From an optimization exercise on the open Yosys and OpenROAD flow, aimed at small area, a short achievable clock period and few clock cycles per item; shortcuts taken in it are not production practice.
Only simulation tests tie the RTL to the original design; equivalence was not proved.
Not every run is shown, and edits may drop behaviour that the tests do not exercise.

[design/flow/flow/run.sh]
#!/bin/bash
# Layout flow: the standard synthesis, then the combinational logic
# (everything but the flip-flops, which keep their names and cells) is
# re-mapped by ABC with an area-recovering script; then the standard
# layout from the netlist, with sky130_fd_sc_hd__buf_2 port buffers.
# Every tool's output goes to a log file in this folder.
set -euo pipefail
bash standard.sh synth > flow_synth.log 2>&1
R=orfs/results/sky130hd/angle_frame/base
cp $R/1_2_yosys.v $R/1_2_yosys_standard.v
LIB=$FLOW_HOME/platforms/sky130hd/lib/sky130_fd_sc_hd__tt_025C_1v80.lib
sed -e "s#@IN@#$R/1_2_yosys_standard.v#" -e "s#@OUT@#$R/1_2_yosys.v#" \
    -e "s#@LIB@#$LIB#g" -e "s#@ABC@#flow/resynth.abc#" flow/resynth.ys > resynth.ys
yosys -l yosys_resynth.log -q resynth.ys > /dev/null 2>&1
bash standard.sh BUFFER_PORTS_ARGS="-buffer_cell sky130_fd_sc_hd__buf_2" finish > flow_finish.log 2>&1
[design/flow/flow/resynth.abc]
strash
dch
map -B 0.2
topo
stime -c
upsize -c
dnsize -c
[design/flow/flow/resynth.ys]
read_liberty -overwrite -ignore_miss_func @LIB@
read_verilog -overwrite @IN@
hierarchy -top angle_frame
setattr -mod -set keep_hierarchy 1 sky130_fd_sc_hd__df*
flatten
opt_clean
abc -script @ABC@ -liberty @LIB@ -dont_use sky130_fd_sc_hd__lpflow_bleeder_1 -dont_use sky130_fd_sc_hd__lpflow_clkbufkapwr_1 -dont_use sky130_fd_sc_hd__lpflow_clkbufkapwr_16 -dont_use sky130_fd_sc_hd__lpflow_clkbufkapwr_2 -dont_use sky130_fd_sc_hd__lpflow_clkbufkapwr_4 -dont_use sky130_fd_sc_hd__lpflow_clkbufkapwr_8 -dont_use sky130_fd_sc_hd__lpflow_clkinvkapwr_1 -dont_use sky130_fd_sc_hd__lpflow_clkinvkapwr_16 -dont_use sky130_fd_sc_hd__lpflow_clkinvkapwr_2 -dont_use sky130_fd_sc_hd__lpflow_clkinvkapwr_4 -dont_use sky130_fd_sc_hd__lpflow_clkinvkapwr_8 -dont_use sky130_fd_sc_hd__lpflow_decapkapwr_12 -dont_use sky130_fd_sc_hd__lpflow_decapkapwr_3 -dont_use sky130_fd_sc_hd__lpflow_decapkapwr_4 -dont_use sky130_fd_sc_hd__lpflow_decapkapwr_6 -dont_use sky130_fd_sc_hd__lpflow_decapkapwr_8 -dont_use sky130_fd_sc_hd__lpflow_inputiso0n_1 -dont_use sky130_fd_sc_hd__lpflow_inputiso0p_1 -dont_use sky130_fd_sc_hd__lpflow_inputiso1n_1 -dont_use sky130_fd_sc_hd__lpflow_inputiso1p_1 -dont_use sky130_fd_sc_hd__lpflow_inputisolatch_1 -dont_use sky130_fd_sc_hd__lpflow_isobufsrc_1 -dont_use sky130_fd_sc_hd__lpflow_isobufsrc_16 -dont_use sky130_fd_sc_hd__lpflow_isobufsrc_2 -dont_use sky130_fd_sc_hd__lpflow_isobufsrc_4 -dont_use sky130_fd_sc_hd__lpflow_isobufsrc_8 -dont_use sky130_fd_sc_hd__lpflow_isobufsrckapwr_16 -dont_use sky130_fd_sc_hd__lpflow_lsbuf_lh_hl_isowell_tap_1 -dont_use sky130_fd_sc_hd__lpflow_lsbuf_lh_hl_isowell_tap_2 -dont_use sky130_fd_sc_hd__lpflow_lsbuf_lh_hl_isowell_tap_4 -dont_use sky130_fd_sc_hd__lpflow_lsbuf_lh_isowell_4 -dont_use sky130_fd_sc_hd__lpflow_lsbuf_lh_isowell_tap_1 -dont_use sky130_fd_sc_hd__lpflow_lsbuf_lh_isowell_tap_2 -dont_use sky130_fd_sc_hd__lpflow_lsbuf_lh_isowell_tap_4 -dont_use sky130_fd_sc_hd__probe_p_8 -dont_use sky130_fd_sc_hd__probec_p_8 
opt_clean -purge
hilomap -singleton -hicell sky130_fd_sc_hd__conb_1 HI -locell sky130_fd_sc_hd__conb_1 LO
setundef -zero
splitnets
opt_clean -purge
stat -liberty @LIB@
delete =sky130_fd_sc_hd__*
write_verilog -noattr -noexpr -nohex -nodec @OUT@
[design/flow/standard.sh]
#!/bin/bash
# synth_recipe.tcl (not shown) runs the flow's synth.tcl, then flattens the netlist and writes it again
# the make line also repeats each setting of config.mk as NAME=value (left out here)
make -C /OpenROAD-flow-scripts/flow DESIGN_CONFIG=/design/flow/config.mk WORK_HOME=/design/flow/orfs CLKGATE_MAP_FILE= SYNTH_SCRIPT=/design/flow/synth_recipe.tcl "${@:-finish}"
[design/flow/config.mk]
export PLATFORM = sky130hd
export DESIGN_NAME = angle_frame
export DESIGN_NICKNAME = angle_frame
export VERILOG_FILES = /design/flow/design.v
export SDC_FILE = /design/flow/constraint.sdc
export NUM_CORES = 8
export LEC_CHECK = 0
export CAP_MARGIN = 20
export CORE_MARGIN = 2
export CORE_UTILIZATION = 40
export CTS_BUF_LIST = sky130_fd_sc_hd__clkbuf_8
export SETUP_SLACK_MARGIN = 4.0
export SLEW_MARGIN = 20
export SYNTH_MEMORY_MAX_BITS = 65536
[design/flow/constraint.sdc]
create_clock -name core_clock -period 8.0 [get_ports {clk}]
set_input_delay 1.6000 -clock core_clock [delete_from_list [all_inputs] [get_ports {clk}]]
set_output_delay 1.6000 -clock core_clock [all_outputs]
set_load 0.01 [all_outputs]
[design/flow/design.v]
module atang(
	input             clk,
	input             load,       
	input      [11:0] x,
	input      [11:0] y,
	output     [31:0] z,
	output            done        
    );
	reg  [32:0] xr;              
	reg  [34:0] rr;              
	reg  [31:0] zr;
	reg  [31:1] t;               
	reg  [16:0] oh;              
	reg         dn;              
	wire d = rr[34];             
	wire dx = ~dn;
	reg  [29:0] a;
	wire [29:0] anext = ({30{oh[0]}} & 30'h1C128E80) |
	                    ({30{oh[1]}} & 30'h0E400224) |
	                    ({30{oh[2]}} & 30'h0727154C) |
	                    ({30{oh[3]}} & 30'h03946F29) |
	                    ({30{oh[4]}} & 30'h01CA5435) |
	                    ({30{oh[5]}} & 30'h00E52D8D) |
	                    ({30{oh[6]}} & 30'h007296C6) |
	                    ({30{~t[7]}} & {1'b0, a[29:1]});
	wire [32:0] xmask;
	assign xmask[0] = 1'b0;
	assign xmask[1] = t[1];
	assign xmask[2] = t[2];
	assign xmask[3] = t[3];
	assign xmask[4] = t[4];
	assign xmask[5] = t[5];
	assign xmask[6] = t[6];
	assign xmask[7] = t[7];
	assign xmask[8] = t[8];
	assign xmask[9] = t[9];
	assign xmask[10] = t[10];
	assign xmask[11] = t[11];
	assign xmask[12] = t[12];
	assign xmask[13] = t[13];
	assign xmask[14] = t[14];
	assign xmask[15] = t[15];
	assign xmask[16] = t[16];
	assign xmask[17] = t[17];
	assign xmask[18] = t[18];
	assign xmask[19] = t[19];
	assign xmask[20] = t[20];
	assign xmask[21] = t[21];
	assign xmask[22] = t[22];
	assign xmask[23] = t[23];
	assign xmask[24] = t[24];
	assign xmask[25] = t[25];
	assign xmask[26] = t[26];
	assign xmask[27] = t[27];
	assign xmask[28] = t[28];
	assign xmask[29] = t[29];
	assign xmask[30] = t[30];
	assign xmask[32:31] = 2'b11;
	wire [32:0] xm = xr & xmask;
	wire [32:0] ysh;
	assign ysh[0] = (oh[0] & rr[1]) | (oh[1] & rr[3]) | (oh[2] & rr[5]) | (oh[3] & rr[7]) | (oh[4] & rr[9]) | (oh[5] & rr[11]) | (oh[6] & rr[13]) | (oh[7] & rr[15]) | (oh[8] & rr[17]) | (oh[9] & rr[19]) | (oh[10] & rr[21]) | (oh[11] & rr[23]) | (oh[12] & rr[25]) | (oh[13] & rr[27]) | (oh[14] & rr[29]) | (oh[15] & rr[31]) | (oh[16] & rr[33]) | (rr[34] & ~t[17]);
	assign ysh[1] = (oh[0] & rr[2]) | (oh[1] & rr[4]) | (oh[2] & rr[6]) | (oh[3] & rr[8]) | (oh[4] & rr[10]) | (oh[5] & rr[12]) | (oh[6] & rr[14]) | (oh[7] & rr[16]) | (oh[8] & rr[18]) | (oh[9] & rr[20]) | (oh[10] & rr[22]) | (oh[11] & rr[24]) | (oh[12] & rr[26]) | (oh[13] & rr[28]) | (oh[14] & rr[30]) | (oh[15] & rr[32]) | (rr[34] & ~t[16]);
	assign ysh[2] = (oh[0] & rr[3]) | (oh[1] & rr[5]) | (oh[2] & rr[7]) | (oh[3] & rr[9]) | (oh[4] & rr[11]) | (oh[5] & rr[13]) | (oh[6] & rr[15]) | (oh[7] & rr[17]) | (oh[8] & rr[19]) | (oh[9] & rr[21]) | (oh[10] & rr[23]) | (oh[11] & rr[25]) | (oh[12] & rr[27]) | (oh[13] & rr[29]) | (oh[14] & rr[31]) | (oh[15] & rr[33]) | (rr[34] & ~t[16]);
	assign ysh[3] = (oh[0] & rr[4]) | (oh[1] & rr[6]) | (oh[2] & rr[8]) | (oh[3] & rr[10]) | (oh[4] & rr[12]) | (oh[5] & rr[14]) | (oh[6] & rr[16]) | (oh[7] & rr[18]) | (oh[8] & rr[20]) | (oh[9] & rr[22]) | (oh[10] & rr[24]) | (oh[11] & rr[26]) | (oh[12] & rr[28]) | (oh[13] & rr[30]) | (oh[14] & rr[32]) | (rr[34] & ~t[15]);
	assign ysh[4] = (oh[0] & rr[5]) | (oh[1] & rr[7]) | (oh[2] & rr[9]) | (oh[3] & rr[11]) | (oh[4] & rr[13]) | (oh[5] & rr[15]) | (oh[6] & rr[17]) | (oh[7] & rr[19]) | (oh[8] & rr[21]) | (oh[9] & rr[23]) | (oh[10] & rr[25]) | (oh[11] & rr[27]) | (oh[12] & rr[29]) | (oh[13] & rr[31]) | (oh[14] & rr[33]) | (rr[34] & ~t[15]);
	assign ysh[5] = (oh[0] & rr[6]) | (oh[1] & rr[8]) | (oh[2] & rr[10]) | (oh[3] & rr[12]) | (oh[4] & rr[14]) | (oh[5] & rr[16]) | (oh[6] & rr[18]) | (oh[7] & rr[20]) | (oh[8] & rr[22]) | (oh[9] & rr[24]) | (oh[10] & rr[26]) | (oh[11] & rr[28]) | (oh[12] & rr[30]) | (oh[13] & rr[32]) | (rr[34] & ~t[14]);
	assign ysh[6] = (oh[0] & rr[7]) | (oh[1] & rr[9]) | (oh[2] & rr[11]) | (oh[3] & rr[13]) | (oh[4] & rr[15]) | (oh[5] & rr[17]) | (oh[6] & rr[19]) | (oh[7] & rr[21]) | (oh[8] & rr[23]) | (oh[9] & rr[25]) | (oh[10] & rr[27]) | (oh[11] & rr[29]) | (oh[12] & rr[31]) | (oh[13] & rr[33]) | (rr[34] & ~t[14]);
	assign ysh[7] = (oh[0] & rr[8]) | (oh[1] & rr[10]) | (oh[2] & rr[12]) | (oh[3] & rr[14]) | (oh[4] & rr[16]) | (oh[5] & rr[18]) | (oh[6] & rr[20]) | (oh[7] & rr[22]) | (oh[8] & rr[24]) | (oh[9] & rr[26]) | (oh[10] & rr[28]) | (oh[11] & rr[30]) | (oh[12] & rr[32]) | (rr[34] & ~t[13]);
	assign ysh[8] = (oh[0] & rr[9]) | (oh[1] & rr[11]) | (oh[2] & rr[13]) | (oh[3] & rr[15]) | (oh[4] & rr[17]) | (oh[5] & rr[19]) | (oh[6] & rr[21]) | (oh[7] & rr[23]) | (oh[8] & rr[25]) | (oh[9] & rr[27]) | (oh[10] & rr[29]) | (oh[11] & rr[31]) | (oh[12] & rr[33]) | (rr[34] & ~t[13]);
	assign ysh[9] = (oh[0] & rr[10]) | (oh[1] & rr[12]) | (oh[2] & rr[14]) | (oh[3] & rr[16]) | (oh[4] & rr[18]) | (oh[5] & rr[20]) | (oh[6] & rr[22]) | (oh[7] & rr[24]) | (oh[8] & rr[26]) | (oh[9] & rr[28]) | (oh[10] & rr[30]) | (oh[11] & rr[32]) | (rr[34] & ~t[12]);
	assign ysh[10] = (oh[0] & rr[11]) | (oh[1] & rr[13]) | (oh[2] & rr[15]) | (oh[3] & rr[17]) | (oh[4] & rr[19]) | (oh[5] & rr[21]) | (oh[6] & rr[23]) | (oh[7] & rr[25]) | (oh[8] & rr[27]) | (oh[9] & rr[29]) | (oh[10] & rr[31]) | (oh[11] & rr[33]) | (rr[34] & ~t[12]);
	assign ysh[11] = (oh[0] & rr[12]) | (oh[1] & rr[14]) | (oh[2] & rr[16]) | (oh[3] & rr[18]) | (oh[4] & rr[20]) | (oh[5] & rr[22]) | (oh[6] & rr[24]) | (oh[7] & rr[26]) | (oh[8] & rr[28]) | (oh[9] & rr[30]) | (oh[10] & rr[32]) | (rr[34] & ~t[11]);
	assign ysh[12] = (oh[0] & rr[13]) | (oh[1] & rr[15]) | (oh[2] & rr[17]) | (oh[3] & rr[19]) | (oh[4] & rr[21]) | (oh[5] & rr[23]) | (oh[6] & rr[25]) | (oh[7] & rr[27]) | (oh[8] & rr[29]) | (oh[9] & rr[31]) | (oh[10] & rr[33]) | (rr[34] & ~t[11]);
	assign ysh[13] = (oh[0] & rr[14]) | (oh[1] & rr[16]) | (oh[2] & rr[18]) | (oh[3] & rr[20]) | (oh[4] & rr[22]) | (oh[5] & rr[24]) | (oh[6] & rr[26]) | (oh[7] & rr[28]) | (oh[8] & rr[30]) | (oh[9] & rr[32]) | (rr[34] & ~t[10]);
	assign ysh[14] = (oh[0] & rr[15]) | (oh[1] & rr[17]) | (oh[2] & rr[19]) | (oh[3] & rr[21]) | (oh[4] & rr[23]) | (oh[5] & rr[25]) | (oh[6] & rr[27]) | (oh[7] & rr[29]) | (oh[8] & rr[31]) | (oh[9] & rr[33]) | (rr[34] & ~t[10]);
	assign ysh[15] = (oh[0] & rr[16]) | (oh[1] & rr[18]) | (oh[2] & rr[20]) | (oh[3] & rr[22]) | (oh[4] & rr[24]) | (oh[5] & rr[26]) | (oh[6] & rr[28]) | (oh[7] & rr[30]) | (oh[8] & rr[32]) | (rr[34] & ~t[9]);
	assign ysh[16] = (oh[0] & rr[17]) | (oh[1] & rr[19]) | (oh[2] & rr[21]) | (oh[3] & rr[23]) | (oh[4] & rr[25]) | (oh[5] & rr[27]) | (oh[6] & rr[29]) | (oh[7] & rr[31]) | (oh[8] & rr[33]) | (rr[34] & ~t[9]);
	assign ysh[17] = (oh[0] & rr[18]) | (oh[1] & rr[20]) | (oh[2] & rr[22]) | (oh[3] & rr[24]) | (oh[4] & rr[26]) | (oh[5] & rr[28]) | (oh[6] & rr[30]) | (oh[7] & rr[32]) | (rr[34] & ~t[8]);
	assign ysh[18] = (oh[0] & rr[19]) | (oh[1] & rr[21]) | (oh[2] & rr[23]) | (oh[3] & rr[25]) | (oh[4] & rr[27]) | (oh[5] & rr[29]) | (oh[6] & rr[31]) | (oh[7] & rr[33]) | (rr[34] & ~t[8]);
	assign ysh[19] = (oh[0] & rr[20]) | (oh[1] & rr[22]) | (oh[2] & rr[24]) | (oh[3] & rr[26]) | (oh[4] & rr[28]) | (oh[5] & rr[30]) | (oh[6] & rr[32]) | (rr[34] & ~t[7]);
	assign ysh[20] = (oh[0] & rr[21]) | (oh[1] & rr[23]) | (oh[2] & rr[25]) | (oh[3] & rr[27]) | (oh[4] & rr[29]) | (oh[5] & rr[31]) | (oh[6] & rr[33]) | (rr[34] & ~t[7]);
	assign ysh[21] = (oh[0] & rr[22]) | (oh[1] & rr[24]) | (oh[2] & rr[26]) | (oh[3] & rr[28]) | (oh[4] & rr[30]) | (oh[5] & rr[32]) | (rr[34] & ~t[6]);
	assign ysh[22] = (oh[0] & rr[23]) | (oh[1] & rr[25]) | (oh[2] & rr[27]) | (oh[3] & rr[29]) | (oh[4] & rr[31]) | (oh[5] & rr[33]) | (rr[34] & ~t[6]);
	assign ysh[23] = (oh[0] & rr[24]) | (oh[1] & rr[26]) | (oh[2] & rr[28]) | (oh[3] & rr[30]) | (oh[4] & rr[32]) | (rr[34] & ~t[5]);
	assign ysh[24] = (oh[0] & rr[25]) | (oh[1] & rr[27]) | (oh[2] & rr[29]) | (oh[3] & rr[31]) | (oh[4] & rr[33]) | (rr[34] & ~t[5]);
	assign ysh[25] = (oh[0] & rr[26]) | (oh[1] & rr[28]) | (oh[2] & rr[30]) | (oh[3] & rr[32]) | (rr[34] & ~t[4]);
	assign ysh[26] = (oh[0] & rr[27]) | (oh[1] & rr[29]) | (oh[2] & rr[31]) | (oh[3] & rr[33]) | (rr[34] & ~t[4]);
	assign ysh[27] = (oh[0] & rr[28]) | (oh[1] & rr[30]) | (oh[2] & rr[32]) | (rr[34] & ~t[3]);
	assign ysh[28] = (oh[0] & rr[29]) | (oh[1] & rr[31]) | (oh[2] & rr[33]) | (rr[34] & ~t[3]);
	assign ysh[29] = (oh[0] & rr[30]) | (oh[1] & rr[32]) | (rr[34] & ~t[2]);
	assign ysh[30] = (oh[0] & rr[31]) | (oh[1] & rr[33]) | (rr[34] & ~t[2]);
	assign ysh[31] = (oh[0] & rr[32]) | (rr[34] & ~t[1]);
	assign ysh[32] = (oh[0] & rr[33]) | (rr[34] & ~t[1]);
	wire [34:0] rnext;
	wire [32:0] xnext;
	wire [31:0] znext;
	add35 radd(.a({rr[33:0], 1'b0}), .b({2'b00, xm} ^ {35{~d}}), .ci(~d), .s(rnext));
	add33 xadd(.a(xr), .b(ysh ^ {33{dx}}), .ci(dx), .s(xnext));
	add32 zadd(.a(zr), .b({2'b00, a} ^ {32{dx}}), .ci(dx), .s(znext));
	wire [12:0] xy_sum, xy_dif;
	add13 sadd(.a({1'b0, x}), .b({1'b0, y}), .ci(1'b0), .s(xy_sum));
	add13 dadd(.a({1'b0, y}), .b(~{1'b0, x}), .ci(1'b1), .s(xy_dif));
	always @(posedge clk) begin
		t <= load ? 31'h7fffffff : {t[30:1], 1'b0};
		oh <= load ? 17'd1 : {oh[15:0], 1'b0};
		a <= load ? 30'h35214E63 : anext;
		dn <= load ? ~xy_dif[12] : ~rnext[34];
		if (load) begin
			xr <= {1'b0, xy_sum, 19'b0};
			rr <= {{3{xy_dif[12]}}, xy_dif, 19'b0};
			zr <= 32'h5A000000;
		end else begin
			xr <= xnext;
			rr <= rnext;
			zr <= znext;
		end
	end
	wire [14:0] zl = zr[14:0] ^ {15{dn}};
	assign done = ~|a[29:14] & (zl >= {a[13:0], 1'b0});
	assign z = zr;
endmodule
module add35(input [34:0] a, input [34:0] b, input ci, output [34:0] s);
	wire [34:0] p0 = a ^ b;
	wire [34:0] g0 = a & b;
	wire gc0 = g0[0] | (p0[0] & ci);
	wire gn1 = g0[1] | (p0[1] & gc0);
	wire gn2 = g0[3] | (p0[3] & g0[2]);
	wire pn2 = p0[3] & p0[2];
	wire gn3 = g0[5] | (p0[5] & g0[4]);
	wire pn3 = p0[5] & p0[4];
	wire gn4 = g0[7] | (p0[7] & g0[6]);
	wire pn4 = p0[7] & p0[6];
	wire gn5 = g0[9] | (p0[9] & g0[8]);
	wire pn5 = p0[9] & p0[8];
	wire gn6 = g0[11] | (p0[11] & g0[10]);
	wire pn6 = p0[11] & p0[10];
	wire gn7 = g0[13] | (p0[13] & g0[12]);
	wire pn7 = p0[13] & p0[12];
	wire gn8 = g0[15] | (p0[15] & g0[14]);
	wire pn8 = p0[15] & p0[14];
	wire gn9 = g0[17] | (p0[17] & g0[16]);
	wire pn9 = p0[17] & p0[16];
	wire gn10 = g0[19] | (p0[19] & g0[18]);
	wire pn10 = p0[19] & p0[18];
	wire gn11 = g0[21] | (p0[21] & g0[20]);
	wire pn11 = p0[21] & p0[20];
	wire gn12 = g0[23] | (p0[23] & g0[22]);
	wire pn12 = p0[23] & p0[22];
	wire gn13 = g0[25] | (p0[25] & g0[24]);
	wire pn13 = p0[25] & p0[24];
	wire gn14 = g0[27] | (p0[27] & g0[26]);
	wire pn14 = p0[27] & p0[26];
	wire gn15 = g0[29] | (p0[29] & g0[28]);
	wire pn15 = p0[29] & p0[28];
	wire gn16 = g0[31] | (p0[31] & g0[30]);
	wire pn16 = p0[31] & p0[30];
	wire gn17 = g0[33] | (p0[33] & g0[32]);
	wire pn17 = p0[33] & p0[32];
	wire gn18 = g0[2] | (p0[2] & gn1);
	wire gn19 = gn2 | (pn2 & gn1);
	wire gn20 = g0[6] | (p0[6] & gn3);
	wire pn20 = p0[6] & pn3;
	wire gn21 = gn4 | (pn4 & gn3);
	wire pn21 = pn4 & pn3;
	wire gn22 = g0[10] | (p0[10] & gn5);
	wire pn22 = p0[10] & pn5;
	wire gn23 = gn6 | (pn6 & gn5);
	wire pn23 = pn6 & pn5;
	wire gn24 = g0[14] | (p0[14] & gn7);
	wire pn24 = p0[14] & pn7;
	wire gn25 = gn8 | (pn8 & gn7);
	wire pn25 = pn8 & pn7;
	wire gn26 = g0[18] | (p0[18] & gn9);
	wire pn26 = p0[18] & pn9;
	wire gn27 = gn10 | (pn10 & gn9);
	wire pn27 = pn10 & pn9;
	wire gn28 = g0[22] | (p0[22] & gn11);
	wire pn28 = p0[22] & pn11;
	wire gn29 = gn12 | (pn12 & gn11);
	wire pn29 = pn12 & pn11;
	wire gn30 = g0[26] | (p0[26] & gn13);
	wire pn30 = p0[26] & pn13;
	wire gn31 = gn14 | (pn14 & gn13);
	wire pn31 = pn14 & pn13;
	wire gn32 = g0[30] | (p0[30] & gn15);
	wire pn32 = p0[30] & pn15;
	wire gn33 = gn16 | (pn16 & gn15);
	wire pn33 = pn16 & pn15;
	wire gn34 = g0[34] | (p0[34] & gn17);
	wire pn34 = p0[34] & pn17;
	wire gn35 = g0[4] | (p0[4] & gn19);
	wire gn36 = gn3 | (pn3 & gn19);
	wire gn37 = gn20 | (pn20 & gn19);
	wire gn38 = gn21 | (pn21 & gn19);
	wire gn39 = g0[12] | (p0[12] & gn23);
	wire pn39 = p0[12] & pn23;
	wire gn40 = gn7 | (pn7 & gn23);
	wire pn40 = pn7 & pn23;
	wire gn41 = gn24 | (pn24 & gn23);
	wire pn41 = pn24 & pn23;
	wire gn42 = gn25 | (pn25 & gn23);
	wire pn42 = pn25 & pn23;
	wire gn43 = g0[20] | (p0[20] & gn27);
	wire pn43 = p0[20] & pn27;
	wire gn44 = gn11 | (pn11 & gn27);
	wire pn44 = pn11 & pn27;
	wire gn45 = gn28 | (pn28 & gn27);
	wire pn45 = pn28 & pn27;
	wire gn46 = gn29 | (pn29 & gn27);
	wire pn46 = pn29 & pn27;
	wire gn47 = g0[28] | (p0[28] & gn31);
	wire pn47 = p0[28] & pn31;
	wire gn48 = gn15 | (pn15 & gn31);
	wire pn48 = pn15 & pn31;
	wire gn49 = gn32 | (pn32 & gn31);
	wire pn49 = pn32 & pn31;
	wire gn50 = gn33 | (pn33 & gn31);
	wire pn50 = pn33 & pn31;
	wire gn51 = g0[8] | (p0[8] & gn38);
	wire gn52 = gn5 | (pn5 & gn38);
	wire gn53 = gn22 | (pn22 & gn38);
	wire gn54 = gn23 | (pn23 & gn38);
	wire gn55 = gn39 | (pn39 & gn38);
	wire gn56 = gn40 | (pn40 & gn38);
	wire gn57 = gn41 | (pn41 & gn38);
	wire gn58 = gn42 | (pn42 & gn38);
	wire gn59 = g0[24] | (p0[24] & gn46);
	wire pn59 = p0[24] & pn46;
	wire gn60 = gn13 | (pn13 & gn46);
	wire pn60 = pn13 & pn46;
	wire gn61 = gn30 | (pn30 & gn46);
	wire pn61 = pn30 & pn46;
	wire gn62 = gn31 | (pn31 & gn46);
	wire pn62 = pn31 & pn46;
	wire gn63 = gn47 | (pn47 & gn46);
	wire pn63 = pn47 & pn46;
	wire gn64 = gn48 | (pn48 & gn46);
	wire pn64 = pn48 & pn46;
	wire gn65 = gn49 | (pn49 & gn46);
	wire pn65 = pn49 & pn46;
	wire gn66 = gn50 | (pn50 & gn46);
	wire pn66 = pn50 & pn46;
	wire gn67 = g0[16] | (p0[16] & gn58);
	wire gn68 = gn9 | (pn9 & gn58);
	wire gn69 = gn26 | (pn26 & gn58);
	wire gn70 = gn27 | (pn27 & gn58);
	wire gn71 = gn43 | (pn43 & gn58);
	wire gn72 = gn44 | (pn44 & gn58);
	wire gn73 = gn45 | (pn45 & gn58);
	wire gn74 = gn46 | (pn46 & gn58);
	wire gn75 = gn59 | (pn59 & gn58);
	wire gn76 = gn60 | (pn60 & gn58);
	wire gn77 = gn61 | (pn61 & gn58);
	wire gn78 = gn62 | (pn62 & gn58);
	wire gn79 = gn63 | (pn63 & gn58);
	wire gn80 = gn64 | (pn64 & gn58);
	wire gn81 = gn65 | (pn65 & gn58);
	wire gn82 = gn66 | (pn66 & gn58);
	wire gn83 = g0[32] | (p0[32] & gn82);
	wire gn84 = gn17 | (pn17 & gn82);
	wire gn85 = gn34 | (pn34 & gn82);
	wire [34:0] c;
	assign c[0] = ci;
	assign c[1] = gc0;
	assign c[2] = gn1;
	assign c[3] = gn18;
	assign c[4] = gn19;
	assign c[5] = gn35;
	assign c[6] = gn36;
	assign c[7] = gn37;
	assign c[8] = gn38;
	assign c[9] = gn51;
	assign c[10] = gn52;
	assign c[11] = gn53;
	assign c[12] = gn54;
	assign c[13] = gn55;
	assign c[14] = gn56;
	assign c[15] = gn57;
	assign c[16] = gn58;
	assign c[17] = gn67;
	assign c[18] = gn68;
	assign c[19] = gn69;
	assign c[20] = gn70;
	assign c[21] = gn71;
	assign c[22] = gn72;
	assign c[23] = gn73;
	assign c[24] = gn74;
	assign c[25] = gn75;
	assign c[26] = gn76;
	assign c[27] = gn77;
	assign c[28] = gn78;
	assign c[29] = gn79;
	assign c[30] = gn80;
	assign c[31] = gn81;
	assign c[32] = gn82;
	assign c[33] = gn83;
	assign c[34] = gn84;
	assign s = p0 ^ c;
endmodule
module add33(input [32:0] a, input [32:0] b, input ci, output [32:0] s);
	wire [32:0] p0 = a ^ b;
	wire [32:0] g0 = a & b;
	wire gc0 = g0[0] | (p0[0] & ci);
	wire gn1 = g0[1] | (p0[1] & gc0);
	wire gn2 = g0[3] | (p0[3] & g0[2]);
	wire pn2 = p0[3] & p0[2];
	wire gn3 = g0[5] | (p0[5] & g0[4]);
	wire pn3 = p0[5] & p0[4];
	wire gn4 = g0[7] | (p0[7] & g0[6]);
	wire pn4 = p0[7] & p0[6];
	wire gn5 = g0[9] | (p0[9] & g0[8]);
	wire pn5 = p0[9] & p0[8];
	wire gn6 = g0[11] | (p0[11] & g0[10]);
	wire pn6 = p0[11] & p0[10];
	wire gn7 = g0[13] | (p0[13] & g0[12]);
	wire pn7 = p0[13] & p0[12];
	wire gn8 = g0[15] | (p0[15] & g0[14]);
	wire pn8 = p0[15] & p0[14];
	wire gn9 = g0[17] | (p0[17] & g0[16]);
	wire pn9 = p0[17] & p0[16];
	wire gn10 = g0[19] | (p0[19] & g0[18]);
	wire pn10 = p0[19] & p0[18];
	wire gn11 = g0[21] | (p0[21] & g0[20]);
	wire pn11 = p0[21] & p0[20];
	wire gn12 = g0[23] | (p0[23] & g0[22]);
	wire pn12 = p0[23] & p0[22];
	wire gn13 = g0[25] | (p0[25] & g0[24]);
	wire pn13 = p0[25] & p0[24];
	wire gn14 = g0[27] | (p0[27] & g0[26]);
	wire pn14 = p0[27] & p0[26];
	wire gn15 = g0[29] | (p0[29] & g0[28]);
	wire pn15 = p0[29] & p0[28];
	wire gn16 = g0[31] | (p0[31] & g0[30]);
	wire pn16 = p0[31] & p0[30];
	wire gn17 = g0[2] | (p0[2] & gn1);
	wire gn18 = gn2 | (pn2 & gn1);
	wire gn19 = g0[6] | (p0[6] & gn3);
	wire pn19 = p0[6] & pn3;
	wire gn20 = gn4 | (pn4 & gn3);
	wire pn20 = pn4 & pn3;
	wire gn21 = g0[10] | (p0[10] & gn5);
	wire pn21 = p0[10] & pn5;
	wire gn22 = gn6 | (pn6 & gn5);
	wire pn22 = pn6 & pn5;
	wire gn23 = g0[14] | (p0[14] & gn7);
	wire pn23 = p0[14] & pn7;
	wire gn24 = gn8 | (pn8 & gn7);
	wire pn24 = pn8 & pn7;
	wire gn25 = g0[18] | (p0[18] & gn9);
	wire pn25 = p0[18] & pn9;
	wire gn26 = gn10 | (pn10 & gn9);
	wire pn26 = pn10 & pn9;
	wire gn27 = g0[22] | (p0[22] & gn11);
	wire pn27 = p0[22] & pn11;
	wire gn28 = gn12 | (pn12 & gn11);
	wire pn28 = pn12 & pn11;
	wire gn29 = g0[26] | (p0[26] & gn13);
	wire pn29 = p0[26] & pn13;
	wire gn30 = gn14 | (pn14 & gn13);
	wire pn30 = pn14 & pn13;
	wire gn31 = g0[30] | (p0[30] & gn15);
	wire pn31 = p0[30] & pn15;
	wire gn32 = gn16 | (pn16 & gn15);
	wire pn32 = pn16 & pn15;
	wire gn33 = g0[4] | (p0[4] & gn18);
	wire gn34 = gn3 | (pn3 & gn18);
	wire gn35 = gn19 | (pn19 & gn18);
	wire gn36 = gn20 | (pn20 & gn18);
	wire gn37 = g0[12] | (p0[12] & gn22);
	wire pn37 = p0[12] & pn22;
	wire gn38 = gn7 | (pn7 & gn22);
	wire pn38 = pn7 & pn22;
	wire gn39 = gn23 | (pn23 & gn22);
	wire pn39 = pn23 & pn22;
	wire gn40 = gn24 | (pn24 & gn22);
	wire pn40 = pn24 & pn22;
	wire gn41 = g0[20] | (p0[20] & gn26);
	wire pn41 = p0[20] & pn26;
	wire gn42 = gn11 | (pn11 & gn26);
	wire pn42 = pn11 & pn26;
	wire gn43 = gn27 | (pn27 & gn26);
	wire pn43 = pn27 & pn26;
	wire gn44 = gn28 | (pn28 & gn26);
	wire pn44 = pn28 & pn26;
	wire gn45 = g0[28] | (p0[28] & gn30);
	wire pn45 = p0[28] & pn30;
	wire gn46 = gn15 | (pn15 & gn30);
	wire pn46 = pn15 & pn30;
	wire gn47 = gn31 | (pn31 & gn30);
	wire pn47 = pn31 & pn30;
	wire gn48 = gn32 | (pn32 & gn30);
	wire pn48 = pn32 & pn30;
	wire gn49 = g0[8] | (p0[8] & gn36);
	wire gn50 = gn5 | (pn5 & gn36);
	wire gn51 = gn21 | (pn21 & gn36);
	wire gn52 = gn22 | (pn22 & gn36);
	wire gn53 = gn37 | (pn37 & gn36);
	wire gn54 = gn38 | (pn38 & gn36);
	wire gn55 = gn39 | (pn39 & gn36);
	wire gn56 = gn40 | (pn40 & gn36);
	wire gn57 = g0[24] | (p0[24] & gn44);
	wire pn57 = p0[24] & pn44;
	wire gn58 = gn13 | (pn13 & gn44);
	wire pn58 = pn13 & pn44;
	wire gn59 = gn29 | (pn29 & gn44);
	wire pn59 = pn29 & pn44;
	wire gn60 = gn30 | (pn30 & gn44);
	wire pn60 = pn30 & pn44;
	wire gn61 = gn45 | (pn45 & gn44);
	wire pn61 = pn45 & pn44;
	wire gn62 = gn46 | (pn46 & gn44);
	wire pn62 = pn46 & pn44;
	wire gn63 = gn47 | (pn47 & gn44);
	wire pn63 = pn47 & pn44;
	wire gn64 = gn48 | (pn48 & gn44);
	wire pn64 = pn48 & pn44;
	wire gn65 = g0[16] | (p0[16] & gn56);
	wire gn66 = gn9 | (pn9 & gn56);
	wire gn67 = gn25 | (pn25 & gn56);
	wire gn68 = gn26 | (pn26 & gn56);
	wire gn69 = gn41 | (pn41 & gn56);
	wire gn70 = gn42 | (pn42 & gn56);
	wire gn71 = gn43 | (pn43 & gn56);
	wire gn72 = gn44 | (pn44 & gn56);
	wire gn73 = gn57 | (pn57 & gn56);
	wire gn74 = gn58 | (pn58 & gn56);
	wire gn75 = gn59 | (pn59 & gn56);
	wire gn76 = gn60 | (pn60 & gn56);
	wire gn77 = gn61 | (pn61 & gn56);
	wire gn78 = gn62 | (pn62 & gn56);
	wire gn79 = gn63 | (pn63 & gn56);
	wire gn80 = gn64 | (pn64 & gn56);
	wire gn81 = g0[32] | (p0[32] & gn80);
	wire [32:0] c;
	assign c[0] = ci;
	assign c[1] = gc0;
	assign c[2] = gn1;
	assign c[3] = gn17;
	assign c[4] = gn18;
	assign c[5] = gn33;
	assign c[6] = gn34;
	assign c[7] = gn35;
	assign c[8] = gn36;
	assign c[9] = gn49;
	assign c[10] = gn50;
	assign c[11] = gn51;
	assign c[12] = gn52;
	assign c[13] = gn53;
	assign c[14] = gn54;
	assign c[15] = gn55;
	assign c[16] = gn56;
	assign c[17] = gn65;
	assign c[18] = gn66;
	assign c[19] = gn67;
	assign c[20] = gn68;
	assign c[21] = gn69;
	assign c[22] = gn70;
	assign c[23] = gn71;
	assign c[24] = gn72;
	assign c[25] = gn73;
	assign c[26] = gn74;
	assign c[27] = gn75;
	assign c[28] = gn76;
	assign c[29] = gn77;
	assign c[30] = gn78;
	assign c[31] = gn79;
	assign c[32] = gn80;
	assign s = p0 ^ c;
endmodule
module add32(input [31:0] a, input [31:0] b, input ci, output [31:0] s);
	wire [31:0] p0 = a ^ b;
	wire [31:0] g0 = a & b;
	wire gc0 = g0[0] | (p0[0] & ci);
	wire gn1 = g0[1] | (p0[1] & gc0);
	wire gn2 = g0[3] | (p0[3] & g0[2]);
	wire pn2 = p0[3] & p0[2];
	wire gn3 = g0[5] | (p0[5] & g0[4]);
	wire pn3 = p0[5] & p0[4];
	wire gn4 = g0[7] | (p0[7] & g0[6]);
	wire pn4 = p0[7] & p0[6];
	wire gn5 = g0[9] | (p0[9] & g0[8]);
	wire pn5 = p0[9] & p0[8];
	wire gn6 = g0[11] | (p0[11] & g0[10]);
	wire pn6 = p0[11] & p0[10];
	wire gn7 = g0[13] | (p0[13] & g0[12]);
	wire pn7 = p0[13] & p0[12];
	wire gn8 = g0[15] | (p0[15] & g0[14]);
	wire pn8 = p0[15] & p0[14];
	wire gn9 = g0[17] | (p0[17] & g0[16]);
	wire pn9 = p0[17] & p0[16];
	wire gn10 = g0[19] | (p0[19] & g0[18]);
	wire pn10 = p0[19] & p0[18];
	wire gn11 = g0[21] | (p0[21] & g0[20]);
	wire pn11 = p0[21] & p0[20];
	wire gn12 = g0[23] | (p0[23] & g0[22]);
	wire pn12 = p0[23] & p0[22];
	wire gn13 = g0[25] | (p0[25] & g0[24]);
	wire pn13 = p0[25] & p0[24];
	wire gn14 = g0[27] | (p0[27] & g0[26]);
	wire pn14 = p0[27] & p0[26];
	wire gn15 = g0[29] | (p0[29] & g0[28]);
	wire pn15 = p0[29] & p0[28];
	wire gn16 = g0[31] | (p0[31] & g0[30]);
	wire pn16 = p0[31] & p0[30];
	wire gn17 = g0[2] | (p0[2] & gn1);
	wire gn18 = gn2 | (pn2 & gn1);
	wire gn19 = g0[6] | (p0[6] & gn3);
	wire pn19 = p0[6] & pn3;
	wire gn20 = gn4 | (pn4 & gn3);
	wire pn20 = pn4 & pn3;
	wire gn21 = g0[10] | (p0[10] & gn5);
	wire pn21 = p0[10] & pn5;
	wire gn22 = gn6 | (pn6 & gn5);
	wire pn22 = pn6 & pn5;
	wire gn23 = g0[14] | (p0[14] & gn7);
	wire pn23 = p0[14] & pn7;
	wire gn24 = gn8 | (pn8 & gn7);
	wire pn24 = pn8 & pn7;
	wire gn25 = g0[18] | (p0[18] & gn9);
	wire pn25 = p0[18] & pn9;
	wire gn26 = gn10 | (pn10 & gn9);
	wire pn26 = pn10 & pn9;
	wire gn27 = g0[22] | (p0[22] & gn11);
	wire pn27 = p0[22] & pn11;
	wire gn28 = gn12 | (pn12 & gn11);
	wire pn28 = pn12 & pn11;
	wire gn29 = g0[26] | (p0[26] & gn13);
	wire pn29 = p0[26] & pn13;
	wire gn30 = gn14 | (pn14 & gn13);
	wire pn30 = pn14 & pn13;
	wire gn31 = g0[30] | (p0[30] & gn15);
	wire pn31 = p0[30] & pn15;
	wire gn32 = gn16 | (pn16 & gn15);
	wire pn32 = pn16 & pn15;
	wire gn33 = g0[4] | (p0[4] & gn18);
	wire gn34 = gn3 | (pn3 & gn18);
	wire gn35 = gn19 | (pn19 & gn18);
	wire gn36 = gn20 | (pn20 & gn18);
	wire gn37 = g0[12] | (p0[12] & gn22);
	wire pn37 = p0[12] & pn22;
	wire gn38 = gn7 | (pn7 & gn22);
	wire pn38 = pn7 & pn22;
	wire gn39 = gn23 | (pn23 & gn22);
	wire pn39 = pn23 & pn22;
	wire gn40 = gn24 | (pn24 & gn22);
	wire pn40 = pn24 & pn22;
	wire gn41 = g0[20] | (p0[20] & gn26);
	wire pn41 = p0[20] & pn26;
	wire gn42 = gn11 | (pn11 & gn26);
	wire pn42 = pn11 & pn26;
	wire gn43 = gn27 | (pn27 & gn26);
	wire pn43 = pn27 & pn26;
	wire gn44 = gn28 | (pn28 & gn26);
	wire pn44 = pn28 & pn26;
	wire gn45 = g0[28] | (p0[28] & gn30);
	wire pn45 = p0[28] & pn30;
	wire gn46 = gn15 | (pn15 & gn30);
	wire pn46 = pn15 & pn30;
	wire gn47 = gn31 | (pn31 & gn30);
	wire pn47 = pn31 & pn30;
	wire gn48 = gn32 | (pn32 & gn30);
	wire pn48 = pn32 & pn30;
	wire gn49 = g0[8] | (p0[8] & gn36);
	wire gn50 = gn5 | (pn5 & gn36);
	wire gn51 = gn21 | (pn21 & gn36);
	wire gn52 = gn22 | (pn22 & gn36);
	wire gn53 = gn37 | (pn37 & gn36);
	wire gn54 = gn38 | (pn38 & gn36);
	wire gn55 = gn39 | (pn39 & gn36);
	wire gn56 = gn40 | (pn40 & gn36);
	wire gn57 = g0[24] | (p0[24] & gn44);
	wire pn57 = p0[24] & pn44;
	wire gn58 = gn13 | (pn13 & gn44);
	wire pn58 = pn13 & pn44;
	wire gn59 = gn29 | (pn29 & gn44);
	wire pn59 = pn29 & pn44;
	wire gn60 = gn30 | (pn30 & gn44);
	wire pn60 = pn30 & pn44;
	wire gn61 = gn45 | (pn45 & gn44);
	wire pn61 = pn45 & pn44;
	wire gn62 = gn46 | (pn46 & gn44);
	wire pn62 = pn46 & pn44;
	wire gn63 = gn47 | (pn47 & gn44);
	wire pn63 = pn47 & pn44;
	wire gn64 = gn48 | (pn48 & gn44);
	wire pn64 = pn48 & pn44;
	wire gn65 = g0[16] | (p0[16] & gn56);
	wire gn66 = gn9 | (pn9 & gn56);
	wire gn67 = gn25 | (pn25 & gn56);
	wire gn68 = gn26 | (pn26 & gn56);
	wire gn69 = gn41 | (pn41 & gn56);
	wire gn70 = gn42 | (pn42 & gn56);
	wire gn71 = gn43 | (pn43 & gn56);
	wire gn72 = gn44 | (pn44 & gn56);
	wire gn73 = gn57 | (pn57 & gn56);
	wire gn74 = gn58 | (pn58 & gn56);
	wire gn75 = gn59 | (pn59 & gn56);
	wire gn76 = gn60 | (pn60 & gn56);
	wire gn77 = gn61 | (pn61 & gn56);
	wire gn78 = gn62 | (pn62 & gn56);
	wire gn79 = gn63 | (pn63 & gn56);
	wire gn80 = gn64 | (pn64 & gn56);
	wire [31:0] c;
	assign c[0] = ci;
	assign c[1] = gc0;
	assign c[2] = gn1;
	assign c[3] = gn17;
	assign c[4] = gn18;
	assign c[5] = gn33;
	assign c[6] = gn34;
	assign c[7] = gn35;
	assign c[8] = gn36;
	assign c[9] = gn49;
	assign c[10] = gn50;
	assign c[11] = gn51;
	assign c[12] = gn52;
	assign c[13] = gn53;
	assign c[14] = gn54;
	assign c[15] = gn55;
	assign c[16] = gn56;
	assign c[17] = gn65;
	assign c[18] = gn66;
	assign c[19] = gn67;
	assign c[20] = gn68;
	assign c[21] = gn69;
	assign c[22] = gn70;
	assign c[23] = gn71;
	assign c[24] = gn72;
	assign c[25] = gn73;
	assign c[26] = gn74;
	assign c[27] = gn75;
	assign c[28] = gn76;
	assign c[29] = gn77;
	assign c[30] = gn78;
	assign c[31] = gn79;
	assign s = p0 ^ c;
endmodule
module add13(input [12:0] a, input [12:0] b, input ci, output [12:0] s);
	wire [12:0] p0 = a ^ b;
	wire [12:0] g0 = a & b;
	wire gc0 = g0[0] | (p0[0] & ci);
	wire gn1 = g0[1] | (p0[1] & gc0);
	wire gn2 = g0[3] | (p0[3] & g0[2]);
	wire pn2 = p0[3] & p0[2];
	wire gn3 = g0[5] | (p0[5] & g0[4]);
	wire pn3 = p0[5] & p0[4];
	wire gn4 = g0[7] | (p0[7] & g0[6]);
	wire pn4 = p0[7] & p0[6];
	wire gn5 = g0[9] | (p0[9] & g0[8]);
	wire pn5 = p0[9] & p0[8];
	wire gn6 = g0[11] | (p0[11] & g0[10]);
	wire pn6 = p0[11] & p0[10];
	wire gn7 = g0[2] | (p0[2] & gn1);
	wire gn8 = gn2 | (pn2 & gn1);
	wire gn9 = g0[6] | (p0[6] & gn3);
	wire pn9 = p0[6] & pn3;
	wire gn10 = gn4 | (pn4 & gn3);
	wire pn10 = pn4 & pn3;
	wire gn11 = g0[10] | (p0[10] & gn5);
	wire pn11 = p0[10] & pn5;
	wire gn12 = gn6 | (pn6 & gn5);
	wire pn12 = pn6 & pn5;
	wire gn13 = g0[4] | (p0[4] & gn8);
	wire gn14 = gn3 | (pn3 & gn8);
	wire gn15 = gn9 | (pn9 & gn8);
	wire gn16 = gn10 | (pn10 & gn8);
	wire gn17 = g0[12] | (p0[12] & gn12);
	wire pn17 = p0[12] & pn12;
	wire gn18 = g0[8] | (p0[8] & gn16);
	wire gn19 = gn5 | (pn5 & gn16);
	wire gn20 = gn11 | (pn11 & gn16);
	wire gn21 = gn12 | (pn12 & gn16);
	wire gn22 = gn17 | (pn17 & gn16);
	wire [12:0] c;
	assign c[0] = ci;
	assign c[1] = gc0;
	assign c[2] = gn1;
	assign c[3] = gn7;
	assign c[4] = gn8;
	assign c[5] = gn13;
	assign c[6] = gn14;
	assign c[7] = gn15;
	assign c[8] = gn16;
	assign c[9] = gn18;
	assign c[10] = gn19;
	assign c[11] = gn20;
	assign c[12] = gn21;
	assign s = p0 ^ c;
endmodule
module conv_dec_ascii(
	input  [16:0] d_in,
	output [20:0] digits     
    );
	wire [6:0] i = d_in[16:10];
	wire [9:0] f = d_in[9:0];
	wire [13:0] m1 = {1'b0, f, 3'b0} + {3'b0, f, 1'b0};
	wire [13:0] m2 = {1'b0, m1[9:0], 3'b0} + {3'b0, m1[9:0], 1'b0};
	wire [13:0] m3 = {1'b0, m2[9:0], 3'b0} + {3'b0, m2[9:0], 1'b0};
	wire [3:0] qh = m1[13:10];
	wire [3:0] qt = m2[13:10];
	wire [3:0] qo = m3[13:10];
	wire [3:0] it = (i >= 7'd120) ? 4'd12 : (i >= 7'd110) ? 4'd11 : (i >= 7'd100) ? 4'd10 :
	                (i >= 7'd90) ? 4'd9 : (i >= 7'd80) ? 4'd8 : (i >= 7'd70) ? 4'd7 :
	                (i >= 7'd60) ? 4'd6 : (i >= 7'd50) ? 4'd5 : (i >= 7'd40) ? 4'd4 :
	                (i >= 7'd30) ? 4'd3 : (i >= 7'd20) ? 4'd2 : (i >= 7'd10) ? 4'd1 : 4'd0;
	wire [6:0] io = i - {it, 3'b0} - {2'b0, it, 1'b0};
	wire       ih = it[3] & (it[2] | it[1]);
	wire [8:0] ti = {ih, ih ? it - 4'd10 : it, io[3:0]};
	assign digits = {ti, qh, qt, qo};
endmodule
module CRC(
	input  [20:0] digits,    
	output [7:0]  crc
    );
	function [7:0] crc8;
		input [47:0] m;
		integer k;
		reg [7:0] c;
		reg fb;
		begin
			c = 8'h80;
			for (k = 47; k >= 0; k = k - 1) begin
				fb = c[7] ^ m[k];
				c = {c[6:0], 1'b0} ^ (fb ? 8'h31 : 8'h00);
			end
			crc8 = c;
		end
	endfunction
	wire [47:0] text = {7'b0011000, digits[20], 4'h3, digits[19:16], 4'h3, digits[15:12],
	                    4'h3, digits[11:8], 4'h3, digits[7:4], 4'h3, digits[3:0]};
	assign crc = crc8(text);
endmodule
module angle_frame(
	input clk,
	input rst,
	input start,
	input [11:0] x,
	input [11:0] y,
	output [55:0] frame,
	output frame_valid
    );
	reg        busy;
	reg        valid;
	reg  [20:0] dig;
	reg  [7:0]  crc_hi;          
	wire [31:0] z;
	wire [20:0] dig_next;
	wire [7:0]  crc_hi_next, crc_lo, crc_0;
	wire        done;
	atang Arctg_alg(.clk(clk), .load(start), .x(x), .y(y), .z(z), .done(done));
	conv_dec_ascii Conversie(.d_in(z[31:15]), .digits(dig_next));
	CRC crc_a(.digits({dig_next[20:4], 4'd0}), .crc(crc_hi_next));
	CRC crc_b(.digits({17'd0, dig[3:0]}), .crc(crc_lo));
	CRC crc_c(.digits(21'd0), .crc(crc_0));
	wire last = done;
	always @(posedge clk) begin
		dig <= dig_next;
		crc_hi <= crc_hi_next;
		if (rst) begin
			busy  <= 1'b0;
			valid <= 1'b0;
		end else begin
			busy  <= start | (busy & ~last);
			valid <= busy & last;
		end
	end
	assign frame = {7'b0011000, dig[20], 4'h3, dig[19:16], 4'h3, dig[15:12],
	                4'h3, dig[11:8], 4'h3, dig[7:4], 4'h3, dig[3:0],
	                crc_hi ^ crc_lo ^ crc_0};
	assign frame_valid = valid;
endmodule
run_1/final_worst_path.png
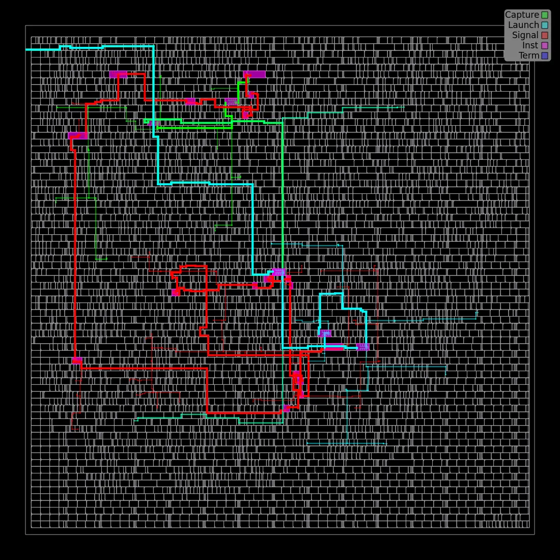
setup_tns: 0 ps
min cycle time layout: 3824 ps
Layout Cells excl Fill: 3150

run_1/cell_classes.png
The bar under the picture is 50 um long.
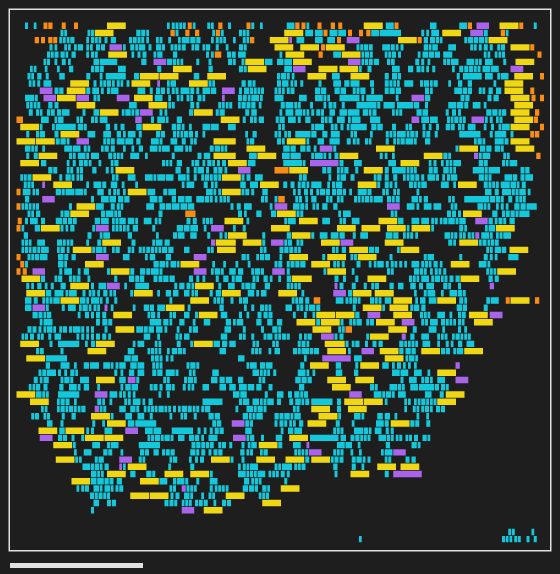
purple -> clock drivers and dummy loads  # cells 73
orange -> other buffers and delay cells  # cells 62
cyan -> all other logic  # cells 2290
yellow -> flip-flops  # cells 207

run_1/registers.png
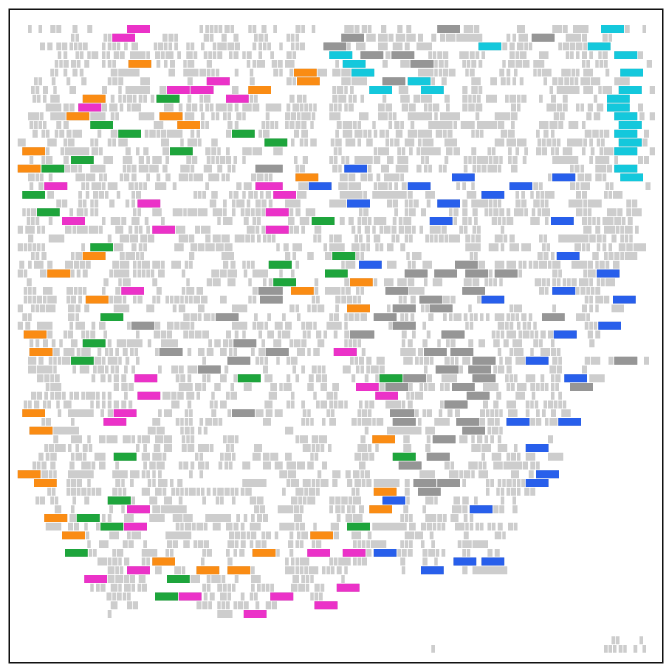
orange -> Arctg_alg.xr  # sequential cells 33
blue -> Arctg_alg.zr  # sequential cells 32
cyan -> dig  # sequential cells 21
green -> Arctg_alg.t  # sequential cells 30
magenta -> Arctg_alg.rr  # sequential cells 34
final core occ: 45.82%
fraction of area in registers: 23.30%
Storage cell area: 4155 um^2

run_1/pins.png
The bar under the picture is 50 um long. Pins as bars across the die edge, other pins in gray.
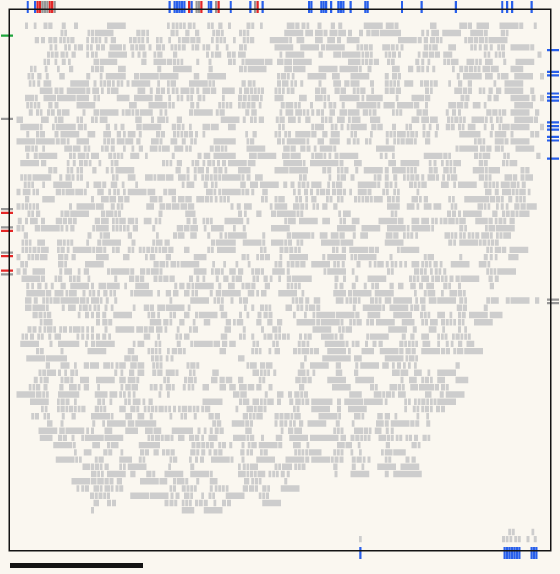
red -> y  # pins 12, direction input, edge 8 north, 4 west
blue -> frame  # pins 56, direction output, edge 33 north, 12 east, 11 south
green -> clk  # pins 1, direction input, edge west
all pins by edge = 49 north, 14 east, 11 south, 10 west
I/O Buffers: 56
Die Span X: 203.1 um
DIE HEIGHT: 203.1 um

==> reports/metrics.cfg, run 1 <==
[critical_path]
crit_chain = inv_2, o22ai_1, nor3_1, nand3_1, nand2_1, nand3_1, nand2_1, nand4_1, nand2_2, nand2_2, nand3_2, a31oi_4, o21bai_4, nand3_2, nand3_1, a21oi_1, nor2_1
worstSetupEndpointType = register
cp-start-kind = register
crit_buf_inv = 1
crit_top_cell = nand3_1
cp_slowest_cell = dfxtp_1
cp_max_fo = 20
cp_top_family = simple AND/OR/NAND/NOR gates
critical_path_class = reg2reg
critPathArrivalTime_ps = 4320
crit_required_ps = 8500
cpPeakStageDelay_ps = 980

[die]
die-area_um2 = 41250
rows = 72
boundaryPins = 84
core_um2 = 38920
start_util_pct = 40.74

[timing]
clock-skew-final_ps = 25.02
timing.hold.ws_ps = 434.5
slew_headroom_pct = 32.44
drv_slew = 0
rsz0062_at_grt = no
setup_viol = 0
worst_slack_ps = 4176
fmax_mhz = 261.5
finalCritPeriodShare_pct = 47.80

[routing]
drt_iter0_drc = 1321
dr.pass1.iters = 8
via_per_inst = 5.446
wirelength_um = 50640
dr_total_vias = 17150
antenna_left = 0
wl_per_cell_um = 16.07
drc = 0

[placement]
place_hpwl_um = 36570
gp_congestion = 0.9316
dp_slack_ps = 3942

[global_route]
grt_use_total_pct = 24.81
grt_pass1_wl_um = 83190
grt_max_degree = 97
antenna_found_initial = 0
grt_overflow = 0
grt_pass1_vias = 16440

[yosys]
synthCells = 2473
synth_warnings = 3
syn_area_per_cell_um2 = 6.412
syn-cell-area_um2 = 15860

[cts]
clock_tree.root_cell = clkbuf_8
cts_hold_buf = 0
ctsHtreeMaxLevel = 2
clk_pin_slew_ps = 60
cts_tree = done
cts_resized = 0
clock_path_buffers = 3
worstSkewPairLatency_ps = 620
cts.sink_count = 207
cts_buffers = 41

[cells_and_area]
syn_to_final_growth_pct = 12.46
antenna_cells = 0
layout.nets = 2629
design_area_um2 = 17830
drive_gt1_share_pct = 11.74
n_fill_cell = 4066

[flow_run]
maxCapViolations = 0

[hold_path]
hold_class = reg2reg

[run_status]
outcome = complete, no violations

Testbench counts for the RTL of run 1, summed over its fixed seeds: cycles 159,356, frames 8,000.
-- run 1: worst paths after layout --
path              slack (ps)                to            start  cells past startpoint
setup / recovery        4180  Arctg_alg.xr[31]  Arctg_alg.oh[6]                     17
hold / removal           430   Arctg_alg.t[30]  Arctg_alg.t[29]                      1
setup reg to reg        4180  Arctg_alg.xr[31]  Arctg_alg.oh[6]                     17
hold reg to reg          430   Arctg_alg.t[30]  Arctg_alg.t[29]                      1
-- run 1: stage by stage --
stage	cells	utilization [%]
2_1_floorplan	2498	-
3_3_place_gp	3077	43.50
3_5_place_dp	3077	43.50
4_1_cts	3150	45.78
5_1_grt	3150	45.82
6_report	3150	45.82
-- run 1: registers in the layout (all words and copies together), names as in the netlist --
register      count
Arctg_alg.t      30
Arctg_alg.oh     16
Arctg_alg.a      30
Arctg_alg.dn      1
valid             1
busy              1
Arctg_alg.zr     32
dig              21
crc_hi            8
Arctg_alg.xr     33
Arctg_alg.rr     34
-- run 1: area by class of cell --
| type | instances | area, um^2 | area share [%] |
|---|---|---|---|
| clock buffers | 51 | 701.9 | 3.936 |
| inverters | 295 | 1179 | 6.610 |
| repair buffers | 62 | 339.1 | 1.901 |
| well taps | 518 | 648.1 | 3.635 |
| clock inverters | 22 | 185.2 | 1.038 |
| multi-input cells | 1995 | 10620 | 59.58 |
| flip-flops and latches | 207 | 4155 | 23.30 |
-- run 1: placed cells by master (no fill, tap or decap), types with 14 or more instances in the layout --
master,n
nor2_1,298
buf_2,55
nand3b_1,14
nand3_2,19
nor3_1,36
or2_2,35
nand2_1,640
nand2_2,28
o21ai_0,95
conb_1,27
nand4_1,63
dfxtp_1,202
inv_2,30
nand3_1,166
a21oi_1,127
a22oi_1,51
o21ai_1,24
clkinv_1,249
a31oi_1,15
o211ai_1,18
xnor2_1,58
o22ai_1,47
xor2_1,86
clkbuf_8,51
-- run 1: metal layers --
metal	GRT usage [%]	vias up	routed length (um)
li1	-	8600	-
met1	30.79	7716	21590
met2	40.72	643	22660
met3	5.297	195	3812
met4	12.30	0	2574
met5	0	-	0
run_1/port_nets.png
The bar under the picture is 50 um long.
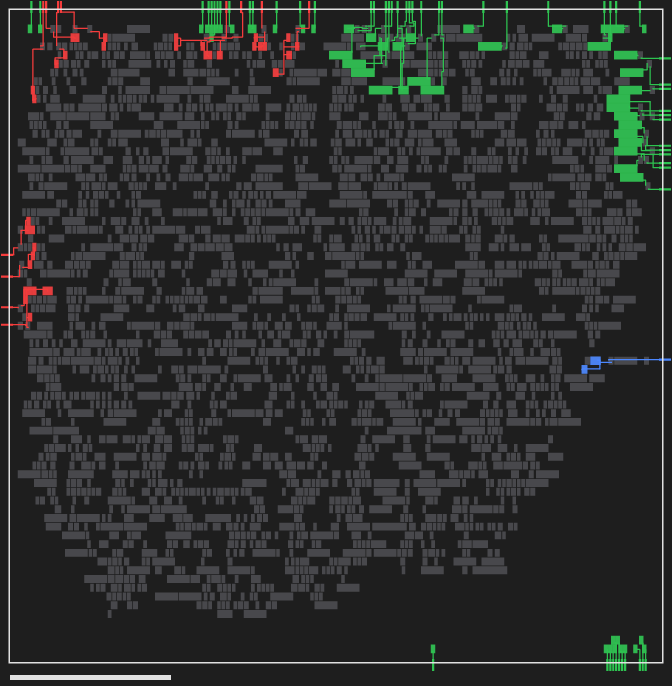

==> run 1 -> run 2 <==
--- a/design/flow/config.mk
+++ b/design/flow/config.mk
@@ -10,3 +10,2 @@
 export CORE_UTILIZATION = 40
-export CTS_BUF_LIST = sky130_fd_sc_hd__clkbuf_8
 export SETUP_SLACK_MARGIN = 4.0
run_2/port_nets.png
The bar under the picture is 50 um long.
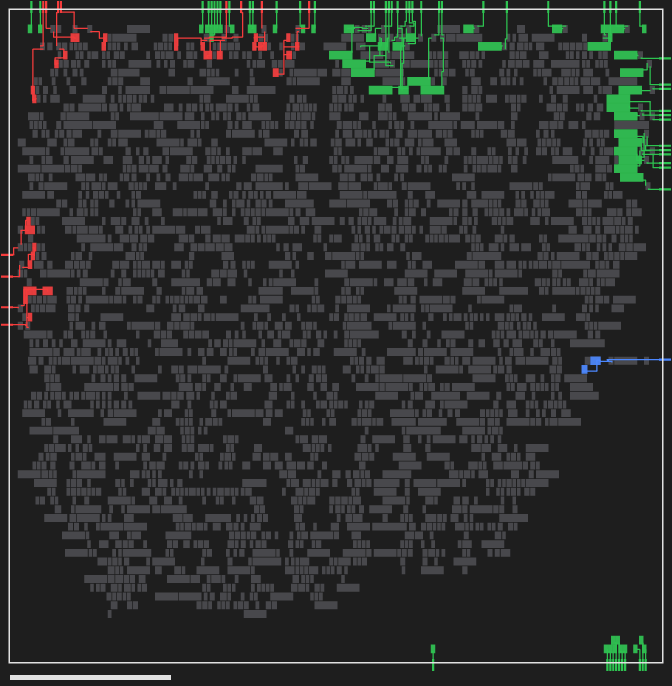
red -> y  # bits 12, direction input, edge 8 north, 4 west, end cells 33, wire 272 um
blue -> rst  # bits 1, direction input, edge east, end cells 2, wire 30.7 um
green -> frame  # bits 56, direction output, edge 33 north, 12 east, 11 south, end cells 56, wire 578 um
# IOs: 84

run_2/pins.png
The bar under the picture is 50 um long. Pins as bars across the die edge, other pins in gray.
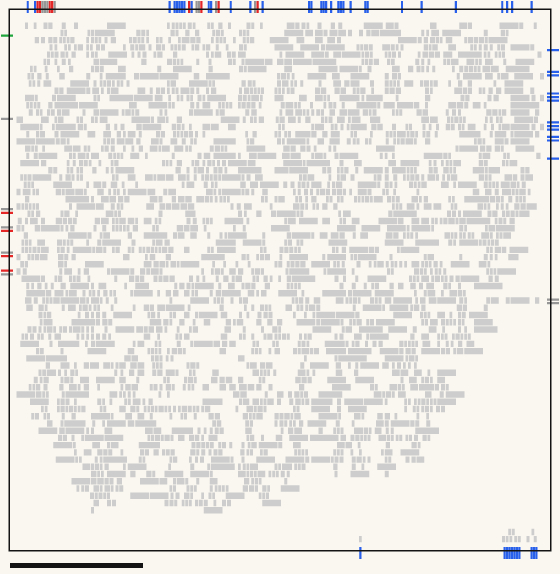
blue -> frame  # pins 56, direction output, edge 33 north, 12 east, 11 south
green -> clk  # pins 1, direction input, edge west
red -> y  # pins 12, direction input, edge 8 north, 4 west

==> run 2 against run 1 <==
Critical path type unchanged. Non-clock buffer count unchanged. Clock skew down 14 ps. Wire length down 0.74%. Register-to-register slack better by 80 ps. Core utilization down 0.20 points. Highest routed layer unchanged. Synthesized cell count unchanged. Critical path depth down 2. Largest cell class unchanged. Critical endpoint unchanged.
==> reports/metrics.cfg, run 2 <==
[cts]
cts_hold_buf = 0
clock_path_buffers = 3
clock_tree.root_cell = clkbuf_16
worstSkewPairLatency_ps = 550
cts.sink_count = 207
cts_buffers = 25
ctsHtreeMaxLevel = 1
clk_pin_slew_ps = 50
post_cts_buffers = 0
cts_tree = done

[critical_path]
r2r_end = Arctg_alg.xr[31]
critical_path_class = reg2reg
ff2ff_path_depth = 15
crit_buf_inv = 1
cp_slowest_cell = dfxtp_1
timing.rr.start = Arctg_alg.rr[30]
worstSetupEndpointType = register
cp_max_fo = 14
cp-start-kind = register
critPathArrivalTime_ps = 4180
crit_chain = clkinv_1, o21ai_0, nor2_1, nand4_1, xnor3_1, nand4_1, nand2_2, nand2_2, nand3_2, a31oi_4, o21bai_4, nand3_2, nand3_1, a21oi_1, nor2_1
cp_top_family = simple AND/OR/NAND/NOR gates
worst-r2r-setup-slack_ps = 4260
cpPeakStageDelay_ps = 830
crit_required_ps = 8440

[timing]
fmax_mhz = 267.3
worst_pin_slew_ps = 837.4
hold_viol = 0
finalCritPeriodShare_pct = 46.76
clock-skew-final_ps = 10.54
rsz0062_at_grt = no
finalSetupTns_ps = 0
slew_headroom_pct = 44.10
setup_viol = 0
drv_slew = 0

[global_route]
grt_max_degree = 97
antenna_found_initial = 0
grt_overflow = 0
grt_pass1_wl_um = 82460
grt_pass1_vias = 16270
grt_use_total_pct = 24.41

[cells_and_area]
largest_reg_flops = 34
layout_commonest_cell = nand2_1
antenna_cells = 0
top_register = Arctg_alg.rr
design_area_um2 = 17750
syn_to_final_growth_pct = 11.96
drive_gt1_share_pct = 10.84
reg_top3 = Arctg_alg.rr (34), Arctg_alg.xr (33), Arctg_alg.zr (32)
layout_common_cells = 640 x nand2_1, 298 x nor2_1, 249 x clkinv_1
layout.nets = 2613

[yosys]
syn_area_per_cell_um2 = 6.412
synth_warnings = 3
syn-cell-area_um2 = 15860
synthCells = 2473

[placement]
gp_congestion = 0.9316
place_hpwl_um = 36570
place_inst = 3077
dpl_cell_area_um2 = 16930
dp_slack_ps = 3942
port_buffers = 56

[routing]
drt_iter0_drc = 1369
wl_per_cell_um = 16.11
drc = 0
dr_total_vias = 17130
via_per_inst = 5.491
antenna_left = 0
wirelength_um = 50260
dr.pass1.iters = 8

[die]
core_um2 = 38920
rows = 72
die_w_um = 203.1
start_util_pct = 40.74
die_h_um = 203.1
die-area_um2 = 41250

[hold_path]
hp-start = Arctg_alg.t[29]
hold_class = reg2reg
holdPathEnd = Arctg_alg.t[30]
whs_path_depth = 1

[flow_run]
maxCapViolations = 0

[run_status]
outcome = complete, no violations

run_2/final_worst_path.png
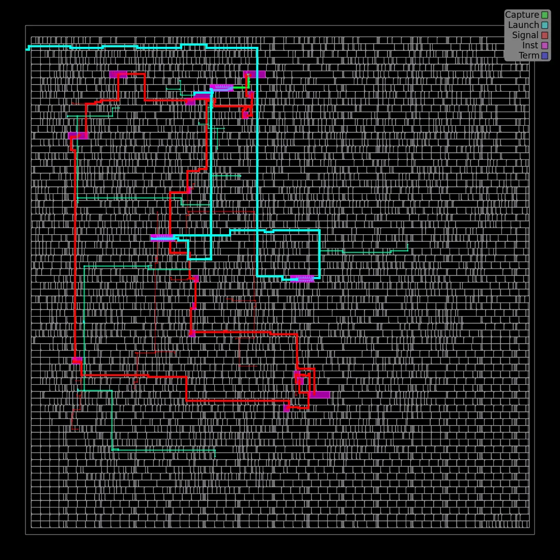
post-route setup slack: 4259 ps
final core occ: 45.62%
Layout Cells excl Fill: 3120
min cycle time layout: 3741 ps

run_2/cell_classes.png
The bar under the picture is 50 um long.
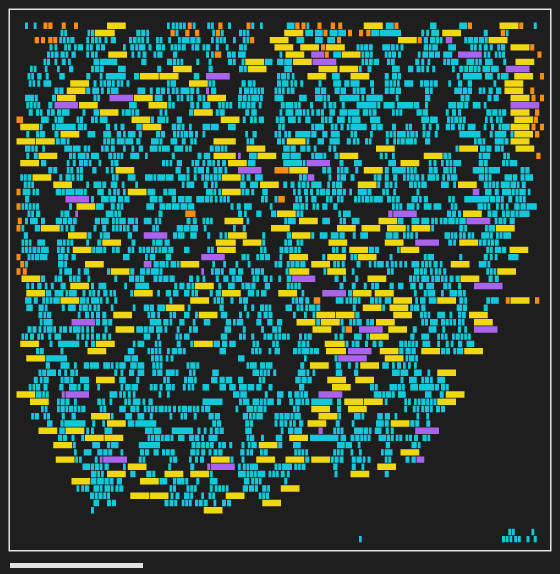
orange -> other buffers and delay cells  # cells 62
purple -> clock drivers and dummy loads  # cells 43
yellow -> flip-flops  # cells 207
cyan -> all other logic  # cells 2290

run 2: changes by cell type in the layout (fill, tap and decap cells not counted), sizes merged:
cell | previous run | this run
clkinv | 260 | 254
clkbuf | 51 | 33
inv | 53 | 45
clkinvlp | 1 | 3
run 2: final cells by class:
type	count	area, um^2
clock buffers	33	665.6
clock inverters	10	140.1
fillers	4062	21160
inverters	295	1179
multi-input cells	1995	10620
flip-flops and latches	207	4158
well taps	518	648.1
repair buffers	62	339.1
run 2: timing repair:
item | CTS | global route
resized for setup | 0 | 9
endpoints found under the setup margin | 0 | 27
hold endpoints to repair | 0 | 0
run 2: layer usage:
metal / GRT usage [%] / vias to the layer above / share of wire, %
li1: - / 8570 / -
met1: 30.81 / 7734 / 43
met2: 41.01 / 652 / 45
met3: 3.981 / 176 / 7.0
met4: 10.69 / 0 / 4.8
met5: 0 / - / 0
run 2: per-stage QoR:
step	hold slack, ps
after floorplan	414.7
after global placement	417.1
after detailed placement	421.8
after CTS	434.9
after global routing	454.4
final	433.7
run 2: worst max path at each step:
stage | from | end | slack (ps) | depth (start not counted)
final | Arctg_alg.rr[30] | Arctg_alg.xr[31] | 4260 | 15
after global routing | Arctg_alg.rr[30] | Arctg_alg.xr[32] | 4030 | 16
after CTS | Arctg_alg.rr[34] | Arctg_alg.rr[34] | 4150 | 20
after detailed placement | y[1] | Arctg_alg.rr[33] | 3940 | 22
after global placement | y[1] | Arctg_alg.rr[31] | 4000 | 22
after floorplan | Arctg_alg.dn | Arctg_alg.zr[18] | 4460 | 16
run 2: worst register-to-register path: cells and delay by family, from the launching register on:
kind	cells	cell delay [ps]
xor gates and xnor gates	1	300
AOI/OAI and AO/OA	4	830
and+or+nand+nor	9	1250
DFF	1	830
buffers and inverters	1	410
run_2/registers.png
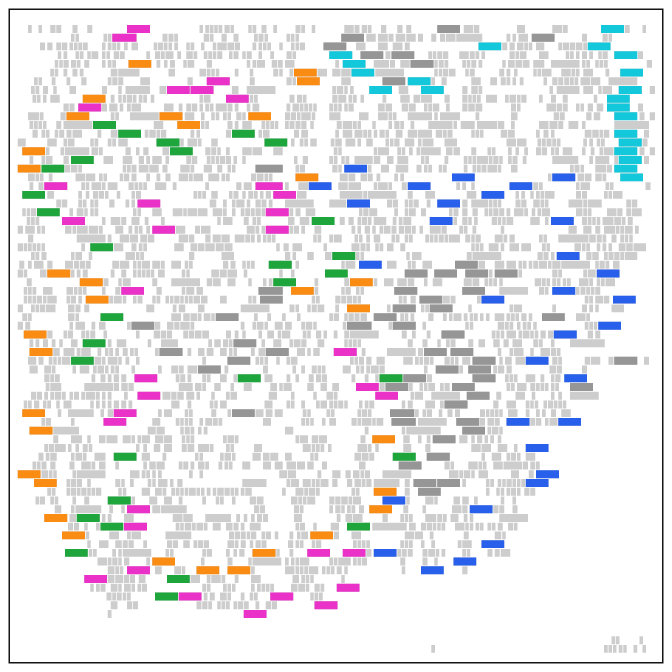

==> run 2 -> run 3 <==
--- a/design/flow/config.mk
+++ b/design/flow/config.mk
@@ -10,2 +10,4 @@
 export CORE_UTILIZATION = 40
+export CTS_BUF_LIST = sky130_fd_sc_hd__clkbuf_8
+export CTS_CLUSTER_SIZE = 12
 export SETUP_SLACK_MARGIN = 4.0
run_3/registers.png
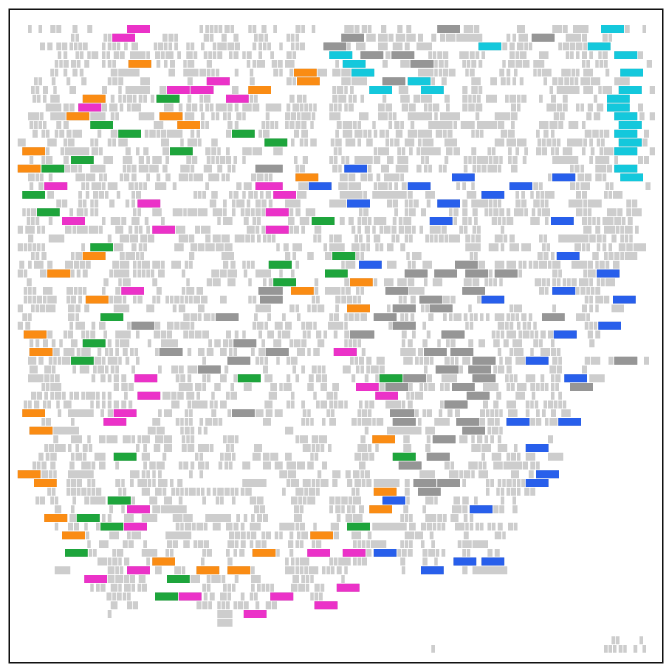
cyan -> dig  # sequential cells 21
magenta -> Arctg_alg.rr  # sequential cells 34
orange -> Arctg_alg.xr  # sequential cells 33
green -> Arctg_alg.t  # sequential cells 30
blue -> Arctg_alg.zr  # sequential cells 32
not colored = 57

run_3/final_worst_path.png
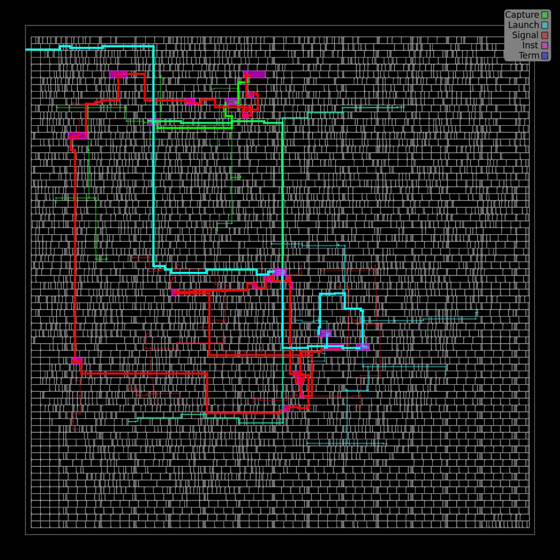
Layout Cells excl Fill: 3149
post-route setup slack: 4202 ps
final core occ: 45.78%
min cycle time layout: 3798 ps

==> run 3 against run 2 <==
Wire length up 0.91%. Register-to-register slack worse by 60 ps. Core utilization up 0.16 points. Via count up 0.47%. Setup slack worse by 57 ps.
==> reports/metrics.cfg, run 3 <==
[run_status]
outcome = complete, no violations

[global_route]
grt_max_degree = 97
antenna_found_initial = 0
grt_pass1_vias = 16470

[die]
start_util_pct = 40.74
die_w_um = 203.1
die_h_um = 203.1
rows = 72
boundaryPins = 84

[timing]
finalSetupTns_ps = 0
slew_headroom_pct = 31.63
fmax_mhz = 263.3
hold_viol = 0
worst_pin_slew_ps = 1024

[routing]
drc = 0
wirelength_um = 50720
antenna_left = 0

[critical_path]
cp_slowest_cell = dfxtp_1
crit_end = Arctg_alg.xr[31]
critPathArrivalTime_ps = 4290
ff2ff_path_depth = 17
crit_chain = inv_2, o22ai_1, nor3_1, nand3_1, nand2_1, nand3_1, nand2_1, nand4_1, nand2_2, nand2_2, nand3_2, a31oi_4, o21bai_4, nand3_2, nand3_1, a21oi_1, nor2_1
critical_path_class = reg2reg
worstSetupEndpointType = register
crit_required_ps = 8500
cp_max_fo = 20

[hold_path]
whs_path_depth = 1

[cells_and_area]
design_area_um2 = 17810
top_register = Arctg_alg.rr
antenna_cells = 0
largest_reg_flops = 34
syn_to_final_growth_pct = 12.35
drive_gt1_share_pct = 11.59
layout_common_cells = 640 x nand2_1, 298 x nor2_1, 249 x clkinv_1

[cts]
clk_pin_slew_ps = 60
clock_path_buffers = 3
clock_tree.root_cell = clkbuf_8
cts_tree = done
cts_buffers = 41
cts.sink_count = 207

[placement]
port_buffers = 56
dpl_cell_area_um2 = 16930
gp_congestion = 0.9316

[yosys]
synth_warnings = 3
syn-cell-area_um2 = 15860
synthCells = 2473

[flow_run]
maxCapViolations = 0

run_3/port_nets.png
The bar under the picture is 50 um long.
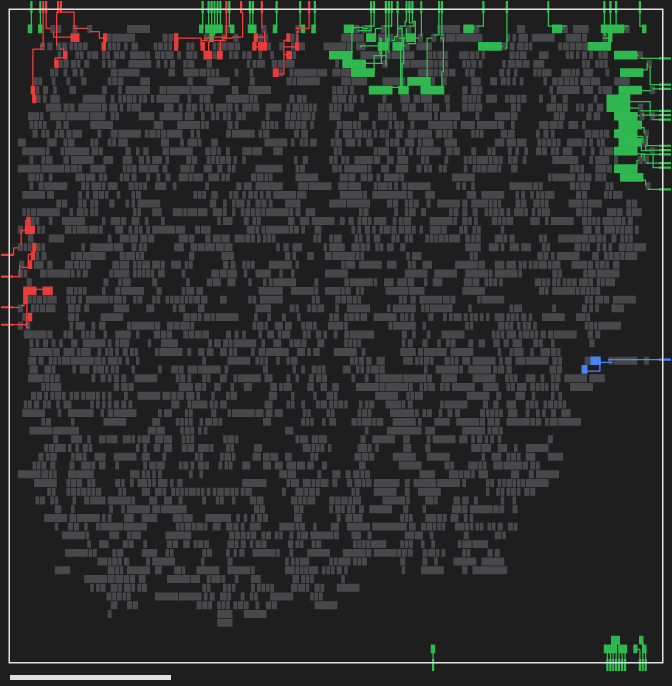
green -> frame  # bits 56, direction output, edge 33 north, 12 east, 11 south, end cells 56, wire 566 um
red -> y  # bits 12, direction input, edge 8 north, 4 west, end cells 33, wire 272 um
blue -> rst  # bits 1, direction input, edge east, end cells 2, wire 30.0 um

run_3/pins.png
The bar under the picture is 50 um long. Pins as bars across the die edge, other pins in gray.
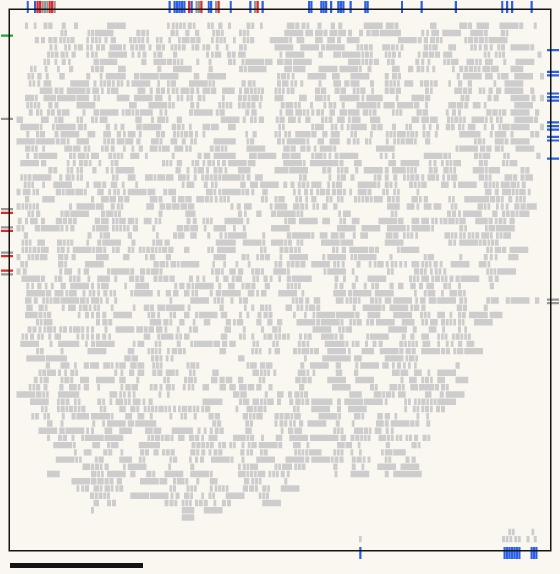
green -> clk  # pins 1, direction input, edge west
blue -> frame  # pins 56, direction output, edge 33 north, 12 east, 11 south
red -> y  # pins 12, direction input, edge 8 north, 4 west
all pins by edge = 49 north, 14 east, 11 south, 10 west

-- run 3: worst min-delay path by stage --
stage / from / to / slack [ps]
2_1_floorplan: Arctg_alg.t[18] / Arctg_alg.t[19] / 410
3_3_place_gp: Arctg_alg.t[29] / Arctg_alg.t[30] / 420
3_5_place_dp: Arctg_alg.t[29] / Arctg_alg.t[30] / 420
4_1_cts: Arctg_alg.t[29] / Arctg_alg.t[30] / 440
5_1_grt: Arctg_alg.t[29] / Arctg_alg.t[30] / 460
6_report: Arctg_alg.t[29] / Arctg_alg.t[30] / 430
-- run 3: cell type report --
class,instances,area [um^2],share of cell area [%]
clock buffers,50,688.2,3.863
clock inverters,22,181.4,1.018
inverters,295,1179,6.616
multi-input cells,1995,10620,59.64
flip-flops and latches,207,4155,23.32
well taps,518,648.1,3.638
repair buffers,62,339.1,1.903
-- run 3: critical path: cells and delay by family (launching register included) --
family / cells / cell delay [ps]
buffers and inverters: 1 / 340
AND/OR/NAND/NOR: 12 / 1450
flip-flops: 1 / 990
AO/OA/AOI/OAI: 4 / 900
-- run 3: stage by stage --
step	std cells	hold WS (ps)	setup slack (ps)	utilization, %
after floorplan	2498	414.7	4455	-
after global placement	3077	417.1	4002	43.50
after detailed placement	3077	421.8	3942	43.50
after CTS	3149	435.4	4149	45.73
after global routing	3149	455.6	4003	45.78
final	3149	434.6	4202	45.78
-- run 3: routing by layer --
metal | GRT usage [%] | wire length [um] | vias to the layer above
met2 | 40.74 | 22690 | 638
met3 | 5.313 | 3881 | 176
met4 | 12.10 | 2407 | 0
met5 | 0 | 0 | -
li1 | - | - | 8593
met1 | 30.85 | 21740 | 7805
-- run 3: what timing repair did --
| action | CTS | global route |
|---|---|---|
| setup endpoints to repair | 0 | 27 |
| resized for setup | 0 | 7 |
| hold buffers | 0 | 0 |
| endpoints found under the hold margin | 0 | 0 |
run_3/cell_classes.png
The bar under the picture is 50 um long.
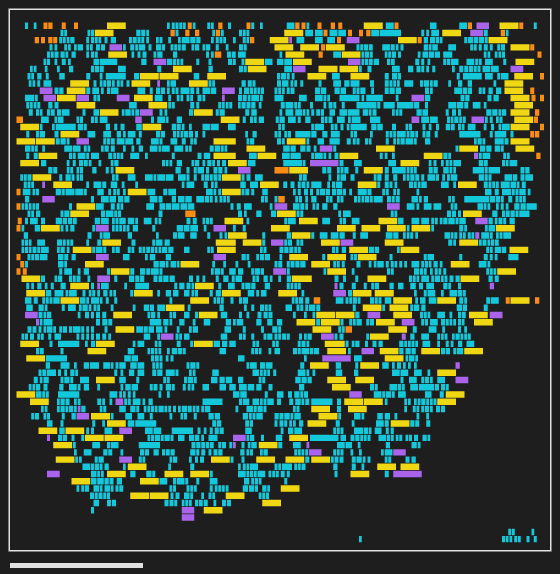

==> run 3 -> run 4 <==
--- a/design/flow/config.mk
+++ b/design/flow/config.mk
@@ -11,2 +11,3 @@
 export CTS_BUF_LIST = sky130_fd_sc_hd__clkbuf_8
+export CTS_CLUSTER_DIAMETER = 60
 export CTS_CLUSTER_SIZE = 12
run_4/cell_classes.png
The bar under the picture is 50 um long.
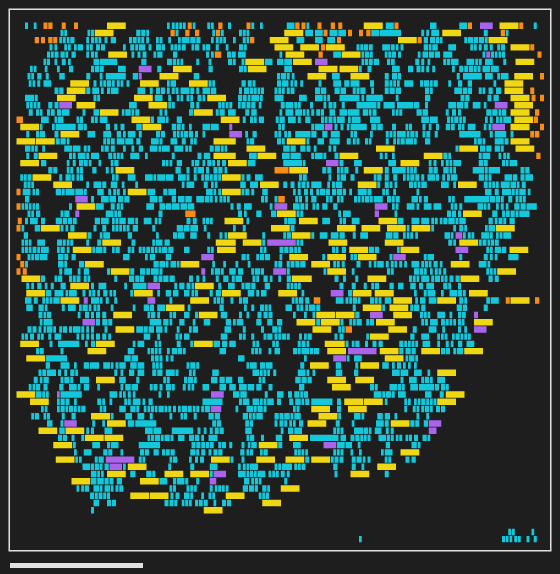
cyan -> all other logic  # cells 2290
yellow -> flip-flops  # cells 207
purple -> clock drivers and dummy loads  # cells 45
orange -> other buffers and delay cells  # cells 62

run_4/registers.png
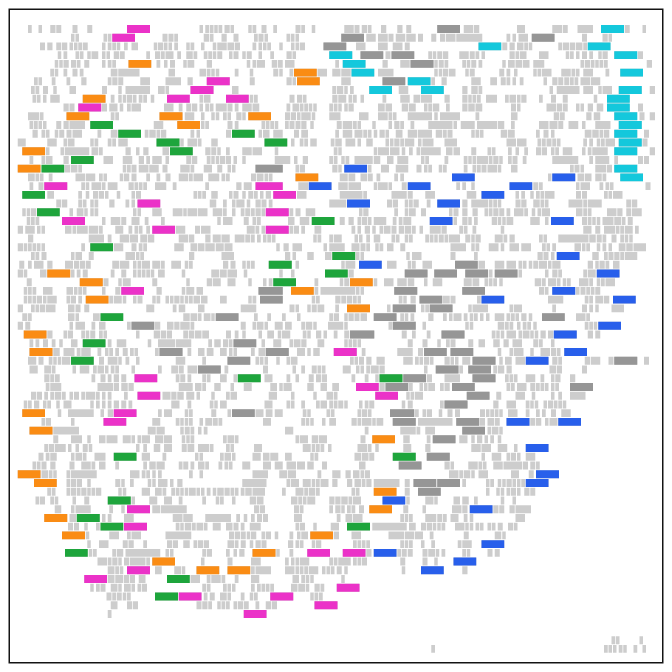
green -> Arctg_alg.t  # sequential cells 30
orange -> Arctg_alg.xr  # sequential cells 33
cyan -> dig  # sequential cells 21
blue -> Arctg_alg.zr  # sequential cells 32
magenta -> Arctg_alg.rr  # sequential cells 34
not colored = 57
final core occ: 44.97%
fraction of area in registers: 23.74%

==> run 4 against run 3 <==
Maximum frequency shrank 0.79%. Non-clock buffer count unchanged. First-iteration DRC count up 9.1%. Critical endpoint unchanged. Critical path depth stayed put.
==> reports/metrics.cfg, run 4 <==
[cells_and_area]
layout_commonest_cell = nand2_1
layout_common_cells = 640 x nand2_1, 298 x nor2_1, 249 x clkinv_1
seq_area_um2 = 4155
layout.nets = 2614
design_area_um2 = 17500
n_fill_cell = 4079
multi_input_area_um2 = 10620
reg_top3 = Arctg_alg.rr (34), Arctg_alg.xr (33), Arctg_alg.zr (32)
largest_reg_flops = 34
drive_gt1_share_pct = 10.98

[routing]
via_per_inst = 5.480
dr_total_vias = 17110
wirelength_um = 50490
drc = 0
antenna_left = 0
wl_per_cell_um = 16.17
dr.pass1.iters = 6

[flow_run]
maxCapViolations = 0

[critical_path]
r2r_end = Arctg_alg.xr[31]
timing.rr.start = Arctg_alg.oh[6]
crit_required_ps = 8520
cp-start-kind = register
worst-r2r-setup-slack_ps = 4170
cp_max_fo = 20
critical_path_class = reg2reg

[hold_path]
hold_class = reg2reg

[timing]
timing.hold.ws_ps = 442.1
slew_headroom_pct = 30.73
worst_pin_slew_ps = 1038
setup_viol = 0
finalCritPeriodShare_pct = 47.86
drv_slew = 0
worst_slack_ps = 4171

[run_status]
outcome = complete, no violations

[global_route]
grt_overflow = 0
grt_use_total_pct = 24.36
grt_max_degree = 97

[die]
die-area_um2 = 41250
rows = 72
core_um2 = 38920

[cts]
cts_buffers = 26
clk_pin_slew_ps = 90
clock_path_buffers = 3

[placement]
port_buffers = 56
gp_congestion = 0.9316

run_4/port_nets.png
The bar under the picture is 50 um long.
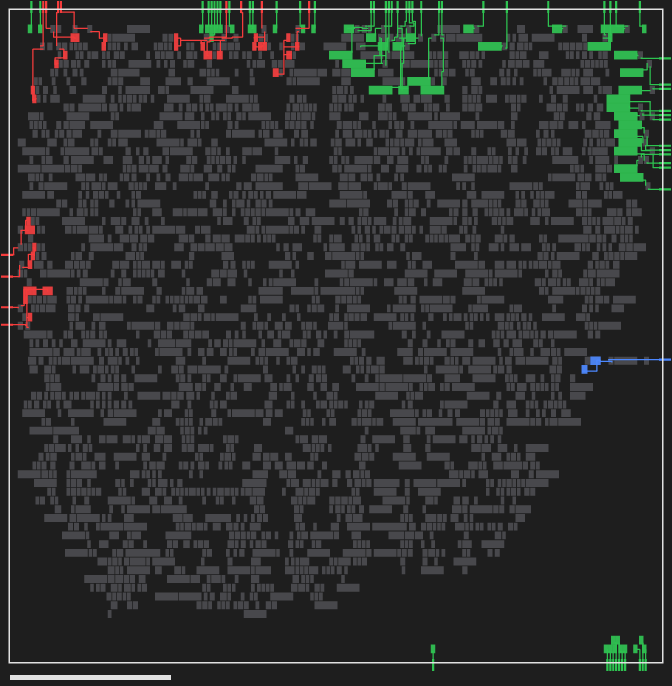
green -> frame  # bits 56, direction output, edge 33 north, 12 east, 11 south, end cells 56, wire 566 um
red -> y  # bits 12, direction input, edge 8 north, 4 west, end cells 33, wire 271 um
blue -> rst  # bits 1, direction input, edge east, end cells 2, wire 29.8 um

run_4/pins.png
The bar under the picture is 50 um long. Pins as bars across the die edge, other pins in gray.
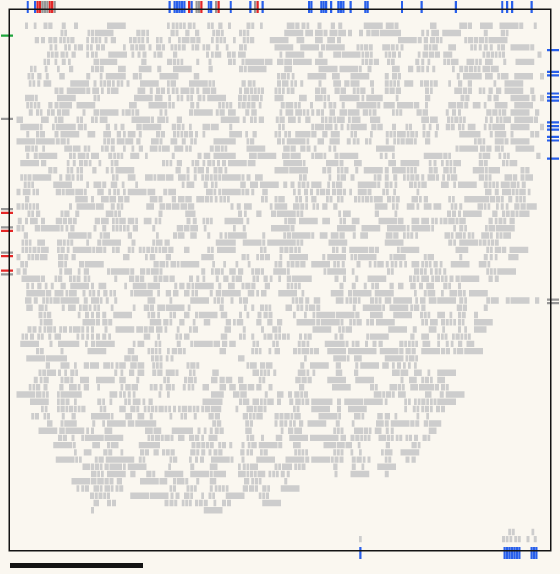
blue -> frame  # pins 56, direction output, edge 33 north, 12 east, 11 south
green -> clk  # pins 1, direction input, edge west
red -> y  # pins 12, direction input, edge 8 north, 4 west
all pins by edge = 49 north, 14 east, 11 south, 10 west

-- run 4: metal layers --
| metal | wire [um] | up-vias | track usage [%] |
|---|---|---|---|
| met3 | 3315 | 176 | 3.772 |
| met4 | 2481 | 0 | 10.71 |
| li1 | - | 8560 | - |
| met1 | 21740 | 7770 | 30.65 |
| met5 | 0 | - | 0 |
| met2 | 22950 | 602 | 41.21 |
-- run 4: timing repair --
action                                  CTS  global route
gates resized for setup                   0             7
hold endpoints to repair                  0             0
endpoints found under the setup margin    0            30
-- run 4: area by class of cell --
type / instances / area share (%)
Clock buffer: 27 / 2.123
Clock inverter: 18 / 1.051
Inverter: 295 / 6.735
Multi-Input combinational cell: 1995 / 60.71
Sequential cell: 207 / 23.74
Tap cell: 518 / 3.703
Timing Repair Buffer: 62 / 1.938
-- run 4: per-stage QoR --
stage | instances | utilization (%)
after floorplan | 2498 | -
after global placement | 3077 | 43.50
after detailed placement | 3077 | 43.50
after CTS | 3122 | 44.92
after global routing | 3122 | 44.97
final | 3122 | 44.97
-- run 4: worst min path at each step --
stage,from,cells past startpoint,to
floorplan,Arctg_alg.t[18],1,Arctg_alg.t[19]
global placement,Arctg_alg.t[29],1,Arctg_alg.t[30]
detailed placement,Arctg_alg.t[29],1,Arctg_alg.t[30]
CTS,Arctg_alg.t[29],1,Arctg_alg.t[30]
global route,Arctg_alg.t[29],1,Arctg_alg.t[30]
finish,Arctg_alg.t[29],1,Arctg_alg.t[30]
-- run 4: critical path: stages, from the launching register on --
cell      delay, ps
dfxtp_1        1010
inv_2           340
o22ai_1         390
nor3_1          130
nand3_1          90
nand2_1          80
nand3_1         100
nand2_1         130
nand4_1         140
nand2_2          90
nand2_2         190
nand3_2         220
a31oi_4         270
o21bai_4        100
nand3_2         120
nand3_1         110
a21oi_1         170
nor2_1           60
run_4/final_worst_path.png
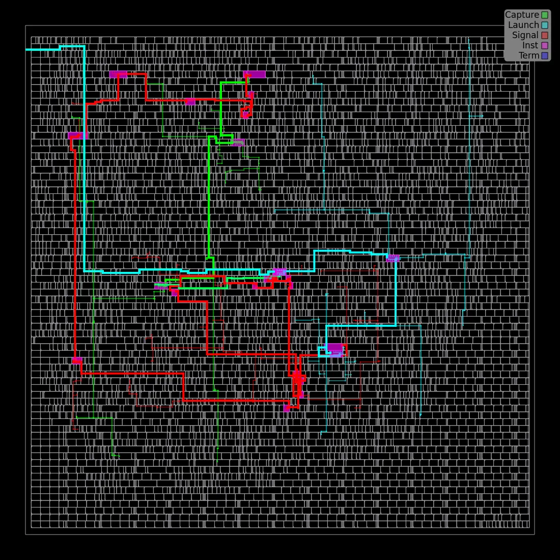

==> run 4 -> run 5 <==
--- a/design/flow/config.mk
+++ b/design/flow/config.mk
@@ -10,6 +10,6 @@
 export CORE_UTILIZATION = 40
-export CTS_BUF_LIST = sky130_fd_sc_hd__clkbuf_8
-export CTS_CLUSTER_DIAMETER = 60
-export CTS_CLUSTER_SIZE = 12
-export SETUP_SLACK_MARGIN = 4.0
+export CTS_BUF_LIST = sky130_fd_sc_hd__clkbuf_16
+export CTS_CLUSTER_DIAMETER = 80
+export CTS_CLUSTER_SIZE = 24
+export SETUP_SLACK_MARGIN = 4.2
 export SLEW_MARGIN = 20
run_5/final_worst_path.png
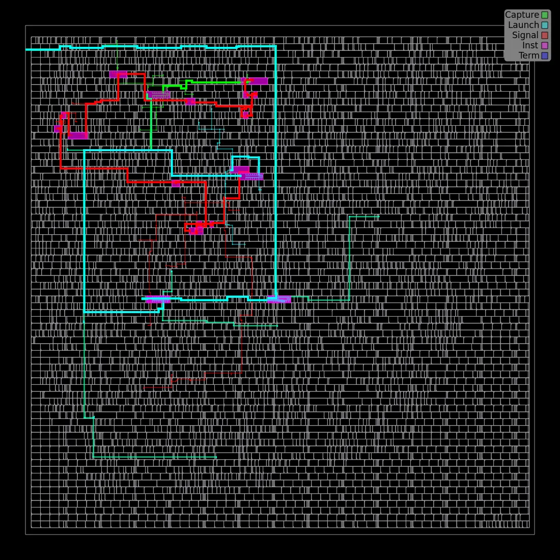
final core occ: 45.15%
Layout Cells excl Fill: 3107
min cycle time layout: 3525 ps

run_5/pins.png
The bar under the picture is 50 um long. Pins as bars across the die edge, other pins in gray.
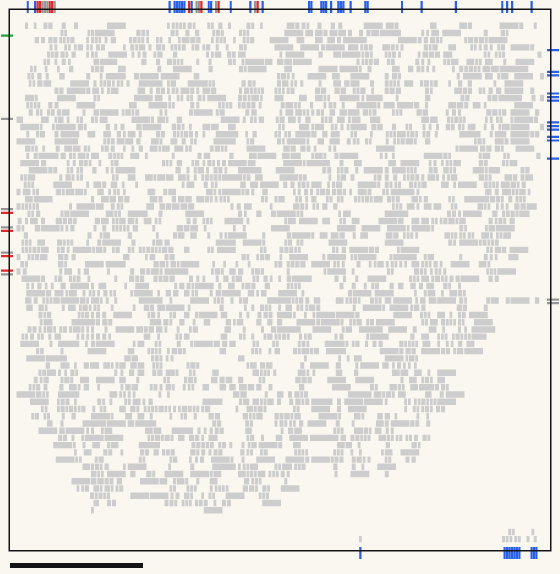
blue -> frame  # pins 56, direction output, edge 33 north, 12 east, 11 south
green -> clk  # pins 1, direction input, edge west
red -> y  # pins 12, direction input, edge 8 north, 4 west
all pins by edge = 49 north, 14 east, 11 south, 10 west

==> run 5 against run 4 <==
Sequential cell count did not move. Synthesized cell count did not move. Sequential share of layout area barely moved. Worst hold slack got worse by 5.7 ps. Core utilization rose by 0.18 points. Setup slack improved by 300 ps. Die area did not move. Cell count fell by 0.48%.
==> reports/metrics.cfg, run 5 <==
[cells_and_area]
n_fill_cell = 4086
reg_top3 = Arctg_alg.rr (34), Arctg_alg.xr (33), Arctg_alg.zr (32)
layout.nets = 2606
layout_commonest_cell = nand2_1
multi_input_area_um2 = 10630
largest_reg_flops = 34
drive_gt1_share_pct = 10.93
syn_to_final_growth_pct = 10.81

[die]
core_um2 = 38920
die_h_um = 203.1
die_w_um = 203.1
boundaryPins = 84

[timing]
worst_pin_slew_ps = 835.4
hold_viol = 0
rsz0062_at_grt = no
drv_slew = 0

[global_route]
grt_max_degree = 97
grt_use_total_pct = 24.41
grt_pass1_wl_um = 82500
grtUsageMet2_pct = 40.95
top_usage_layer = met2
grt_overflow = 0
grt_pass1_vias = 16280

[critical_path]
timing.rr.start = Arctg_alg.rr[31]
critical_path_class = reg2reg
worst-r2r-setup-slack_ps = 4480
cp_max_fo = 13
cp_slowest_cell = dfxtp_1
ff2ff_path_depth = 14
crit_chain = clkinv_1, o22ai_1, a221oi_1, nand3_1, xor2_1, xnor2_1, nor3_1, a31oi_4, o21bai_4, nand3_2, nand3_1, nand2_1, nand3_1, o21ai_0
crit_start = Arctg_alg.rr[31]
cp-start-kind = register
r2r_end = Arctg_alg.xr[30]
critPathArrivalTime_ps = 3940

[yosys]
synth_warnings = 3
syn_area_per_cell_um2 = 6.412
synthCells = 2473

[run_status]
outcome = complete, no violations

[cts]
cts.sink_count = 207
post_cts_buffers = 0
cts_hold_buf = 0
clock_path_buffers = 3
clock_tree.root_cell = clkbuf_16
cts_buffers = 18

[hold_path]
hp-start = Arctg_alg.t[29]
hold_class = reg2reg
whs_path_depth = 1

[placement]
gp_congestion = 0.9316
port_buffers = 56

[routing]
wl_per_cell_um = 16.14
wirelength_um = 50140
dr.pass1.iters = 5
antenna_left = 0

[flow_run]
maxCapViolations = 0

run_5/cell_classes.png
The bar under the picture is 50 um long.
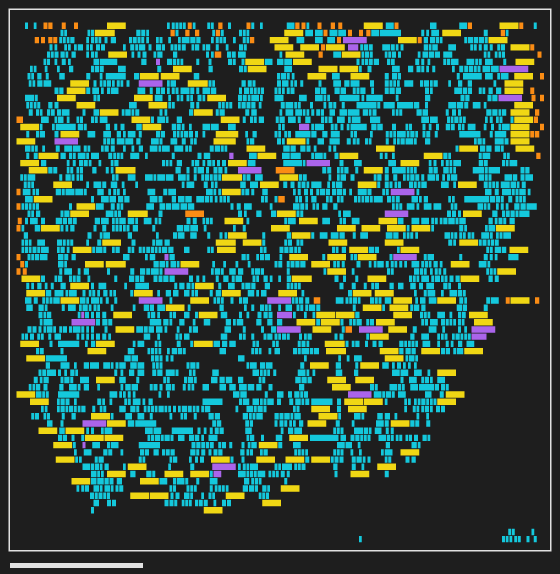
purple -> clock drivers and dummy loads  # cells 30
orange -> other buffers and delay cells  # cells 62
yellow -> flip-flops  # cells 207
cyan -> all other logic  # cells 2290

run_5/registers.png
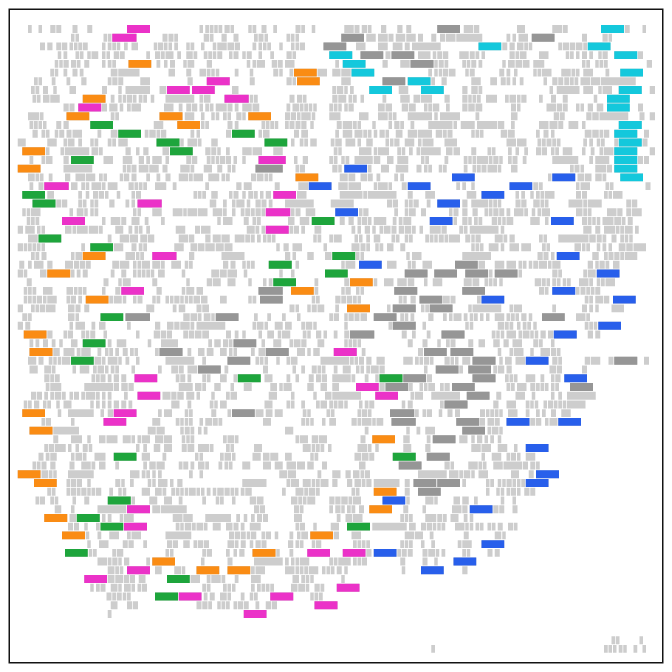
blue -> Arctg_alg.zr  # sequential cells 32
green -> Arctg_alg.t  # sequential cells 30
magenta -> Arctg_alg.rr  # sequential cells 34
cyan -> dig  # sequential cells 21
orange -> Arctg_alg.xr  # sequential cells 33
not colored = 57
Storage cell area: 4165 um^2
fraction of area in registers: 23.71%

## run 5: final cells by class
| class | instances | share of cell area (%) |
|---|---|---|
| timing repair buffer | 62 | 2.008 |
| clock buffer | 19 | 2.706 |
| clock inverter | 11 | 0.6623 |
| tap | 518 | 3.689 |
| multi-input combinational | 1995 | 60.52 |
| sequential | 207 | 23.71 |
| inverter | 295 | 6.708 |
## run 5: worst max-delay path by stage
stage | to | slack, ps | depth (start not counted)
floorplan | Arctg_alg.zr[18] | 4460 | 16
global placement | Arctg_alg.rr[31] | 4000 | 22
detailed placement | Arctg_alg.rr[33] | 3940 | 22
CTS | Arctg_alg.zr[30] | 4220 | 17
global route | Arctg_alg.xr[31] | 4200 | 19
finish | Arctg_alg.xr[30] | 4480 | 14
## run 5: metrics by stage
step / util [%] / hold slack, ps / worst slack [ps] / area [um^2]
3_5_place_dp: 43.50 / 421.8 / 3942 / 16930
3_3_place_gp: 43.50 / 417.1 / 4002 / 16930
4_1_cts: 45.03 / 437.9 / 4224 / 17520
6_report: 45.15 / 436.4 / 4475 / 17570
5_1_grt: 45.15 / 457.5 / 4201 / 17570
2_1_floorplan: - / 414.7 / 4455 / 15950
## run 5: timing repair
action	4_1_cts	5_1_grt
setup endpoints to repair	4	41
cloned	0	0
pin swaps	0	1
gates resized for setup	2	22
## run 5: routing by layer
| metal | up-vias | routed length, um |
|---|---|---|
| li1 | 8539 | - |
| met1 | 7686 | 21620 |
| met2 | 599 | 22550 |
| met3 | 170 | 3600 |
| met4 | 0 | 2373 |
| met5 | - | 0 |
## run 5: worst max-delay path, delay by kind of cell (launching register included)
| family | cells | cell delay (ps) |
|---|---|---|
| flops | 1 | 780 |
| buf+inv | 1 | 420 |
| compound gates | 5 | 720 |
| xor+xnor | 2 | 570 |
| simple gates | 6 | 920 |
run_5/port_nets.png
The bar under the picture is 50 um long.
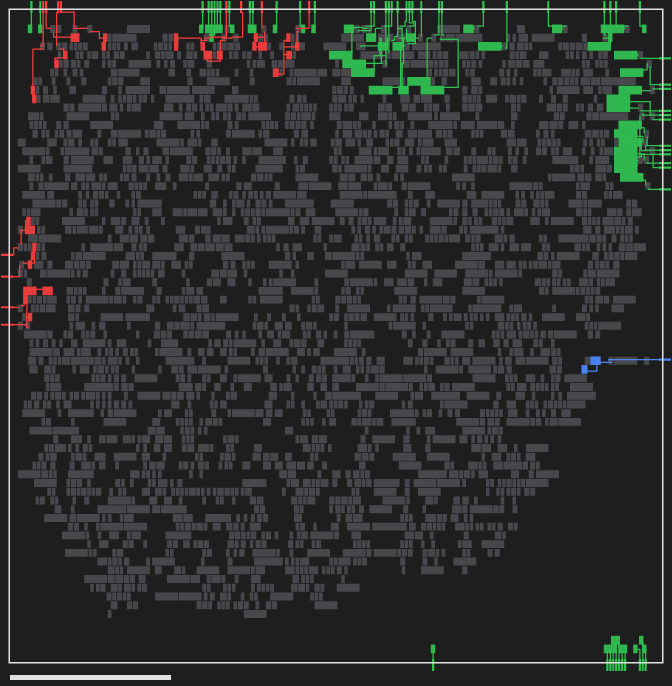

==> run 5 -> run 6 <==
--- a/design/flow/config.mk
+++ b/design/flow/config.mk
@@ -13,3 +13,3 @@
 export CTS_CLUSTER_SIZE = 24
-export SETUP_SLACK_MARGIN = 4.2
+export SETUP_SLACK_MARGIN = 4.4
 export SLEW_MARGIN = 20
run_6/port_nets.png
The bar under the picture is 50 um long.
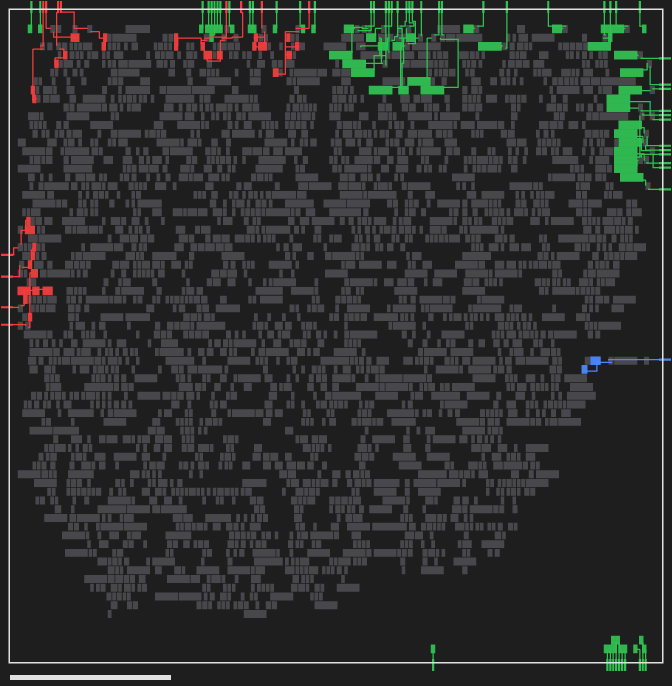
red -> y  # bits 12, direction input, edge 8 north, 4 west, end cells 33, wire 275 um
blue -> rst  # bits 1, direction input, edge east, end cells 2, wire 29.1 um
green -> frame  # bits 56, direction output, edge 33 north, 12 east, 11 south, end cells 56, wire 586 um

run_6/cell_classes.png
The bar under the picture is 50 um long.
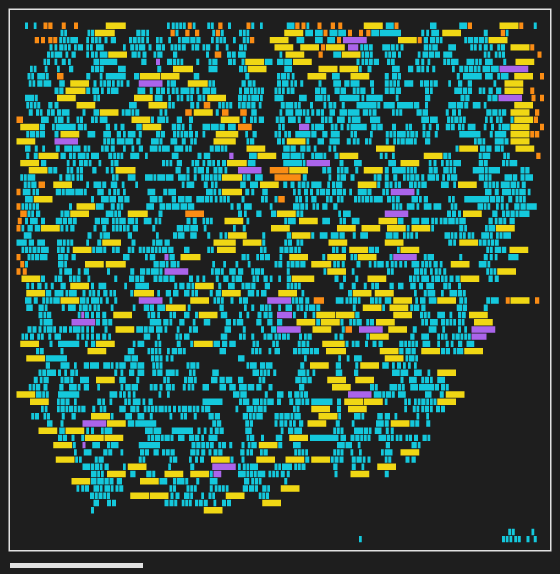
cyan -> all other logic  # cells 2290
yellow -> flip-flops  # cells 207
purple -> clock drivers and dummy loads  # cells 30
orange -> other buffers and delay cells  # cells 71

==> run 6 against run 5 <==
Still clean on timing, DRC and antenna. Worst hold slack gained 4.3 ps. Count of clock-buffer cells in the layout did not move. Maximum frequency increased by 4.5%. Final area is 1.0% higher. Setup slack improved by 150 ps.
==> reports/metrics.cfg, run 6 <==
[die]
die_w_um = 203.1
rows = 72
boundaryPins = 84
start_util_pct = 40.74
core_um2 = 38920
die_h_um = 203.1
die-area_um2 = 41250

[cells_and_area]
layout_commonest_cell = nand2_1
layout_common_cells = 635 x nand2_1, 294 x nor2_1, 249 x clkinv_1
reg_top3 = Arctg_alg.rr (34), Arctg_alg.xr (33), Arctg_alg.zr (32)
layout.nets = 2615
antenna_cells = 0
syn_to_final_growth_pct = 11.92
largest_reg_flops = 34
top_register = Arctg_alg.rr
n_fill_cell = 4072
drive_gt1_share_pct = 12.24

[critical_path]
crit_start = Arctg_alg.oh[6]
cp-start-kind = register
r2r_end = Arctg_alg.xr[31]
cp_top_family = simple AND/OR/NAND/NOR gates
ff2ff_path_depth = 17
crit_cells = 17
crit_buf_inv = 1
crit_required_ps = 8430
timing.rr.start = Arctg_alg.oh[6]
cp_slowest_cell = dfxtp_2
critical_path_class = reg2reg
crit_top_cell = nand2_1
cpPeakStageDelay_ps = 690
crit_chain = inv_2, o22ai_1, nor3_1, nand3_1, nand2_1, nand2_1, nand2_1, nand4_1, nand2_2, nand2_2, nand3_2, a31oi_4, o21bai_4, nand3_2, nand3_1, a21oi_1, nor2_1
cp_max_fo = 20
critPathArrivalTime_ps = 3800
worstSetupEndpointType = register
worst-r2r-setup-slack_ps = 4630

[cts]
worstSkewPairLatency_ps = 530
clk_pin_slew_ps = 90
clock_path_buffers = 3
clock_tree.root_cell = clkbuf_16
cts_tree = done
cts_hold_buf = 0
cts.sink_count = 207
ctsHtreeMaxLevel = 1
cts_buffers = 18

[yosys]
syn_area_per_cell_um2 = 6.412
syn-cell-area_um2 = 15860
synth_warnings = 3
synthCells = 2473

[routing]
antenna_left = 0
wl_per_cell_um = 16.28
drt_iter0_drc = 1329
wirelength_um = 50730
drc = 0
via_per_inst = 5.484
dr.pass1.iters = 6
dr_total_vias = 17090

[timing]
fmax_mhz = 296.5
worst_pin_slew_ps = 824.3
rsz0062_at_grt = no
clock-skew-final_ps = 21.87
setup_viol = 0
finalCritPeriodShare_pct = 42.16
slew_headroom_pct = 45.04
hold_viol = 0
drv_slew = 0
finalSetupTns_ps = 0

[placement]
gp_congestion = 0.9316
place_inst = 3077
place_hpwl_um = 36570
port_buffers = 56

[flow_run]
maxCapViolations = 0

[hold_path]
hold_class = reg2reg
hp-start = Arctg_alg.t[25]
whs_path_depth = 1
holdPathEnd = Arctg_alg.t[26]

[global_route]
grt_overflow = 0
antenna_found_initial = 0
grt_pass1_vias = 16290
grt_use_total_pct = 24.41
grt_max_degree = 97
grt_pass1_wl_um = 82490

[run_status]
outcome = complete, no violations

run_6/pins.png
The bar under the picture is 50 um long. Pins as bars across the die edge, other pins in gray.
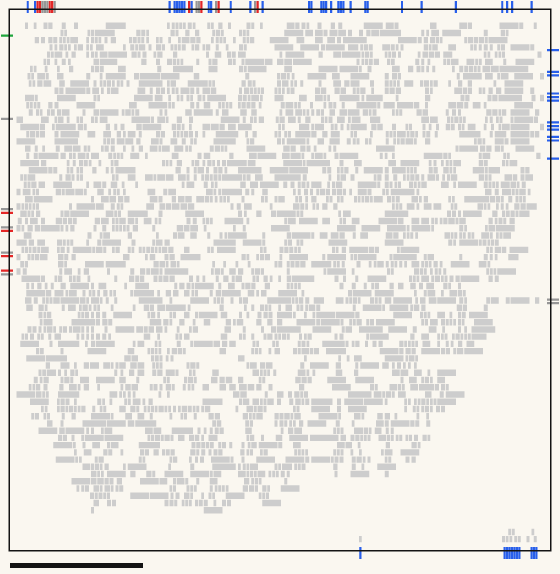
red -> y  # pins 12, direction input, edge 8 north, 4 west
blue -> frame  # pins 56, direction output, edge 33 north, 12 east, 11 south
green -> clk  # pins 1, direction input, edge west
all pins by edge = 49 north, 14 east, 11 south, 10 west

run_6/final_worst_path.png
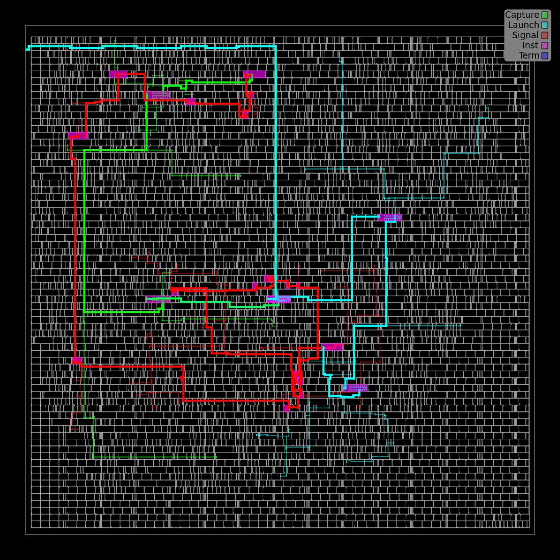
final core occ: 45.60%
Layout Cells excl Fill: 3116
min cycle time layout: 3373 ps

==> run 6: cell count changes in the layout (fill, tap and decap cells not counted), sizes merged <==
cell      delta
buf          +9
clkinv       -1
clkinvlp     +1
==> run 6: area by class of cell <==
cell class	instances	area, um^2	area share, %
clock inverter	11	116.4	0.6557
clock buffer	19	475.5	2.679
sequential	207	4185	23.58
inverter	295	1182	6.663
tap	518	648.1	3.652
multi-input combinational	1995	10690	60.22
timing repair buffer	71	451.7	2.545
==> run 6: worst register-to-register path, stage by stage, from the launching register on <==
cell and delay [ps]:
dfxtp_2 690, inv_2 270, o22ai_1 310, nor3_1 120, nand3_1 80, nand2_1 70, nand2_1 70, nand2_1 130
nand4_1 160, nand2_2 90, nand2_2 200, nand3_2 230, a31oi_4 260, o21bai_4 100, nand3_2 130, nand3_1 120
a21oi_1 170, nor2_1 60
==> run 6: worst max-delay path by stage <==
| stage | end | slack, ps |
|---|---|---|
| 2_1_floorplan | Arctg_alg.zr[18] | 4460 |
| 3_3_place_gp | Arctg_alg.rr[31] | 4000 |
| 6_report | Arctg_alg.xr[31] | 4630 |
| 4_1_cts | Arctg_alg.xr[31] | 4410 |
| 3_5_place_dp | Arctg_alg.rr[33] | 3940 |
| 5_1_grt | Arctg_alg.rr[31] | 4400 |
==> run 6: routing by layer <==
layer	vias up	part of all wire (%)	wire length [um]	GRT usage (%)
met2	642	45	22730	40.94
met1	7702	43	21760	30.66
met4	0	5.0	2517	11.05
li1	8565	-	-	-
met3	179	7.3	3724	4.093
met5	-	0	0	0
==> run 6: per-stage QoR <==
step	util [%]	setup slack (ps)	area, um^2	hold slack (ps)
6_report	45.60	4627	17750	440.7
5_1_grt	45.60	4400	17750	463.7
2_1_floorplan	-	4455	15950	414.7
3_5_place_dp	43.50	3942	16930	421.8
3_3_place_gp	43.50	4002	16930	417.1
4_1_cts	45.06	4409	17530	437.8
==> run 6: timing repair <==
action,in CTS,in global routing
setup buffers,0,9
pin swaps,0,13
gates cloned,0,0
setup endpoints to repair,34,44
gates resized for setup,7,50
run_6/registers.png
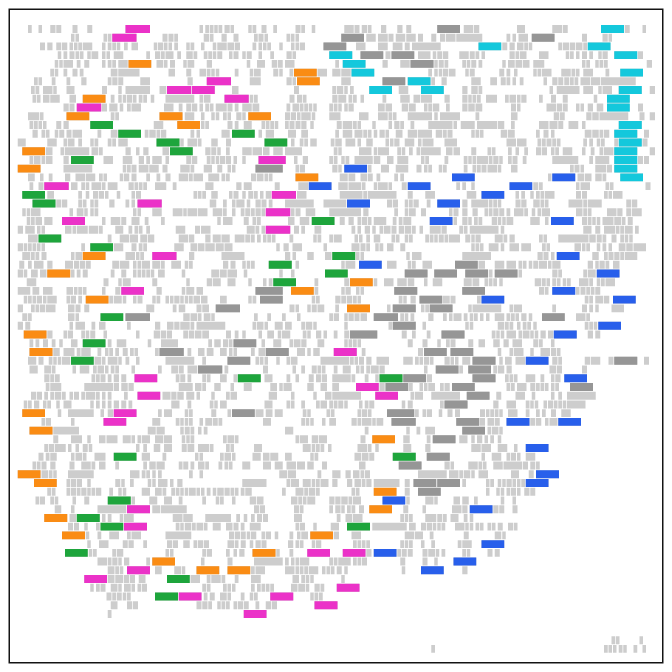

==> run 6 -> run 7 <==
--- a/design/flow/config.mk
+++ b/design/flow/config.mk
@@ -13,3 +13,3 @@
 export CTS_CLUSTER_SIZE = 24
-export SETUP_SLACK_MARGIN = 4.4
+export SETUP_SLACK_MARGIN = 4.85
 export SLEW_MARGIN = 20
run_7/registers.png
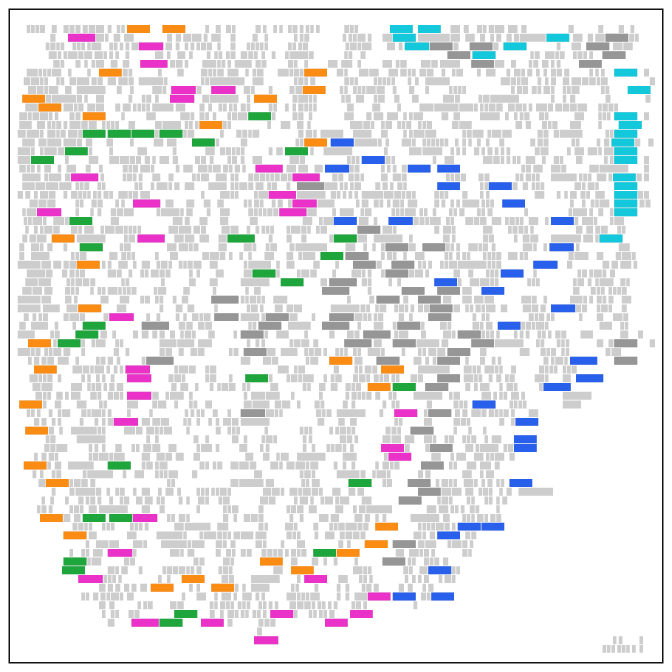
orange -> Arctg_alg.xr  # sequential cells 33
cyan -> dig  # sequential cells 21
blue -> Arctg_alg.zr  # sequential cells 32
green -> Arctg_alg.t  # sequential cells 30
magenta -> Arctg_alg.rr  # sequential cells 34
not colored = 57

run_7/final_worst_path.png
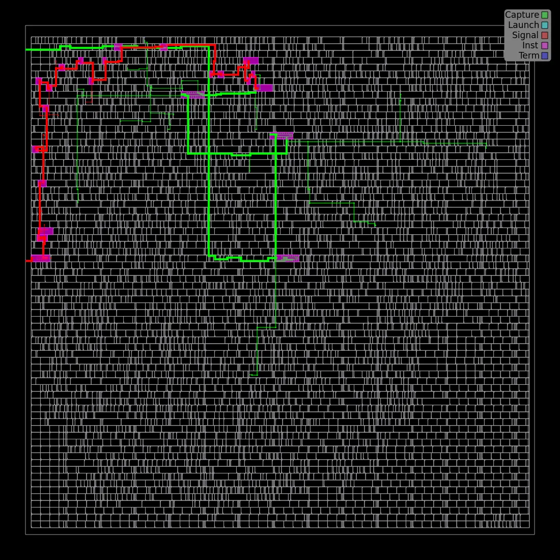
post-route setup slack: 4655 ps
Layout Cells excl Fill: 3180
min cycle time layout: 3345 ps
final core occ: 48.62%

==> run 7 against run 6 <==
Still clean on timing, DRC and antenna. Cell count increased by 2.1%. Largest cell class unchanged. Critical path depth up 2. Final area increased by 6.6%.
==> reports/metrics.cfg, run 7 <==
[placement]
dp_slack_ps = 3859
dpl_cell_area_um2 = 17050
gp_congestion = 0.9547
place_hpwl_um = 37380
port_buffers = 56

[cells_and_area]
layout_common_cells = 626 x nand2_1, 281 x nor2_1, 239 x clkinv_1
reg_top3 = Arctg_alg.rr (34), Arctg_alg.xr (33), Arctg_alg.zr (32)
antenna_cells = 0
syn_to_final_growth_pct = 19.33
design_area_um2 = 18920
largest_reg_flops = 34
top_register = Arctg_alg.rr
drive_gt1_share_pct = 17.99
layout.nets = 2677
layout_commonest_cell = nand2_1

[die]
boundaryPins = 84
start_util_pct = 40.74
rows = 72
die_w_um = 203.1
core_um2 = 38920
die-area_um2 = 41250
die_h_um = 203.1

[timing]
hold_viol = 0
rsz0062_at_grt = yes
finalCritPeriodShare_pct = 41.81
worst_pin_slew_ps = 908.9
finalSetupTns_ps = 0
clock-skew-final_ps = 28.32
drv_slew = 0
setup_viol = 0
slew_headroom_pct = 38.94
fmax_mhz = 299.0

[routing]
drc = 0
wl_per_cell_um = 16.83
drt_iter0_drc = 1330
via_per_inst = 5.468
dr_total_vias = 17390
wirelength_um = 53530
antenna_left = 0
dr.pass1.iters = 6

[yosys]
syn-cell-area_um2 = 15860
synth_warnings = 3
synthCells = 2473
syn_area_per_cell_um2 = 6.412

[critical_path]
crit_top_cell = nor2_2
critical_path_class = in2reg
crit_chain = buf_12, nor2_4, a21oi_4, o21ai_2, nor2_2, nor2_2, nor2_2, nor2_2, nor2_2, o21ai_1, o21ai_1, nand2_1, o21ai_2, o211ai_1, nand2_1, nand2_2, a41oi_2, nand2_1, nor2_1
critPathArrivalTime_ps = 3760
worstSetupEndpointType = register
crit_buf_inv = 1
crit_required_ps = 8410
cp-start-kind = input port
cp_max_fo = 3
cp_slowest_cell = o211ai_1
cp_top_family = simple AND/OR/NAND/NOR gates
cpPeakStageDelay_ps = 260

[flow_run]
maxCapViolations = 0

[cts]
worstSkewPairLatency_ps = 540
cts_hold_buf = 0
clock_tree.root_cell = clkbuf_16
cts_tree = done
ctsHtreeMaxLevel = 1
clock_path_buffers = 3
cts_buffers = 19
cts.sink_count = 207
clk_pin_slew_ps = 70

[global_route]
grt_pass1_vias = 16540
grt_overflow = 0
grt_use_total_pct = 25.21
antenna_found_initial = 0
grt_max_degree = 97
grt_pass1_wl_um = 84700

[hold_path]
hold_class = reg2reg

[run_status]
outcome = complete, no violations

run_7/port_nets.png
The bar under the picture is 50 um long.
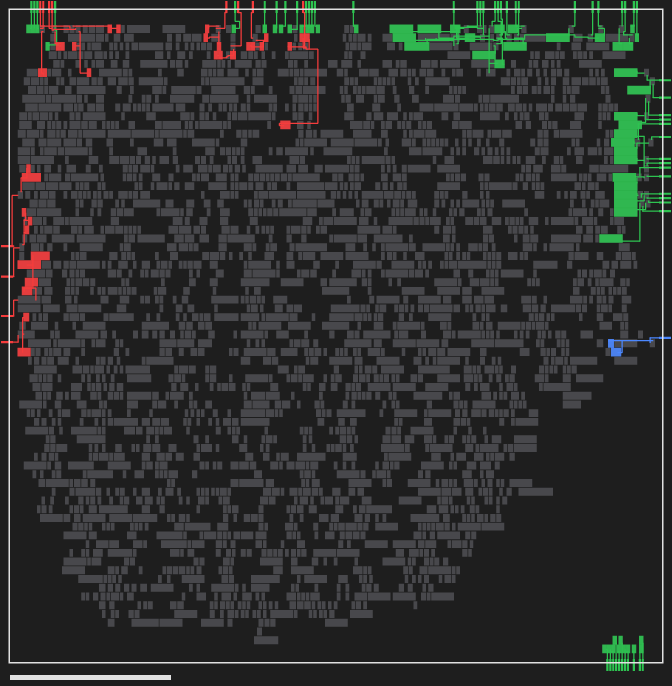
blue -> rst  # bits 1, direction input, edge east, end cells 2, wire 24.2 um
green -> frame  # bits 56, direction output, edge 31 north, 14 east, 11 south, end cells 56, wire 612 um
red -> y  # bits 12, direction input, edge 8 north, 4 west, end cells 33, wire 318 um

run_7/cell_classes.png
The bar under the picture is 50 um long.
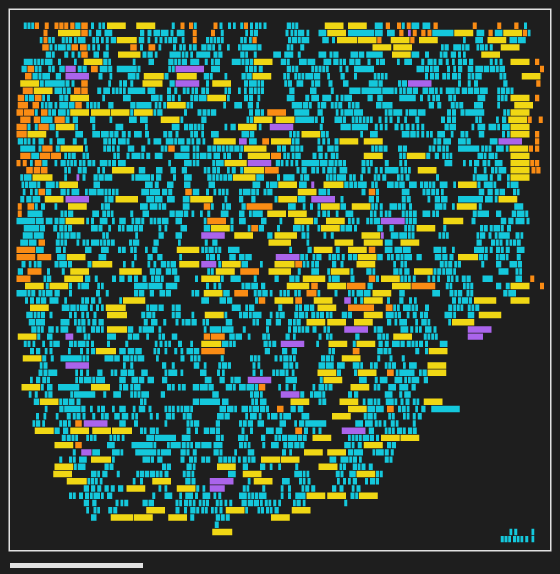
orange -> other buffers and delay cells  # cells 131
cyan -> all other logic  # cells 2291
purple -> clock drivers and dummy loads  # cells 33
yellow -> flip-flops  # cells 207

[run 7: layout make-up]
| class | instances | area, um^2 |
|---|---|---|
| clock buffers | 19 | 475.5 |
| clock inverters | 14 | 161.4 |
| multi-input cells | 1995 | 11020 |
| flip-flops and latches | 207 | 4260 |
| repair buffers | 131 | 1104 |
| well taps | 518 | 648.1 |
| inverters | 295 | 1245 |
| fillers | 4049 | 20000 |
| repair inverters | 1 | 11.26 |
[run 7: per-stage QoR]
stage	hold slack, ps	instances
after floorplan	414.7	2498
after global placement	415.7	3079
after detailed placement	421.1	3079
after CTS	436.6	3151
after global routing	452.0	3180
final	438.2	3180
[run 7: final timing paths]
| check | from | to | slack [ps] | depth (start not counted) |
|---|---|---|---|---|
| setup / recovery | x[1] | Arctg_alg.xr[31] | 4660 | 19 |
| hold reg to reg | Arctg_alg.t[26] | Arctg_alg.t[27] | 440 | 1 |
| setup reg to reg | Arctg_alg.rr[20] | Arctg_alg.xr[31] | 4920 | 15 |
| hold / removal | Arctg_alg.t[26] | Arctg_alg.t[27] | 440 | 1 |
[run 7: metal layers]
layer | global-route usage (%) | vias up | share of wire (%)
met5 | 0 | - | 0
met4 | 10.27 | 0 | 4.3
met3 | 3.018 | 153 | 6.3
met2 | 44.23 | 596 | 47
met1 | 31.28 | 7943 | 43
li1 | - | 8697 | -
[run 7: timing repair]
item                                    CTS  global route
buffers inserted                         39            26
gates cloned                              0             3
pin swaps                                17            33
endpoints found under the setup margin   77            54
resized for setup                        80           132
run_7/pins.png
The bar under the picture is 50 um long. Pins as bars across the die edge, other pins in gray.
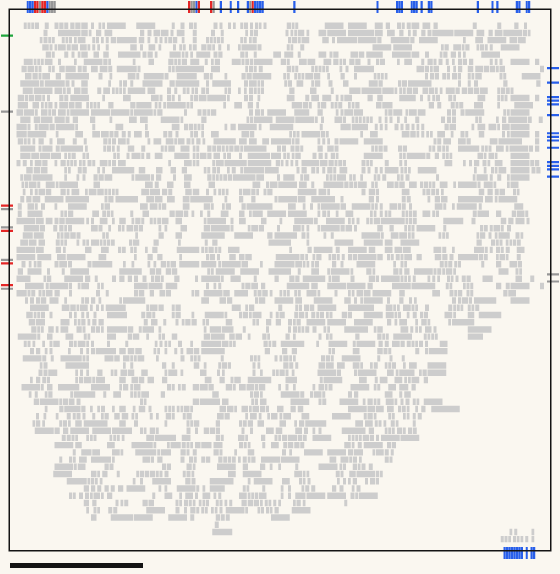

==> run 7 -> run 8 <==
--- a/design/flow/config.mk
+++ b/design/flow/config.mk
@@ -13,3 +13,3 @@
 export CTS_CLUSTER_SIZE = 24
-export SETUP_SLACK_MARGIN = 4.85
+export SETUP_SLACK_MARGIN = 5.0
 export SLEW_MARGIN = 20
run_8/pins.png
The bar under the picture is 50 um long. Pins as bars across the die edge, other pins in gray.
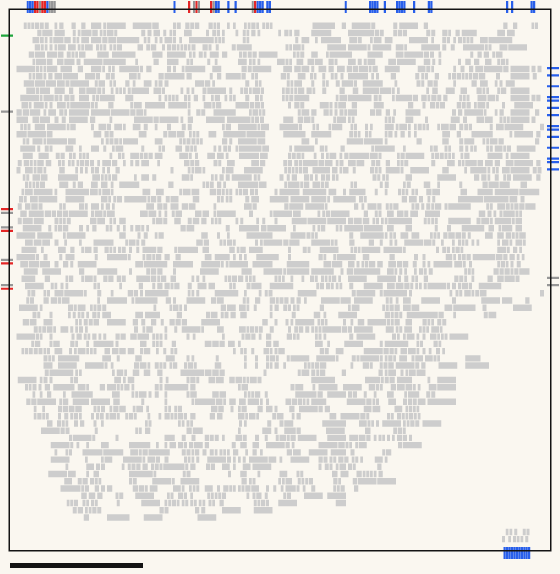
blue -> frame  # pins 56, direction output, edge 31 north, 14 east, 11 south
green -> clk  # pins 1, direction input, edge west
red -> y  # pins 12, direction input, edge 8 north, 4 west
all pins by edge = 47 north, 16 east, 11 south, 10 west

run_8/registers.png
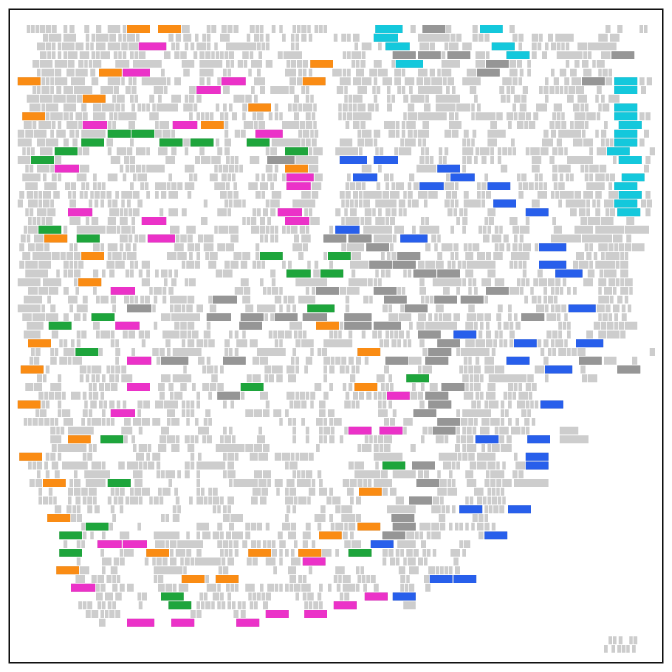
cyan -> dig  # sequential cells 21
green -> Arctg_alg.t  # sequential cells 30
orange -> Arctg_alg.xr  # sequential cells 33
blue -> Arctg_alg.zr  # sequential cells 32
magenta -> Arctg_alg.rr  # sequential cells 34
not colored = 57

run_8/cell_classes.png
The bar under the picture is 50 um long.
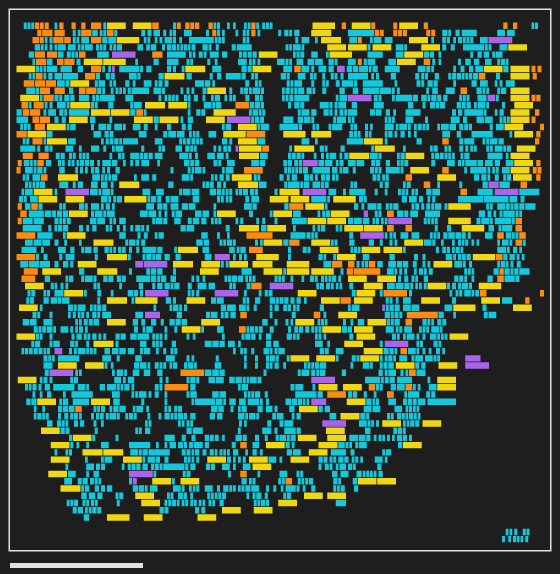
purple -> clock drivers and dummy loads  # cells 34
yellow -> flip-flops  # cells 207
orange -> other buffers and delay cells  # cells 154
cyan -> all other logic  # cells 2291
CORE AREA: 38920 um^2
fraction of area in registers: 21.95%
final core occ: 49.91%
Finished Cell Area: 19420 um^2
row cnt: 72

run_8/final_worst_path.png
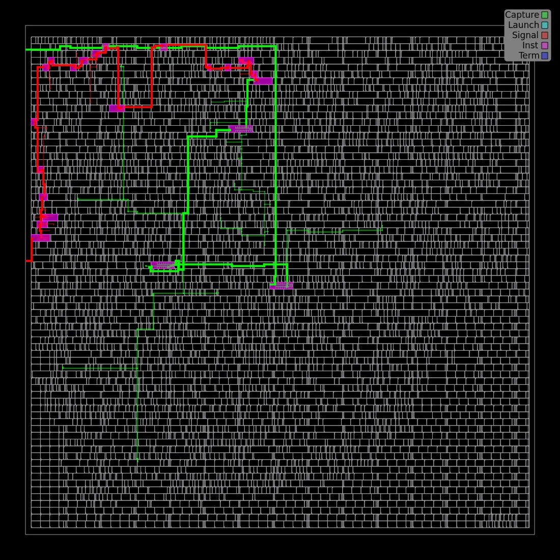
min cycle time layout: 3268 ps
post-route setup slack: 4732 ps
Layout Cells excl Fill: 3204

==> run 8 against run 7 <==
Wire length increased by 2.0%. Worst hold slack better by 2.3 ps. Final area grew 2.6%. First-iteration DRC count shrank 3.2%. Cell count grew 0.75%. Critical path type unchanged. Sequential cell count stayed put. Still clean on timing, DRC and antenna. Clock skew decreased by 10 ps.
==> reports/metrics.cfg, run 8 <==
[timing]
fmax_mhz = 306.0
worst_pin_slew_ps = 832.0
finalCritPeriodShare_pct = 40.85
drv_slew = 0
hold_viol = 0
slew_headroom_pct = 44.53
clock-skew-final_ps = 17.87
setup_viol = 0
finalSetupTns_ps = 0
rsz0062_at_grt = yes

[cts]
worstSkewPairLatency_ps = 540
clk_pin_slew_ps = 80
cts.sink_count = 207
cts_tree = done
clock_path_buffers = 3
cts_buffers = 19
clock_tree.root_cell = clkbuf_16
ctsHtreeMaxLevel = 1

[critical_path]
critPathArrivalTime_ps = 3700
cp_top_family = simple AND/OR/NAND/NOR gates
crit_top_cell = nor2_2
crit_chain = buf_12, nor2_4, a21oi_4, o21ai_2, nor2_2, nor2_2, nor2_2, nor2_2, nor2_2, o21ai_2, o21ai_2, nand2_2, o21ai_4, o211ai_1, nand2_1, nand2_2, a41oi_2, nand2_1, nor2_1
cp_slowest_cell = o211ai_1
worst-r2r-setup-slack_ps = 4940
cp_max_fo = 5
crit_required_ps = 8430
cpPeakStageDelay_ps = 250
cp-start-kind = input port
critical_path_class = in2reg
crit_buf_inv = 1
worstSetupEndpointType = register

[placement]
place_hpwl_um = 36880
gp_congestion = 0.9512
dpl_cell_area_um2 = 17050
port_buffers = 56
place_inst = 3079

[cells_and_area]
layout_commonest_cell = nand2_1
layout_common_cells = 614 x nand2_1, 282 x nor2_1, 242 x clkinv_1
reg_top3 = Arctg_alg.rr (34), Arctg_alg.xr (33), Arctg_alg.zr (32)
layout.nets = 2700
top_register = Arctg_alg.rr
multi_input_area_um2 = 11290
n_fill_cell = 3926
antenna_cells = 0
syn_to_final_growth_pct = 22.49
largest_reg_flops = 34
seq_area_um2 = 4263
drive_gt1_share_pct = 19.77

[routing]
dr.pass1.iters = 8
wirelength_um = 54590
wl_per_cell_um = 17.04
drt_iter0_drc = 1288
antenna_left = 0
via_per_inst = 5.480
dr_total_vias = 17560
drc = 0

[global_route]
grt_max_degree = 97
grt_overflow = 0
grt_pass1_wl_um = 84650
grt_pass1_vias = 16500
antenna_found_initial = 0
grt_use_total_pct = 25.25

[die]
start_util_pct = 40.74
die_h_um = 203.1
boundaryPins = 84
die_w_um = 203.1
die-area_um2 = 41250

[yosys]
synth_warnings = 3
synthCells = 2473
syn-cell-area_um2 = 15860
syn_area_per_cell_um2 = 6.412

[flow_run]
maxCapViolations = 0

[hold_path]
hold_class = reg2reg

[run_status]
outcome = complete, no violations

[run 8: final timing paths]
path	from	end	cells past startpoint
min	Arctg_alg.t[18]	Arctg_alg.t[19]	1
min reg2reg	Arctg_alg.t[18]	Arctg_alg.t[19]	1
max reg2reg	Arctg_alg.rr[31]	Arctg_alg.xr[30]	17
max	x[1]	Arctg_alg.xr[31]	19
[run 8: cell type report]
class,instances,area share (%)
Timing Repair inverter,1,0.05798
Multi-Input combinational cell,1995,58.13
Clock inverter,15,0.7666
Clock buffer,19,2.448
Inverter,295,6.294
Sequential cell,207,21.95
Timing Repair Buffer,154,7.022
Tap cell,518,3.337
[run 8: timing repair]
action | 4_1_cts | 5_1_grt
resized for setup | 114 | 156
cloned | 1 | 4
setup buffers | 41 | 45
hold buffers | 0 | 0
endpoints found under the setup margin | 91 | 62
pin swaps | 40 | 55
[run 8: layer usage]
layer | vias to the layer above | share of wire, % | global-route usage [%]
met5 | - | 0 | 0
met4 | 0 | 4.5 | 10.95
met3 | 168 | 6.2 | 3.291
met2 | 625 | 47 | 43.80
met1 | 8023 | 43 | 31.31
li1 | 8743 | - | -
[run 8: worst register-to-register path: stages, from the launching register on]
cell	delay (ps)
dfxtp_2	580
clkinvlp_4	270
o22ai_1	260
a221oi_2	80
nand3_1	140
nand2_1	100
nand3_1	140
nand2_1	70
a31oi_1	250
nand3_1	140
nand2_2	160
a31oi_4	140
o21bai_4	170
nand3_2	130
nand3_1	120
nand2_1	60
nand3_1	60
o21ai_1	80
[run 8: metrics by stage]
step           hold slack [ps]  setup WS (ps)
3_3_place_gp             415.5           3953
3_5_place_dp             420.4           3899
6_report                 440.5           4732
5_1_grt                  452.7           4489
2_1_floorplan            414.7           4596
4_1_cts                  439.7           4650
run_8/port_nets.png
The bar under the picture is 50 um long.
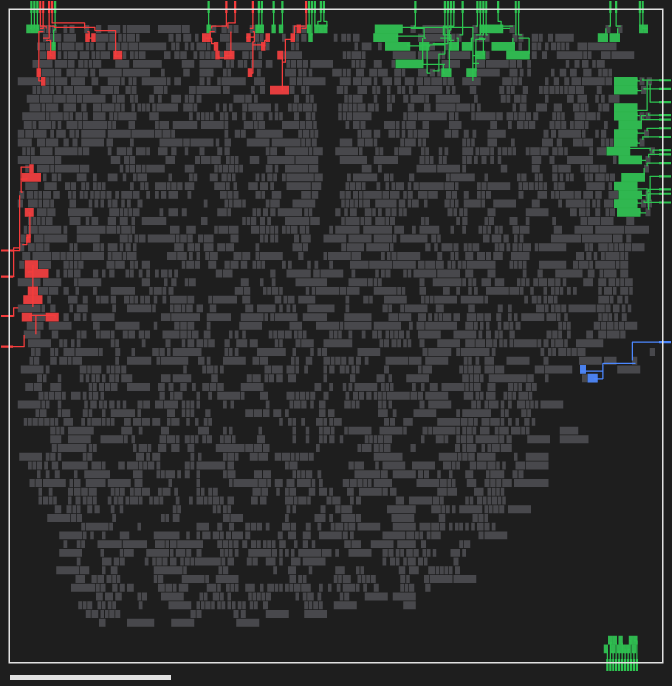

==> run 8 -> run 9 <==
--- a/design/flow/config.mk
+++ b/design/flow/config.mk
@@ -13,3 +13,3 @@
 export CTS_CLUSTER_SIZE = 24
-export SETUP_SLACK_MARGIN = 5.0
+export SETUP_SLACK_MARGIN = 4.5
 export SLEW_MARGIN = 20
run_9/port_nets.png
The bar under the picture is 50 um long.
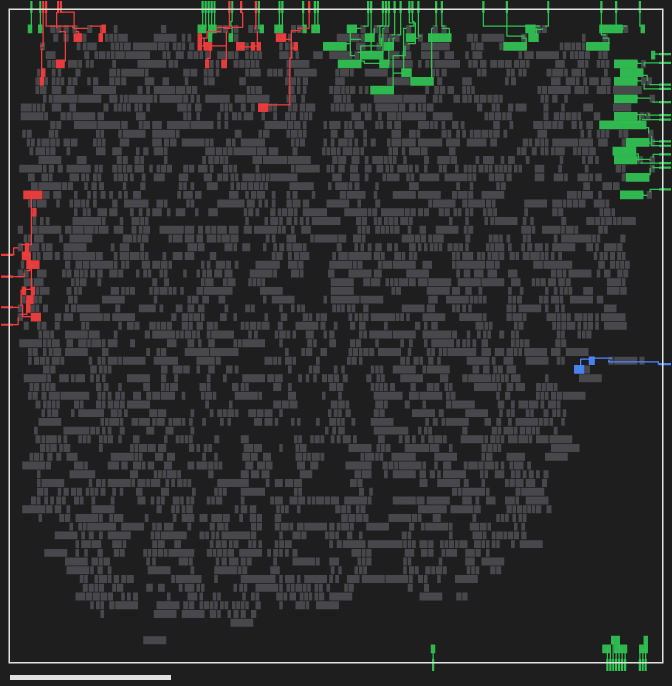
blue -> rst  # bits 1, direction input, edge east, end cells 2, wire 30.9 um
green -> frame  # bits 56, direction output, edge 32 north, 13 east, 11 south, end cells 56, wire 531 um
red -> y  # bits 12, direction input, edge 8 north, 4 west, end cells 33, wire 278 um

run_9/cell_classes.png
The bar under the picture is 50 um long.
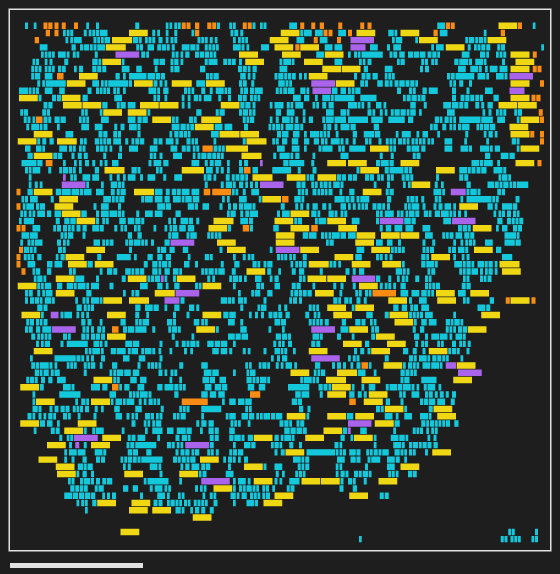
purple -> clock drivers and dummy loads  # cells 32
orange -> other buffers and delay cells  # cells 72
yellow -> flip-flops  # cells 207
cyan -> all other logic  # cells 2290

run_9/final_worst_path.png
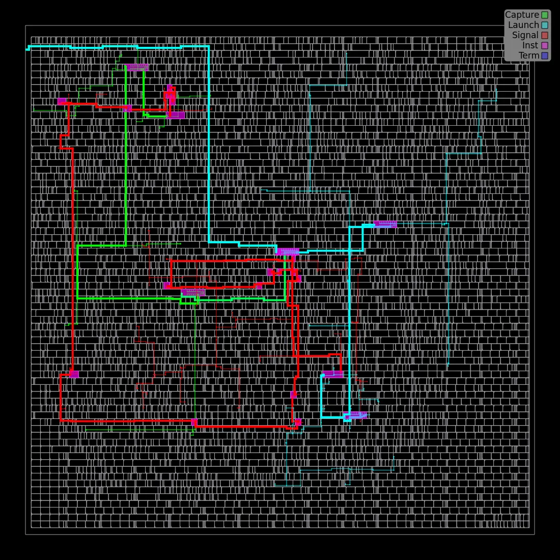
Layout Cells excl Fill: 3119
min cycle time layout: 3347 ps

run_9/pins.png
The bar under the picture is 50 um long. Pins as bars across the die edge, other pins in gray.
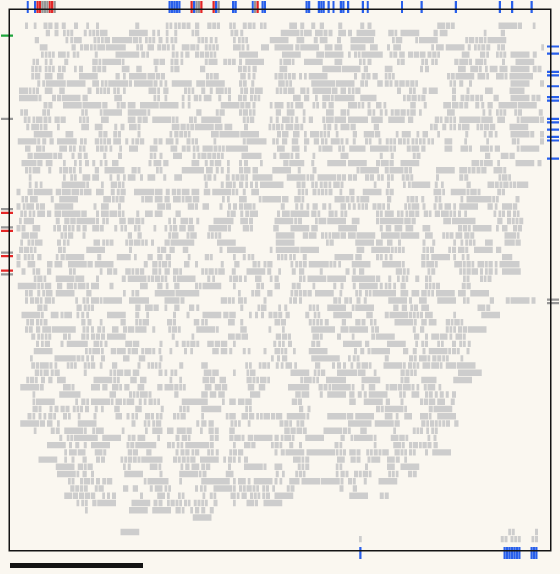
blue -> frame  # pins 56, direction output, edge 32 north, 13 east, 11 south
red -> y  # pins 12, direction input, edge 8 north, 4 west
green -> clk  # pins 1, direction input, edge west
all pins by edge = 48 north, 15 east, 11 south, 10 west

==> run 9 against run 8 <==
Still clean on timing, DRC and antenna. Die area stayed put. Global-route usage fell by 0.94 points. Sequential share of layout area up 1.5 points. Via count fell by 2.7%. Maximum frequency decreased by 2.4%. Final area shrank 8.4%. Count of clock-buffer cells in the layout fell by 1. Critical path type is now reg2reg. Largest cell class unchanged. Highest routed layer unchanged.
==> reports/metrics.cfg, run 9 <==
[run_status]
outcome = complete, no violations

[cts]
worstSkewPairLatency_ps = 560
cts_buffers = 18
cts_tree = done
clock_tree.root_cell = clkbuf_16
cts_hold_buf = 0
clk_pin_slew_ps = 100
ctsHtreeMaxLevel = 1
clock_path_buffers = 3
cts.sink_count = 207

[cells_and_area]
multi_input_area_um2 = 10700
drive_gt1_share_pct = 12.15
design_area_um2 = 17800
top_register = Arctg_alg.rr
layout.nets = 2616
n_fill_cell = 4070
layout_common_cells = 638 x nand2_1, 294 x nor2_1, 252 x clkinv_1
syn_to_final_growth_pct = 12.25
layout_commonest_cell = nand2_1
reg_top3 = Arctg_alg.rr (34), Arctg_alg.xr (33), Arctg_alg.zr (32)
largest_reg_flops = 34
antenna_cells = 0

[global_route]
grt_use_total_pct = 24.31
grt_pass1_vias = 15790
grt_overflow = 0
antenna_found_initial = 0
grt_max_degree = 97
grt_pass1_wl_um = 81610

[critical_path]
critPathArrivalTime_ps = 3820
worstSetupEndpointType = register
crit_required_ps = 8470
critical_path_class = reg2reg
cp-start-kind = register
ff2ff_path_depth = 17
cp_max_fo = 20

[routing]
wirelength_um = 51540
wl_per_cell_um = 16.52
via_per_inst = 5.478
dr_total_vias = 17090
drt_iter0_drc = 1393
drc = 0
dr.pass1.iters = 8
antenna_left = 0

[timing]
slew_headroom_pct = 45.39
clock-skew-final_ps = 42.94
setup_viol = 0
timing.hold.ws_ps = 410.4
finalSetupTns_ps = 0
fmax_mhz = 298.8
rsz0062_at_grt = yes
hold_viol = 0
worst_pin_slew_ps = 819.1

[yosys]
synthCells = 2473
synth_warnings = 3
syn_area_per_cell_um2 = 6.412
syn-cell-area_um2 = 15860

[die]
die_h_um = 203.1
start_util_pct = 40.74
boundaryPins = 84
rows = 72
core_um2 = 38920
die_w_um = 203.1
die-area_um2 = 41250

[placement]
port_buffers = 56
dpl_cell_area_um2 = 16950
gp_congestion = 0.9382
place_hpwl_um = 37380
place_inst = 3080

[flow_run]
maxCapViolations = 0

[hold_path]
hold_class = reg2reg
whs_path_depth = 1

## run 9: changes by cell type in the layout (fill, tap and decap cells not counted), sizes merged
cell | previous run | this run
buf | 149 | 71
bufbuf | 1 | 0
bufinv | 0 | 1
clkbuf | 23 | 19
clkinv | 262 | 261
clkinvlp | 1 | 0
inv | 48 | 47
## run 9: layout make-up
type,instances,share of cell area [%]
Sequential cell,207,23.45
Multi-Input combinational cell,1995,60.13
Clock inverter,14,1.040
Clock buffer,18,2.531
Tap cell,518,3.641
Inverter,295,6.622
Timing Repair Buffer,72,2.587
## run 9: worst paths after layout
path                        start               end  slack (ps)
setup / recovery  Arctg_alg.oh[6]  Arctg_alg.xr[28]        4650
setup reg to reg  Arctg_alg.oh[6]  Arctg_alg.xr[28]        4650
hold / removal    Arctg_alg.t[28]   Arctg_alg.t[29]         410
hold reg to reg   Arctg_alg.t[28]   Arctg_alg.t[29]         410
## run 9: repair_timing
| action | CTS | global route |
|---|---|---|
| endpoints found under the setup margin | 52 | 39 |
| pin swaps | 0 | 11 |
| hold endpoints to repair | 0 | 0 |
| setup buffers | 0 | 6 |
| gates cloned | 0 | 1 |
| resized for setup | 10 | 42 |
## run 9: metrics by stage
step	setup slack, ps	util (%)
after floorplan	4550	-
after global placement	3994	43.55
after detailed placement	3915	43.55
after CTS	4513	45.26
after global routing	4412	45.74
final	4653	45.74
## run 9: routing by layer
layer  global-route usage, %  share of wire [%]  wire (um)
met5                       0                  0          0
met2                   41.70                 46      23700
met4                   10.48                4.8       2473
met1                   31.06                 44      22470
met3                   2.343                5.6       2901
## run 9: critical path: stages (launching register included)
cell and delay (ps):
dfxtp_2 710, inv_2 260, o22ai_1 300, nor3_1 130, nand3_1 80, nand2_1 70, nand3_1 90, nand2_1 130
nand4_1 140, nand2_2 110, nand2_2 160, nand3_2 220, a31o_2 300, a21oi_2 210, nand2_1 70, a31oi_1 130
o21ai_1 80, nand2_1 60
run_9/registers.png
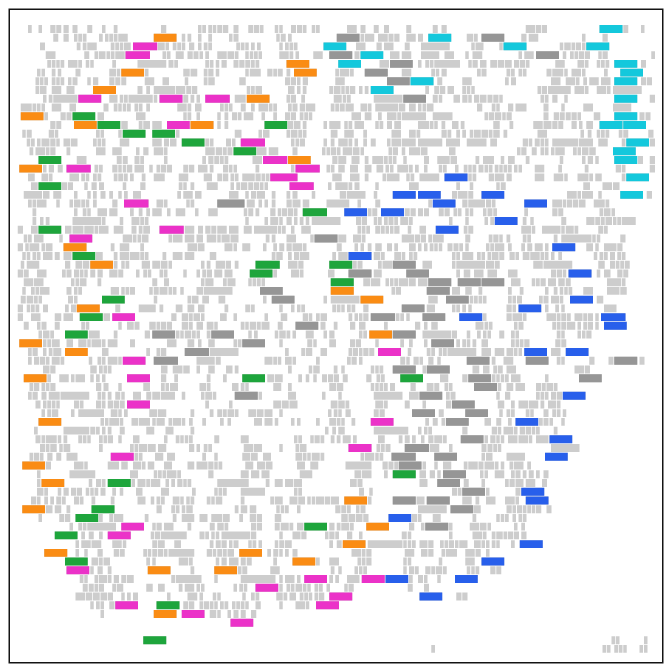

==> run 9 -> run 10 <==
--- a/design/flow/config.mk
+++ b/design/flow/config.mk
@@ -13,3 +13,3 @@
 export CTS_CLUSTER_SIZE = 24
-export SETUP_SLACK_MARGIN = 4.5
+export SETUP_SLACK_MARGIN = 4.6
 export SLEW_MARGIN = 20
run_10/registers.png
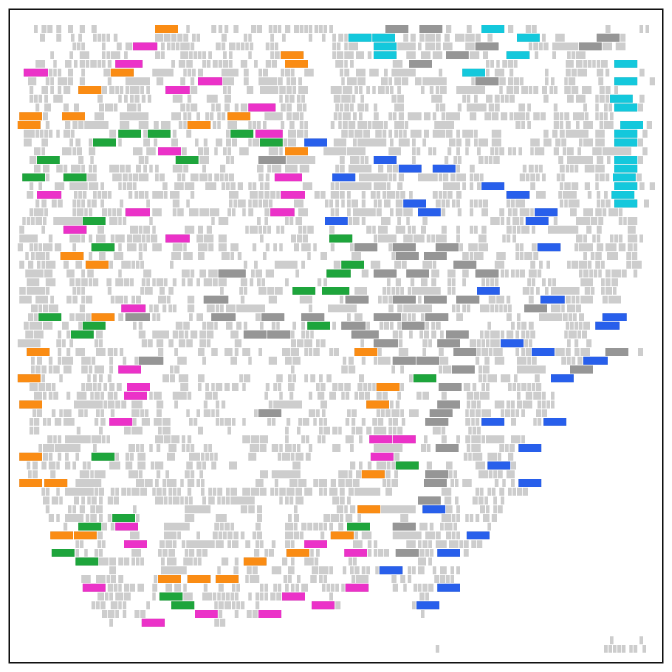
magenta -> Arctg_alg.rr  # sequential cells 34
blue -> Arctg_alg.zr  # sequential cells 32
orange -> Arctg_alg.xr  # sequential cells 33
green -> Arctg_alg.t  # sequential cells 30
cyan -> dig  # sequential cells 21
not colored = 57
final core occ: 46.19%
fraction of area in registers: 23.39%
Storage cell area: 4204 um^2

run_10/port_nets.png
The bar under the picture is 50 um long.
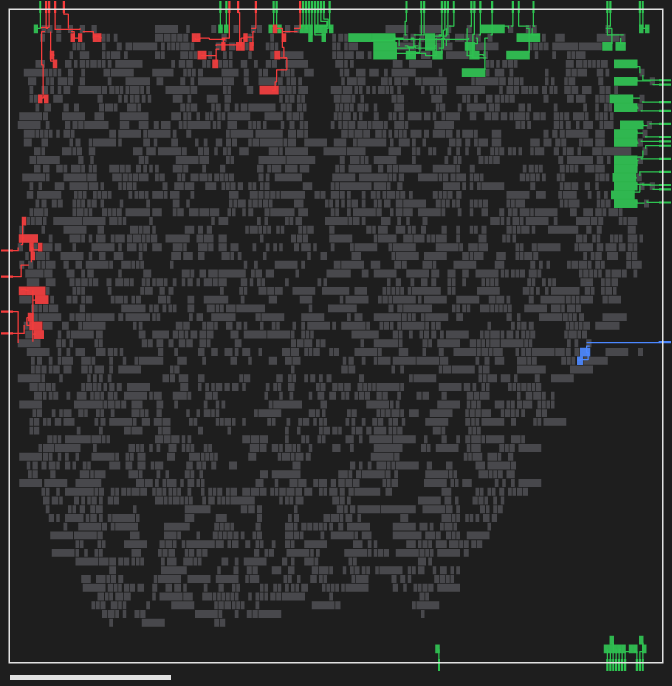
green -> frame  # bits 56, direction output, edge 32 north, 13 east, 11 south, end cells 56, wire 544 um
red -> y  # bits 12, direction input, edge 8 north, 4 west, end cells 33, wire 264 um
blue -> rst  # bits 1, direction input, edge east, end cells 2, wire 32.4 um

==> run 10 against run 9 <==
Still clean on timing, DRC and antenna. Setup slack gained 70 ps. Non-clock buffer count increased by 1. Sequential share of layout area decreased by 0.065 points. Sequential cell count did not move. Worst hold slack gained 26 ps. Largest cell class unchanged.
==> reports/metrics.cfg, run 10 <==
[cells_and_area]
syn_to_final_growth_pct = 13.37
n_fill_cell = 4084
antenna_cells = 0
layout_commonest_cell = nand2_1
layout_common_cells = 633 x nand2_1, 291 x nor2_1, 245 x clkinv_1

[global_route]
met3_usage_pct = 2.953
grt_max_degree = 97
grt_pass1_vias = 16200
top_usage_layer = met2
grtUsageMet2_pct = 42.28

[placement]
port_buffers = 56
gp_congestion = 0.9762

[timing]
clock-skew-final_ps = 20.41
setup_viol = 0
min_period_ps = 3277
finalSetupTns_ps = 0
worst_pin_slew_ps = 817.5
fmax_mhz = 305.2

[critical_path]
cp-start-kind = input port
critPathArrivalTime_ps = 3700
critical_path_class = in2reg

[routing]
wirelength_um = 51010
antenna_left = 0
via_per_inst = 5.422
dr.pass1.iters = 6

[die]
boundaryPins = 84
die_w_um = 203.1
rows = 72
die-area_um2 = 41250

[cts]
clock_path_buffers = 3
clock_tree.root_cell = clkbuf_16
cts_tree = done
cts_buffers = 18
ctsHtreeMaxLevel = 1
cts_hold_buf = 0

[hold_path]
whs_path_depth = 1

[run_status]
outcome = complete, no violations

[yosys]
synth_warnings = 3
synthCells = 2473
syn_area_per_cell_um2 = 6.412

[flow_run]
maxCapViolations = 0

run_10/cell_classes.png
The bar under the picture is 50 um long.
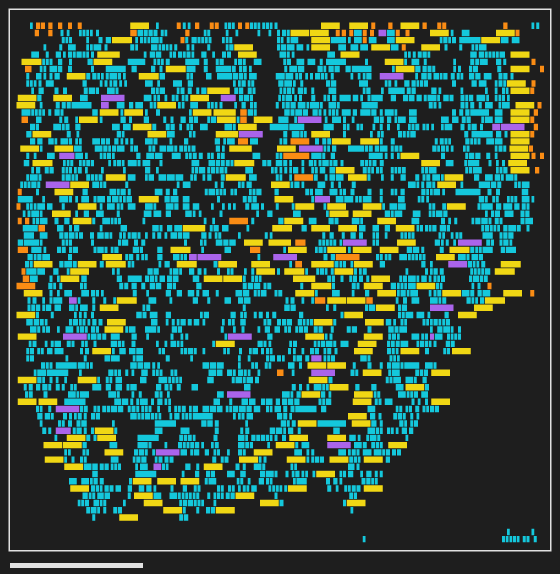
cyan -> all other logic  # cells 2290
yellow -> flip-flops  # cells 207
purple -> clock drivers and dummy loads  # cells 32
orange -> other buffers and delay cells  # cells 73

run_10/pins.png
The bar under the picture is 50 um long. Pins as bars across the die edge, other pins in gray.
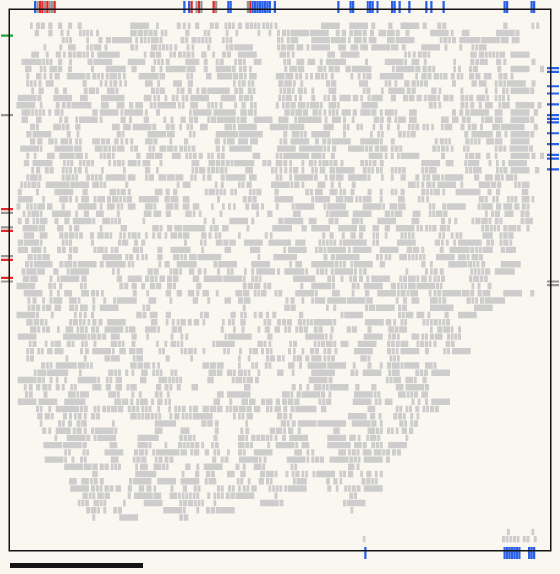
blue -> frame  # pins 56, direction output, edge 32 north, 13 east, 11 south
red -> y  # pins 12, direction input, edge 8 north, 4 west
green -> clk  # pins 1, direction input, edge west
all pins by edge = 48 north, 15 east, 11 south, 10 west

run 10: cell type report:
cell class | count | area (um^2) | share of cell area (%)
Sequential cell | 207 | 4204 | 23.39
Multi-Input combinational cell | 1995 | 10770 | 59.93
Inverter | 295 | 1197 | 6.661
Clock buffer | 19 | 475.5 | 2.645
Clock inverter | 13 | 153.9 | 0.8561
Timing Repair Buffer | 73 | 524.3 | 2.916
Tap cell | 518 | 648.1 | 3.605
run 10: stage by stage:
step	std cells	utilization (%)	setup WS, ps	cell area, um^2
after floorplan	2498	-	4579	16000
after global placement	3078	43.62	4042	16980
after detailed placement	3078	43.62	3978	16980
after CTS	3111	45.38	4605	17660
after global routing	3120	46.19	4518	17980
final	3120	46.19	4723	17980
run 10: timing repair:
item	CTS	global route
resized for setup	18	73
buffers inserted	1	8
cloned	0	1
pin swaps	0	17
setup endpoints to repair	47	43
run 10: path summary, 6_finish.rpt:
path	end	slack [ps]	from
setup / recovery	Arctg_alg.xr[31]	4720	y[1]
hold / removal	Arctg_alg.t[23]	440	Arctg_alg.t[22]
setup reg to reg	Arctg_alg.xr[31]	4780	Arctg_alg.rr[27]
hold reg to reg	Arctg_alg.t[23]	440	Arctg_alg.t[22]
run 10: metal layers:
metal | share of wire, % | up-vias
met3 | 5.8 | 158
met4 | 4.0 | 0
met2 | 46 | 529
li1 | - | 8555
met5 | 0 | -
met1 | 44 | 7674
run 10: critical path, stage by stage:
cell	delay [ps]
buf_12	120
nor2_4	120
a21oi_4	40
o21ai_2	160
nor2_2	70
nor2_2	140
nor2_2	60
nor2_2	160
nor2_2	60
o21ai_1	160
o21ai_1	110
nand2_1	100
o21ai_2	80
o211ai_1	240
nand2_1	120
nand2_2	100
a41oi_2	120
nand2_1	100
nor2_1	40
run_10/final_worst_path.png
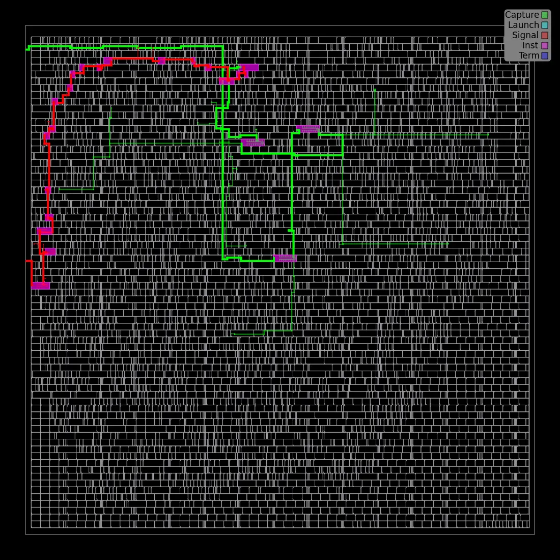

==> run 10 -> run 11 <==
--- a/design/flow/config.mk
+++ b/design/flow/config.mk
@@ -13,3 +13,3 @@
 export CTS_CLUSTER_SIZE = 24
-export SETUP_SLACK_MARGIN = 4.6
+export SETUP_SLACK_MARGIN = 4.8
 export SLEW_MARGIN = 20
run_11/final_worst_path.png
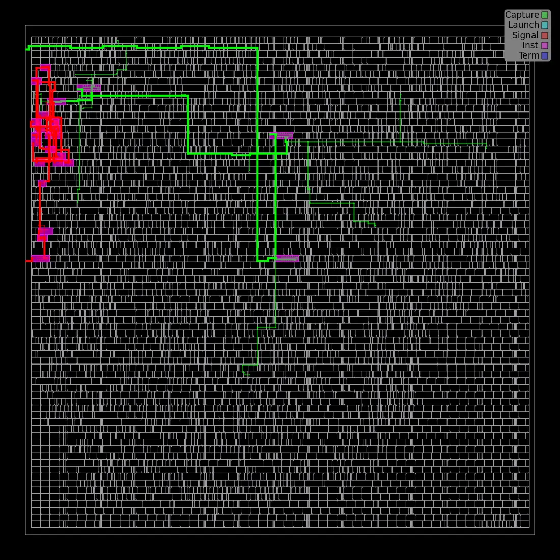
post-route setup slack: 4695 ps
Layout Cells excl Fill: 3169
final core occ: 48.10%

run_11/pins.png
The bar under the picture is 50 um long. Pins as bars across the die edge, other pins in gray.
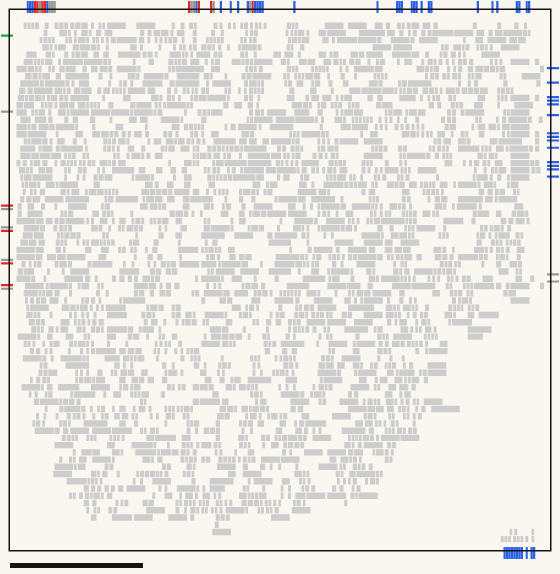
red -> y  # pins 12, direction input, edge 8 north, 4 west
green -> clk  # pins 1, direction input, edge west
blue -> frame  # pins 56, direction output, edge 31 north, 14 east, 11 south
all pins by edge = 47 north, 16 east, 11 south, 10 west

==> run 11 against run 10 <==
Critical path depth grew 1. Critical path type unchanged. Setup slack lost 28 ps. Clock skew grew 8.7 ps. Critical endpoint is now Arctg_alg.xr[22].
==> reports/metrics.cfg, run 11 <==
[yosys]
synthCells = 2473
syn-cell-area_um2 = 15860
synth_warnings = 3
syn_area_per_cell_um2 = 6.412

[cts]
cts_tree = done
cts_hold_buf = 0
ctsHtreeMaxLevel = 1
clock_tree.root_cell = clkbuf_16
cts_buffers = 19
clock_path_buffers = 3
worstSkewPairLatency_ps = 540
cts.sink_count = 207

[critical_path]
cp_max_fo = 3
critical_path_class = in2reg
worst-r2r-setup-slack_ps = 4900
crit_required_ps = 8440
cp_slowest_cell = o21ai_2
crit_top_cell = buf_6
cpPeakStageDelay_ps = 180
critPathArrivalTime_ps = 3750

[cells_and_area]
antenna_cells = 0
top_register = Arctg_alg.rr
layout_commonest_cell = nand2_1
design_area_um2 = 18720
layout.nets = 2666
largest_reg_flops = 34
drive_gt1_share_pct = 16.97
syn_to_final_growth_pct = 18.05
reg_top3 = Arctg_alg.rr (34), Arctg_alg.xr (33), Arctg_alg.zr (32)
n_fill_cell = 4051
layout_common_cells = 625 x nand2_1, 286 x nor2_1, 241 x clkinv_1

[timing]
hold_viol = 0
min_period_ps = 3305
clock-skew-final_ps = 29.12
setup_viol = 0
finalSetupTns_ps = 0
fmax_mhz = 302.6
timing.hold.ws_ps = 436.5
rsz0062_at_grt = yes
slew_headroom_pct = 38.79
worst_pin_slew_ps = 911.1
drv_slew = 0

[flow_run]
maxCapViolations = 0

[routing]
wirelength_um = 53310
dr_total_vias = 17390
wl_per_cell_um = 16.82
drt_iter0_drc = 1139
dr.pass1.iters = 6
drc = 0
antenna_left = 0
via_per_inst = 5.486

[global_route]
antenna_found_initial = 0
grt_pass1_vias = 16520
grt_overflow = 0
grt_use_total_pct = 25.17
grt_pass1_wl_um = 84580

[die]
boundaryPins = 84
die_h_um = 203.1
start_util_pct = 40.74
core_um2 = 38920
die_w_um = 203.1
die-area_um2 = 41250
rows = 72

[run_status]
outcome = complete, no violations

[placement]
place_hpwl_um = 37380
gp_congestion = 0.9547

[hold_path]
hold_class = reg2reg

run_11/registers.png
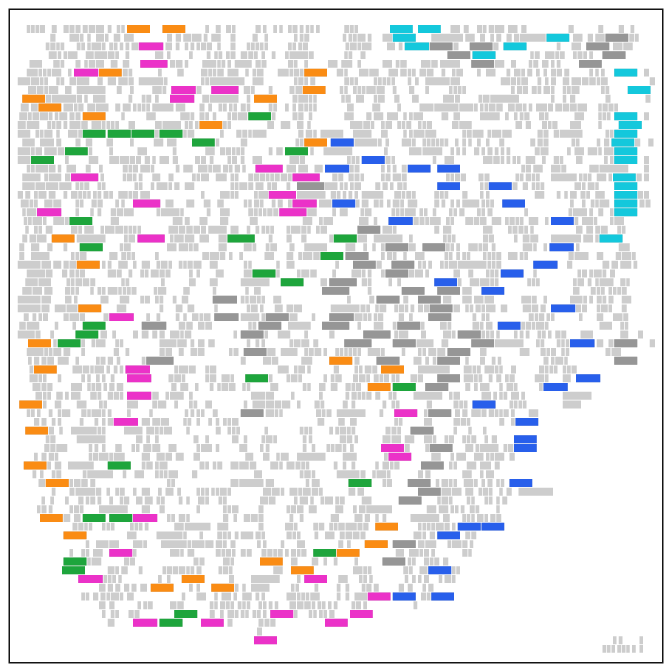
magenta -> Arctg_alg.rr  # sequential cells 34
orange -> Arctg_alg.xr  # sequential cells 33
blue -> Arctg_alg.zr  # sequential cells 32
cyan -> dig  # sequential cells 21
green -> Arctg_alg.t  # sequential cells 30
fraction of area in registers: 22.66%
Storage cell area: 4242 um^2

run_11/port_nets.png
The bar under the picture is 50 um long.
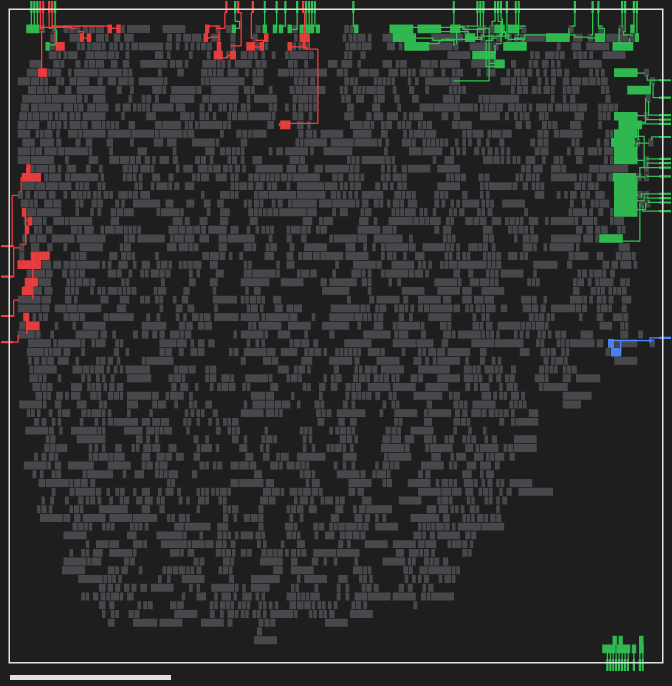
blue -> rst  # bits 1, direction input, edge east, end cells 2, wire 23.8 um
red -> y  # bits 12, direction input, edge 8 north, 4 west, end cells 33, wire 292 um
green -> frame  # bits 56, direction output, edge 31 north, 14 east, 11 south, end cells 56, wire 628 um

==> run 11: area by class of cell <==
type	count	area, um^2	area share [%]
Clock inverter	14	161.4	0.8623
Timing Repair Buffer	120	978.4	5.227
Sequential cell	207	4242	22.66
Clock buffer	19	475.5	2.540
Timing Repair inverter	1	11.26	0.06016
Tap cell	518	648.1	3.463
Multi-Input combinational cell	1995	10970	58.62
Inverter	295	1230	6.571
==> run 11: critical path: cells and delay by family <==
kind / cells / cell delay, ps
compound gates: 3 / 370
simple gates: 2 / 180
buf+inv: 15 / 1580
==> run 11: routing by layer <==
layer / up-vias / GRT usage, % / share of wire [%]
met5: - / 0 / 0
met4: 0 / 10.01 / 4.2
met3: 159 / 2.921 / 6.4
met2: 612 / 44.23 / 47
met1: 7936 / 31.30 / 42
li1: 8678 / - / -
==> run 11: final timing paths <==
kind | depth (start not counted) | end | from
setup / recovery | 20 | Arctg_alg.xr[22] | x[1]
hold / removal | 1 | Arctg_alg.t[23] | Arctg_alg.t[22]
setup reg to reg | 16 | Arctg_alg.xr[31] | Arctg_alg.oh[8]
hold reg to reg | 1 | Arctg_alg.t[23] | Arctg_alg.t[22]
==> run 11: through the flow <==
stage	cells	util (%)	worst slack (ps)
after floorplan	2498	-	4584
after global placement	3079	43.82	3924
after detailed placement	3079	43.82	3859
after CTS	3150	46.72	4695
after global routing	3169	48.10	4544
final	3169	48.10	4695
==> run 11: repair_timing <==
action | in CTS | in global routing
buffers inserted | 38 | 17
gates resized for setup | 64 | 119
cloned | 0 | 2
pin swaps | 14 | 33
setup endpoints to repair | 73 | 52
run_11/cell_classes.png
The bar under the picture is 50 um long.
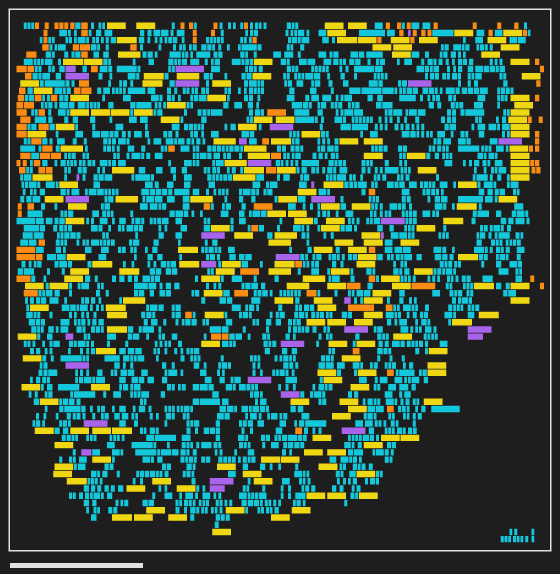

==> run 11 -> run 12 <==
--- a/design/flow/config.mk
+++ b/design/flow/config.mk
@@ -13,3 +13,3 @@
 export CTS_CLUSTER_SIZE = 24
-export SETUP_SLACK_MARGIN = 4.8
+export SETUP_SLACK_MARGIN = 4.0
 export SLEW_MARGIN = 20
run_12/cell_classes.png
The bar under the picture is 50 um long.
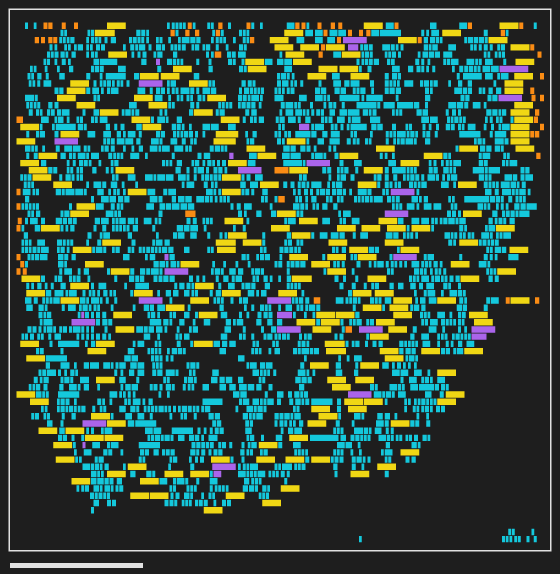
orange -> other buffers and delay cells  # cells 62
purple -> clock drivers and dummy loads  # cells 30
yellow -> flip-flops  # cells 207
cyan -> all other logic  # cells 2290

run_12/port_nets.png
The bar under the picture is 50 um long.
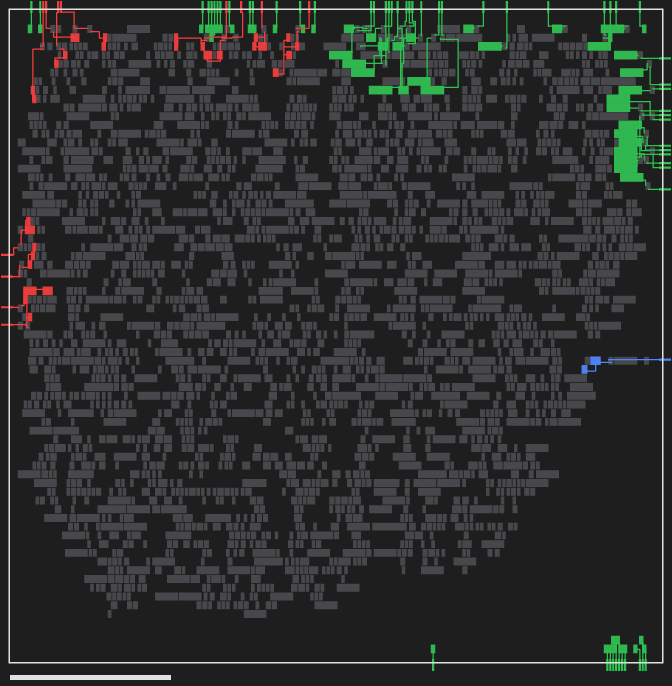
red -> y  # bits 12, direction input, edge 8 north, 4 west, end cells 33, wire 269 um
green -> frame  # bits 56, direction output, edge 33 north, 12 east, 11 south, end cells 56, wire 586 um
blue -> rst  # bits 1, direction input, edge east, end cells 2, wire 29.2 um

run_12/pins.png
The bar under the picture is 50 um long. Pins as bars across the die edge, other pins in gray.
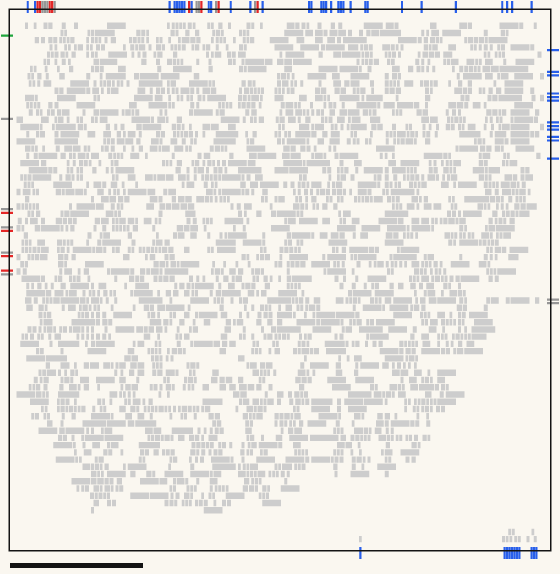
green -> clk  # pins 1, direction input, edge west
blue -> frame  # pins 56, direction output, edge 33 north, 12 east, 11 south
red -> y  # pins 12, direction input, edge 8 north, 4 west
all pins by edge = 49 north, 14 east, 11 south, 10 west

run_12/registers.png
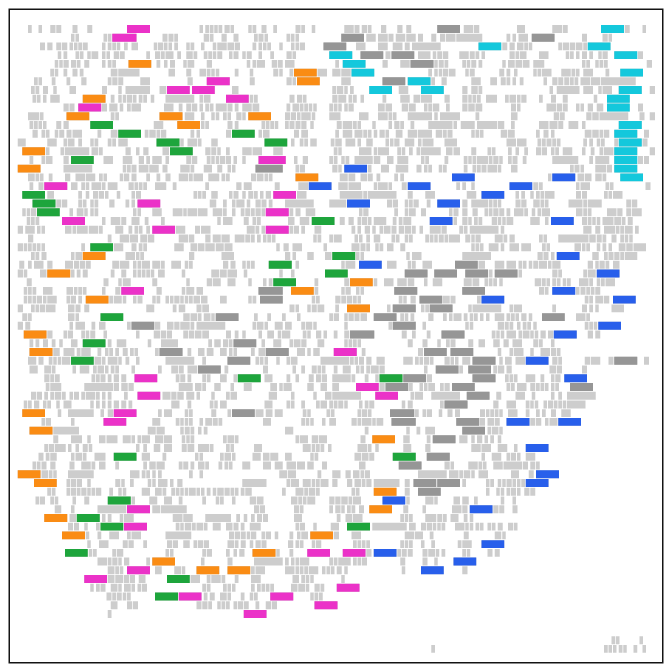
magenta -> Arctg_alg.rr  # sequential cells 34
blue -> Arctg_alg.zr  # sequential cells 32
orange -> Arctg_alg.xr  # sequential cells 33
cyan -> dig  # sequential cells 21
green -> Arctg_alg.t  # sequential cells 30

==> run 12 against run 11 <==
Final area decreased by 6.3%. Non-clock buffer count decreased by 58. Core utilization decreased by 3.0 points. Synthesized cell count unchanged. Worst hold slack about the same. Maximum frequency decreased by 12%. First-iteration DRC count increased by 25%. Critical path type is now reg2reg. Critical endpoint is now Arctg_alg.xr[31].
==> reports/metrics.cfg, run 12 <==
[cts]
worstSkewPairLatency_ps = 530
cts_buffers = 18
cts.sink_count = 207
clock_tree.root_cell = clkbuf_16
clock_path_buffers = 3
ctsHtreeMaxLevel = 1
cts_tree = done

[placement]
gp_congestion = 0.9316
port_buffers = 56
place_hpwl_um = 36570

[timing]
min_period_ps = 3760
hold_viol = 0
setup_viol = 0
finalCritPeriodShare_pct = 47.00
slew_headroom_pct = 43.51
fmax_mhz = 265.9
clock-skew-final_ps = 22.93
finalSetupTns_ps = 0
drv_slew = 0
rsz0062_at_grt = no

[critical_path]
critPathArrivalTime_ps = 4190
cp_max_fo = 14
cpPeakStageDelay_ps = 850
cp_top_family = simple AND/OR/NAND/NOR gates
r2r_end = Arctg_alg.xr[31]
critical_path_class = reg2reg
worst-r2r-setup-slack_ps = 4240
ff2ff_path_depth = 15
crit_buf_inv = 1
crit_required_ps = 8430
cp-start-kind = register
timing.rr.start = Arctg_alg.rr[30]
crit_chain = clkinv_1, o21ai_0, nor2_1, nand4_1, xnor3_1, nand4_1, nand2_2, nand2_2, nand3_2, a31oi_4, o21bai_4, nand3_2, nand3_1, a21oi_1, nor2_1

[routing]
wirelength_um = 50310
via_per_inst = 5.505
antenna_left = 0
dr.pass1.iters = 6
wl_per_cell_um = 16.19
drc = 0
dr_total_vias = 17100
drt_iter0_drc = 1426

[cells_and_area]
layout_common_cells = 640 x nand2_1, 298 x nor2_1, 250 x clkinv_1
top_register = Arctg_alg.rr
largest_reg_flops = 34
drive_gt1_share_pct = 10.58
reg_top3 = Arctg_alg.rr (34), Arctg_alg.xr (33), Arctg_alg.zr (32)
antenna_cells = 0
utilization_pct = 45.07
syn_to_final_growth_pct = 10.61

[global_route]
grt_overflow = 0
grt_use_total_pct = 24.40
antenna_found_initial = 0

[flow_run]
maxCapViolations = 0

[die]
die-area_um2 = 41250
boundaryPins = 84
die_w_um = 203.1
rows = 72
core_um2 = 38920
die_h_um = 203.1

[yosys]
syn_area_per_cell_um2 = 6.412
syn-cell-area_um2 = 15860
synth_warnings = 3
synthCells = 2473

[run_status]
outcome = complete, no violations

[hold_path]
hold_class = reg2reg
hp-start = Arctg_alg.t[29]
holdPathEnd = Arctg_alg.t[30]

run 12: worst max path at each step:
stage / start / endpoint / slack, ps / cells after the start
5_1_grt: Arctg_alg.rr[30] / Arctg_alg.xr[32] / 4060 / 16
3_3_place_gp: y[1] / Arctg_alg.rr[31] / 4000 / 22
4_1_cts: Arctg_alg.rr[34] / Arctg_alg.rr[34] / 4150 / 20
3_5_place_dp: y[1] / Arctg_alg.rr[33] / 3940 / 22
2_1_floorplan: Arctg_alg.dn / Arctg_alg.zr[18] / 4460 / 16
6_report: Arctg_alg.rr[30] / Arctg_alg.xr[31] / 4240 / 15
run 12: cell type report:
cell class | count | area, um^2
clock buffer | 19 | 475.5
multi-input combinational | 1995 | 10620
fill | 4090 | 21380
sequential | 207 | 4158
timing repair buffer | 62 | 339.1
inverter | 295 | 1179
clock inverter | 11 | 116.4
tap | 518 | 648.1
run 12: worst reg2reg max path: stages (launching register included):
cell and delay (ps):
dfxtp_1 850, clkinv_1 410, o21ai_0 310, nor2_1 90, nand4_1 200, xnor3_1 300, nand4_1 150, nand2_2 90
nand2_2 200, nand3_2 230, a31oi_4 270, o21bai_4 100, nand3_2 120, nand3_1 110, a21oi_1 170, nor2_1 60
run 12: layer usage:
metal	share of wire [%]	global-route usage [%]
met5	0	0
met4	4.7	11.13
met3	7.6	3.981
met2	45	40.84
met1	42	30.77
run 12: timing repair:
| item | CTS | global route |
|---|---|---|
| setup endpoints to repair | 0 | 26 |
| resized for setup | 0 | 9 |
| hold endpoints to repair | 0 | 0 |
| buffers inserted | 0 | 0 |
| hold buffers | 0 | 0 |
run 12: through the flow:
| step | worst slack [ps] | hold slack [ps] | instances | area [um^2] |
|---|---|---|---|---|
| global placement | 4002 | 417.1 | 3077 | 16930 |
| global route | 4058 | 457.5 | 3107 | 17540 |
| finish | 4240 | 436.9 | 3107 | 17540 |
| floorplan | 4455 | 414.7 | 2498 | 15950 |
| CTS | 4151 | 437.9 | 3107 | 17520 |
| detailed placement | 3942 | 421.8 | 3077 | 16930 |
run_12/final_worst_path.png
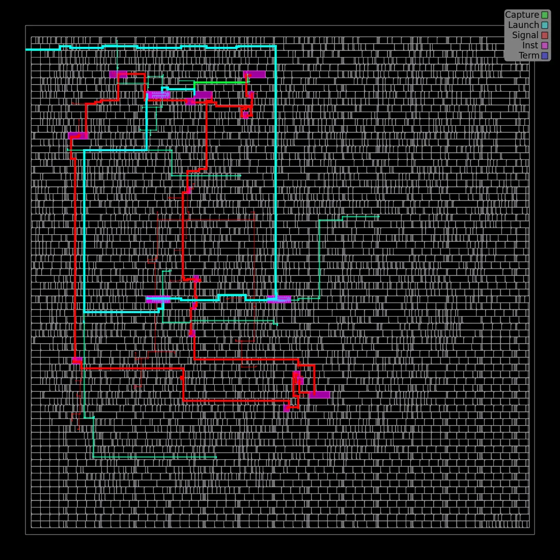

==> run 12 -> run 13 <==
--- a/design/flow/config.mk
+++ b/design/flow/config.mk
@@ -13,3 +13,3 @@
 export CTS_CLUSTER_SIZE = 24
-export SETUP_SLACK_MARGIN = 4.0
+export SETUP_SLACK_MARGIN = 4.7
 export SLEW_MARGIN = 20
run_13/final_worst_path.png
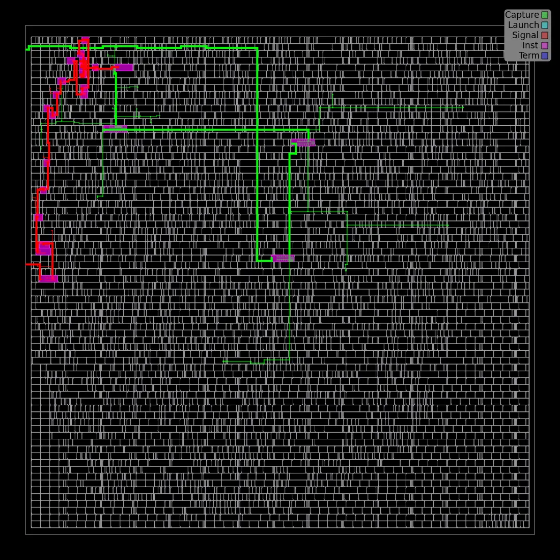
Layout Cells excl Fill: 3148
post-route setup slack: 4837 ps

run_13/cell_classes.png
The bar under the picture is 50 um long.
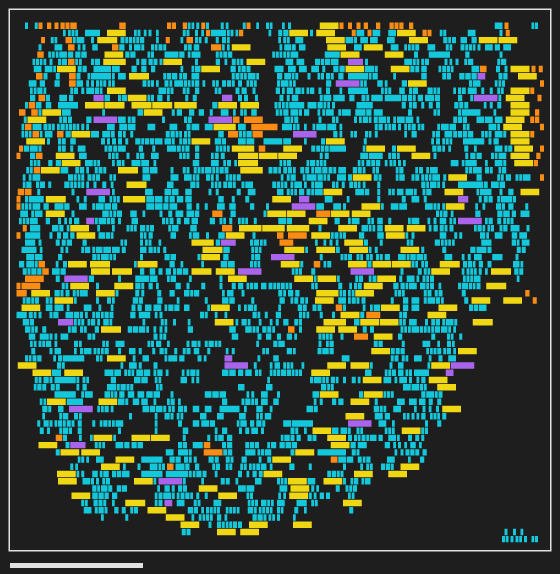
orange -> other buffers and delay cells  # cells 103
purple -> clock drivers and dummy loads  # cells 30
yellow -> flip-flops  # cells 207
cyan -> all other logic  # cells 2290
final core occ: 46.94%
fraction of area in registers: 23.08%
Finished Cell Area: 18270 um^2

==> run 13 against run 12 <==
Critical path depth increased by 4. Sequential cell count is the same. Critical path type is now in2reg. Final area increased by 4.2%.
==> reports/metrics.cfg, run 13 <==
[run_status]
outcome = complete, no violations

[flow_run]
maxCapViolations = 0

[routing]
wl_per_cell_um = 16.69
wirelength_um = 52530
dr.pass1.iters = 6

[cts]
ctsHtreeMaxLevel = 1
clock_tree.root_cell = clkbuf_16
clk_pin_slew_ps = 80
worstSkewPairLatency_ps = 540
clock_path_buffers = 3
cts_buffers = 17

[global_route]
grt_pass1_wl_um = 83920
met3_usage_pct = 3.483
grt_max_degree = 97
met1_usage_pct = 30.54
grt_pass1_vias = 16280
grt_use_total_pct = 25.10
top_usage_layer = met2
grtUsageMet2_pct = 44.47

[hold_path]
hold_class = reg2reg

[die]
start_util_pct = 40.74
die-area_um2 = 41250
rows = 72

[cells_and_area]
syn_to_final_growth_pct = 15.21
top_register = Arctg_alg.rr
reg_top3 = Arctg_alg.rr (34), Arctg_alg.xr (33), Arctg_alg.zr (32)

[critical_path]
cp_slowest_cell = o21ai_2
crit_required_ps = 8420
cp-start-kind = input port
critical_path_class = in2reg
crit_chain = buf_12, nor2_4, a21oi_4, o21ai_2, nor2_2, nor2_2, nor2_2, nor2_2, nor2_2, o21ai_2, o21ai_2, buf_4, buf_4, buf_4, buf_4, buf_4, buf_4, nor2_2, o22ai_1
cp_max_fo = 5

[placement]
port_buffers = 56
place_hpwl_um = 37720

[timing]
timing.hold.ws_ps = 444.1
min_period_ps = 3163
drv_slew = 0
setup_viol = 0
rsz0062_at_grt = yes
finalSetupTns_ps = 0

[yosys]
synthCells = 2473
syn_area_per_cell_um2 = 6.412
synth_warnings = 3

run_13/port_nets.png
The bar under the picture is 50 um long.
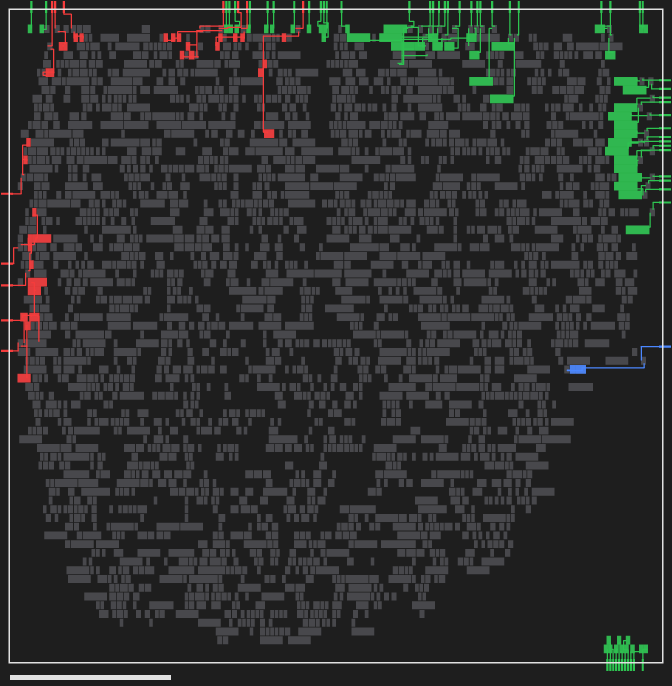
green -> frame  # bits 56, direction output, edge 31 north, 14 east, 11 south, end cells 56, wire 556 um
blue -> rst  # bits 1, direction input, edge east, end cells 2, wire 37.7 um
red -> y  # bits 12, direction input, edge 7 north, 5 west, end cells 33, wire 315 um

run_13/registers.png
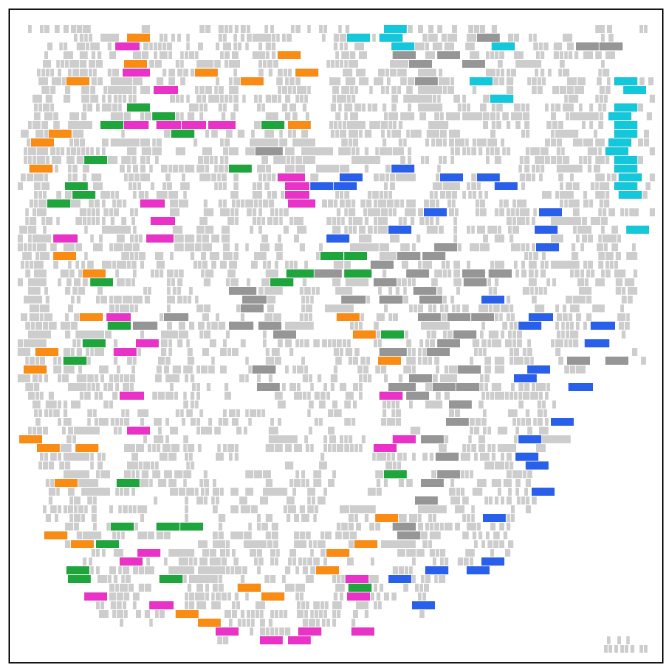
magenta -> Arctg_alg.rr  # sequential cells 34
green -> Arctg_alg.t  # sequential cells 30
orange -> Arctg_alg.xr  # sequential cells 33
blue -> Arctg_alg.zr  # sequential cells 32
cyan -> dig  # sequential cells 21
Storage cell area: 4217 um^2

run 13: what timing repair did:
| item | 4_1_cts | 5_1_grt |
|---|---|---|
| pin swaps | 14 | 25 |
| hold buffers | 0 | 0 |
| gates resized for setup | 41 | 77 |
| setup endpoints to repair | 55 | 34 |
| setup buffers | 24 | 15 |
| endpoints found under the hold margin | 0 | 0 |
run 13: area by class of cell:
type	count	area, um^2
Clock buffer	17	425.4
Clock inverter	13	153.9
Fill cell	4091	20650
Inverter	295	1216
Multi-Input combinational cell	1995	10830
Sequential cell	207	4217
Tap cell	518	648.1
Timing Repair Buffer	103	778.2
run 13: routing by layer:
metal	wire (um)	part of all wire [%]
met4	2352	4.5
met1	22190	42
met5	0	0
met2	24540	47
met3	3446	6.6
run 13: worst paths after layout:
check                   start                to  slack (ps)  cells after the start
max                      x[1]  Arctg_alg.xr[26]        4840                     19
min           Arctg_alg.t[26]   Arctg_alg.t[27]         440                      1
max reg2reg  Arctg_alg.rr[18]  Arctg_alg.xr[32]        4860                     15
min reg2reg   Arctg_alg.t[26]   Arctg_alg.t[27]         440                      1
run 13: per-stage QoR:
step                      std cells  util (%)  setup WS [ps]  cell area (um^2)
after floorplan                2498         -           4584             16030
after global routing           3148     46.94           4653             18270
after detailed placement       3079     43.73           3905             17020
after global placement         3079     43.73           4002             17020
final                          3148     46.94           4837             18270
after CTS                      3133     46.08           4692             17930
run 13: critical path: cells and delay by family:
| kind | cells | cell delay, ps |
|---|---|---|
| and+or+nand+nor | 7 | 630 |
| buffers and inverters | 7 | 840 |
| AOI/OAI and AO/OA | 5 | 510 |
run_13/pins.png
The bar under the picture is 50 um long. Pins as bars across the die edge, other pins in gray.
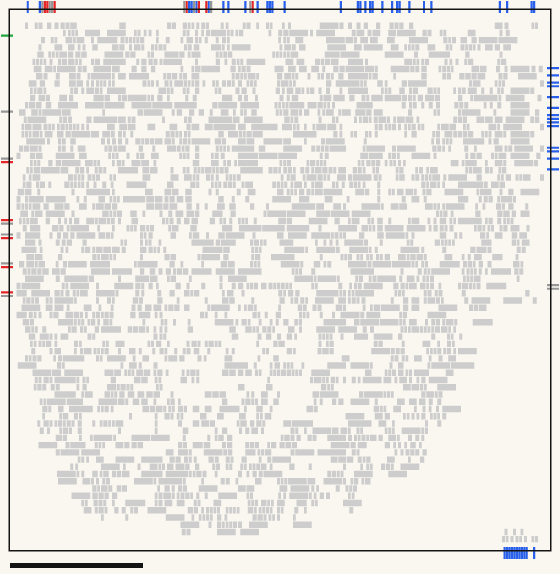

==> run 13 -> run 14 <==
==> design/flow/flow/resynth.abc (replaced) <==
strash
dc2
dch -f
map -B 0.2
topo
stime -c
upsize -c
dnsize -c
run_14/pins.png
The bar under the picture is 50 um long. Pins as bars across the die edge, other pins in gray.
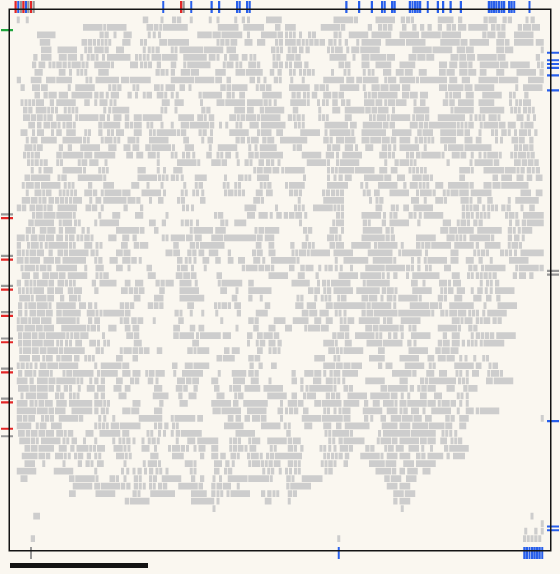
green -> clk  # pins 1, direction input, edge west
blue -> frame  # pins 56, direction output, edge 38 north, 9 east, 9 south
red -> y  # pins 12, direction input, edge 8 west, 4 north
all pins by edge = 46 north, 17 west, 11 east, 10 south
DIE HEIGHT: 195.3 um
Die Span X: 195.3 um

run_14/cell_classes.png
The bar under the picture is 50 um long.
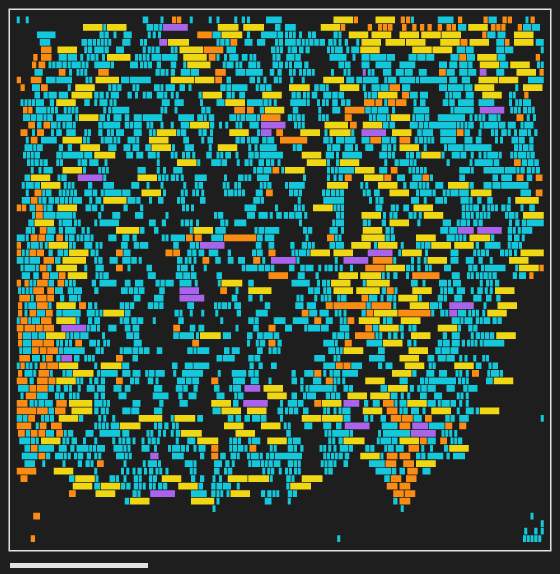
yellow -> flip-flops  # cells 207
cyan -> all other logic  # cells 1949
purple -> clock drivers and dummy loads  # cells 29
orange -> other buffers and delay cells  # cells 237
row cnt: 70
CORE AREA: 36350 um^2
fraction of area in registers: 22.24%
Finished Cell Area: 19150 um^2
final core occ: 52.69%

run_14/final_worst_path.png
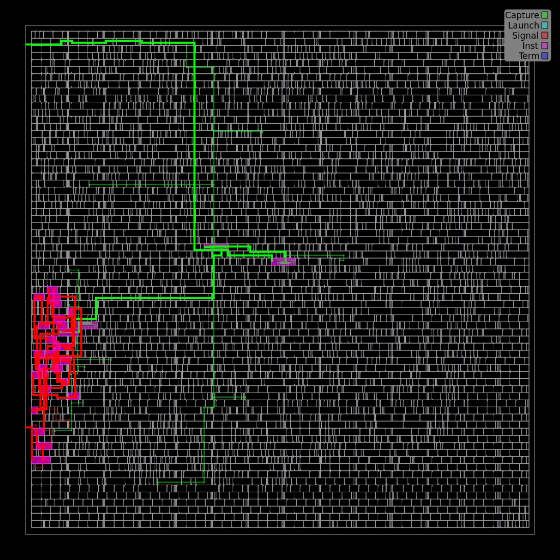
post-route setup slack: 4095 ps
min cycle time layout: 3905 ps
Layout Cells excl Fill: 2890

run_14/registers.png
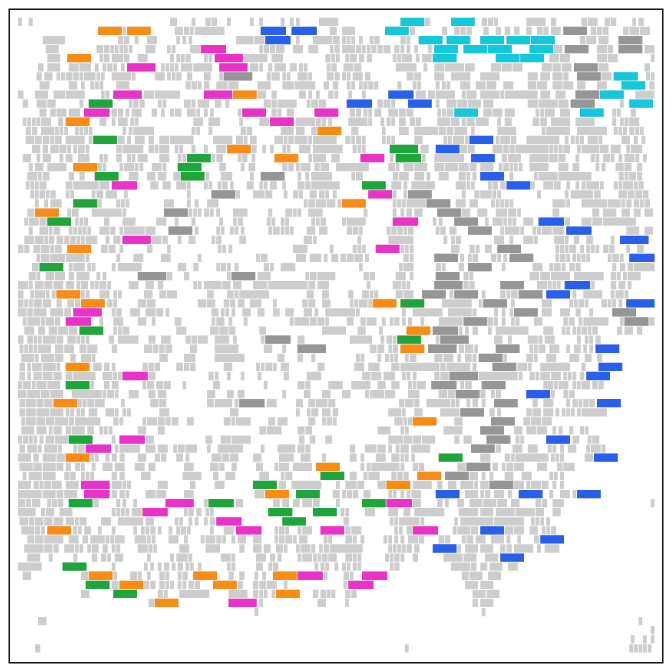
magenta -> Arctg_alg.rr  # sequential cells 34
cyan -> dig  # sequential cells 21, where north-east
orange -> Arctg_alg.xr  # sequential cells 33
blue -> Arctg_alg.zr  # sequential cells 32
green -> Arctg_alg.t  # sequential cells 30
not colored = 57

==> run 14 against run 13 <==
Still clean on timing, DRC and antenna. Sequential share of layout area is 0.84 points lower. Global-route usage up 0.59 points. Maximum frequency fell by 19%. Worst hold slack worse by 4.0 ps. Sequential cell count unchanged. Core utilization increased by 5.8 points. Cell count is 8.2% lower. Area after synthesis decreased by 7.7%. First-iteration DRC count down 18%.
==> reports/metrics.cfg, run 14 <==
[timing]
rsz0062_at_grt = yes
fmax_mhz = 256.1
clock-skew-final_ps = 30.88
setup_viol = 0
hold_viol = 0
slew_headroom_pct = 56.88
finalSetupTns_ps = 0
finalCritPeriodShare_pct = 48.81

[critical_path]
worst-r2r-setup-slack_ps = 4440
crit_required_ps = 8440
r2r_end = Arctg_alg.dn
timing.rr.start = Arctg_alg.t[7]
critical_path_class = in2reg
cp-start-kind = input port
critPathArrivalTime_ps = 4340
worstSetupEndpointType = register
ff2ff_path_depth = 21

[global_route]
grt_pass1_wl_um = 78910
grt_use_total_pct = 25.69
antenna_found_initial = 0
grt_overflow = 0
grt_max_degree = 50

[die]
die-area_um2 = 38150
boundaryPins = 84
start_util_pct = 40.28

[routing]
drt_iter0_drc = 1065
wirelength_um = 50540
antenna_left = 0
wl_per_cell_um = 17.49
dr_total_vias = 15490
dr.pass1.iters = 5
drc = 0

[cells_and_area]
drive_gt1_share_pct = 28.36
n_fill_cell = 3511
antenna_cells = 0
layout_common_cells = 391 x nand2_1, 258 x nor2_1, 207 x clkinv_1
top_register = Arctg_alg.rr
reg_top3 = Arctg_alg.rr (34), Arctg_alg.xr (33), Arctg_alg.zr (32)
syn_to_final_growth_pct = 30.81
layout_commonest_cell = nand2_1
layout.nets = 2439
largest_reg_flops = 34

[hold_path]
whs_path_depth = 0
hp-start = Arctg_alg.zr[25]
hold_class = reg2reg
holdPathEnd = dig[12]

[cts]
cts_hold_buf = 0
ctsHtreeMaxLevel = 1
cts.sink_count = 207
cts_tree = done
clk_pin_slew_ps = 90
clock_tree.root_cell = clkbuf_16
cts_buffers = 17
worstSkewPairLatency_ps = 520

[placement]
place_hpwl_um = 32600
gp_congestion = 0.9799
port_buffers = 56

[yosys]
syn_area_per_cell_um2 = 6.868
synth_warnings = 3
synthCells = 2132

[run_status]
outcome = complete, no violations

run 14: through the flow:
| stage | std cells | setup slack (ps) | cell area (um^2) | hold WS [ps] | utilization [%] |
|---|---|---|---|---|---|
| after floorplan | 2157 | 4039 | 14830 | 414.7 | - |
| after global placement | 2689 | 3535 | 15760 | 419.6 | 43.36 |
| after detailed placement | 2689 | 3469 | 15760 | 424.1 | 43.36 |
| after CTS | 2840 | 4223 | 17990 | 446.4 | 49.51 |
| after global routing | 2890 | 3949 | 19150 | 454.1 | 52.69 |
| final | 2890 | 4095 | 19150 | 440.0 | 52.69 |
run 14: worst max-delay path by stage:
stage / from / end / slack, ps / depth (start not counted)
floorplan: x[0] / Arctg_alg.xr[30] / 4040 / 26
global placement: x[0] / Arctg_alg.xr[31] / 3530 / 28
detailed placement: x[0] / Arctg_alg.xr[31] / 3470 / 28
CTS: y[0] / Arctg_alg.xr[30] / 4220 / 27
global route: x[0] / Arctg_alg.dn / 3950 / 25
finish: x[0] / Arctg_alg.xr[22] / 4100 / 26
run 14: per-layer routing:
metal	up-vias	part of all wire, %	global-route usage (%)
li1	7649	-	-
met2	497	49	45.41
met1	7186	41	31.71
met3	154	5.4	2.902
met5	-	0	0
met4	0	5.1	10.69
run 14: layout make-up:
class                      instances  area, um^2  share of cell area [%]
clock buffer                      17       425.4                   2.221
clock inverter                    12       145.1                  0.7578
sequential                       207        4259                   22.24
timing repair buffer             237        2103                   10.98
multi-input combinational       1666       10340                   54.01
tap                              468       585.6                   3.057
inverter                         283        1289                   6.729
run 14: what timing repair did:
| action | in CTS | in global routing |
|---|---|---|
| setup endpoints to repair | 65 | 47 |
| pin swaps | 39 | 99 |
| buffers inserted | 118 | 50 |
| resized for setup | 180 | 197 |
| gates cloned | 4 | 0 |
run 14: worst max-delay path: stages:
cell,delay [ps]
buf_12,90
inv_12,30
nor2_4,120
a21oi_2,40
or2_1,240
o21ai_1,120
o21ai_2,90
buf_4,140
buf_6,110
buf_6,100
buf_6,100
buf_6,100
buf_6,100
buf_6,100
buf_6,100
buf_6,100
buf_6,100
buf_6,100
buf_6,100
buf_6,100
buf_6,100
buf_6,100
buf_6,110
nand2_2,50
nand2_1,70
o22ai_1,190
run_14/port_nets.png
The bar under the picture is 50 um long.
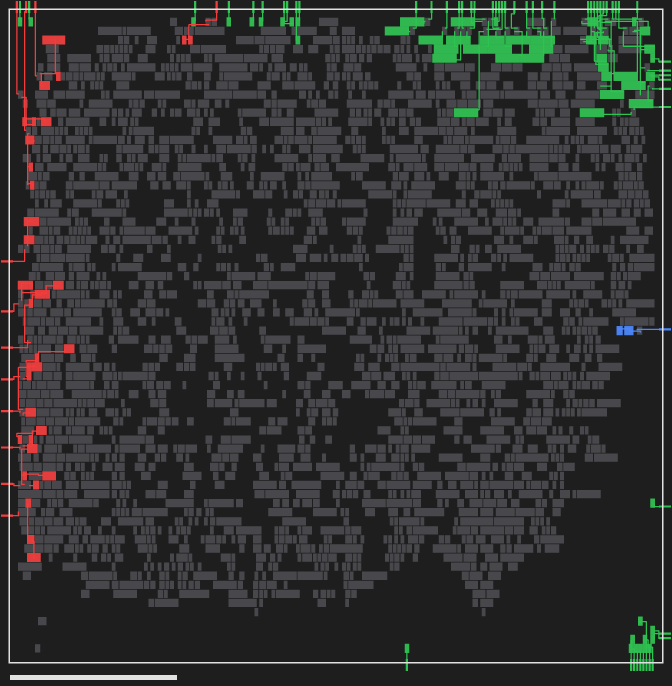

==> run 14 -> run 15 <==
==> design/flow/flow/resynth.abc (replaced) <==
strash
dch
map -a
topo
stime -c
upsize -c
dnsize -c
run_15/port_nets.png
The bar under the picture is 50 um long.
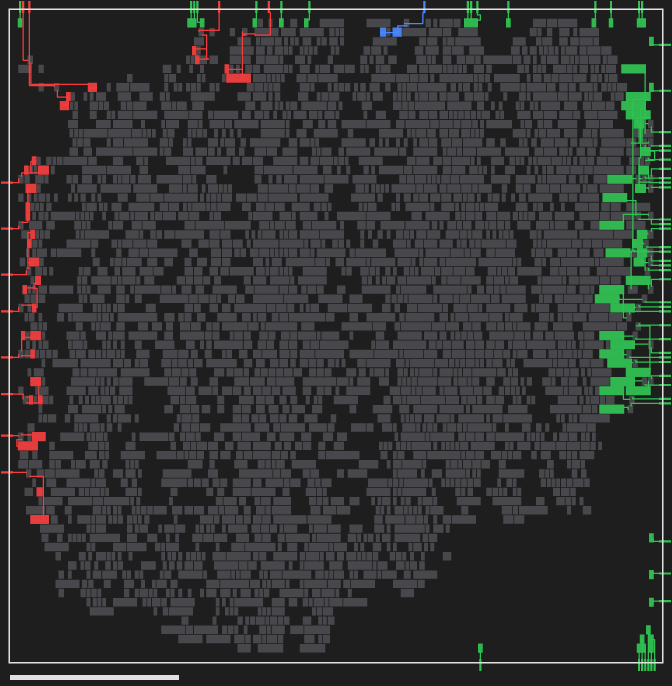
green -> frame  # bits 56, direction output, edge 34 east, 15 north, 7 south, end cells 56, wire 500 um
blue -> rst  # bits 1, direction input, edge north, end cells 2, wire 19.9 um
red -> y  # bits 12, direction input, edge 8 west, 4 north, end cells 33, wire 293 um

run_15/registers.png
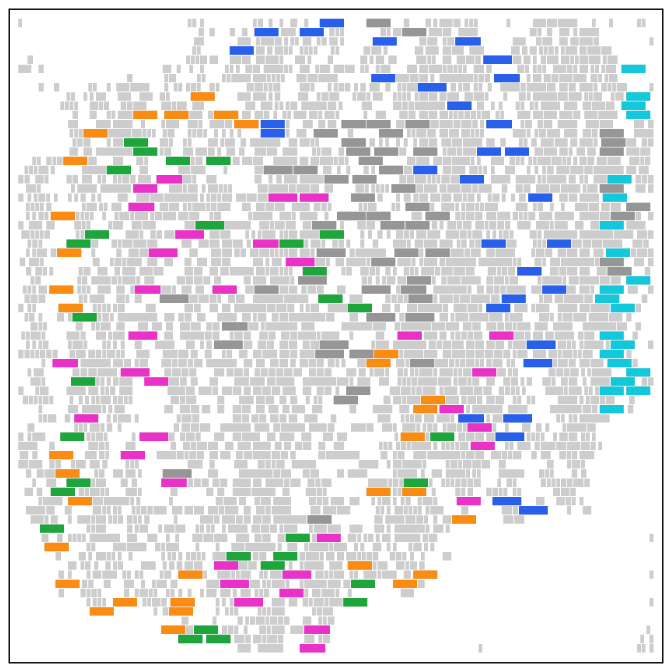
orange -> Arctg_alg.xr  # sequential cells 33
cyan -> dig  # sequential cells 21
magenta -> Arctg_alg.rr  # sequential cells 34
green -> Arctg_alg.t  # sequential cells 30
blue -> Arctg_alg.zr  # sequential cells 32

run_15/final_worst_path.png
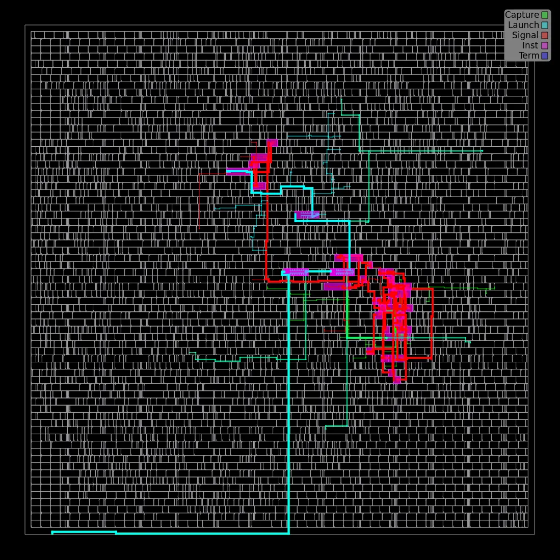
post-route setup slack: 3287 ps
Layout Cells excl Fill: 3096

run_15/cell_classes.png
The bar under the picture is 50 um long.
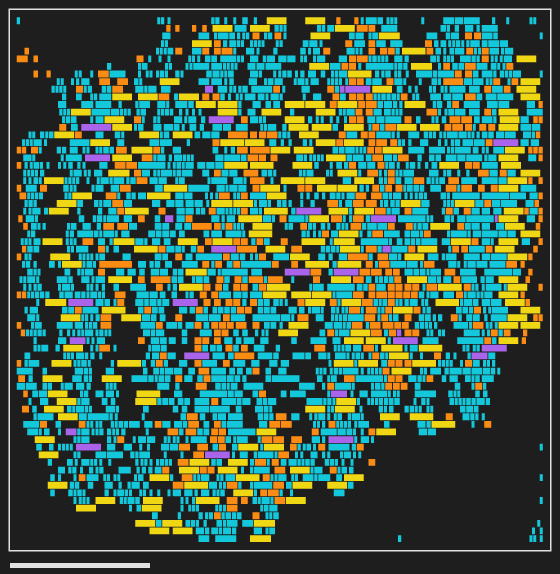
yellow -> flip-flops  # cells 207
purple -> clock drivers and dummy loads  # cells 28
cyan -> all other logic  # cells 1953
orange -> other buffers and delay cells  # cells 447

==> run 15 against run 14 <==
Synthesized cell count hardly changed. Sequential cell count stayed put. Clock skew is 2.3 ps lower. Critical path type is now reg2reg. Largest cell class unchanged. Count of clock-buffer cells in the layout stayed put. Area after synthesis is 2.5% lower. Worst hold slack better by 0.69 ps. Wire length is 11% higher. Cell count is 7.1% higher.
==> reports/metrics.cfg, run 15 <==
[run_status]
outcome = complete, no violations

[critical_path]
cpPeakStageDelay_ps = 380
crit_required_ps = 8420
r2r_end = Arctg_alg.rr[3]
cp_slowest_cell = dfxtp_4
crit_end = Arctg_alg.rr[3]
worstSetupEndpointType = register
cp-start-kind = register
crit_start = Arctg_alg.rr[34]
critPathArrivalTime_ps = 5130
worst-r2r-setup-slack_ps = 3290
timing.rr.start = Arctg_alg.rr[34]
cp_max_fo = 4
ff2ff_path_depth = 35
critical_path_class = reg2reg
crit_top_cell = buf_4

[global_route]
grt_pass1_wl_um = 81430
grt_pass1_vias = 15830
grt_max_degree = 68
grt_use_total_pct = 27.60
grt_overflow = 0
antenna_found_initial = 0

[cts]
cts.sink_count = 207
clock_path_buffers = 3
cts_tree = done
clock_tree.root_cell = clkbuf_16
ctsHtreeMaxLevel = 1
cts_buffers = 16
clk_pin_slew_ps = 100

[routing]
via_per_inst = 5.448
dr_total_vias = 16870
drc = 0
dr.pass1.iters = 7
drt_iter0_drc = 1282
antenna_left = 0
wl_per_cell_um = 18.08
wirelength_um = 55980

[cells_and_area]
syn_to_final_growth_pct = 51.92
utilization_pct = 61.39
layout_common_cells = 297 x nor2_1, 271 x buf_4, 249 x nand2_1
layout_commonest_cell = nor2_1
drive_gt1_share_pct = 39.66
top_register = Arctg_alg.rr
largest_reg_flops = 34
layout.nets = 2652
n_fill_cell = 2914
reg_top3 = Arctg_alg.rr (34), Arctg_alg.xr (33), Arctg_alg.zr (32)
antenna_cells = 0

[die]
die_h_um = 192.9
start_util_pct = 40.41
rows = 69
die-area_um2 = 37200
boundaryPins = 84
core_um2 = 35310

[timing]
setup_viol = 0
rsz0062_at_grt = yes
hold_viol = 0
clock-skew-final_ps = 28.60
finalSetupTns_ps = 0
slew_headroom_pct = 42.24
min_period_ps = 4713
worst_pin_slew_ps = 863.3
drv_slew = 0
fmax_mhz = 212.2
finalCritPeriodShare_pct = 58.91

[placement]
gp_congestion = 1.004
place_hpwl_um = 31940
dp_slack_ps = 2691
port_buffers = 56

[hold_path]
whs_path_depth = 1
hold_class = reg2reg
hp-start = Arctg_alg.t[29]

[yosys]
syn_area_per_cell_um2 = 6.696
synth_warnings = 3
syn-cell-area_um2 = 14270
synthCells = 2131

[flow_run]
maxCapViolations = 0

## run 15: layout make-up
| class | count | area [um^2] | area share (%) |
|---|---|---|---|
| repair inverters | 5 | 47.55 | 0.2193 |
| clock inverters | 11 | 130.1 | 0.6003 |
| multi-input cells | 1583 | 10740 | 49.54 |
| repair buffers | 447 | 3791 | 17.49 |
| clock buffers | 17 | 425.4 | 1.962 |
| well taps | 461 | 576.8 | 2.661 |
| flip-flops and latches | 207 | 4282 | 19.75 |
| inverters | 365 | 1687 | 7.781 |
## run 15: per-stage QoR
| step | std cells | area [um^2] | hold WS [ps] |
|---|---|---|---|
| after CTS | 2979 | 19170 | 439.5 |
| final | 3096 | 21680 | 440.7 |
| after floorplan | 2156 | 14600 | 414.7 |
| after global placement | 2676 | 15480 | 416.2 |
| after detailed placement | 2676 | 15480 | 420.6 |
| after global routing | 3096 | 21680 | 452.1 |
## run 15: worst min path at each step
stage	to	slack, ps
3_5_place_dp	Arctg_alg.t[30]	420
6_report	Arctg_alg.t[30]	440
3_3_place_gp	Arctg_alg.t[29]	420
2_1_floorplan	Arctg_alg.t[19]	410
5_1_grt	Arctg_alg.t[30]	450
4_1_cts	Arctg_alg.t[30]	440
## run 15: routing by layer
metal / GRT usage (%) / vias up / routed length, um
met5: 0 / - / 0
met4: 13.33 / 0 / 3350
met3: 5.146 / 279 / 3998
met2: 48.33 / 740 / 27080
met1: 32.27 / 7806 / 21550
li1: - / 8041 / -
## run 15: repair_timing
item | CTS | global route
buffers inserted | 269 | 117
cloned | 6 | 0
setup endpoints to repair | 79 | 95
hold buffers | 0 | 0
hold endpoints to repair | 0 | 0
gates resized for setup | 282 | 422
pin swaps | 109 | 180
## run 15: critical path: cells and delay by family (launching register included)
kind            cells  cell delay, ps
buf+inv            29            3480
flops               1             380
compound gates      2             330
simple gates        3             280
xor+xnor            1             120
run_15/pins.png
The bar under the picture is 50 um long. Pins as bars across the die edge, other pins in gray.
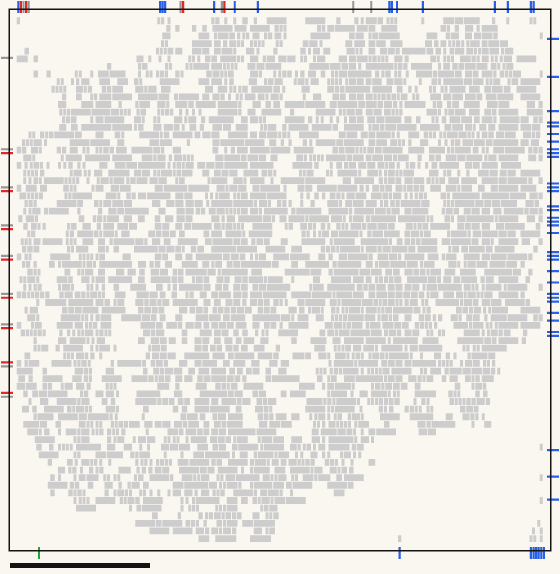

==> run 15 -> run 16 <==
==> design/flow/flow/resynth.abc (replaced) <==
strash
dch
map -B 0.2
topo
stime -c
upsize -c
dnsize -c
--- a/design/flow/config.mk
+++ b/design/flow/config.mk
@@ -13,2 +13,3 @@
 export CTS_CLUSTER_SIZE = 24
+export PLACE_DENSITY = 0.75
 export SETUP_SLACK_MARGIN = 4.7
run_16/pins.png
The bar under the picture is 50 um long. Pins as bars across the die edge, other pins in gray.
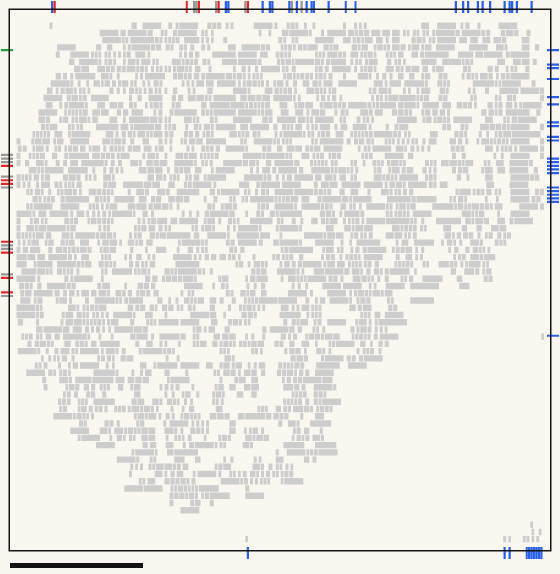
green -> clk  # pins 1, direction input, edge west
blue -> frame  # pins 56, direction output, edge 25 north, 21 east, 10 south
red -> y  # pins 12, direction input, edge 7 west, 5 north
all pins by edge = 36 north, 21 east, 17 west, 10 south

run_16/final_worst_path.png
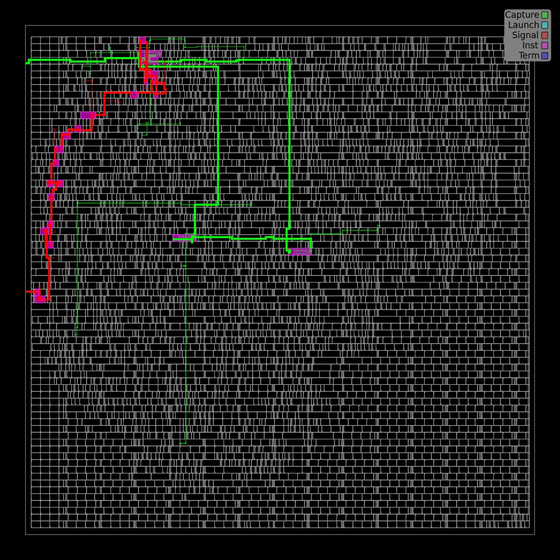
final core occ: 46.40%
min cycle time layout: 3273 ps
post-route setup slack: 4727 ps
Layout Cells excl Fill: 3125

run_16/registers.png
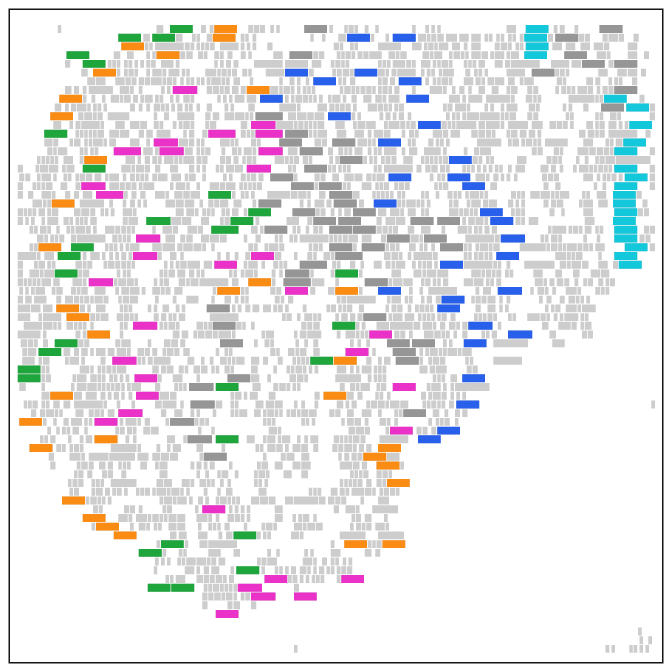
green -> Arctg_alg.t  # sequential cells 30
magenta -> Arctg_alg.rr  # sequential cells 34
orange -> Arctg_alg.xr  # sequential cells 33
blue -> Arctg_alg.zr  # sequential cells 32
cyan -> dig  # sequential cells 21
not colored = 57
fraction of area in registers: 23.31%
Storage cell area: 4209 um^2

run_16/port_nets.png
The bar under the picture is 50 um long.
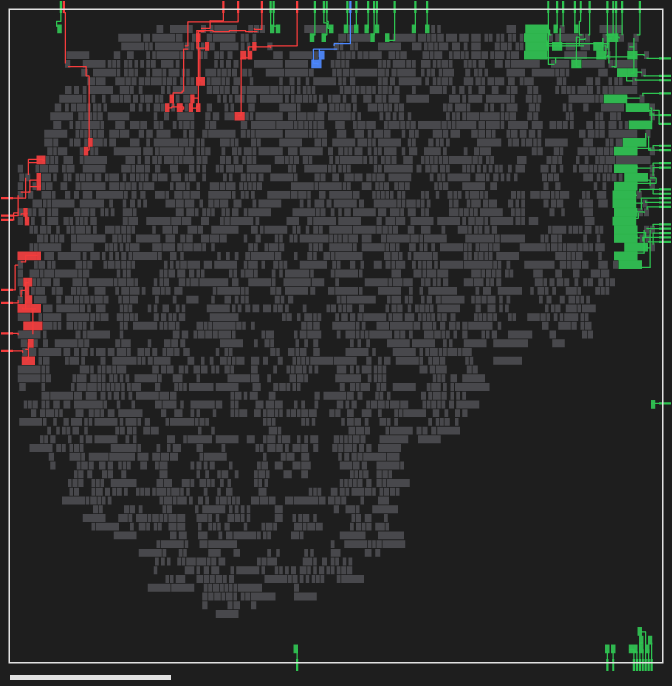
green -> frame  # bits 56, direction output, edge 25 north, 21 east, 10 south, end cells 56, wire 564 um
blue -> rst  # bits 1, direction input, edge north, end cells 2, wire 31.9 um
red -> y  # bits 12, direction input, edge 7 west, 5 north, end cells 33, wire 358 um

==> run 16 against run 15 <==
Worst hold slack improved by 2.9 ps. Die area rose by 11%. Sequential cell count did not move. Maximum frequency rose by 44%. Non-clock buffer count fell by 365.
==> reports/metrics.cfg, run 16 <==
[run_status]
outcome = complete, no violations

[cts]
cts.sink_count = 207
cts_hold_buf = 0
cts_tree = done
clock_path_buffers = 3
clock_tree.root_cell = clkbuf_16
clk_pin_slew_ps = 90
cts_buffers = 16

[timing]
setup_viol = 0
hold_viol = 0
worst_pin_slew_ps = 845.7
finalSetupTns_ps = 0
slew_headroom_pct = 43.19
fmax_mhz = 305.5
rsz0062_at_grt = yes
finalCritPeriodShare_pct = 40.92
drv_slew = 0
clock-skew-final_ps = 39.01

[cells_and_area]
layout_common_cells = 631 x nand2_1, 289 x nor2_1, 243 x clkinv_1
drive_gt1_share_pct = 14.19
n_fill_cell = 3944
multi_input_area_um2 = 10830
layout.nets = 2624
largest_reg_flops = 34
top_register = Arctg_alg.rr
antenna_cells = 0
syn_to_final_growth_pct = 13.89
design_area_um2 = 18060
reg_top3 = Arctg_alg.rr (34), Arctg_alg.xr (33), Arctg_alg.zr (32)

[die]
boundaryPins = 84
rows = 72
die_w_um = 203.1
die-area_um2 = 41250
start_util_pct = 40.74
core_um2 = 38920
die_h_um = 203.1

[critical_path]
crit_required_ps = 8420
cp-start-kind = input port
worstSetupEndpointType = register
critical_path_class = in2reg
critPathArrivalTime_ps = 3700
cp_max_fo = 3

[yosys]
synth_warnings = 3
syn_area_per_cell_um2 = 6.412
syn-cell-area_um2 = 15860
synthCells = 2473

[global_route]
grt_use_total_pct = 24.32
grt_pass1_wl_um = 82740
antenna_found_initial = 0
grt_overflow = 0
grt_pass1_vias = 16660

[routing]
drc = 0
wirelength_um = 50780
via_per_inst = 5.585
dr_total_vias = 17450
wl_per_cell_um = 16.25
drt_iter0_drc = 1507
antenna_left = 0
dr.pass1.iters = 6

[hold_path]
hold_class = reg2reg

[placement]
place_inst = 3080
gp_congestion = 1.008
place_hpwl_um = 36090
dpl_cell_area_um2 = 17030
port_buffers = 56

[flow_run]
maxCapViolations = 0

run 16: area by class of cell:
| type | instances | share of cell area [%] |
|---|---|---|
| Timing Repair Buffer | 82 | 3.159 |
| Multi-Input combinational cell | 1995 | 59.97 |
| Clock inverter | 11 | 0.9146 |
| Sequential cell | 207 | 23.31 |
| Inverter | 295 | 6.707 |
| Clock buffer | 17 | 2.356 |
| Tap cell | 518 | 3.589 |
run 16: final timing paths:
path                    start          endpoint  slack [ps]  cells past startpoint
max                      y[0]  Arctg_alg.xr[29]        4730                     19
max reg2reg  Arctg_alg.rr[16]  Arctg_alg.rr[33]        4850                     17
min reg2reg   Arctg_alg.t[28]   Arctg_alg.t[29]         440                      1
min           Arctg_alg.t[28]   Arctg_alg.t[29]         440                      1
run 16: timing repair:
action | in CTS | in global routing
pin swaps | 1 | 17
gates cloned | 0 | 0
setup buffers | 3 | 14
endpoints found under the setup margin | 54 | 44
gates resized for setup | 23 | 82
run 16: per-layer routing:
layer / wire (um) / global-route usage, % / part of all wire, % / vias up
li1: - / - / - / 8579
met1: 20490 / 29.43 / 40 / 7856
met2: 23490 / 42.40 / 46 / 809
met3: 4216 / 3.804 / 8.3 / 209
met4: 2586 / 10.92 / 5.1 / 0
met5: 0 / 0 / 0 / -
run 16: through the flow:
stage | worst slack (ps) | hold slack, ps
after floorplan | 4584 | 414.7
after global placement | 4053 | 422.0
after detailed placement | 4009 | 422.8
after CTS | 4669 | 444.4
after global routing | 4544 | 467.0
final | 4727 | 443.6
run 16: worst max-delay path, stage by stage:
cell	delay, ps
buf_2	120
nand2_4	80
a21oi_2	70
o21ai_2	170
nor2_2	70
nor2_2	140
nor2_2	60
nor2_2	160
nor2_2	70
o21ai_2	160
o21ai_2	80
nand2_2	100
o21ai_4	70
o211ai_1	230
nand2_1	130
nand2_1	100
nand3_2	80
nand4_1	120
nand2_1	70
run_16/cell_classes.png
The bar under the picture is 50 um long.
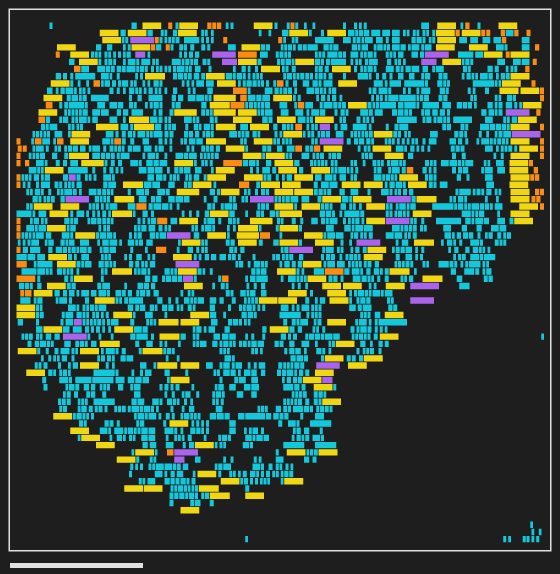

==> run 16 -> run 17 <==
--- a/design/flow/config.mk
+++ b/design/flow/config.mk
@@ -13,3 +13,2 @@
 export CTS_CLUSTER_SIZE = 24
-export PLACE_DENSITY = 0.75
 export SETUP_SLACK_MARGIN = 4.7
@@ -17 +16,2 @@
 export SYNTH_MEMORY_MAX_BITS = 65536
+export TNS_END_PERCENT = 10
run_17/cell_classes.png
The bar under the picture is 50 um long.
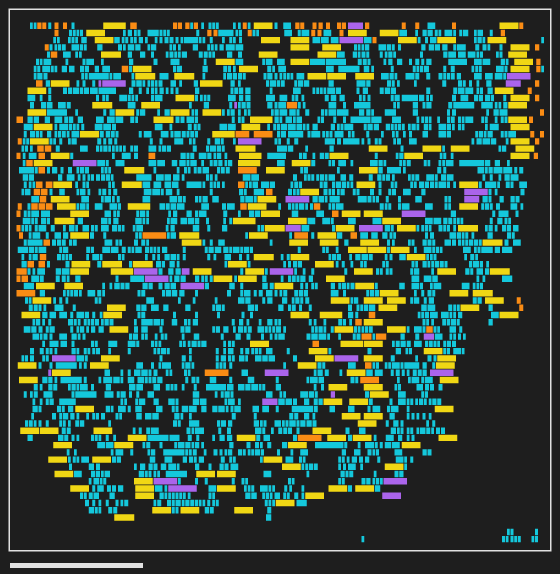
orange -> other buffers and delay cells  # cells 100
cyan -> all other logic  # cells 2290
yellow -> flip-flops  # cells 207
purple -> clock drivers and dummy loads  # cells 32
CORE AREA: 38920 um^2
Finished Cell Area: 18290 um^2
fraction of area in registers: 23.02%

run_17/final_worst_path.png
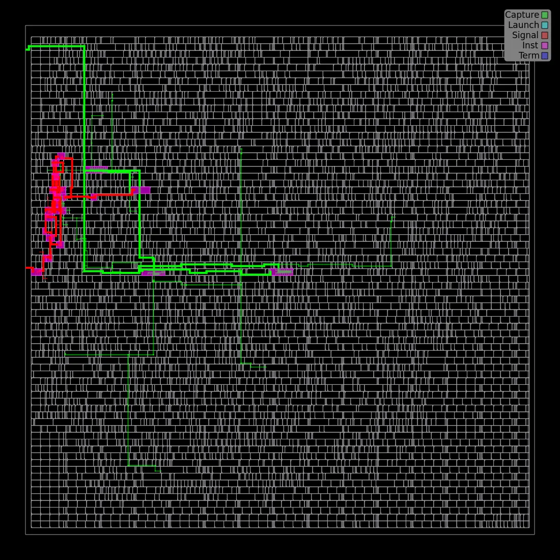
Layout Cells excl Fill: 3147
final core occ: 47.00%
min cycle time layout: 3320 ps
post-route setup slack: 4680 ps

==> run 17 against run 16 <==
Still clean on timing, DRC and antenna. Global-route usage rose by 0.60 points. Wire length rose by 4.5%. Area after synthesis did not move. First-iteration DRC count fell by 12%. Count of clock-buffer cells in the layout rose by 2. Final area rose by 1.3%. Clock skew fell by 21 ps. Non-clock buffer count rose by 18.
==> reports/metrics.cfg, run 17 <==
[cells_and_area]
antenna_cells = 0
n_fill_cell = 4054
layout_common_cells = 630 x nand2_1, 288 x nor2_1, 249 x clkinv_1
top_register = Arctg_alg.rr
drive_gt1_share_pct = 14.68
largest_reg_flops = 34
reg_top3 = Arctg_alg.rr (34), Arctg_alg.xr (33), Arctg_alg.zr (32)
layout_commonest_cell = nand2_1
layout.nets = 2644
syn_to_final_growth_pct = 15.36
multi_input_area_um2 = 10840
seq_area_um2 = 4210

[routing]
dr_total_vias = 17160
drt_iter0_drc = 1323
wl_per_cell_um = 16.87
antenna_left = 0
wirelength_um = 53090
drc = 0
dr.pass1.iters = 7
via_per_inst = 5.451

[cts]
clock_tree.root_cell = clkbuf_16
clock_path_buffers = 3
cts_buffers = 18
cts.sink_count = 207
ctsHtreeMaxLevel = 1
cts_hold_buf = 0
clk_pin_slew_ps = 80
worstSkewPairLatency_ps = 540
cts_tree = done

[run_status]
outcome = complete, no violations

[global_route]
grt_pass1_vias = 16120
grt_overflow = 0
antenna_found_initial = 0
grt_use_total_pct = 24.92
grt_pass1_wl_um = 83280
grt_max_degree = 97

[critical_path]
cp_max_fo = 4
critPathArrivalTime_ps = 3740
cp-start-kind = input port
worstSetupEndpointType = register
crit_required_ps = 8420
critical_path_class = in2reg

[timing]
clock-skew-final_ps = 17.94
finalCritPeriodShare_pct = 41.50
drv_slew = 0
slew_headroom_pct = 45.94
rsz0062_at_grt = yes
hold_viol = 0
fmax_mhz = 301.2
setup_viol = 0
finalSetupTns_ps = 0
worst_pin_slew_ps = 810.8

[die]
die-area_um2 = 41250
start_util_pct = 40.74
rows = 72
boundaryPins = 84
die_w_um = 203.1
die_h_um = 203.1

[flow_run]
maxCapViolations = 0

[placement]
dp_slack_ps = 3916
port_buffers = 56
place_hpwl_um = 37220
gp_congestion = 0.9691

[yosys]
synth_warnings = 3
syn-cell-area_um2 = 15860
synthCells = 2473
syn_area_per_cell_um2 = 6.412

[hold_path]
hold_class = reg2reg

run_17/port_nets.png
The bar under the picture is 50 um long.
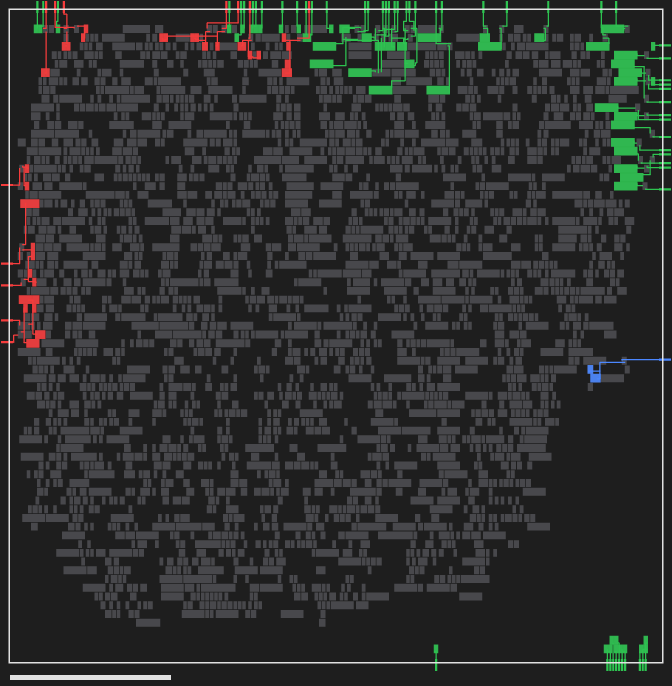
red -> y  # bits 12, direction input, edge 7 north, 5 west, end cells 33, wire 253 um
blue -> rst  # bits 1, direction input, edge east, end cells 2, wire 29.9 um
green -> frame  # bits 56, direction output, edge 31 north, 14 east, 11 south, end cells 56, wire 565 um

run_17/pins.png
The bar under the picture is 50 um long. Pins as bars across the die edge, other pins in gray.
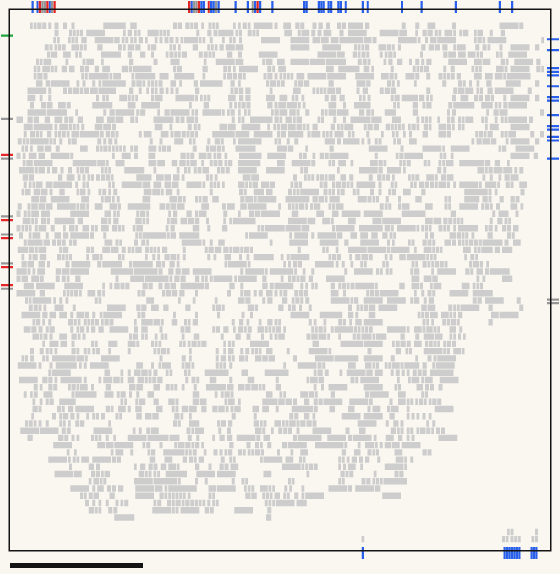
red -> y  # pins 12, direction input, edge 7 north, 5 west
blue -> frame  # pins 56, direction output, edge 31 north, 14 east, 11 south
green -> clk  # pins 1, direction input, edge west

## run 17: final cells by class
class / count / share of cell area [%]
well taps: 518 / 3.543
clock buffers: 19 / 2.599
clock inverters: 13 / 0.9166
flip-flops and latches: 207 / 23.02
inverters: 295 / 6.560
multi-input cells: 1995 / 59.24
repair buffers: 100 / 4.118
## run 17: path summary, 6_finish.rpt
kind / startpoint / endpoint / slack [ps] / cells after the start
setup / recovery: y[1] / Arctg_alg.rr[22] / 4680 / 19
hold reg to reg: Arctg_alg.t[27] / Arctg_alg.t[28] / 440 / 1
hold / removal: Arctg_alg.t[27] / Arctg_alg.t[28] / 440 / 1
setup reg to reg: Arctg_alg.rr[22] / Arctg_alg.xr[30] / 4880 / 16
## run 17: worst max-delay path, stage by stage
cell and delay, ps:
buf_6 100, clkinv_1 80, nor2_2 100, o21ai_2 90
a21oi_2 150, nand2_1 110, buf_4 150, buf_4 120
buf_4 120, buf_4 120, buf_4 120, buf_4 120
buf_4 120, buf_4 120, buf_4 120, buf_4 120
buf_4 120, nand2_1 60, o22ai_1 100
## run 17: metal layers
metal  track usage [%]  vias to the layer above  routed length, um
met3             3.194                      173               3411
met4             10.58                        0               2663
met5                 0                        -                  0
li1                  -                     8610                  -
met2             43.14                      584              24360
met1             31.08                     7788              22650
## run 17: metrics by stage
step           hold WS, ps  util (%)  instance area [um^2]  instances
6_report             439.5     47.00                 18290       3147
3_5_place_dp         420.6     43.52                 16940       3078
4_1_cts              438.6     45.87                 17850       3130
3_3_place_gp         419.8     43.52                 16940       3078
5_1_grt              460.7     47.00                 18290       3147
2_1_floorplan        414.7         -                 15950       2498
## run 17: what timing repair did
item | CTS | global route
cloned | 0 | 3
setup buffers | 20 | 14
endpoints found under the setup margin | 62 | 53
gates resized for setup | 37 | 84
pin swaps | 18 | 28
run_17/registers.png
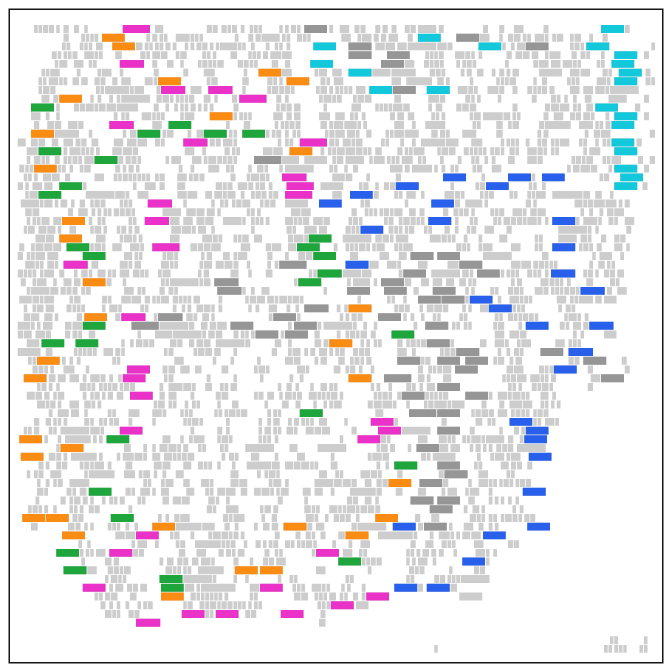

==> run 17 -> run 18 <==
==> design/flow/flow/resynth.abc (replaced) <==
strash
dch
map -B 0.2
topo
dnsize
--- a/design/flow/config.mk
+++ b/design/flow/config.mk
@@ -16,2 +16 @@
 export SYNTH_MEMORY_MAX_BITS = 65536
-export TNS_END_PERCENT = 10
run_18/registers.png
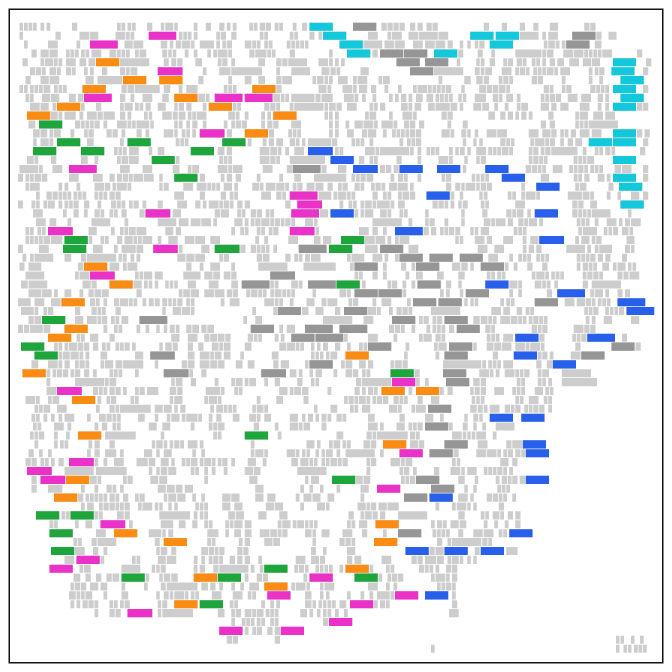
green -> Arctg_alg.t  # sequential cells 30
magenta -> Arctg_alg.rr  # sequential cells 34
orange -> Arctg_alg.xr  # sequential cells 33
cyan -> dig  # sequential cells 21
blue -> Arctg_alg.zr  # sequential cells 32

run_18/cell_classes.png
The bar under the picture is 50 um long.
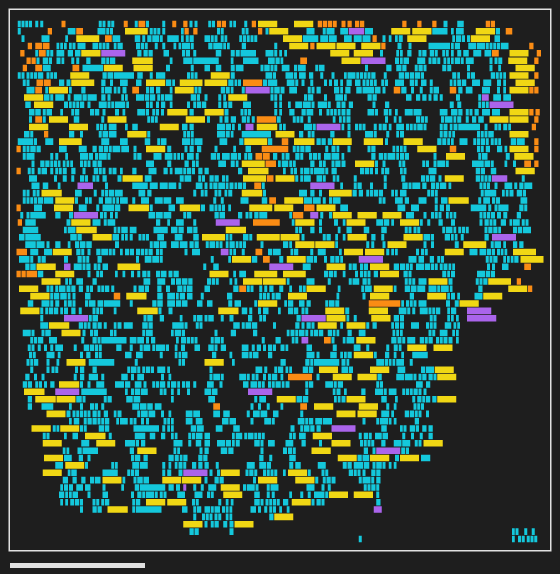
orange -> other buffers and delay cells  # cells 99
purple -> clock drivers and dummy loads  # cells 31
cyan -> all other logic  # cells 2290
yellow -> flip-flops  # cells 207

run_18/port_nets.png
The bar under the picture is 50 um long.
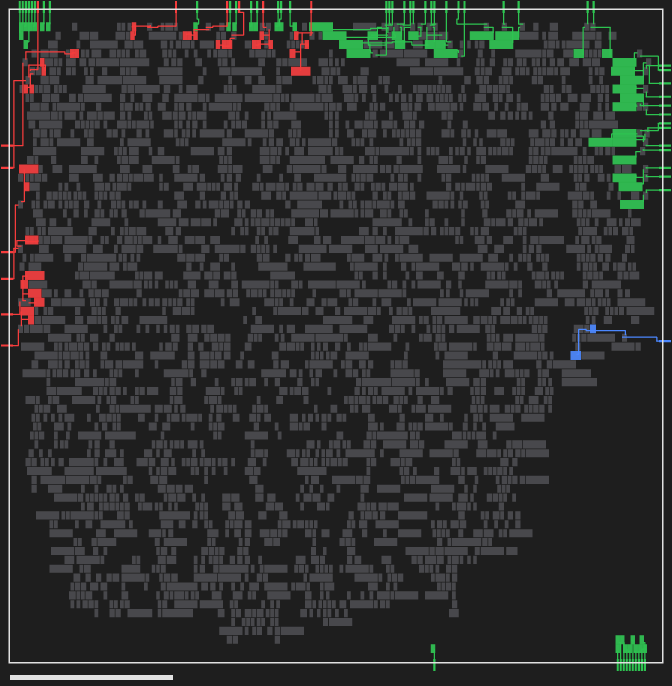
red -> y  # bits 12, direction input, edge 6 west, 6 north, end cells 33, wire 311 um
green -> frame  # bits 56, direction output, edge 32 north, 13 east, 11 south, end cells 56, wire 534 um
blue -> rst  # bits 1, direction input, edge east, end cells 2, wire 37.2 um

run_18/final_worst_path.png
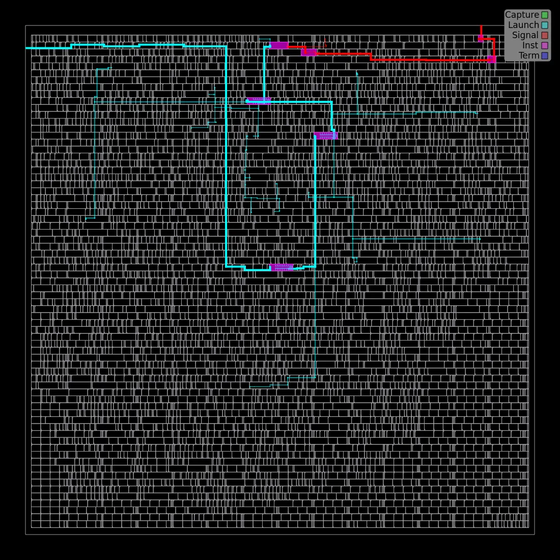
post-route setup slack: 4794 ps
min cycle time layout: 3206 ps
Layout Cells excl Fill: 3138
final core occ: 48.01%

==> run 18 against run 17 <==
Global-route usage rose by 1.1 points. Sequential cell count did not move. Core utilization rose by 1.0 points. Clock skew rose by 13 ps. Critical path depth fell by 16. Sequential share of layout area rose by 0.48 points. Maximum frequency rose by 3.6%. Critical path type is now reg2out. Synthesized cell count did not move. Largest cell class unchanged.
==> reports/metrics.cfg, run 18 <==
[timing]
finalSetupTns_ps = 0
timing.hold.ws_ps = 434.0
drv_slew = 0
rsz0062_at_grt = yes
slew_headroom_pct = 48.91
hold_viol = 0
clock-skew-final_ps = 30.72
finalCritPeriodShare_pct = 40.07
setup_viol = 0
worst_pin_slew_ps = 766.3
fmax_mhz = 312.0

[yosys]
synthCells = 2473
synth_warnings = 3
syn-cell-area_um2 = 15310
syn_area_per_cell_um2 = 6.190

[cells_and_area]
layout_common_cells = 647 x nand2_1, 293 x nor2_1, 263 x clkinv_1
reg_top3 = Arctg_alg.rr (34), Arctg_alg.xr (33), Arctg_alg.zr (32)
syn_to_final_growth_pct = 18.15
largest_reg_flops = 34
layout_commonest_cell = nand2_1
top_register = Arctg_alg.rr
antenna_cells = 0
drive_gt1_share_pct = 13.51
layout.nets = 2644

[routing]
dr.pass1.iters = 6
antenna_left = 0
wirelength_um = 53430
drc = 0
via_per_inst = 5.521
wl_per_cell_um = 17.03
drt_iter0_drc = 1576
dr_total_vias = 17330

[placement]
port_buffers = 56
gp_congestion = 0.9751
place_hpwl_um = 37380

[critical_path]
critPathArrivalTime_ps = 1610
critical_path_class = reg2out
cp_slowest_cell = dfxtp_1
cp-start-kind = register
cpPeakStageDelay_ps = 380
worstSetupEndpointType = output pin
crit_chain = xnor2_2, xnor2_1, buf_2
cp_max_fo = 4
crit_required_ps = 6400

[cts]
clock_tree.root_cell = clkbuf_16
clk_pin_slew_ps = 80
clock_path_buffers = 3
worstSkewPairLatency_ps = 540
ctsHtreeMaxLevel = 1
cts_hold_buf = 0
cts_tree = done
cts.sink_count = 207
cts_buffers = 19

[global_route]
grt_max_degree = 66
grt_pass1_vias = 16000
grt_overflow = 0
grt_use_total_pct = 26.05
antenna_found_initial = 0
grt_pass1_wl_um = 82740

[die]
die-area_um2 = 39850
die_h_um = 199.6
core_um2 = 37670
rows = 71
start_util_pct = 40.64
boundaryPins = 84
die_w_um = 199.6

[flow_run]
maxCapViolations = 0

[hold_path]
hold_class = reg2reg

[run_status]
outcome = complete, no violations

[run 18: layout make-up]
| class | instances | area [um^2] |
|---|---|---|
| Fill cell | 3964 | 19580 |
| Timing Repair Buffer | 99 | 734.5 |
| Inverter | 295 | 1219 |
| Clock inverter | 12 | 140.1 |
| Tap cell | 511 | 639.4 |
| Multi-Input combinational cell | 1995 | 10630 |
| Clock buffer | 19 | 475.5 |
| Sequential cell | 207 | 4250 |
[run 18: worst max-delay path: cells and delay by family, from the launching register on]
| family | cells | cell delay (ps) |
|---|---|---|
| flops | 1 | 380 |
| xor+xnor | 2 | 540 |
| buf+inv | 1 | 150 |
[run 18: final timing paths]
| kind | startpoint | end | slack [ps] | cells after the start |
|---|---|---|---|---|
| worst max register to register | Arctg_alg.rr[34] | Arctg_alg.xr[10] | 4800 | 17 |
| worst min register to register | Arctg_alg.t[18] | Arctg_alg.t[19] | 430 | 1 |
| worst max-delay path | dig[3] | frame[4] | 4790 | 3 |
| worst min-delay path | Arctg_alg.t[18] | Arctg_alg.t[19] | 430 | 1 |
[run 18: per-layer routing]
metal	GRT usage (%)	vias up	wire [um]	part of all wire [%]
li1	-	8611	-	-
met1	33.11	7861	22920	43
met2	43.69	660	24200	45
met3	4.051	193	3678	6.9
met4	11.11	0	2620	4.9
met5	0	-	0	0
[run 18: what timing repair did]
item,CTS,global route
endpoints found under the setup margin,88,46
cloned,1,1
resized for setup,98,120
setup buffers,20,16
pin swaps,18,30
[run 18: metrics by stage]
| stage | util [%] | worst slack [ps] | std cells | instance area [um^2] |
|---|---|---|---|---|
| 2_1_floorplan | - | 4631 | 2498 | 15500 |
| 3_3_place_gp | 43.73 | 3545 | 3069 | 16470 |
| 3_5_place_dp | 43.73 | 3394 | 3069 | 16470 |
| 4_1_cts | 46.55 | 4669 | 3121 | 17530 |
| 5_1_grt | 48.01 | 4630 | 3138 | 18080 |
| 6_report | 48.01 | 4794 | 3138 | 18080 |
run_18/pins.png
The bar under the picture is 50 um long. Pins as bars across the die edge, other pins in gray.
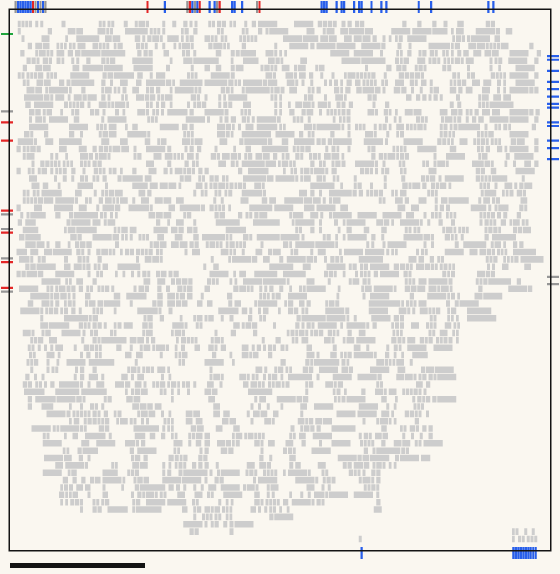

==> run 18 -> run 19 <==
==> design/flow/flow/resynth.abc (replaced) <==
strash
dch
map -B 0.2
topo
stime -c
upsize -c
dnsize -c
--- a/design/flow/config.mk
+++ b/design/flow/config.mk
@@ -10,5 +10,2 @@
 export CORE_UTILIZATION = 40
-export CTS_BUF_LIST = sky130_fd_sc_hd__clkbuf_16
-export CTS_CLUSTER_DIAMETER = 80
-export CTS_CLUSTER_SIZE = 24
 export SETUP_SLACK_MARGIN = 4.7
run_19/pins.png
The bar under the picture is 50 um long. Pins as bars across the die edge, other pins in gray.
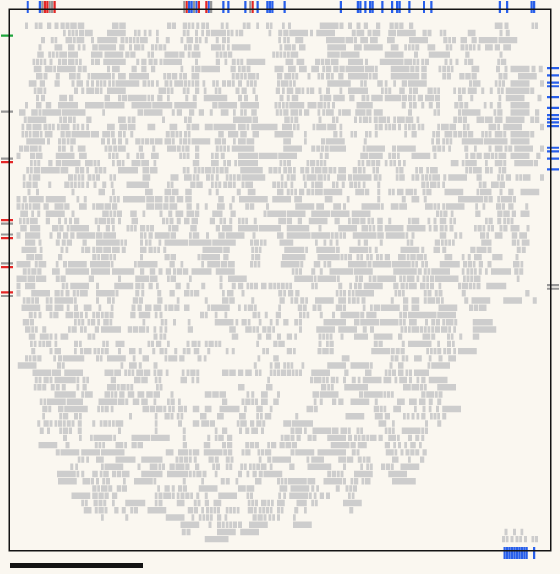
red -> y  # pins 12, direction input, edge 7 north, 5 west
green -> clk  # pins 1, direction input, edge west
blue -> frame  # pins 56, direction output, edge 31 north, 14 east, 11 south

run_19/port_nets.png
The bar under the picture is 50 um long.
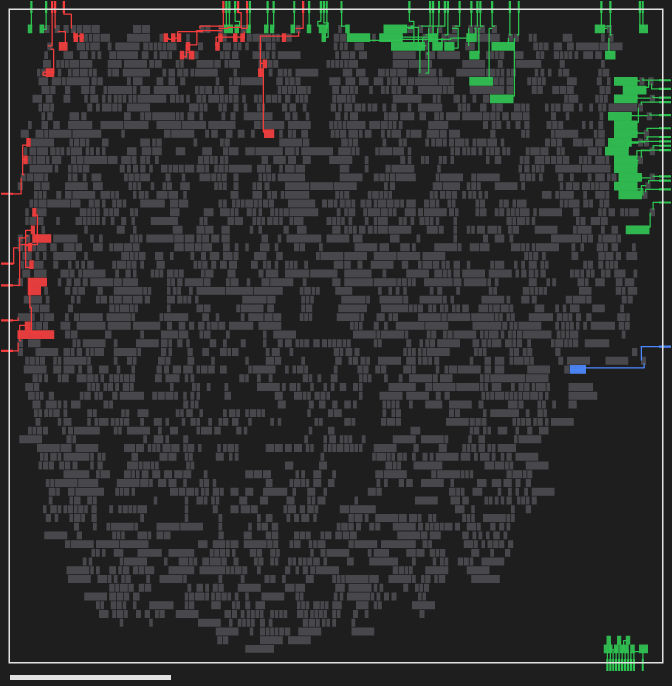
blue -> rst  # bits 1, direction input, edge east, end cells 2, wire 35.5 um
green -> frame  # bits 56, direction output, edge 31 north, 14 east, 11 south, end cells 56, wire 549 um
red -> y  # bits 12, direction input, edge 7 north, 5 west, end cells 33, wire 308 um

run_19/registers.png
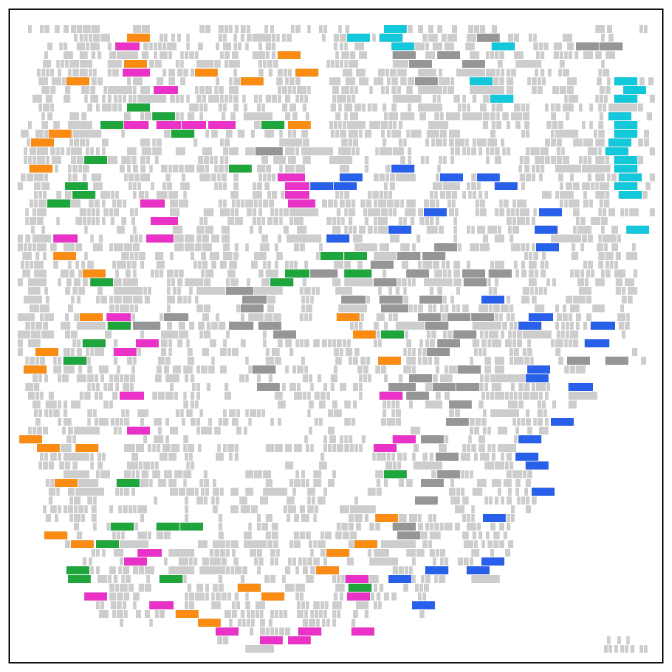
orange -> Arctg_alg.xr  # sequential cells 33
blue -> Arctg_alg.zr  # sequential cells 32
cyan -> dig  # sequential cells 21
magenta -> Arctg_alg.rr  # sequential cells 34
green -> Arctg_alg.t  # sequential cells 30
not colored = 57

run_19/cell_classes.png
The bar under the picture is 50 um long.
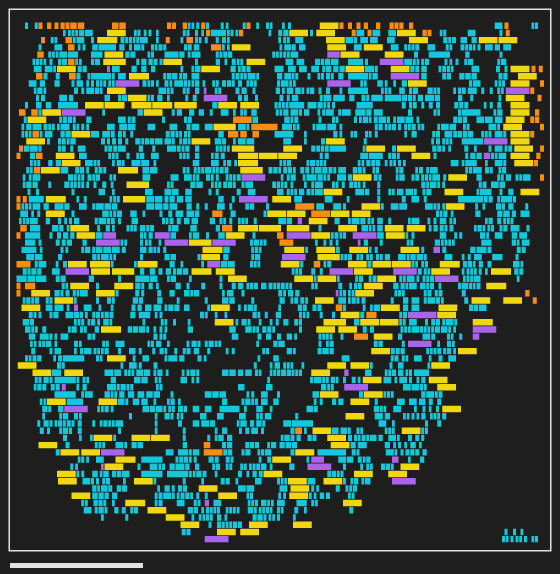
orange -> other buffers and delay cells  # cells 91
purple -> clock drivers and dummy loads  # cells 48
cyan -> all other logic  # cells 2290
yellow -> flip-flops  # cells 207
final core occ: 47.42%
Finished Cell Area: 18450 um^2
fraction of area in registers: 22.87%
row cnt: 72

==> run 19 against run 18 <==
Area after synthesis increased by 3.6%. Critical endpoint is now frame[5]. Worst hold slack improved by 3.2 ps. Clock skew decreased by 22 ps. Sequential share of layout area decreased by 0.63 points. Global-route usage decreased by 0.99 points. Critical path depth unchanged. Register-to-register slack improved by 100 ps. Wire length decreased by 2.0%. First-iteration DRC count decreased by 26%. Via count decreased by 0.25%. Die area increased by 3.5%. Still clean on timing, DRC and antenna.
==> reports/metrics.cfg, run 19 <==
[routing]
via_per_inst = 5.479
drt_iter0_drc = 1164
wl_per_cell_um = 16.60
drc = 0
dr.pass1.iters = 6

[die]
start_util_pct = 40.74
core_um2 = 38920
die_w_um = 203.1
boundaryPins = 84

[cts]
clk_pin_slew_ps = 60
worstSkewPairLatency_ps = 550
cts.sink_count = 207
cts_hold_buf = 0
cts_tree = done
clock_tree.root_cell = clkbuf_16
cts_buffers = 26
clock_path_buffers = 3

[timing]
min_period_ps = 3171
finalSetupTns_ps = 0
fmax_mhz = 315.4
hold_viol = 0
finalCritPeriodShare_pct = 39.63
setup_viol = 0

[critical_path]
critical_path_class = reg2out
cp-start-kind = register

[hold_path]
hold_class = reg2reg

[cells_and_area]
reg_top3 = Arctg_alg.rr (34), Arctg_alg.xr (33), Arctg_alg.zr (32)
drive_gt1_share_pct = 14.91
layout_common_cells = 629 x nand2_1, 289 x nor2_1, 244 x clkinv_1
syn_to_final_growth_pct = 16.38
top_register = Arctg_alg.rr

[placement]
gp_congestion = 0.9822

[global_route]
grt_pass1_vias = 16370
grt_use_total_pct = 25.05
grt_overflow = 0
grt_max_degree = 97

[run_status]
outcome = complete, no violations

[flow_run]
maxCapViolations = 0

[yosys]
syn_area_per_cell_um2 = 6.412

[run 19: changes by cell type in the layout (fill, tap and decap cells not counted), sizes merged]
cell / previous run / this run
inv: 12 / 43
clkinv: 285 / 255
clkbuf: 20 / 35
buf: 97 / 91
bufinv: 1 / 3
clkinvlp: 9 / 7
bufbuf: 1 / 0
[run 19: timing repair]
action	in CTS	in global routing
resized for setup	33	73
pin swaps	11	17
buffers inserted	16	11
endpoints found under the setup margin	56	44
hold endpoints to repair	0	0
[run 19: through the flow]
| stage | util [%] | setup WS (ps) | instances | instance area (um^2) |
|---|---|---|---|---|
| final | 47.42 | 4829 | 3154 | 18450 |
| after CTS | 46.64 | 4703 | 3143 | 18150 |
| after global routing | 47.42 | 4678 | 3154 | 18450 |
| after detailed placement | 43.73 | 3905 | 3079 | 17020 |
| after global placement | 43.73 | 4002 | 3079 | 17020 |
| after floorplan | - | 4584 | 2498 | 16030 |
[run 19: layout make-up]
cell class / instances / area [um^2]
fillers: 4053 / 20460
repair buffers: 91 / 665.6
clock buffers: 35 / 724.4
multi-input cells: 1995 / 10820
well taps: 518 / 648.1
inverters: 295 / 1212
clock inverters: 13 / 161.4
flip-flops and latches: 207 / 4220
[run 19: worst max-delay path, stage by stage (launching register included)]
cell and delay [ps]:
dfxtp_1 370, xnor2_2 340, xnor2_1 160, buf_2 150
[run 19: routing by layer]
| layer | up-vias | track usage (%) | wire length (um) |
|---|---|---|---|
| met4 | 0 | 10.11 | 2699 |
| met2 | 602 | 44.42 | 24120 |
| met5 | - | 0 | 0 |
| met1 | 7878 | 30.25 | 22130 |
| li1 | 8615 | - | - |
| met3 | 186 | 3.772 | 3412 |
[run 19: final timing paths]
check,cells past startpoint,from,endpoint,slack (ps)
max,3,dig[3],frame[5],4830
min,1,Arctg_alg.t[26],Arctg_alg.t[27],440
max reg2reg,15,Arctg_alg.rr[18],Arctg_alg.xr[32],4900
min reg2reg,1,Arctg_alg.t[26],Arctg_alg.t[27],440

port drivers added, routing unchanged:
Ports are ideal in the flow. The routed layouts listed here were re-timed in OpenROAD. Step 1 (the two cells are an assumption about what drives the block):
set clk [get_ports {clk}]
set_driving_cell -lib_cell sky130_fd_sc_hd__clkbuf_16 $clk
set_driving_cell -lib_cell sky130_fd_sc_hd__buf_2 [delete_from_list [all_inputs] $clk]
Step 2 adds t to the input delays and takes it off the output delays; t is the mean of the earliest and latest rising clock arrival at the registers after step 1. Input paths then give back, and output paths get back, about the clock's delay inside the block. Three values: ideal ports, drivers, drivers and shift; two values: the first two.
| run | t, ns | slack for setup (ns) | cell pins on the clock port's net |
|---|---|---|---|
| run 1 | 0.663 | 4.176 / 4.176 / 3.962 | 1 |
| run 2 | 0.603 | 4.259 / 4.259 / 3.965 | 1 |
| run 3 | 0.663 | 4.202 / 4.202 / 3.955 | 1 |
| run 4 | 0.663 | 4.171 / 4.171 / 3.984 | 1 |
| run 5 | 0.581 | 4.475 / 4.475 / 4.012 | 1 |
| run 6 | 0.581 | 4.627 / 4.627 / 4.130 | 1 |
| run 7 | 0.583 | 4.655 / 4.668 / 4.085 | 1 |
| run 8 | 0.587 | 4.732 / 4.740 / 4.153 | 1 |
| run 9 | 0.589 | 4.653 / 4.653 / 4.123 | 1 |
| run 10 | 0.579 | 4.723 / 4.730 / 4.150 | 1 |
| run 11 | 0.581 | 4.695 / 4.706 / 4.125 | 1 |
| run 12 | 0.581 | 4.240 / 4.240 / 3.968 | 1 |
| run 13 | 0.581 | 4.837 / 4.789 / 4.262 | 1 |
| run 14 | 0.562 | 4.095 / 4.083 / 3.521 | 1 |
| run 15 | 0.566 | 3.287 / 3.287 / 3.287 | 1 |
| run 16 | 0.565 | 4.727 / 4.739 / 4.174 | 1 |
| run 17 | 0.591 | 4.680 / 4.701 / 4.110 | 1 |
| run 18 | 0.585 | 4.794 / 4.738 / 4.262 | 1 |
| run 19 | 0.605 | 4.829 / 4.774 / 4.251 | 1 |
After both steps setup and hold are still met in every run listed. For run 8, which loses most, drivers alone change the setup slack by +0.008 ns; drivers and shift together by -0.579 ns.
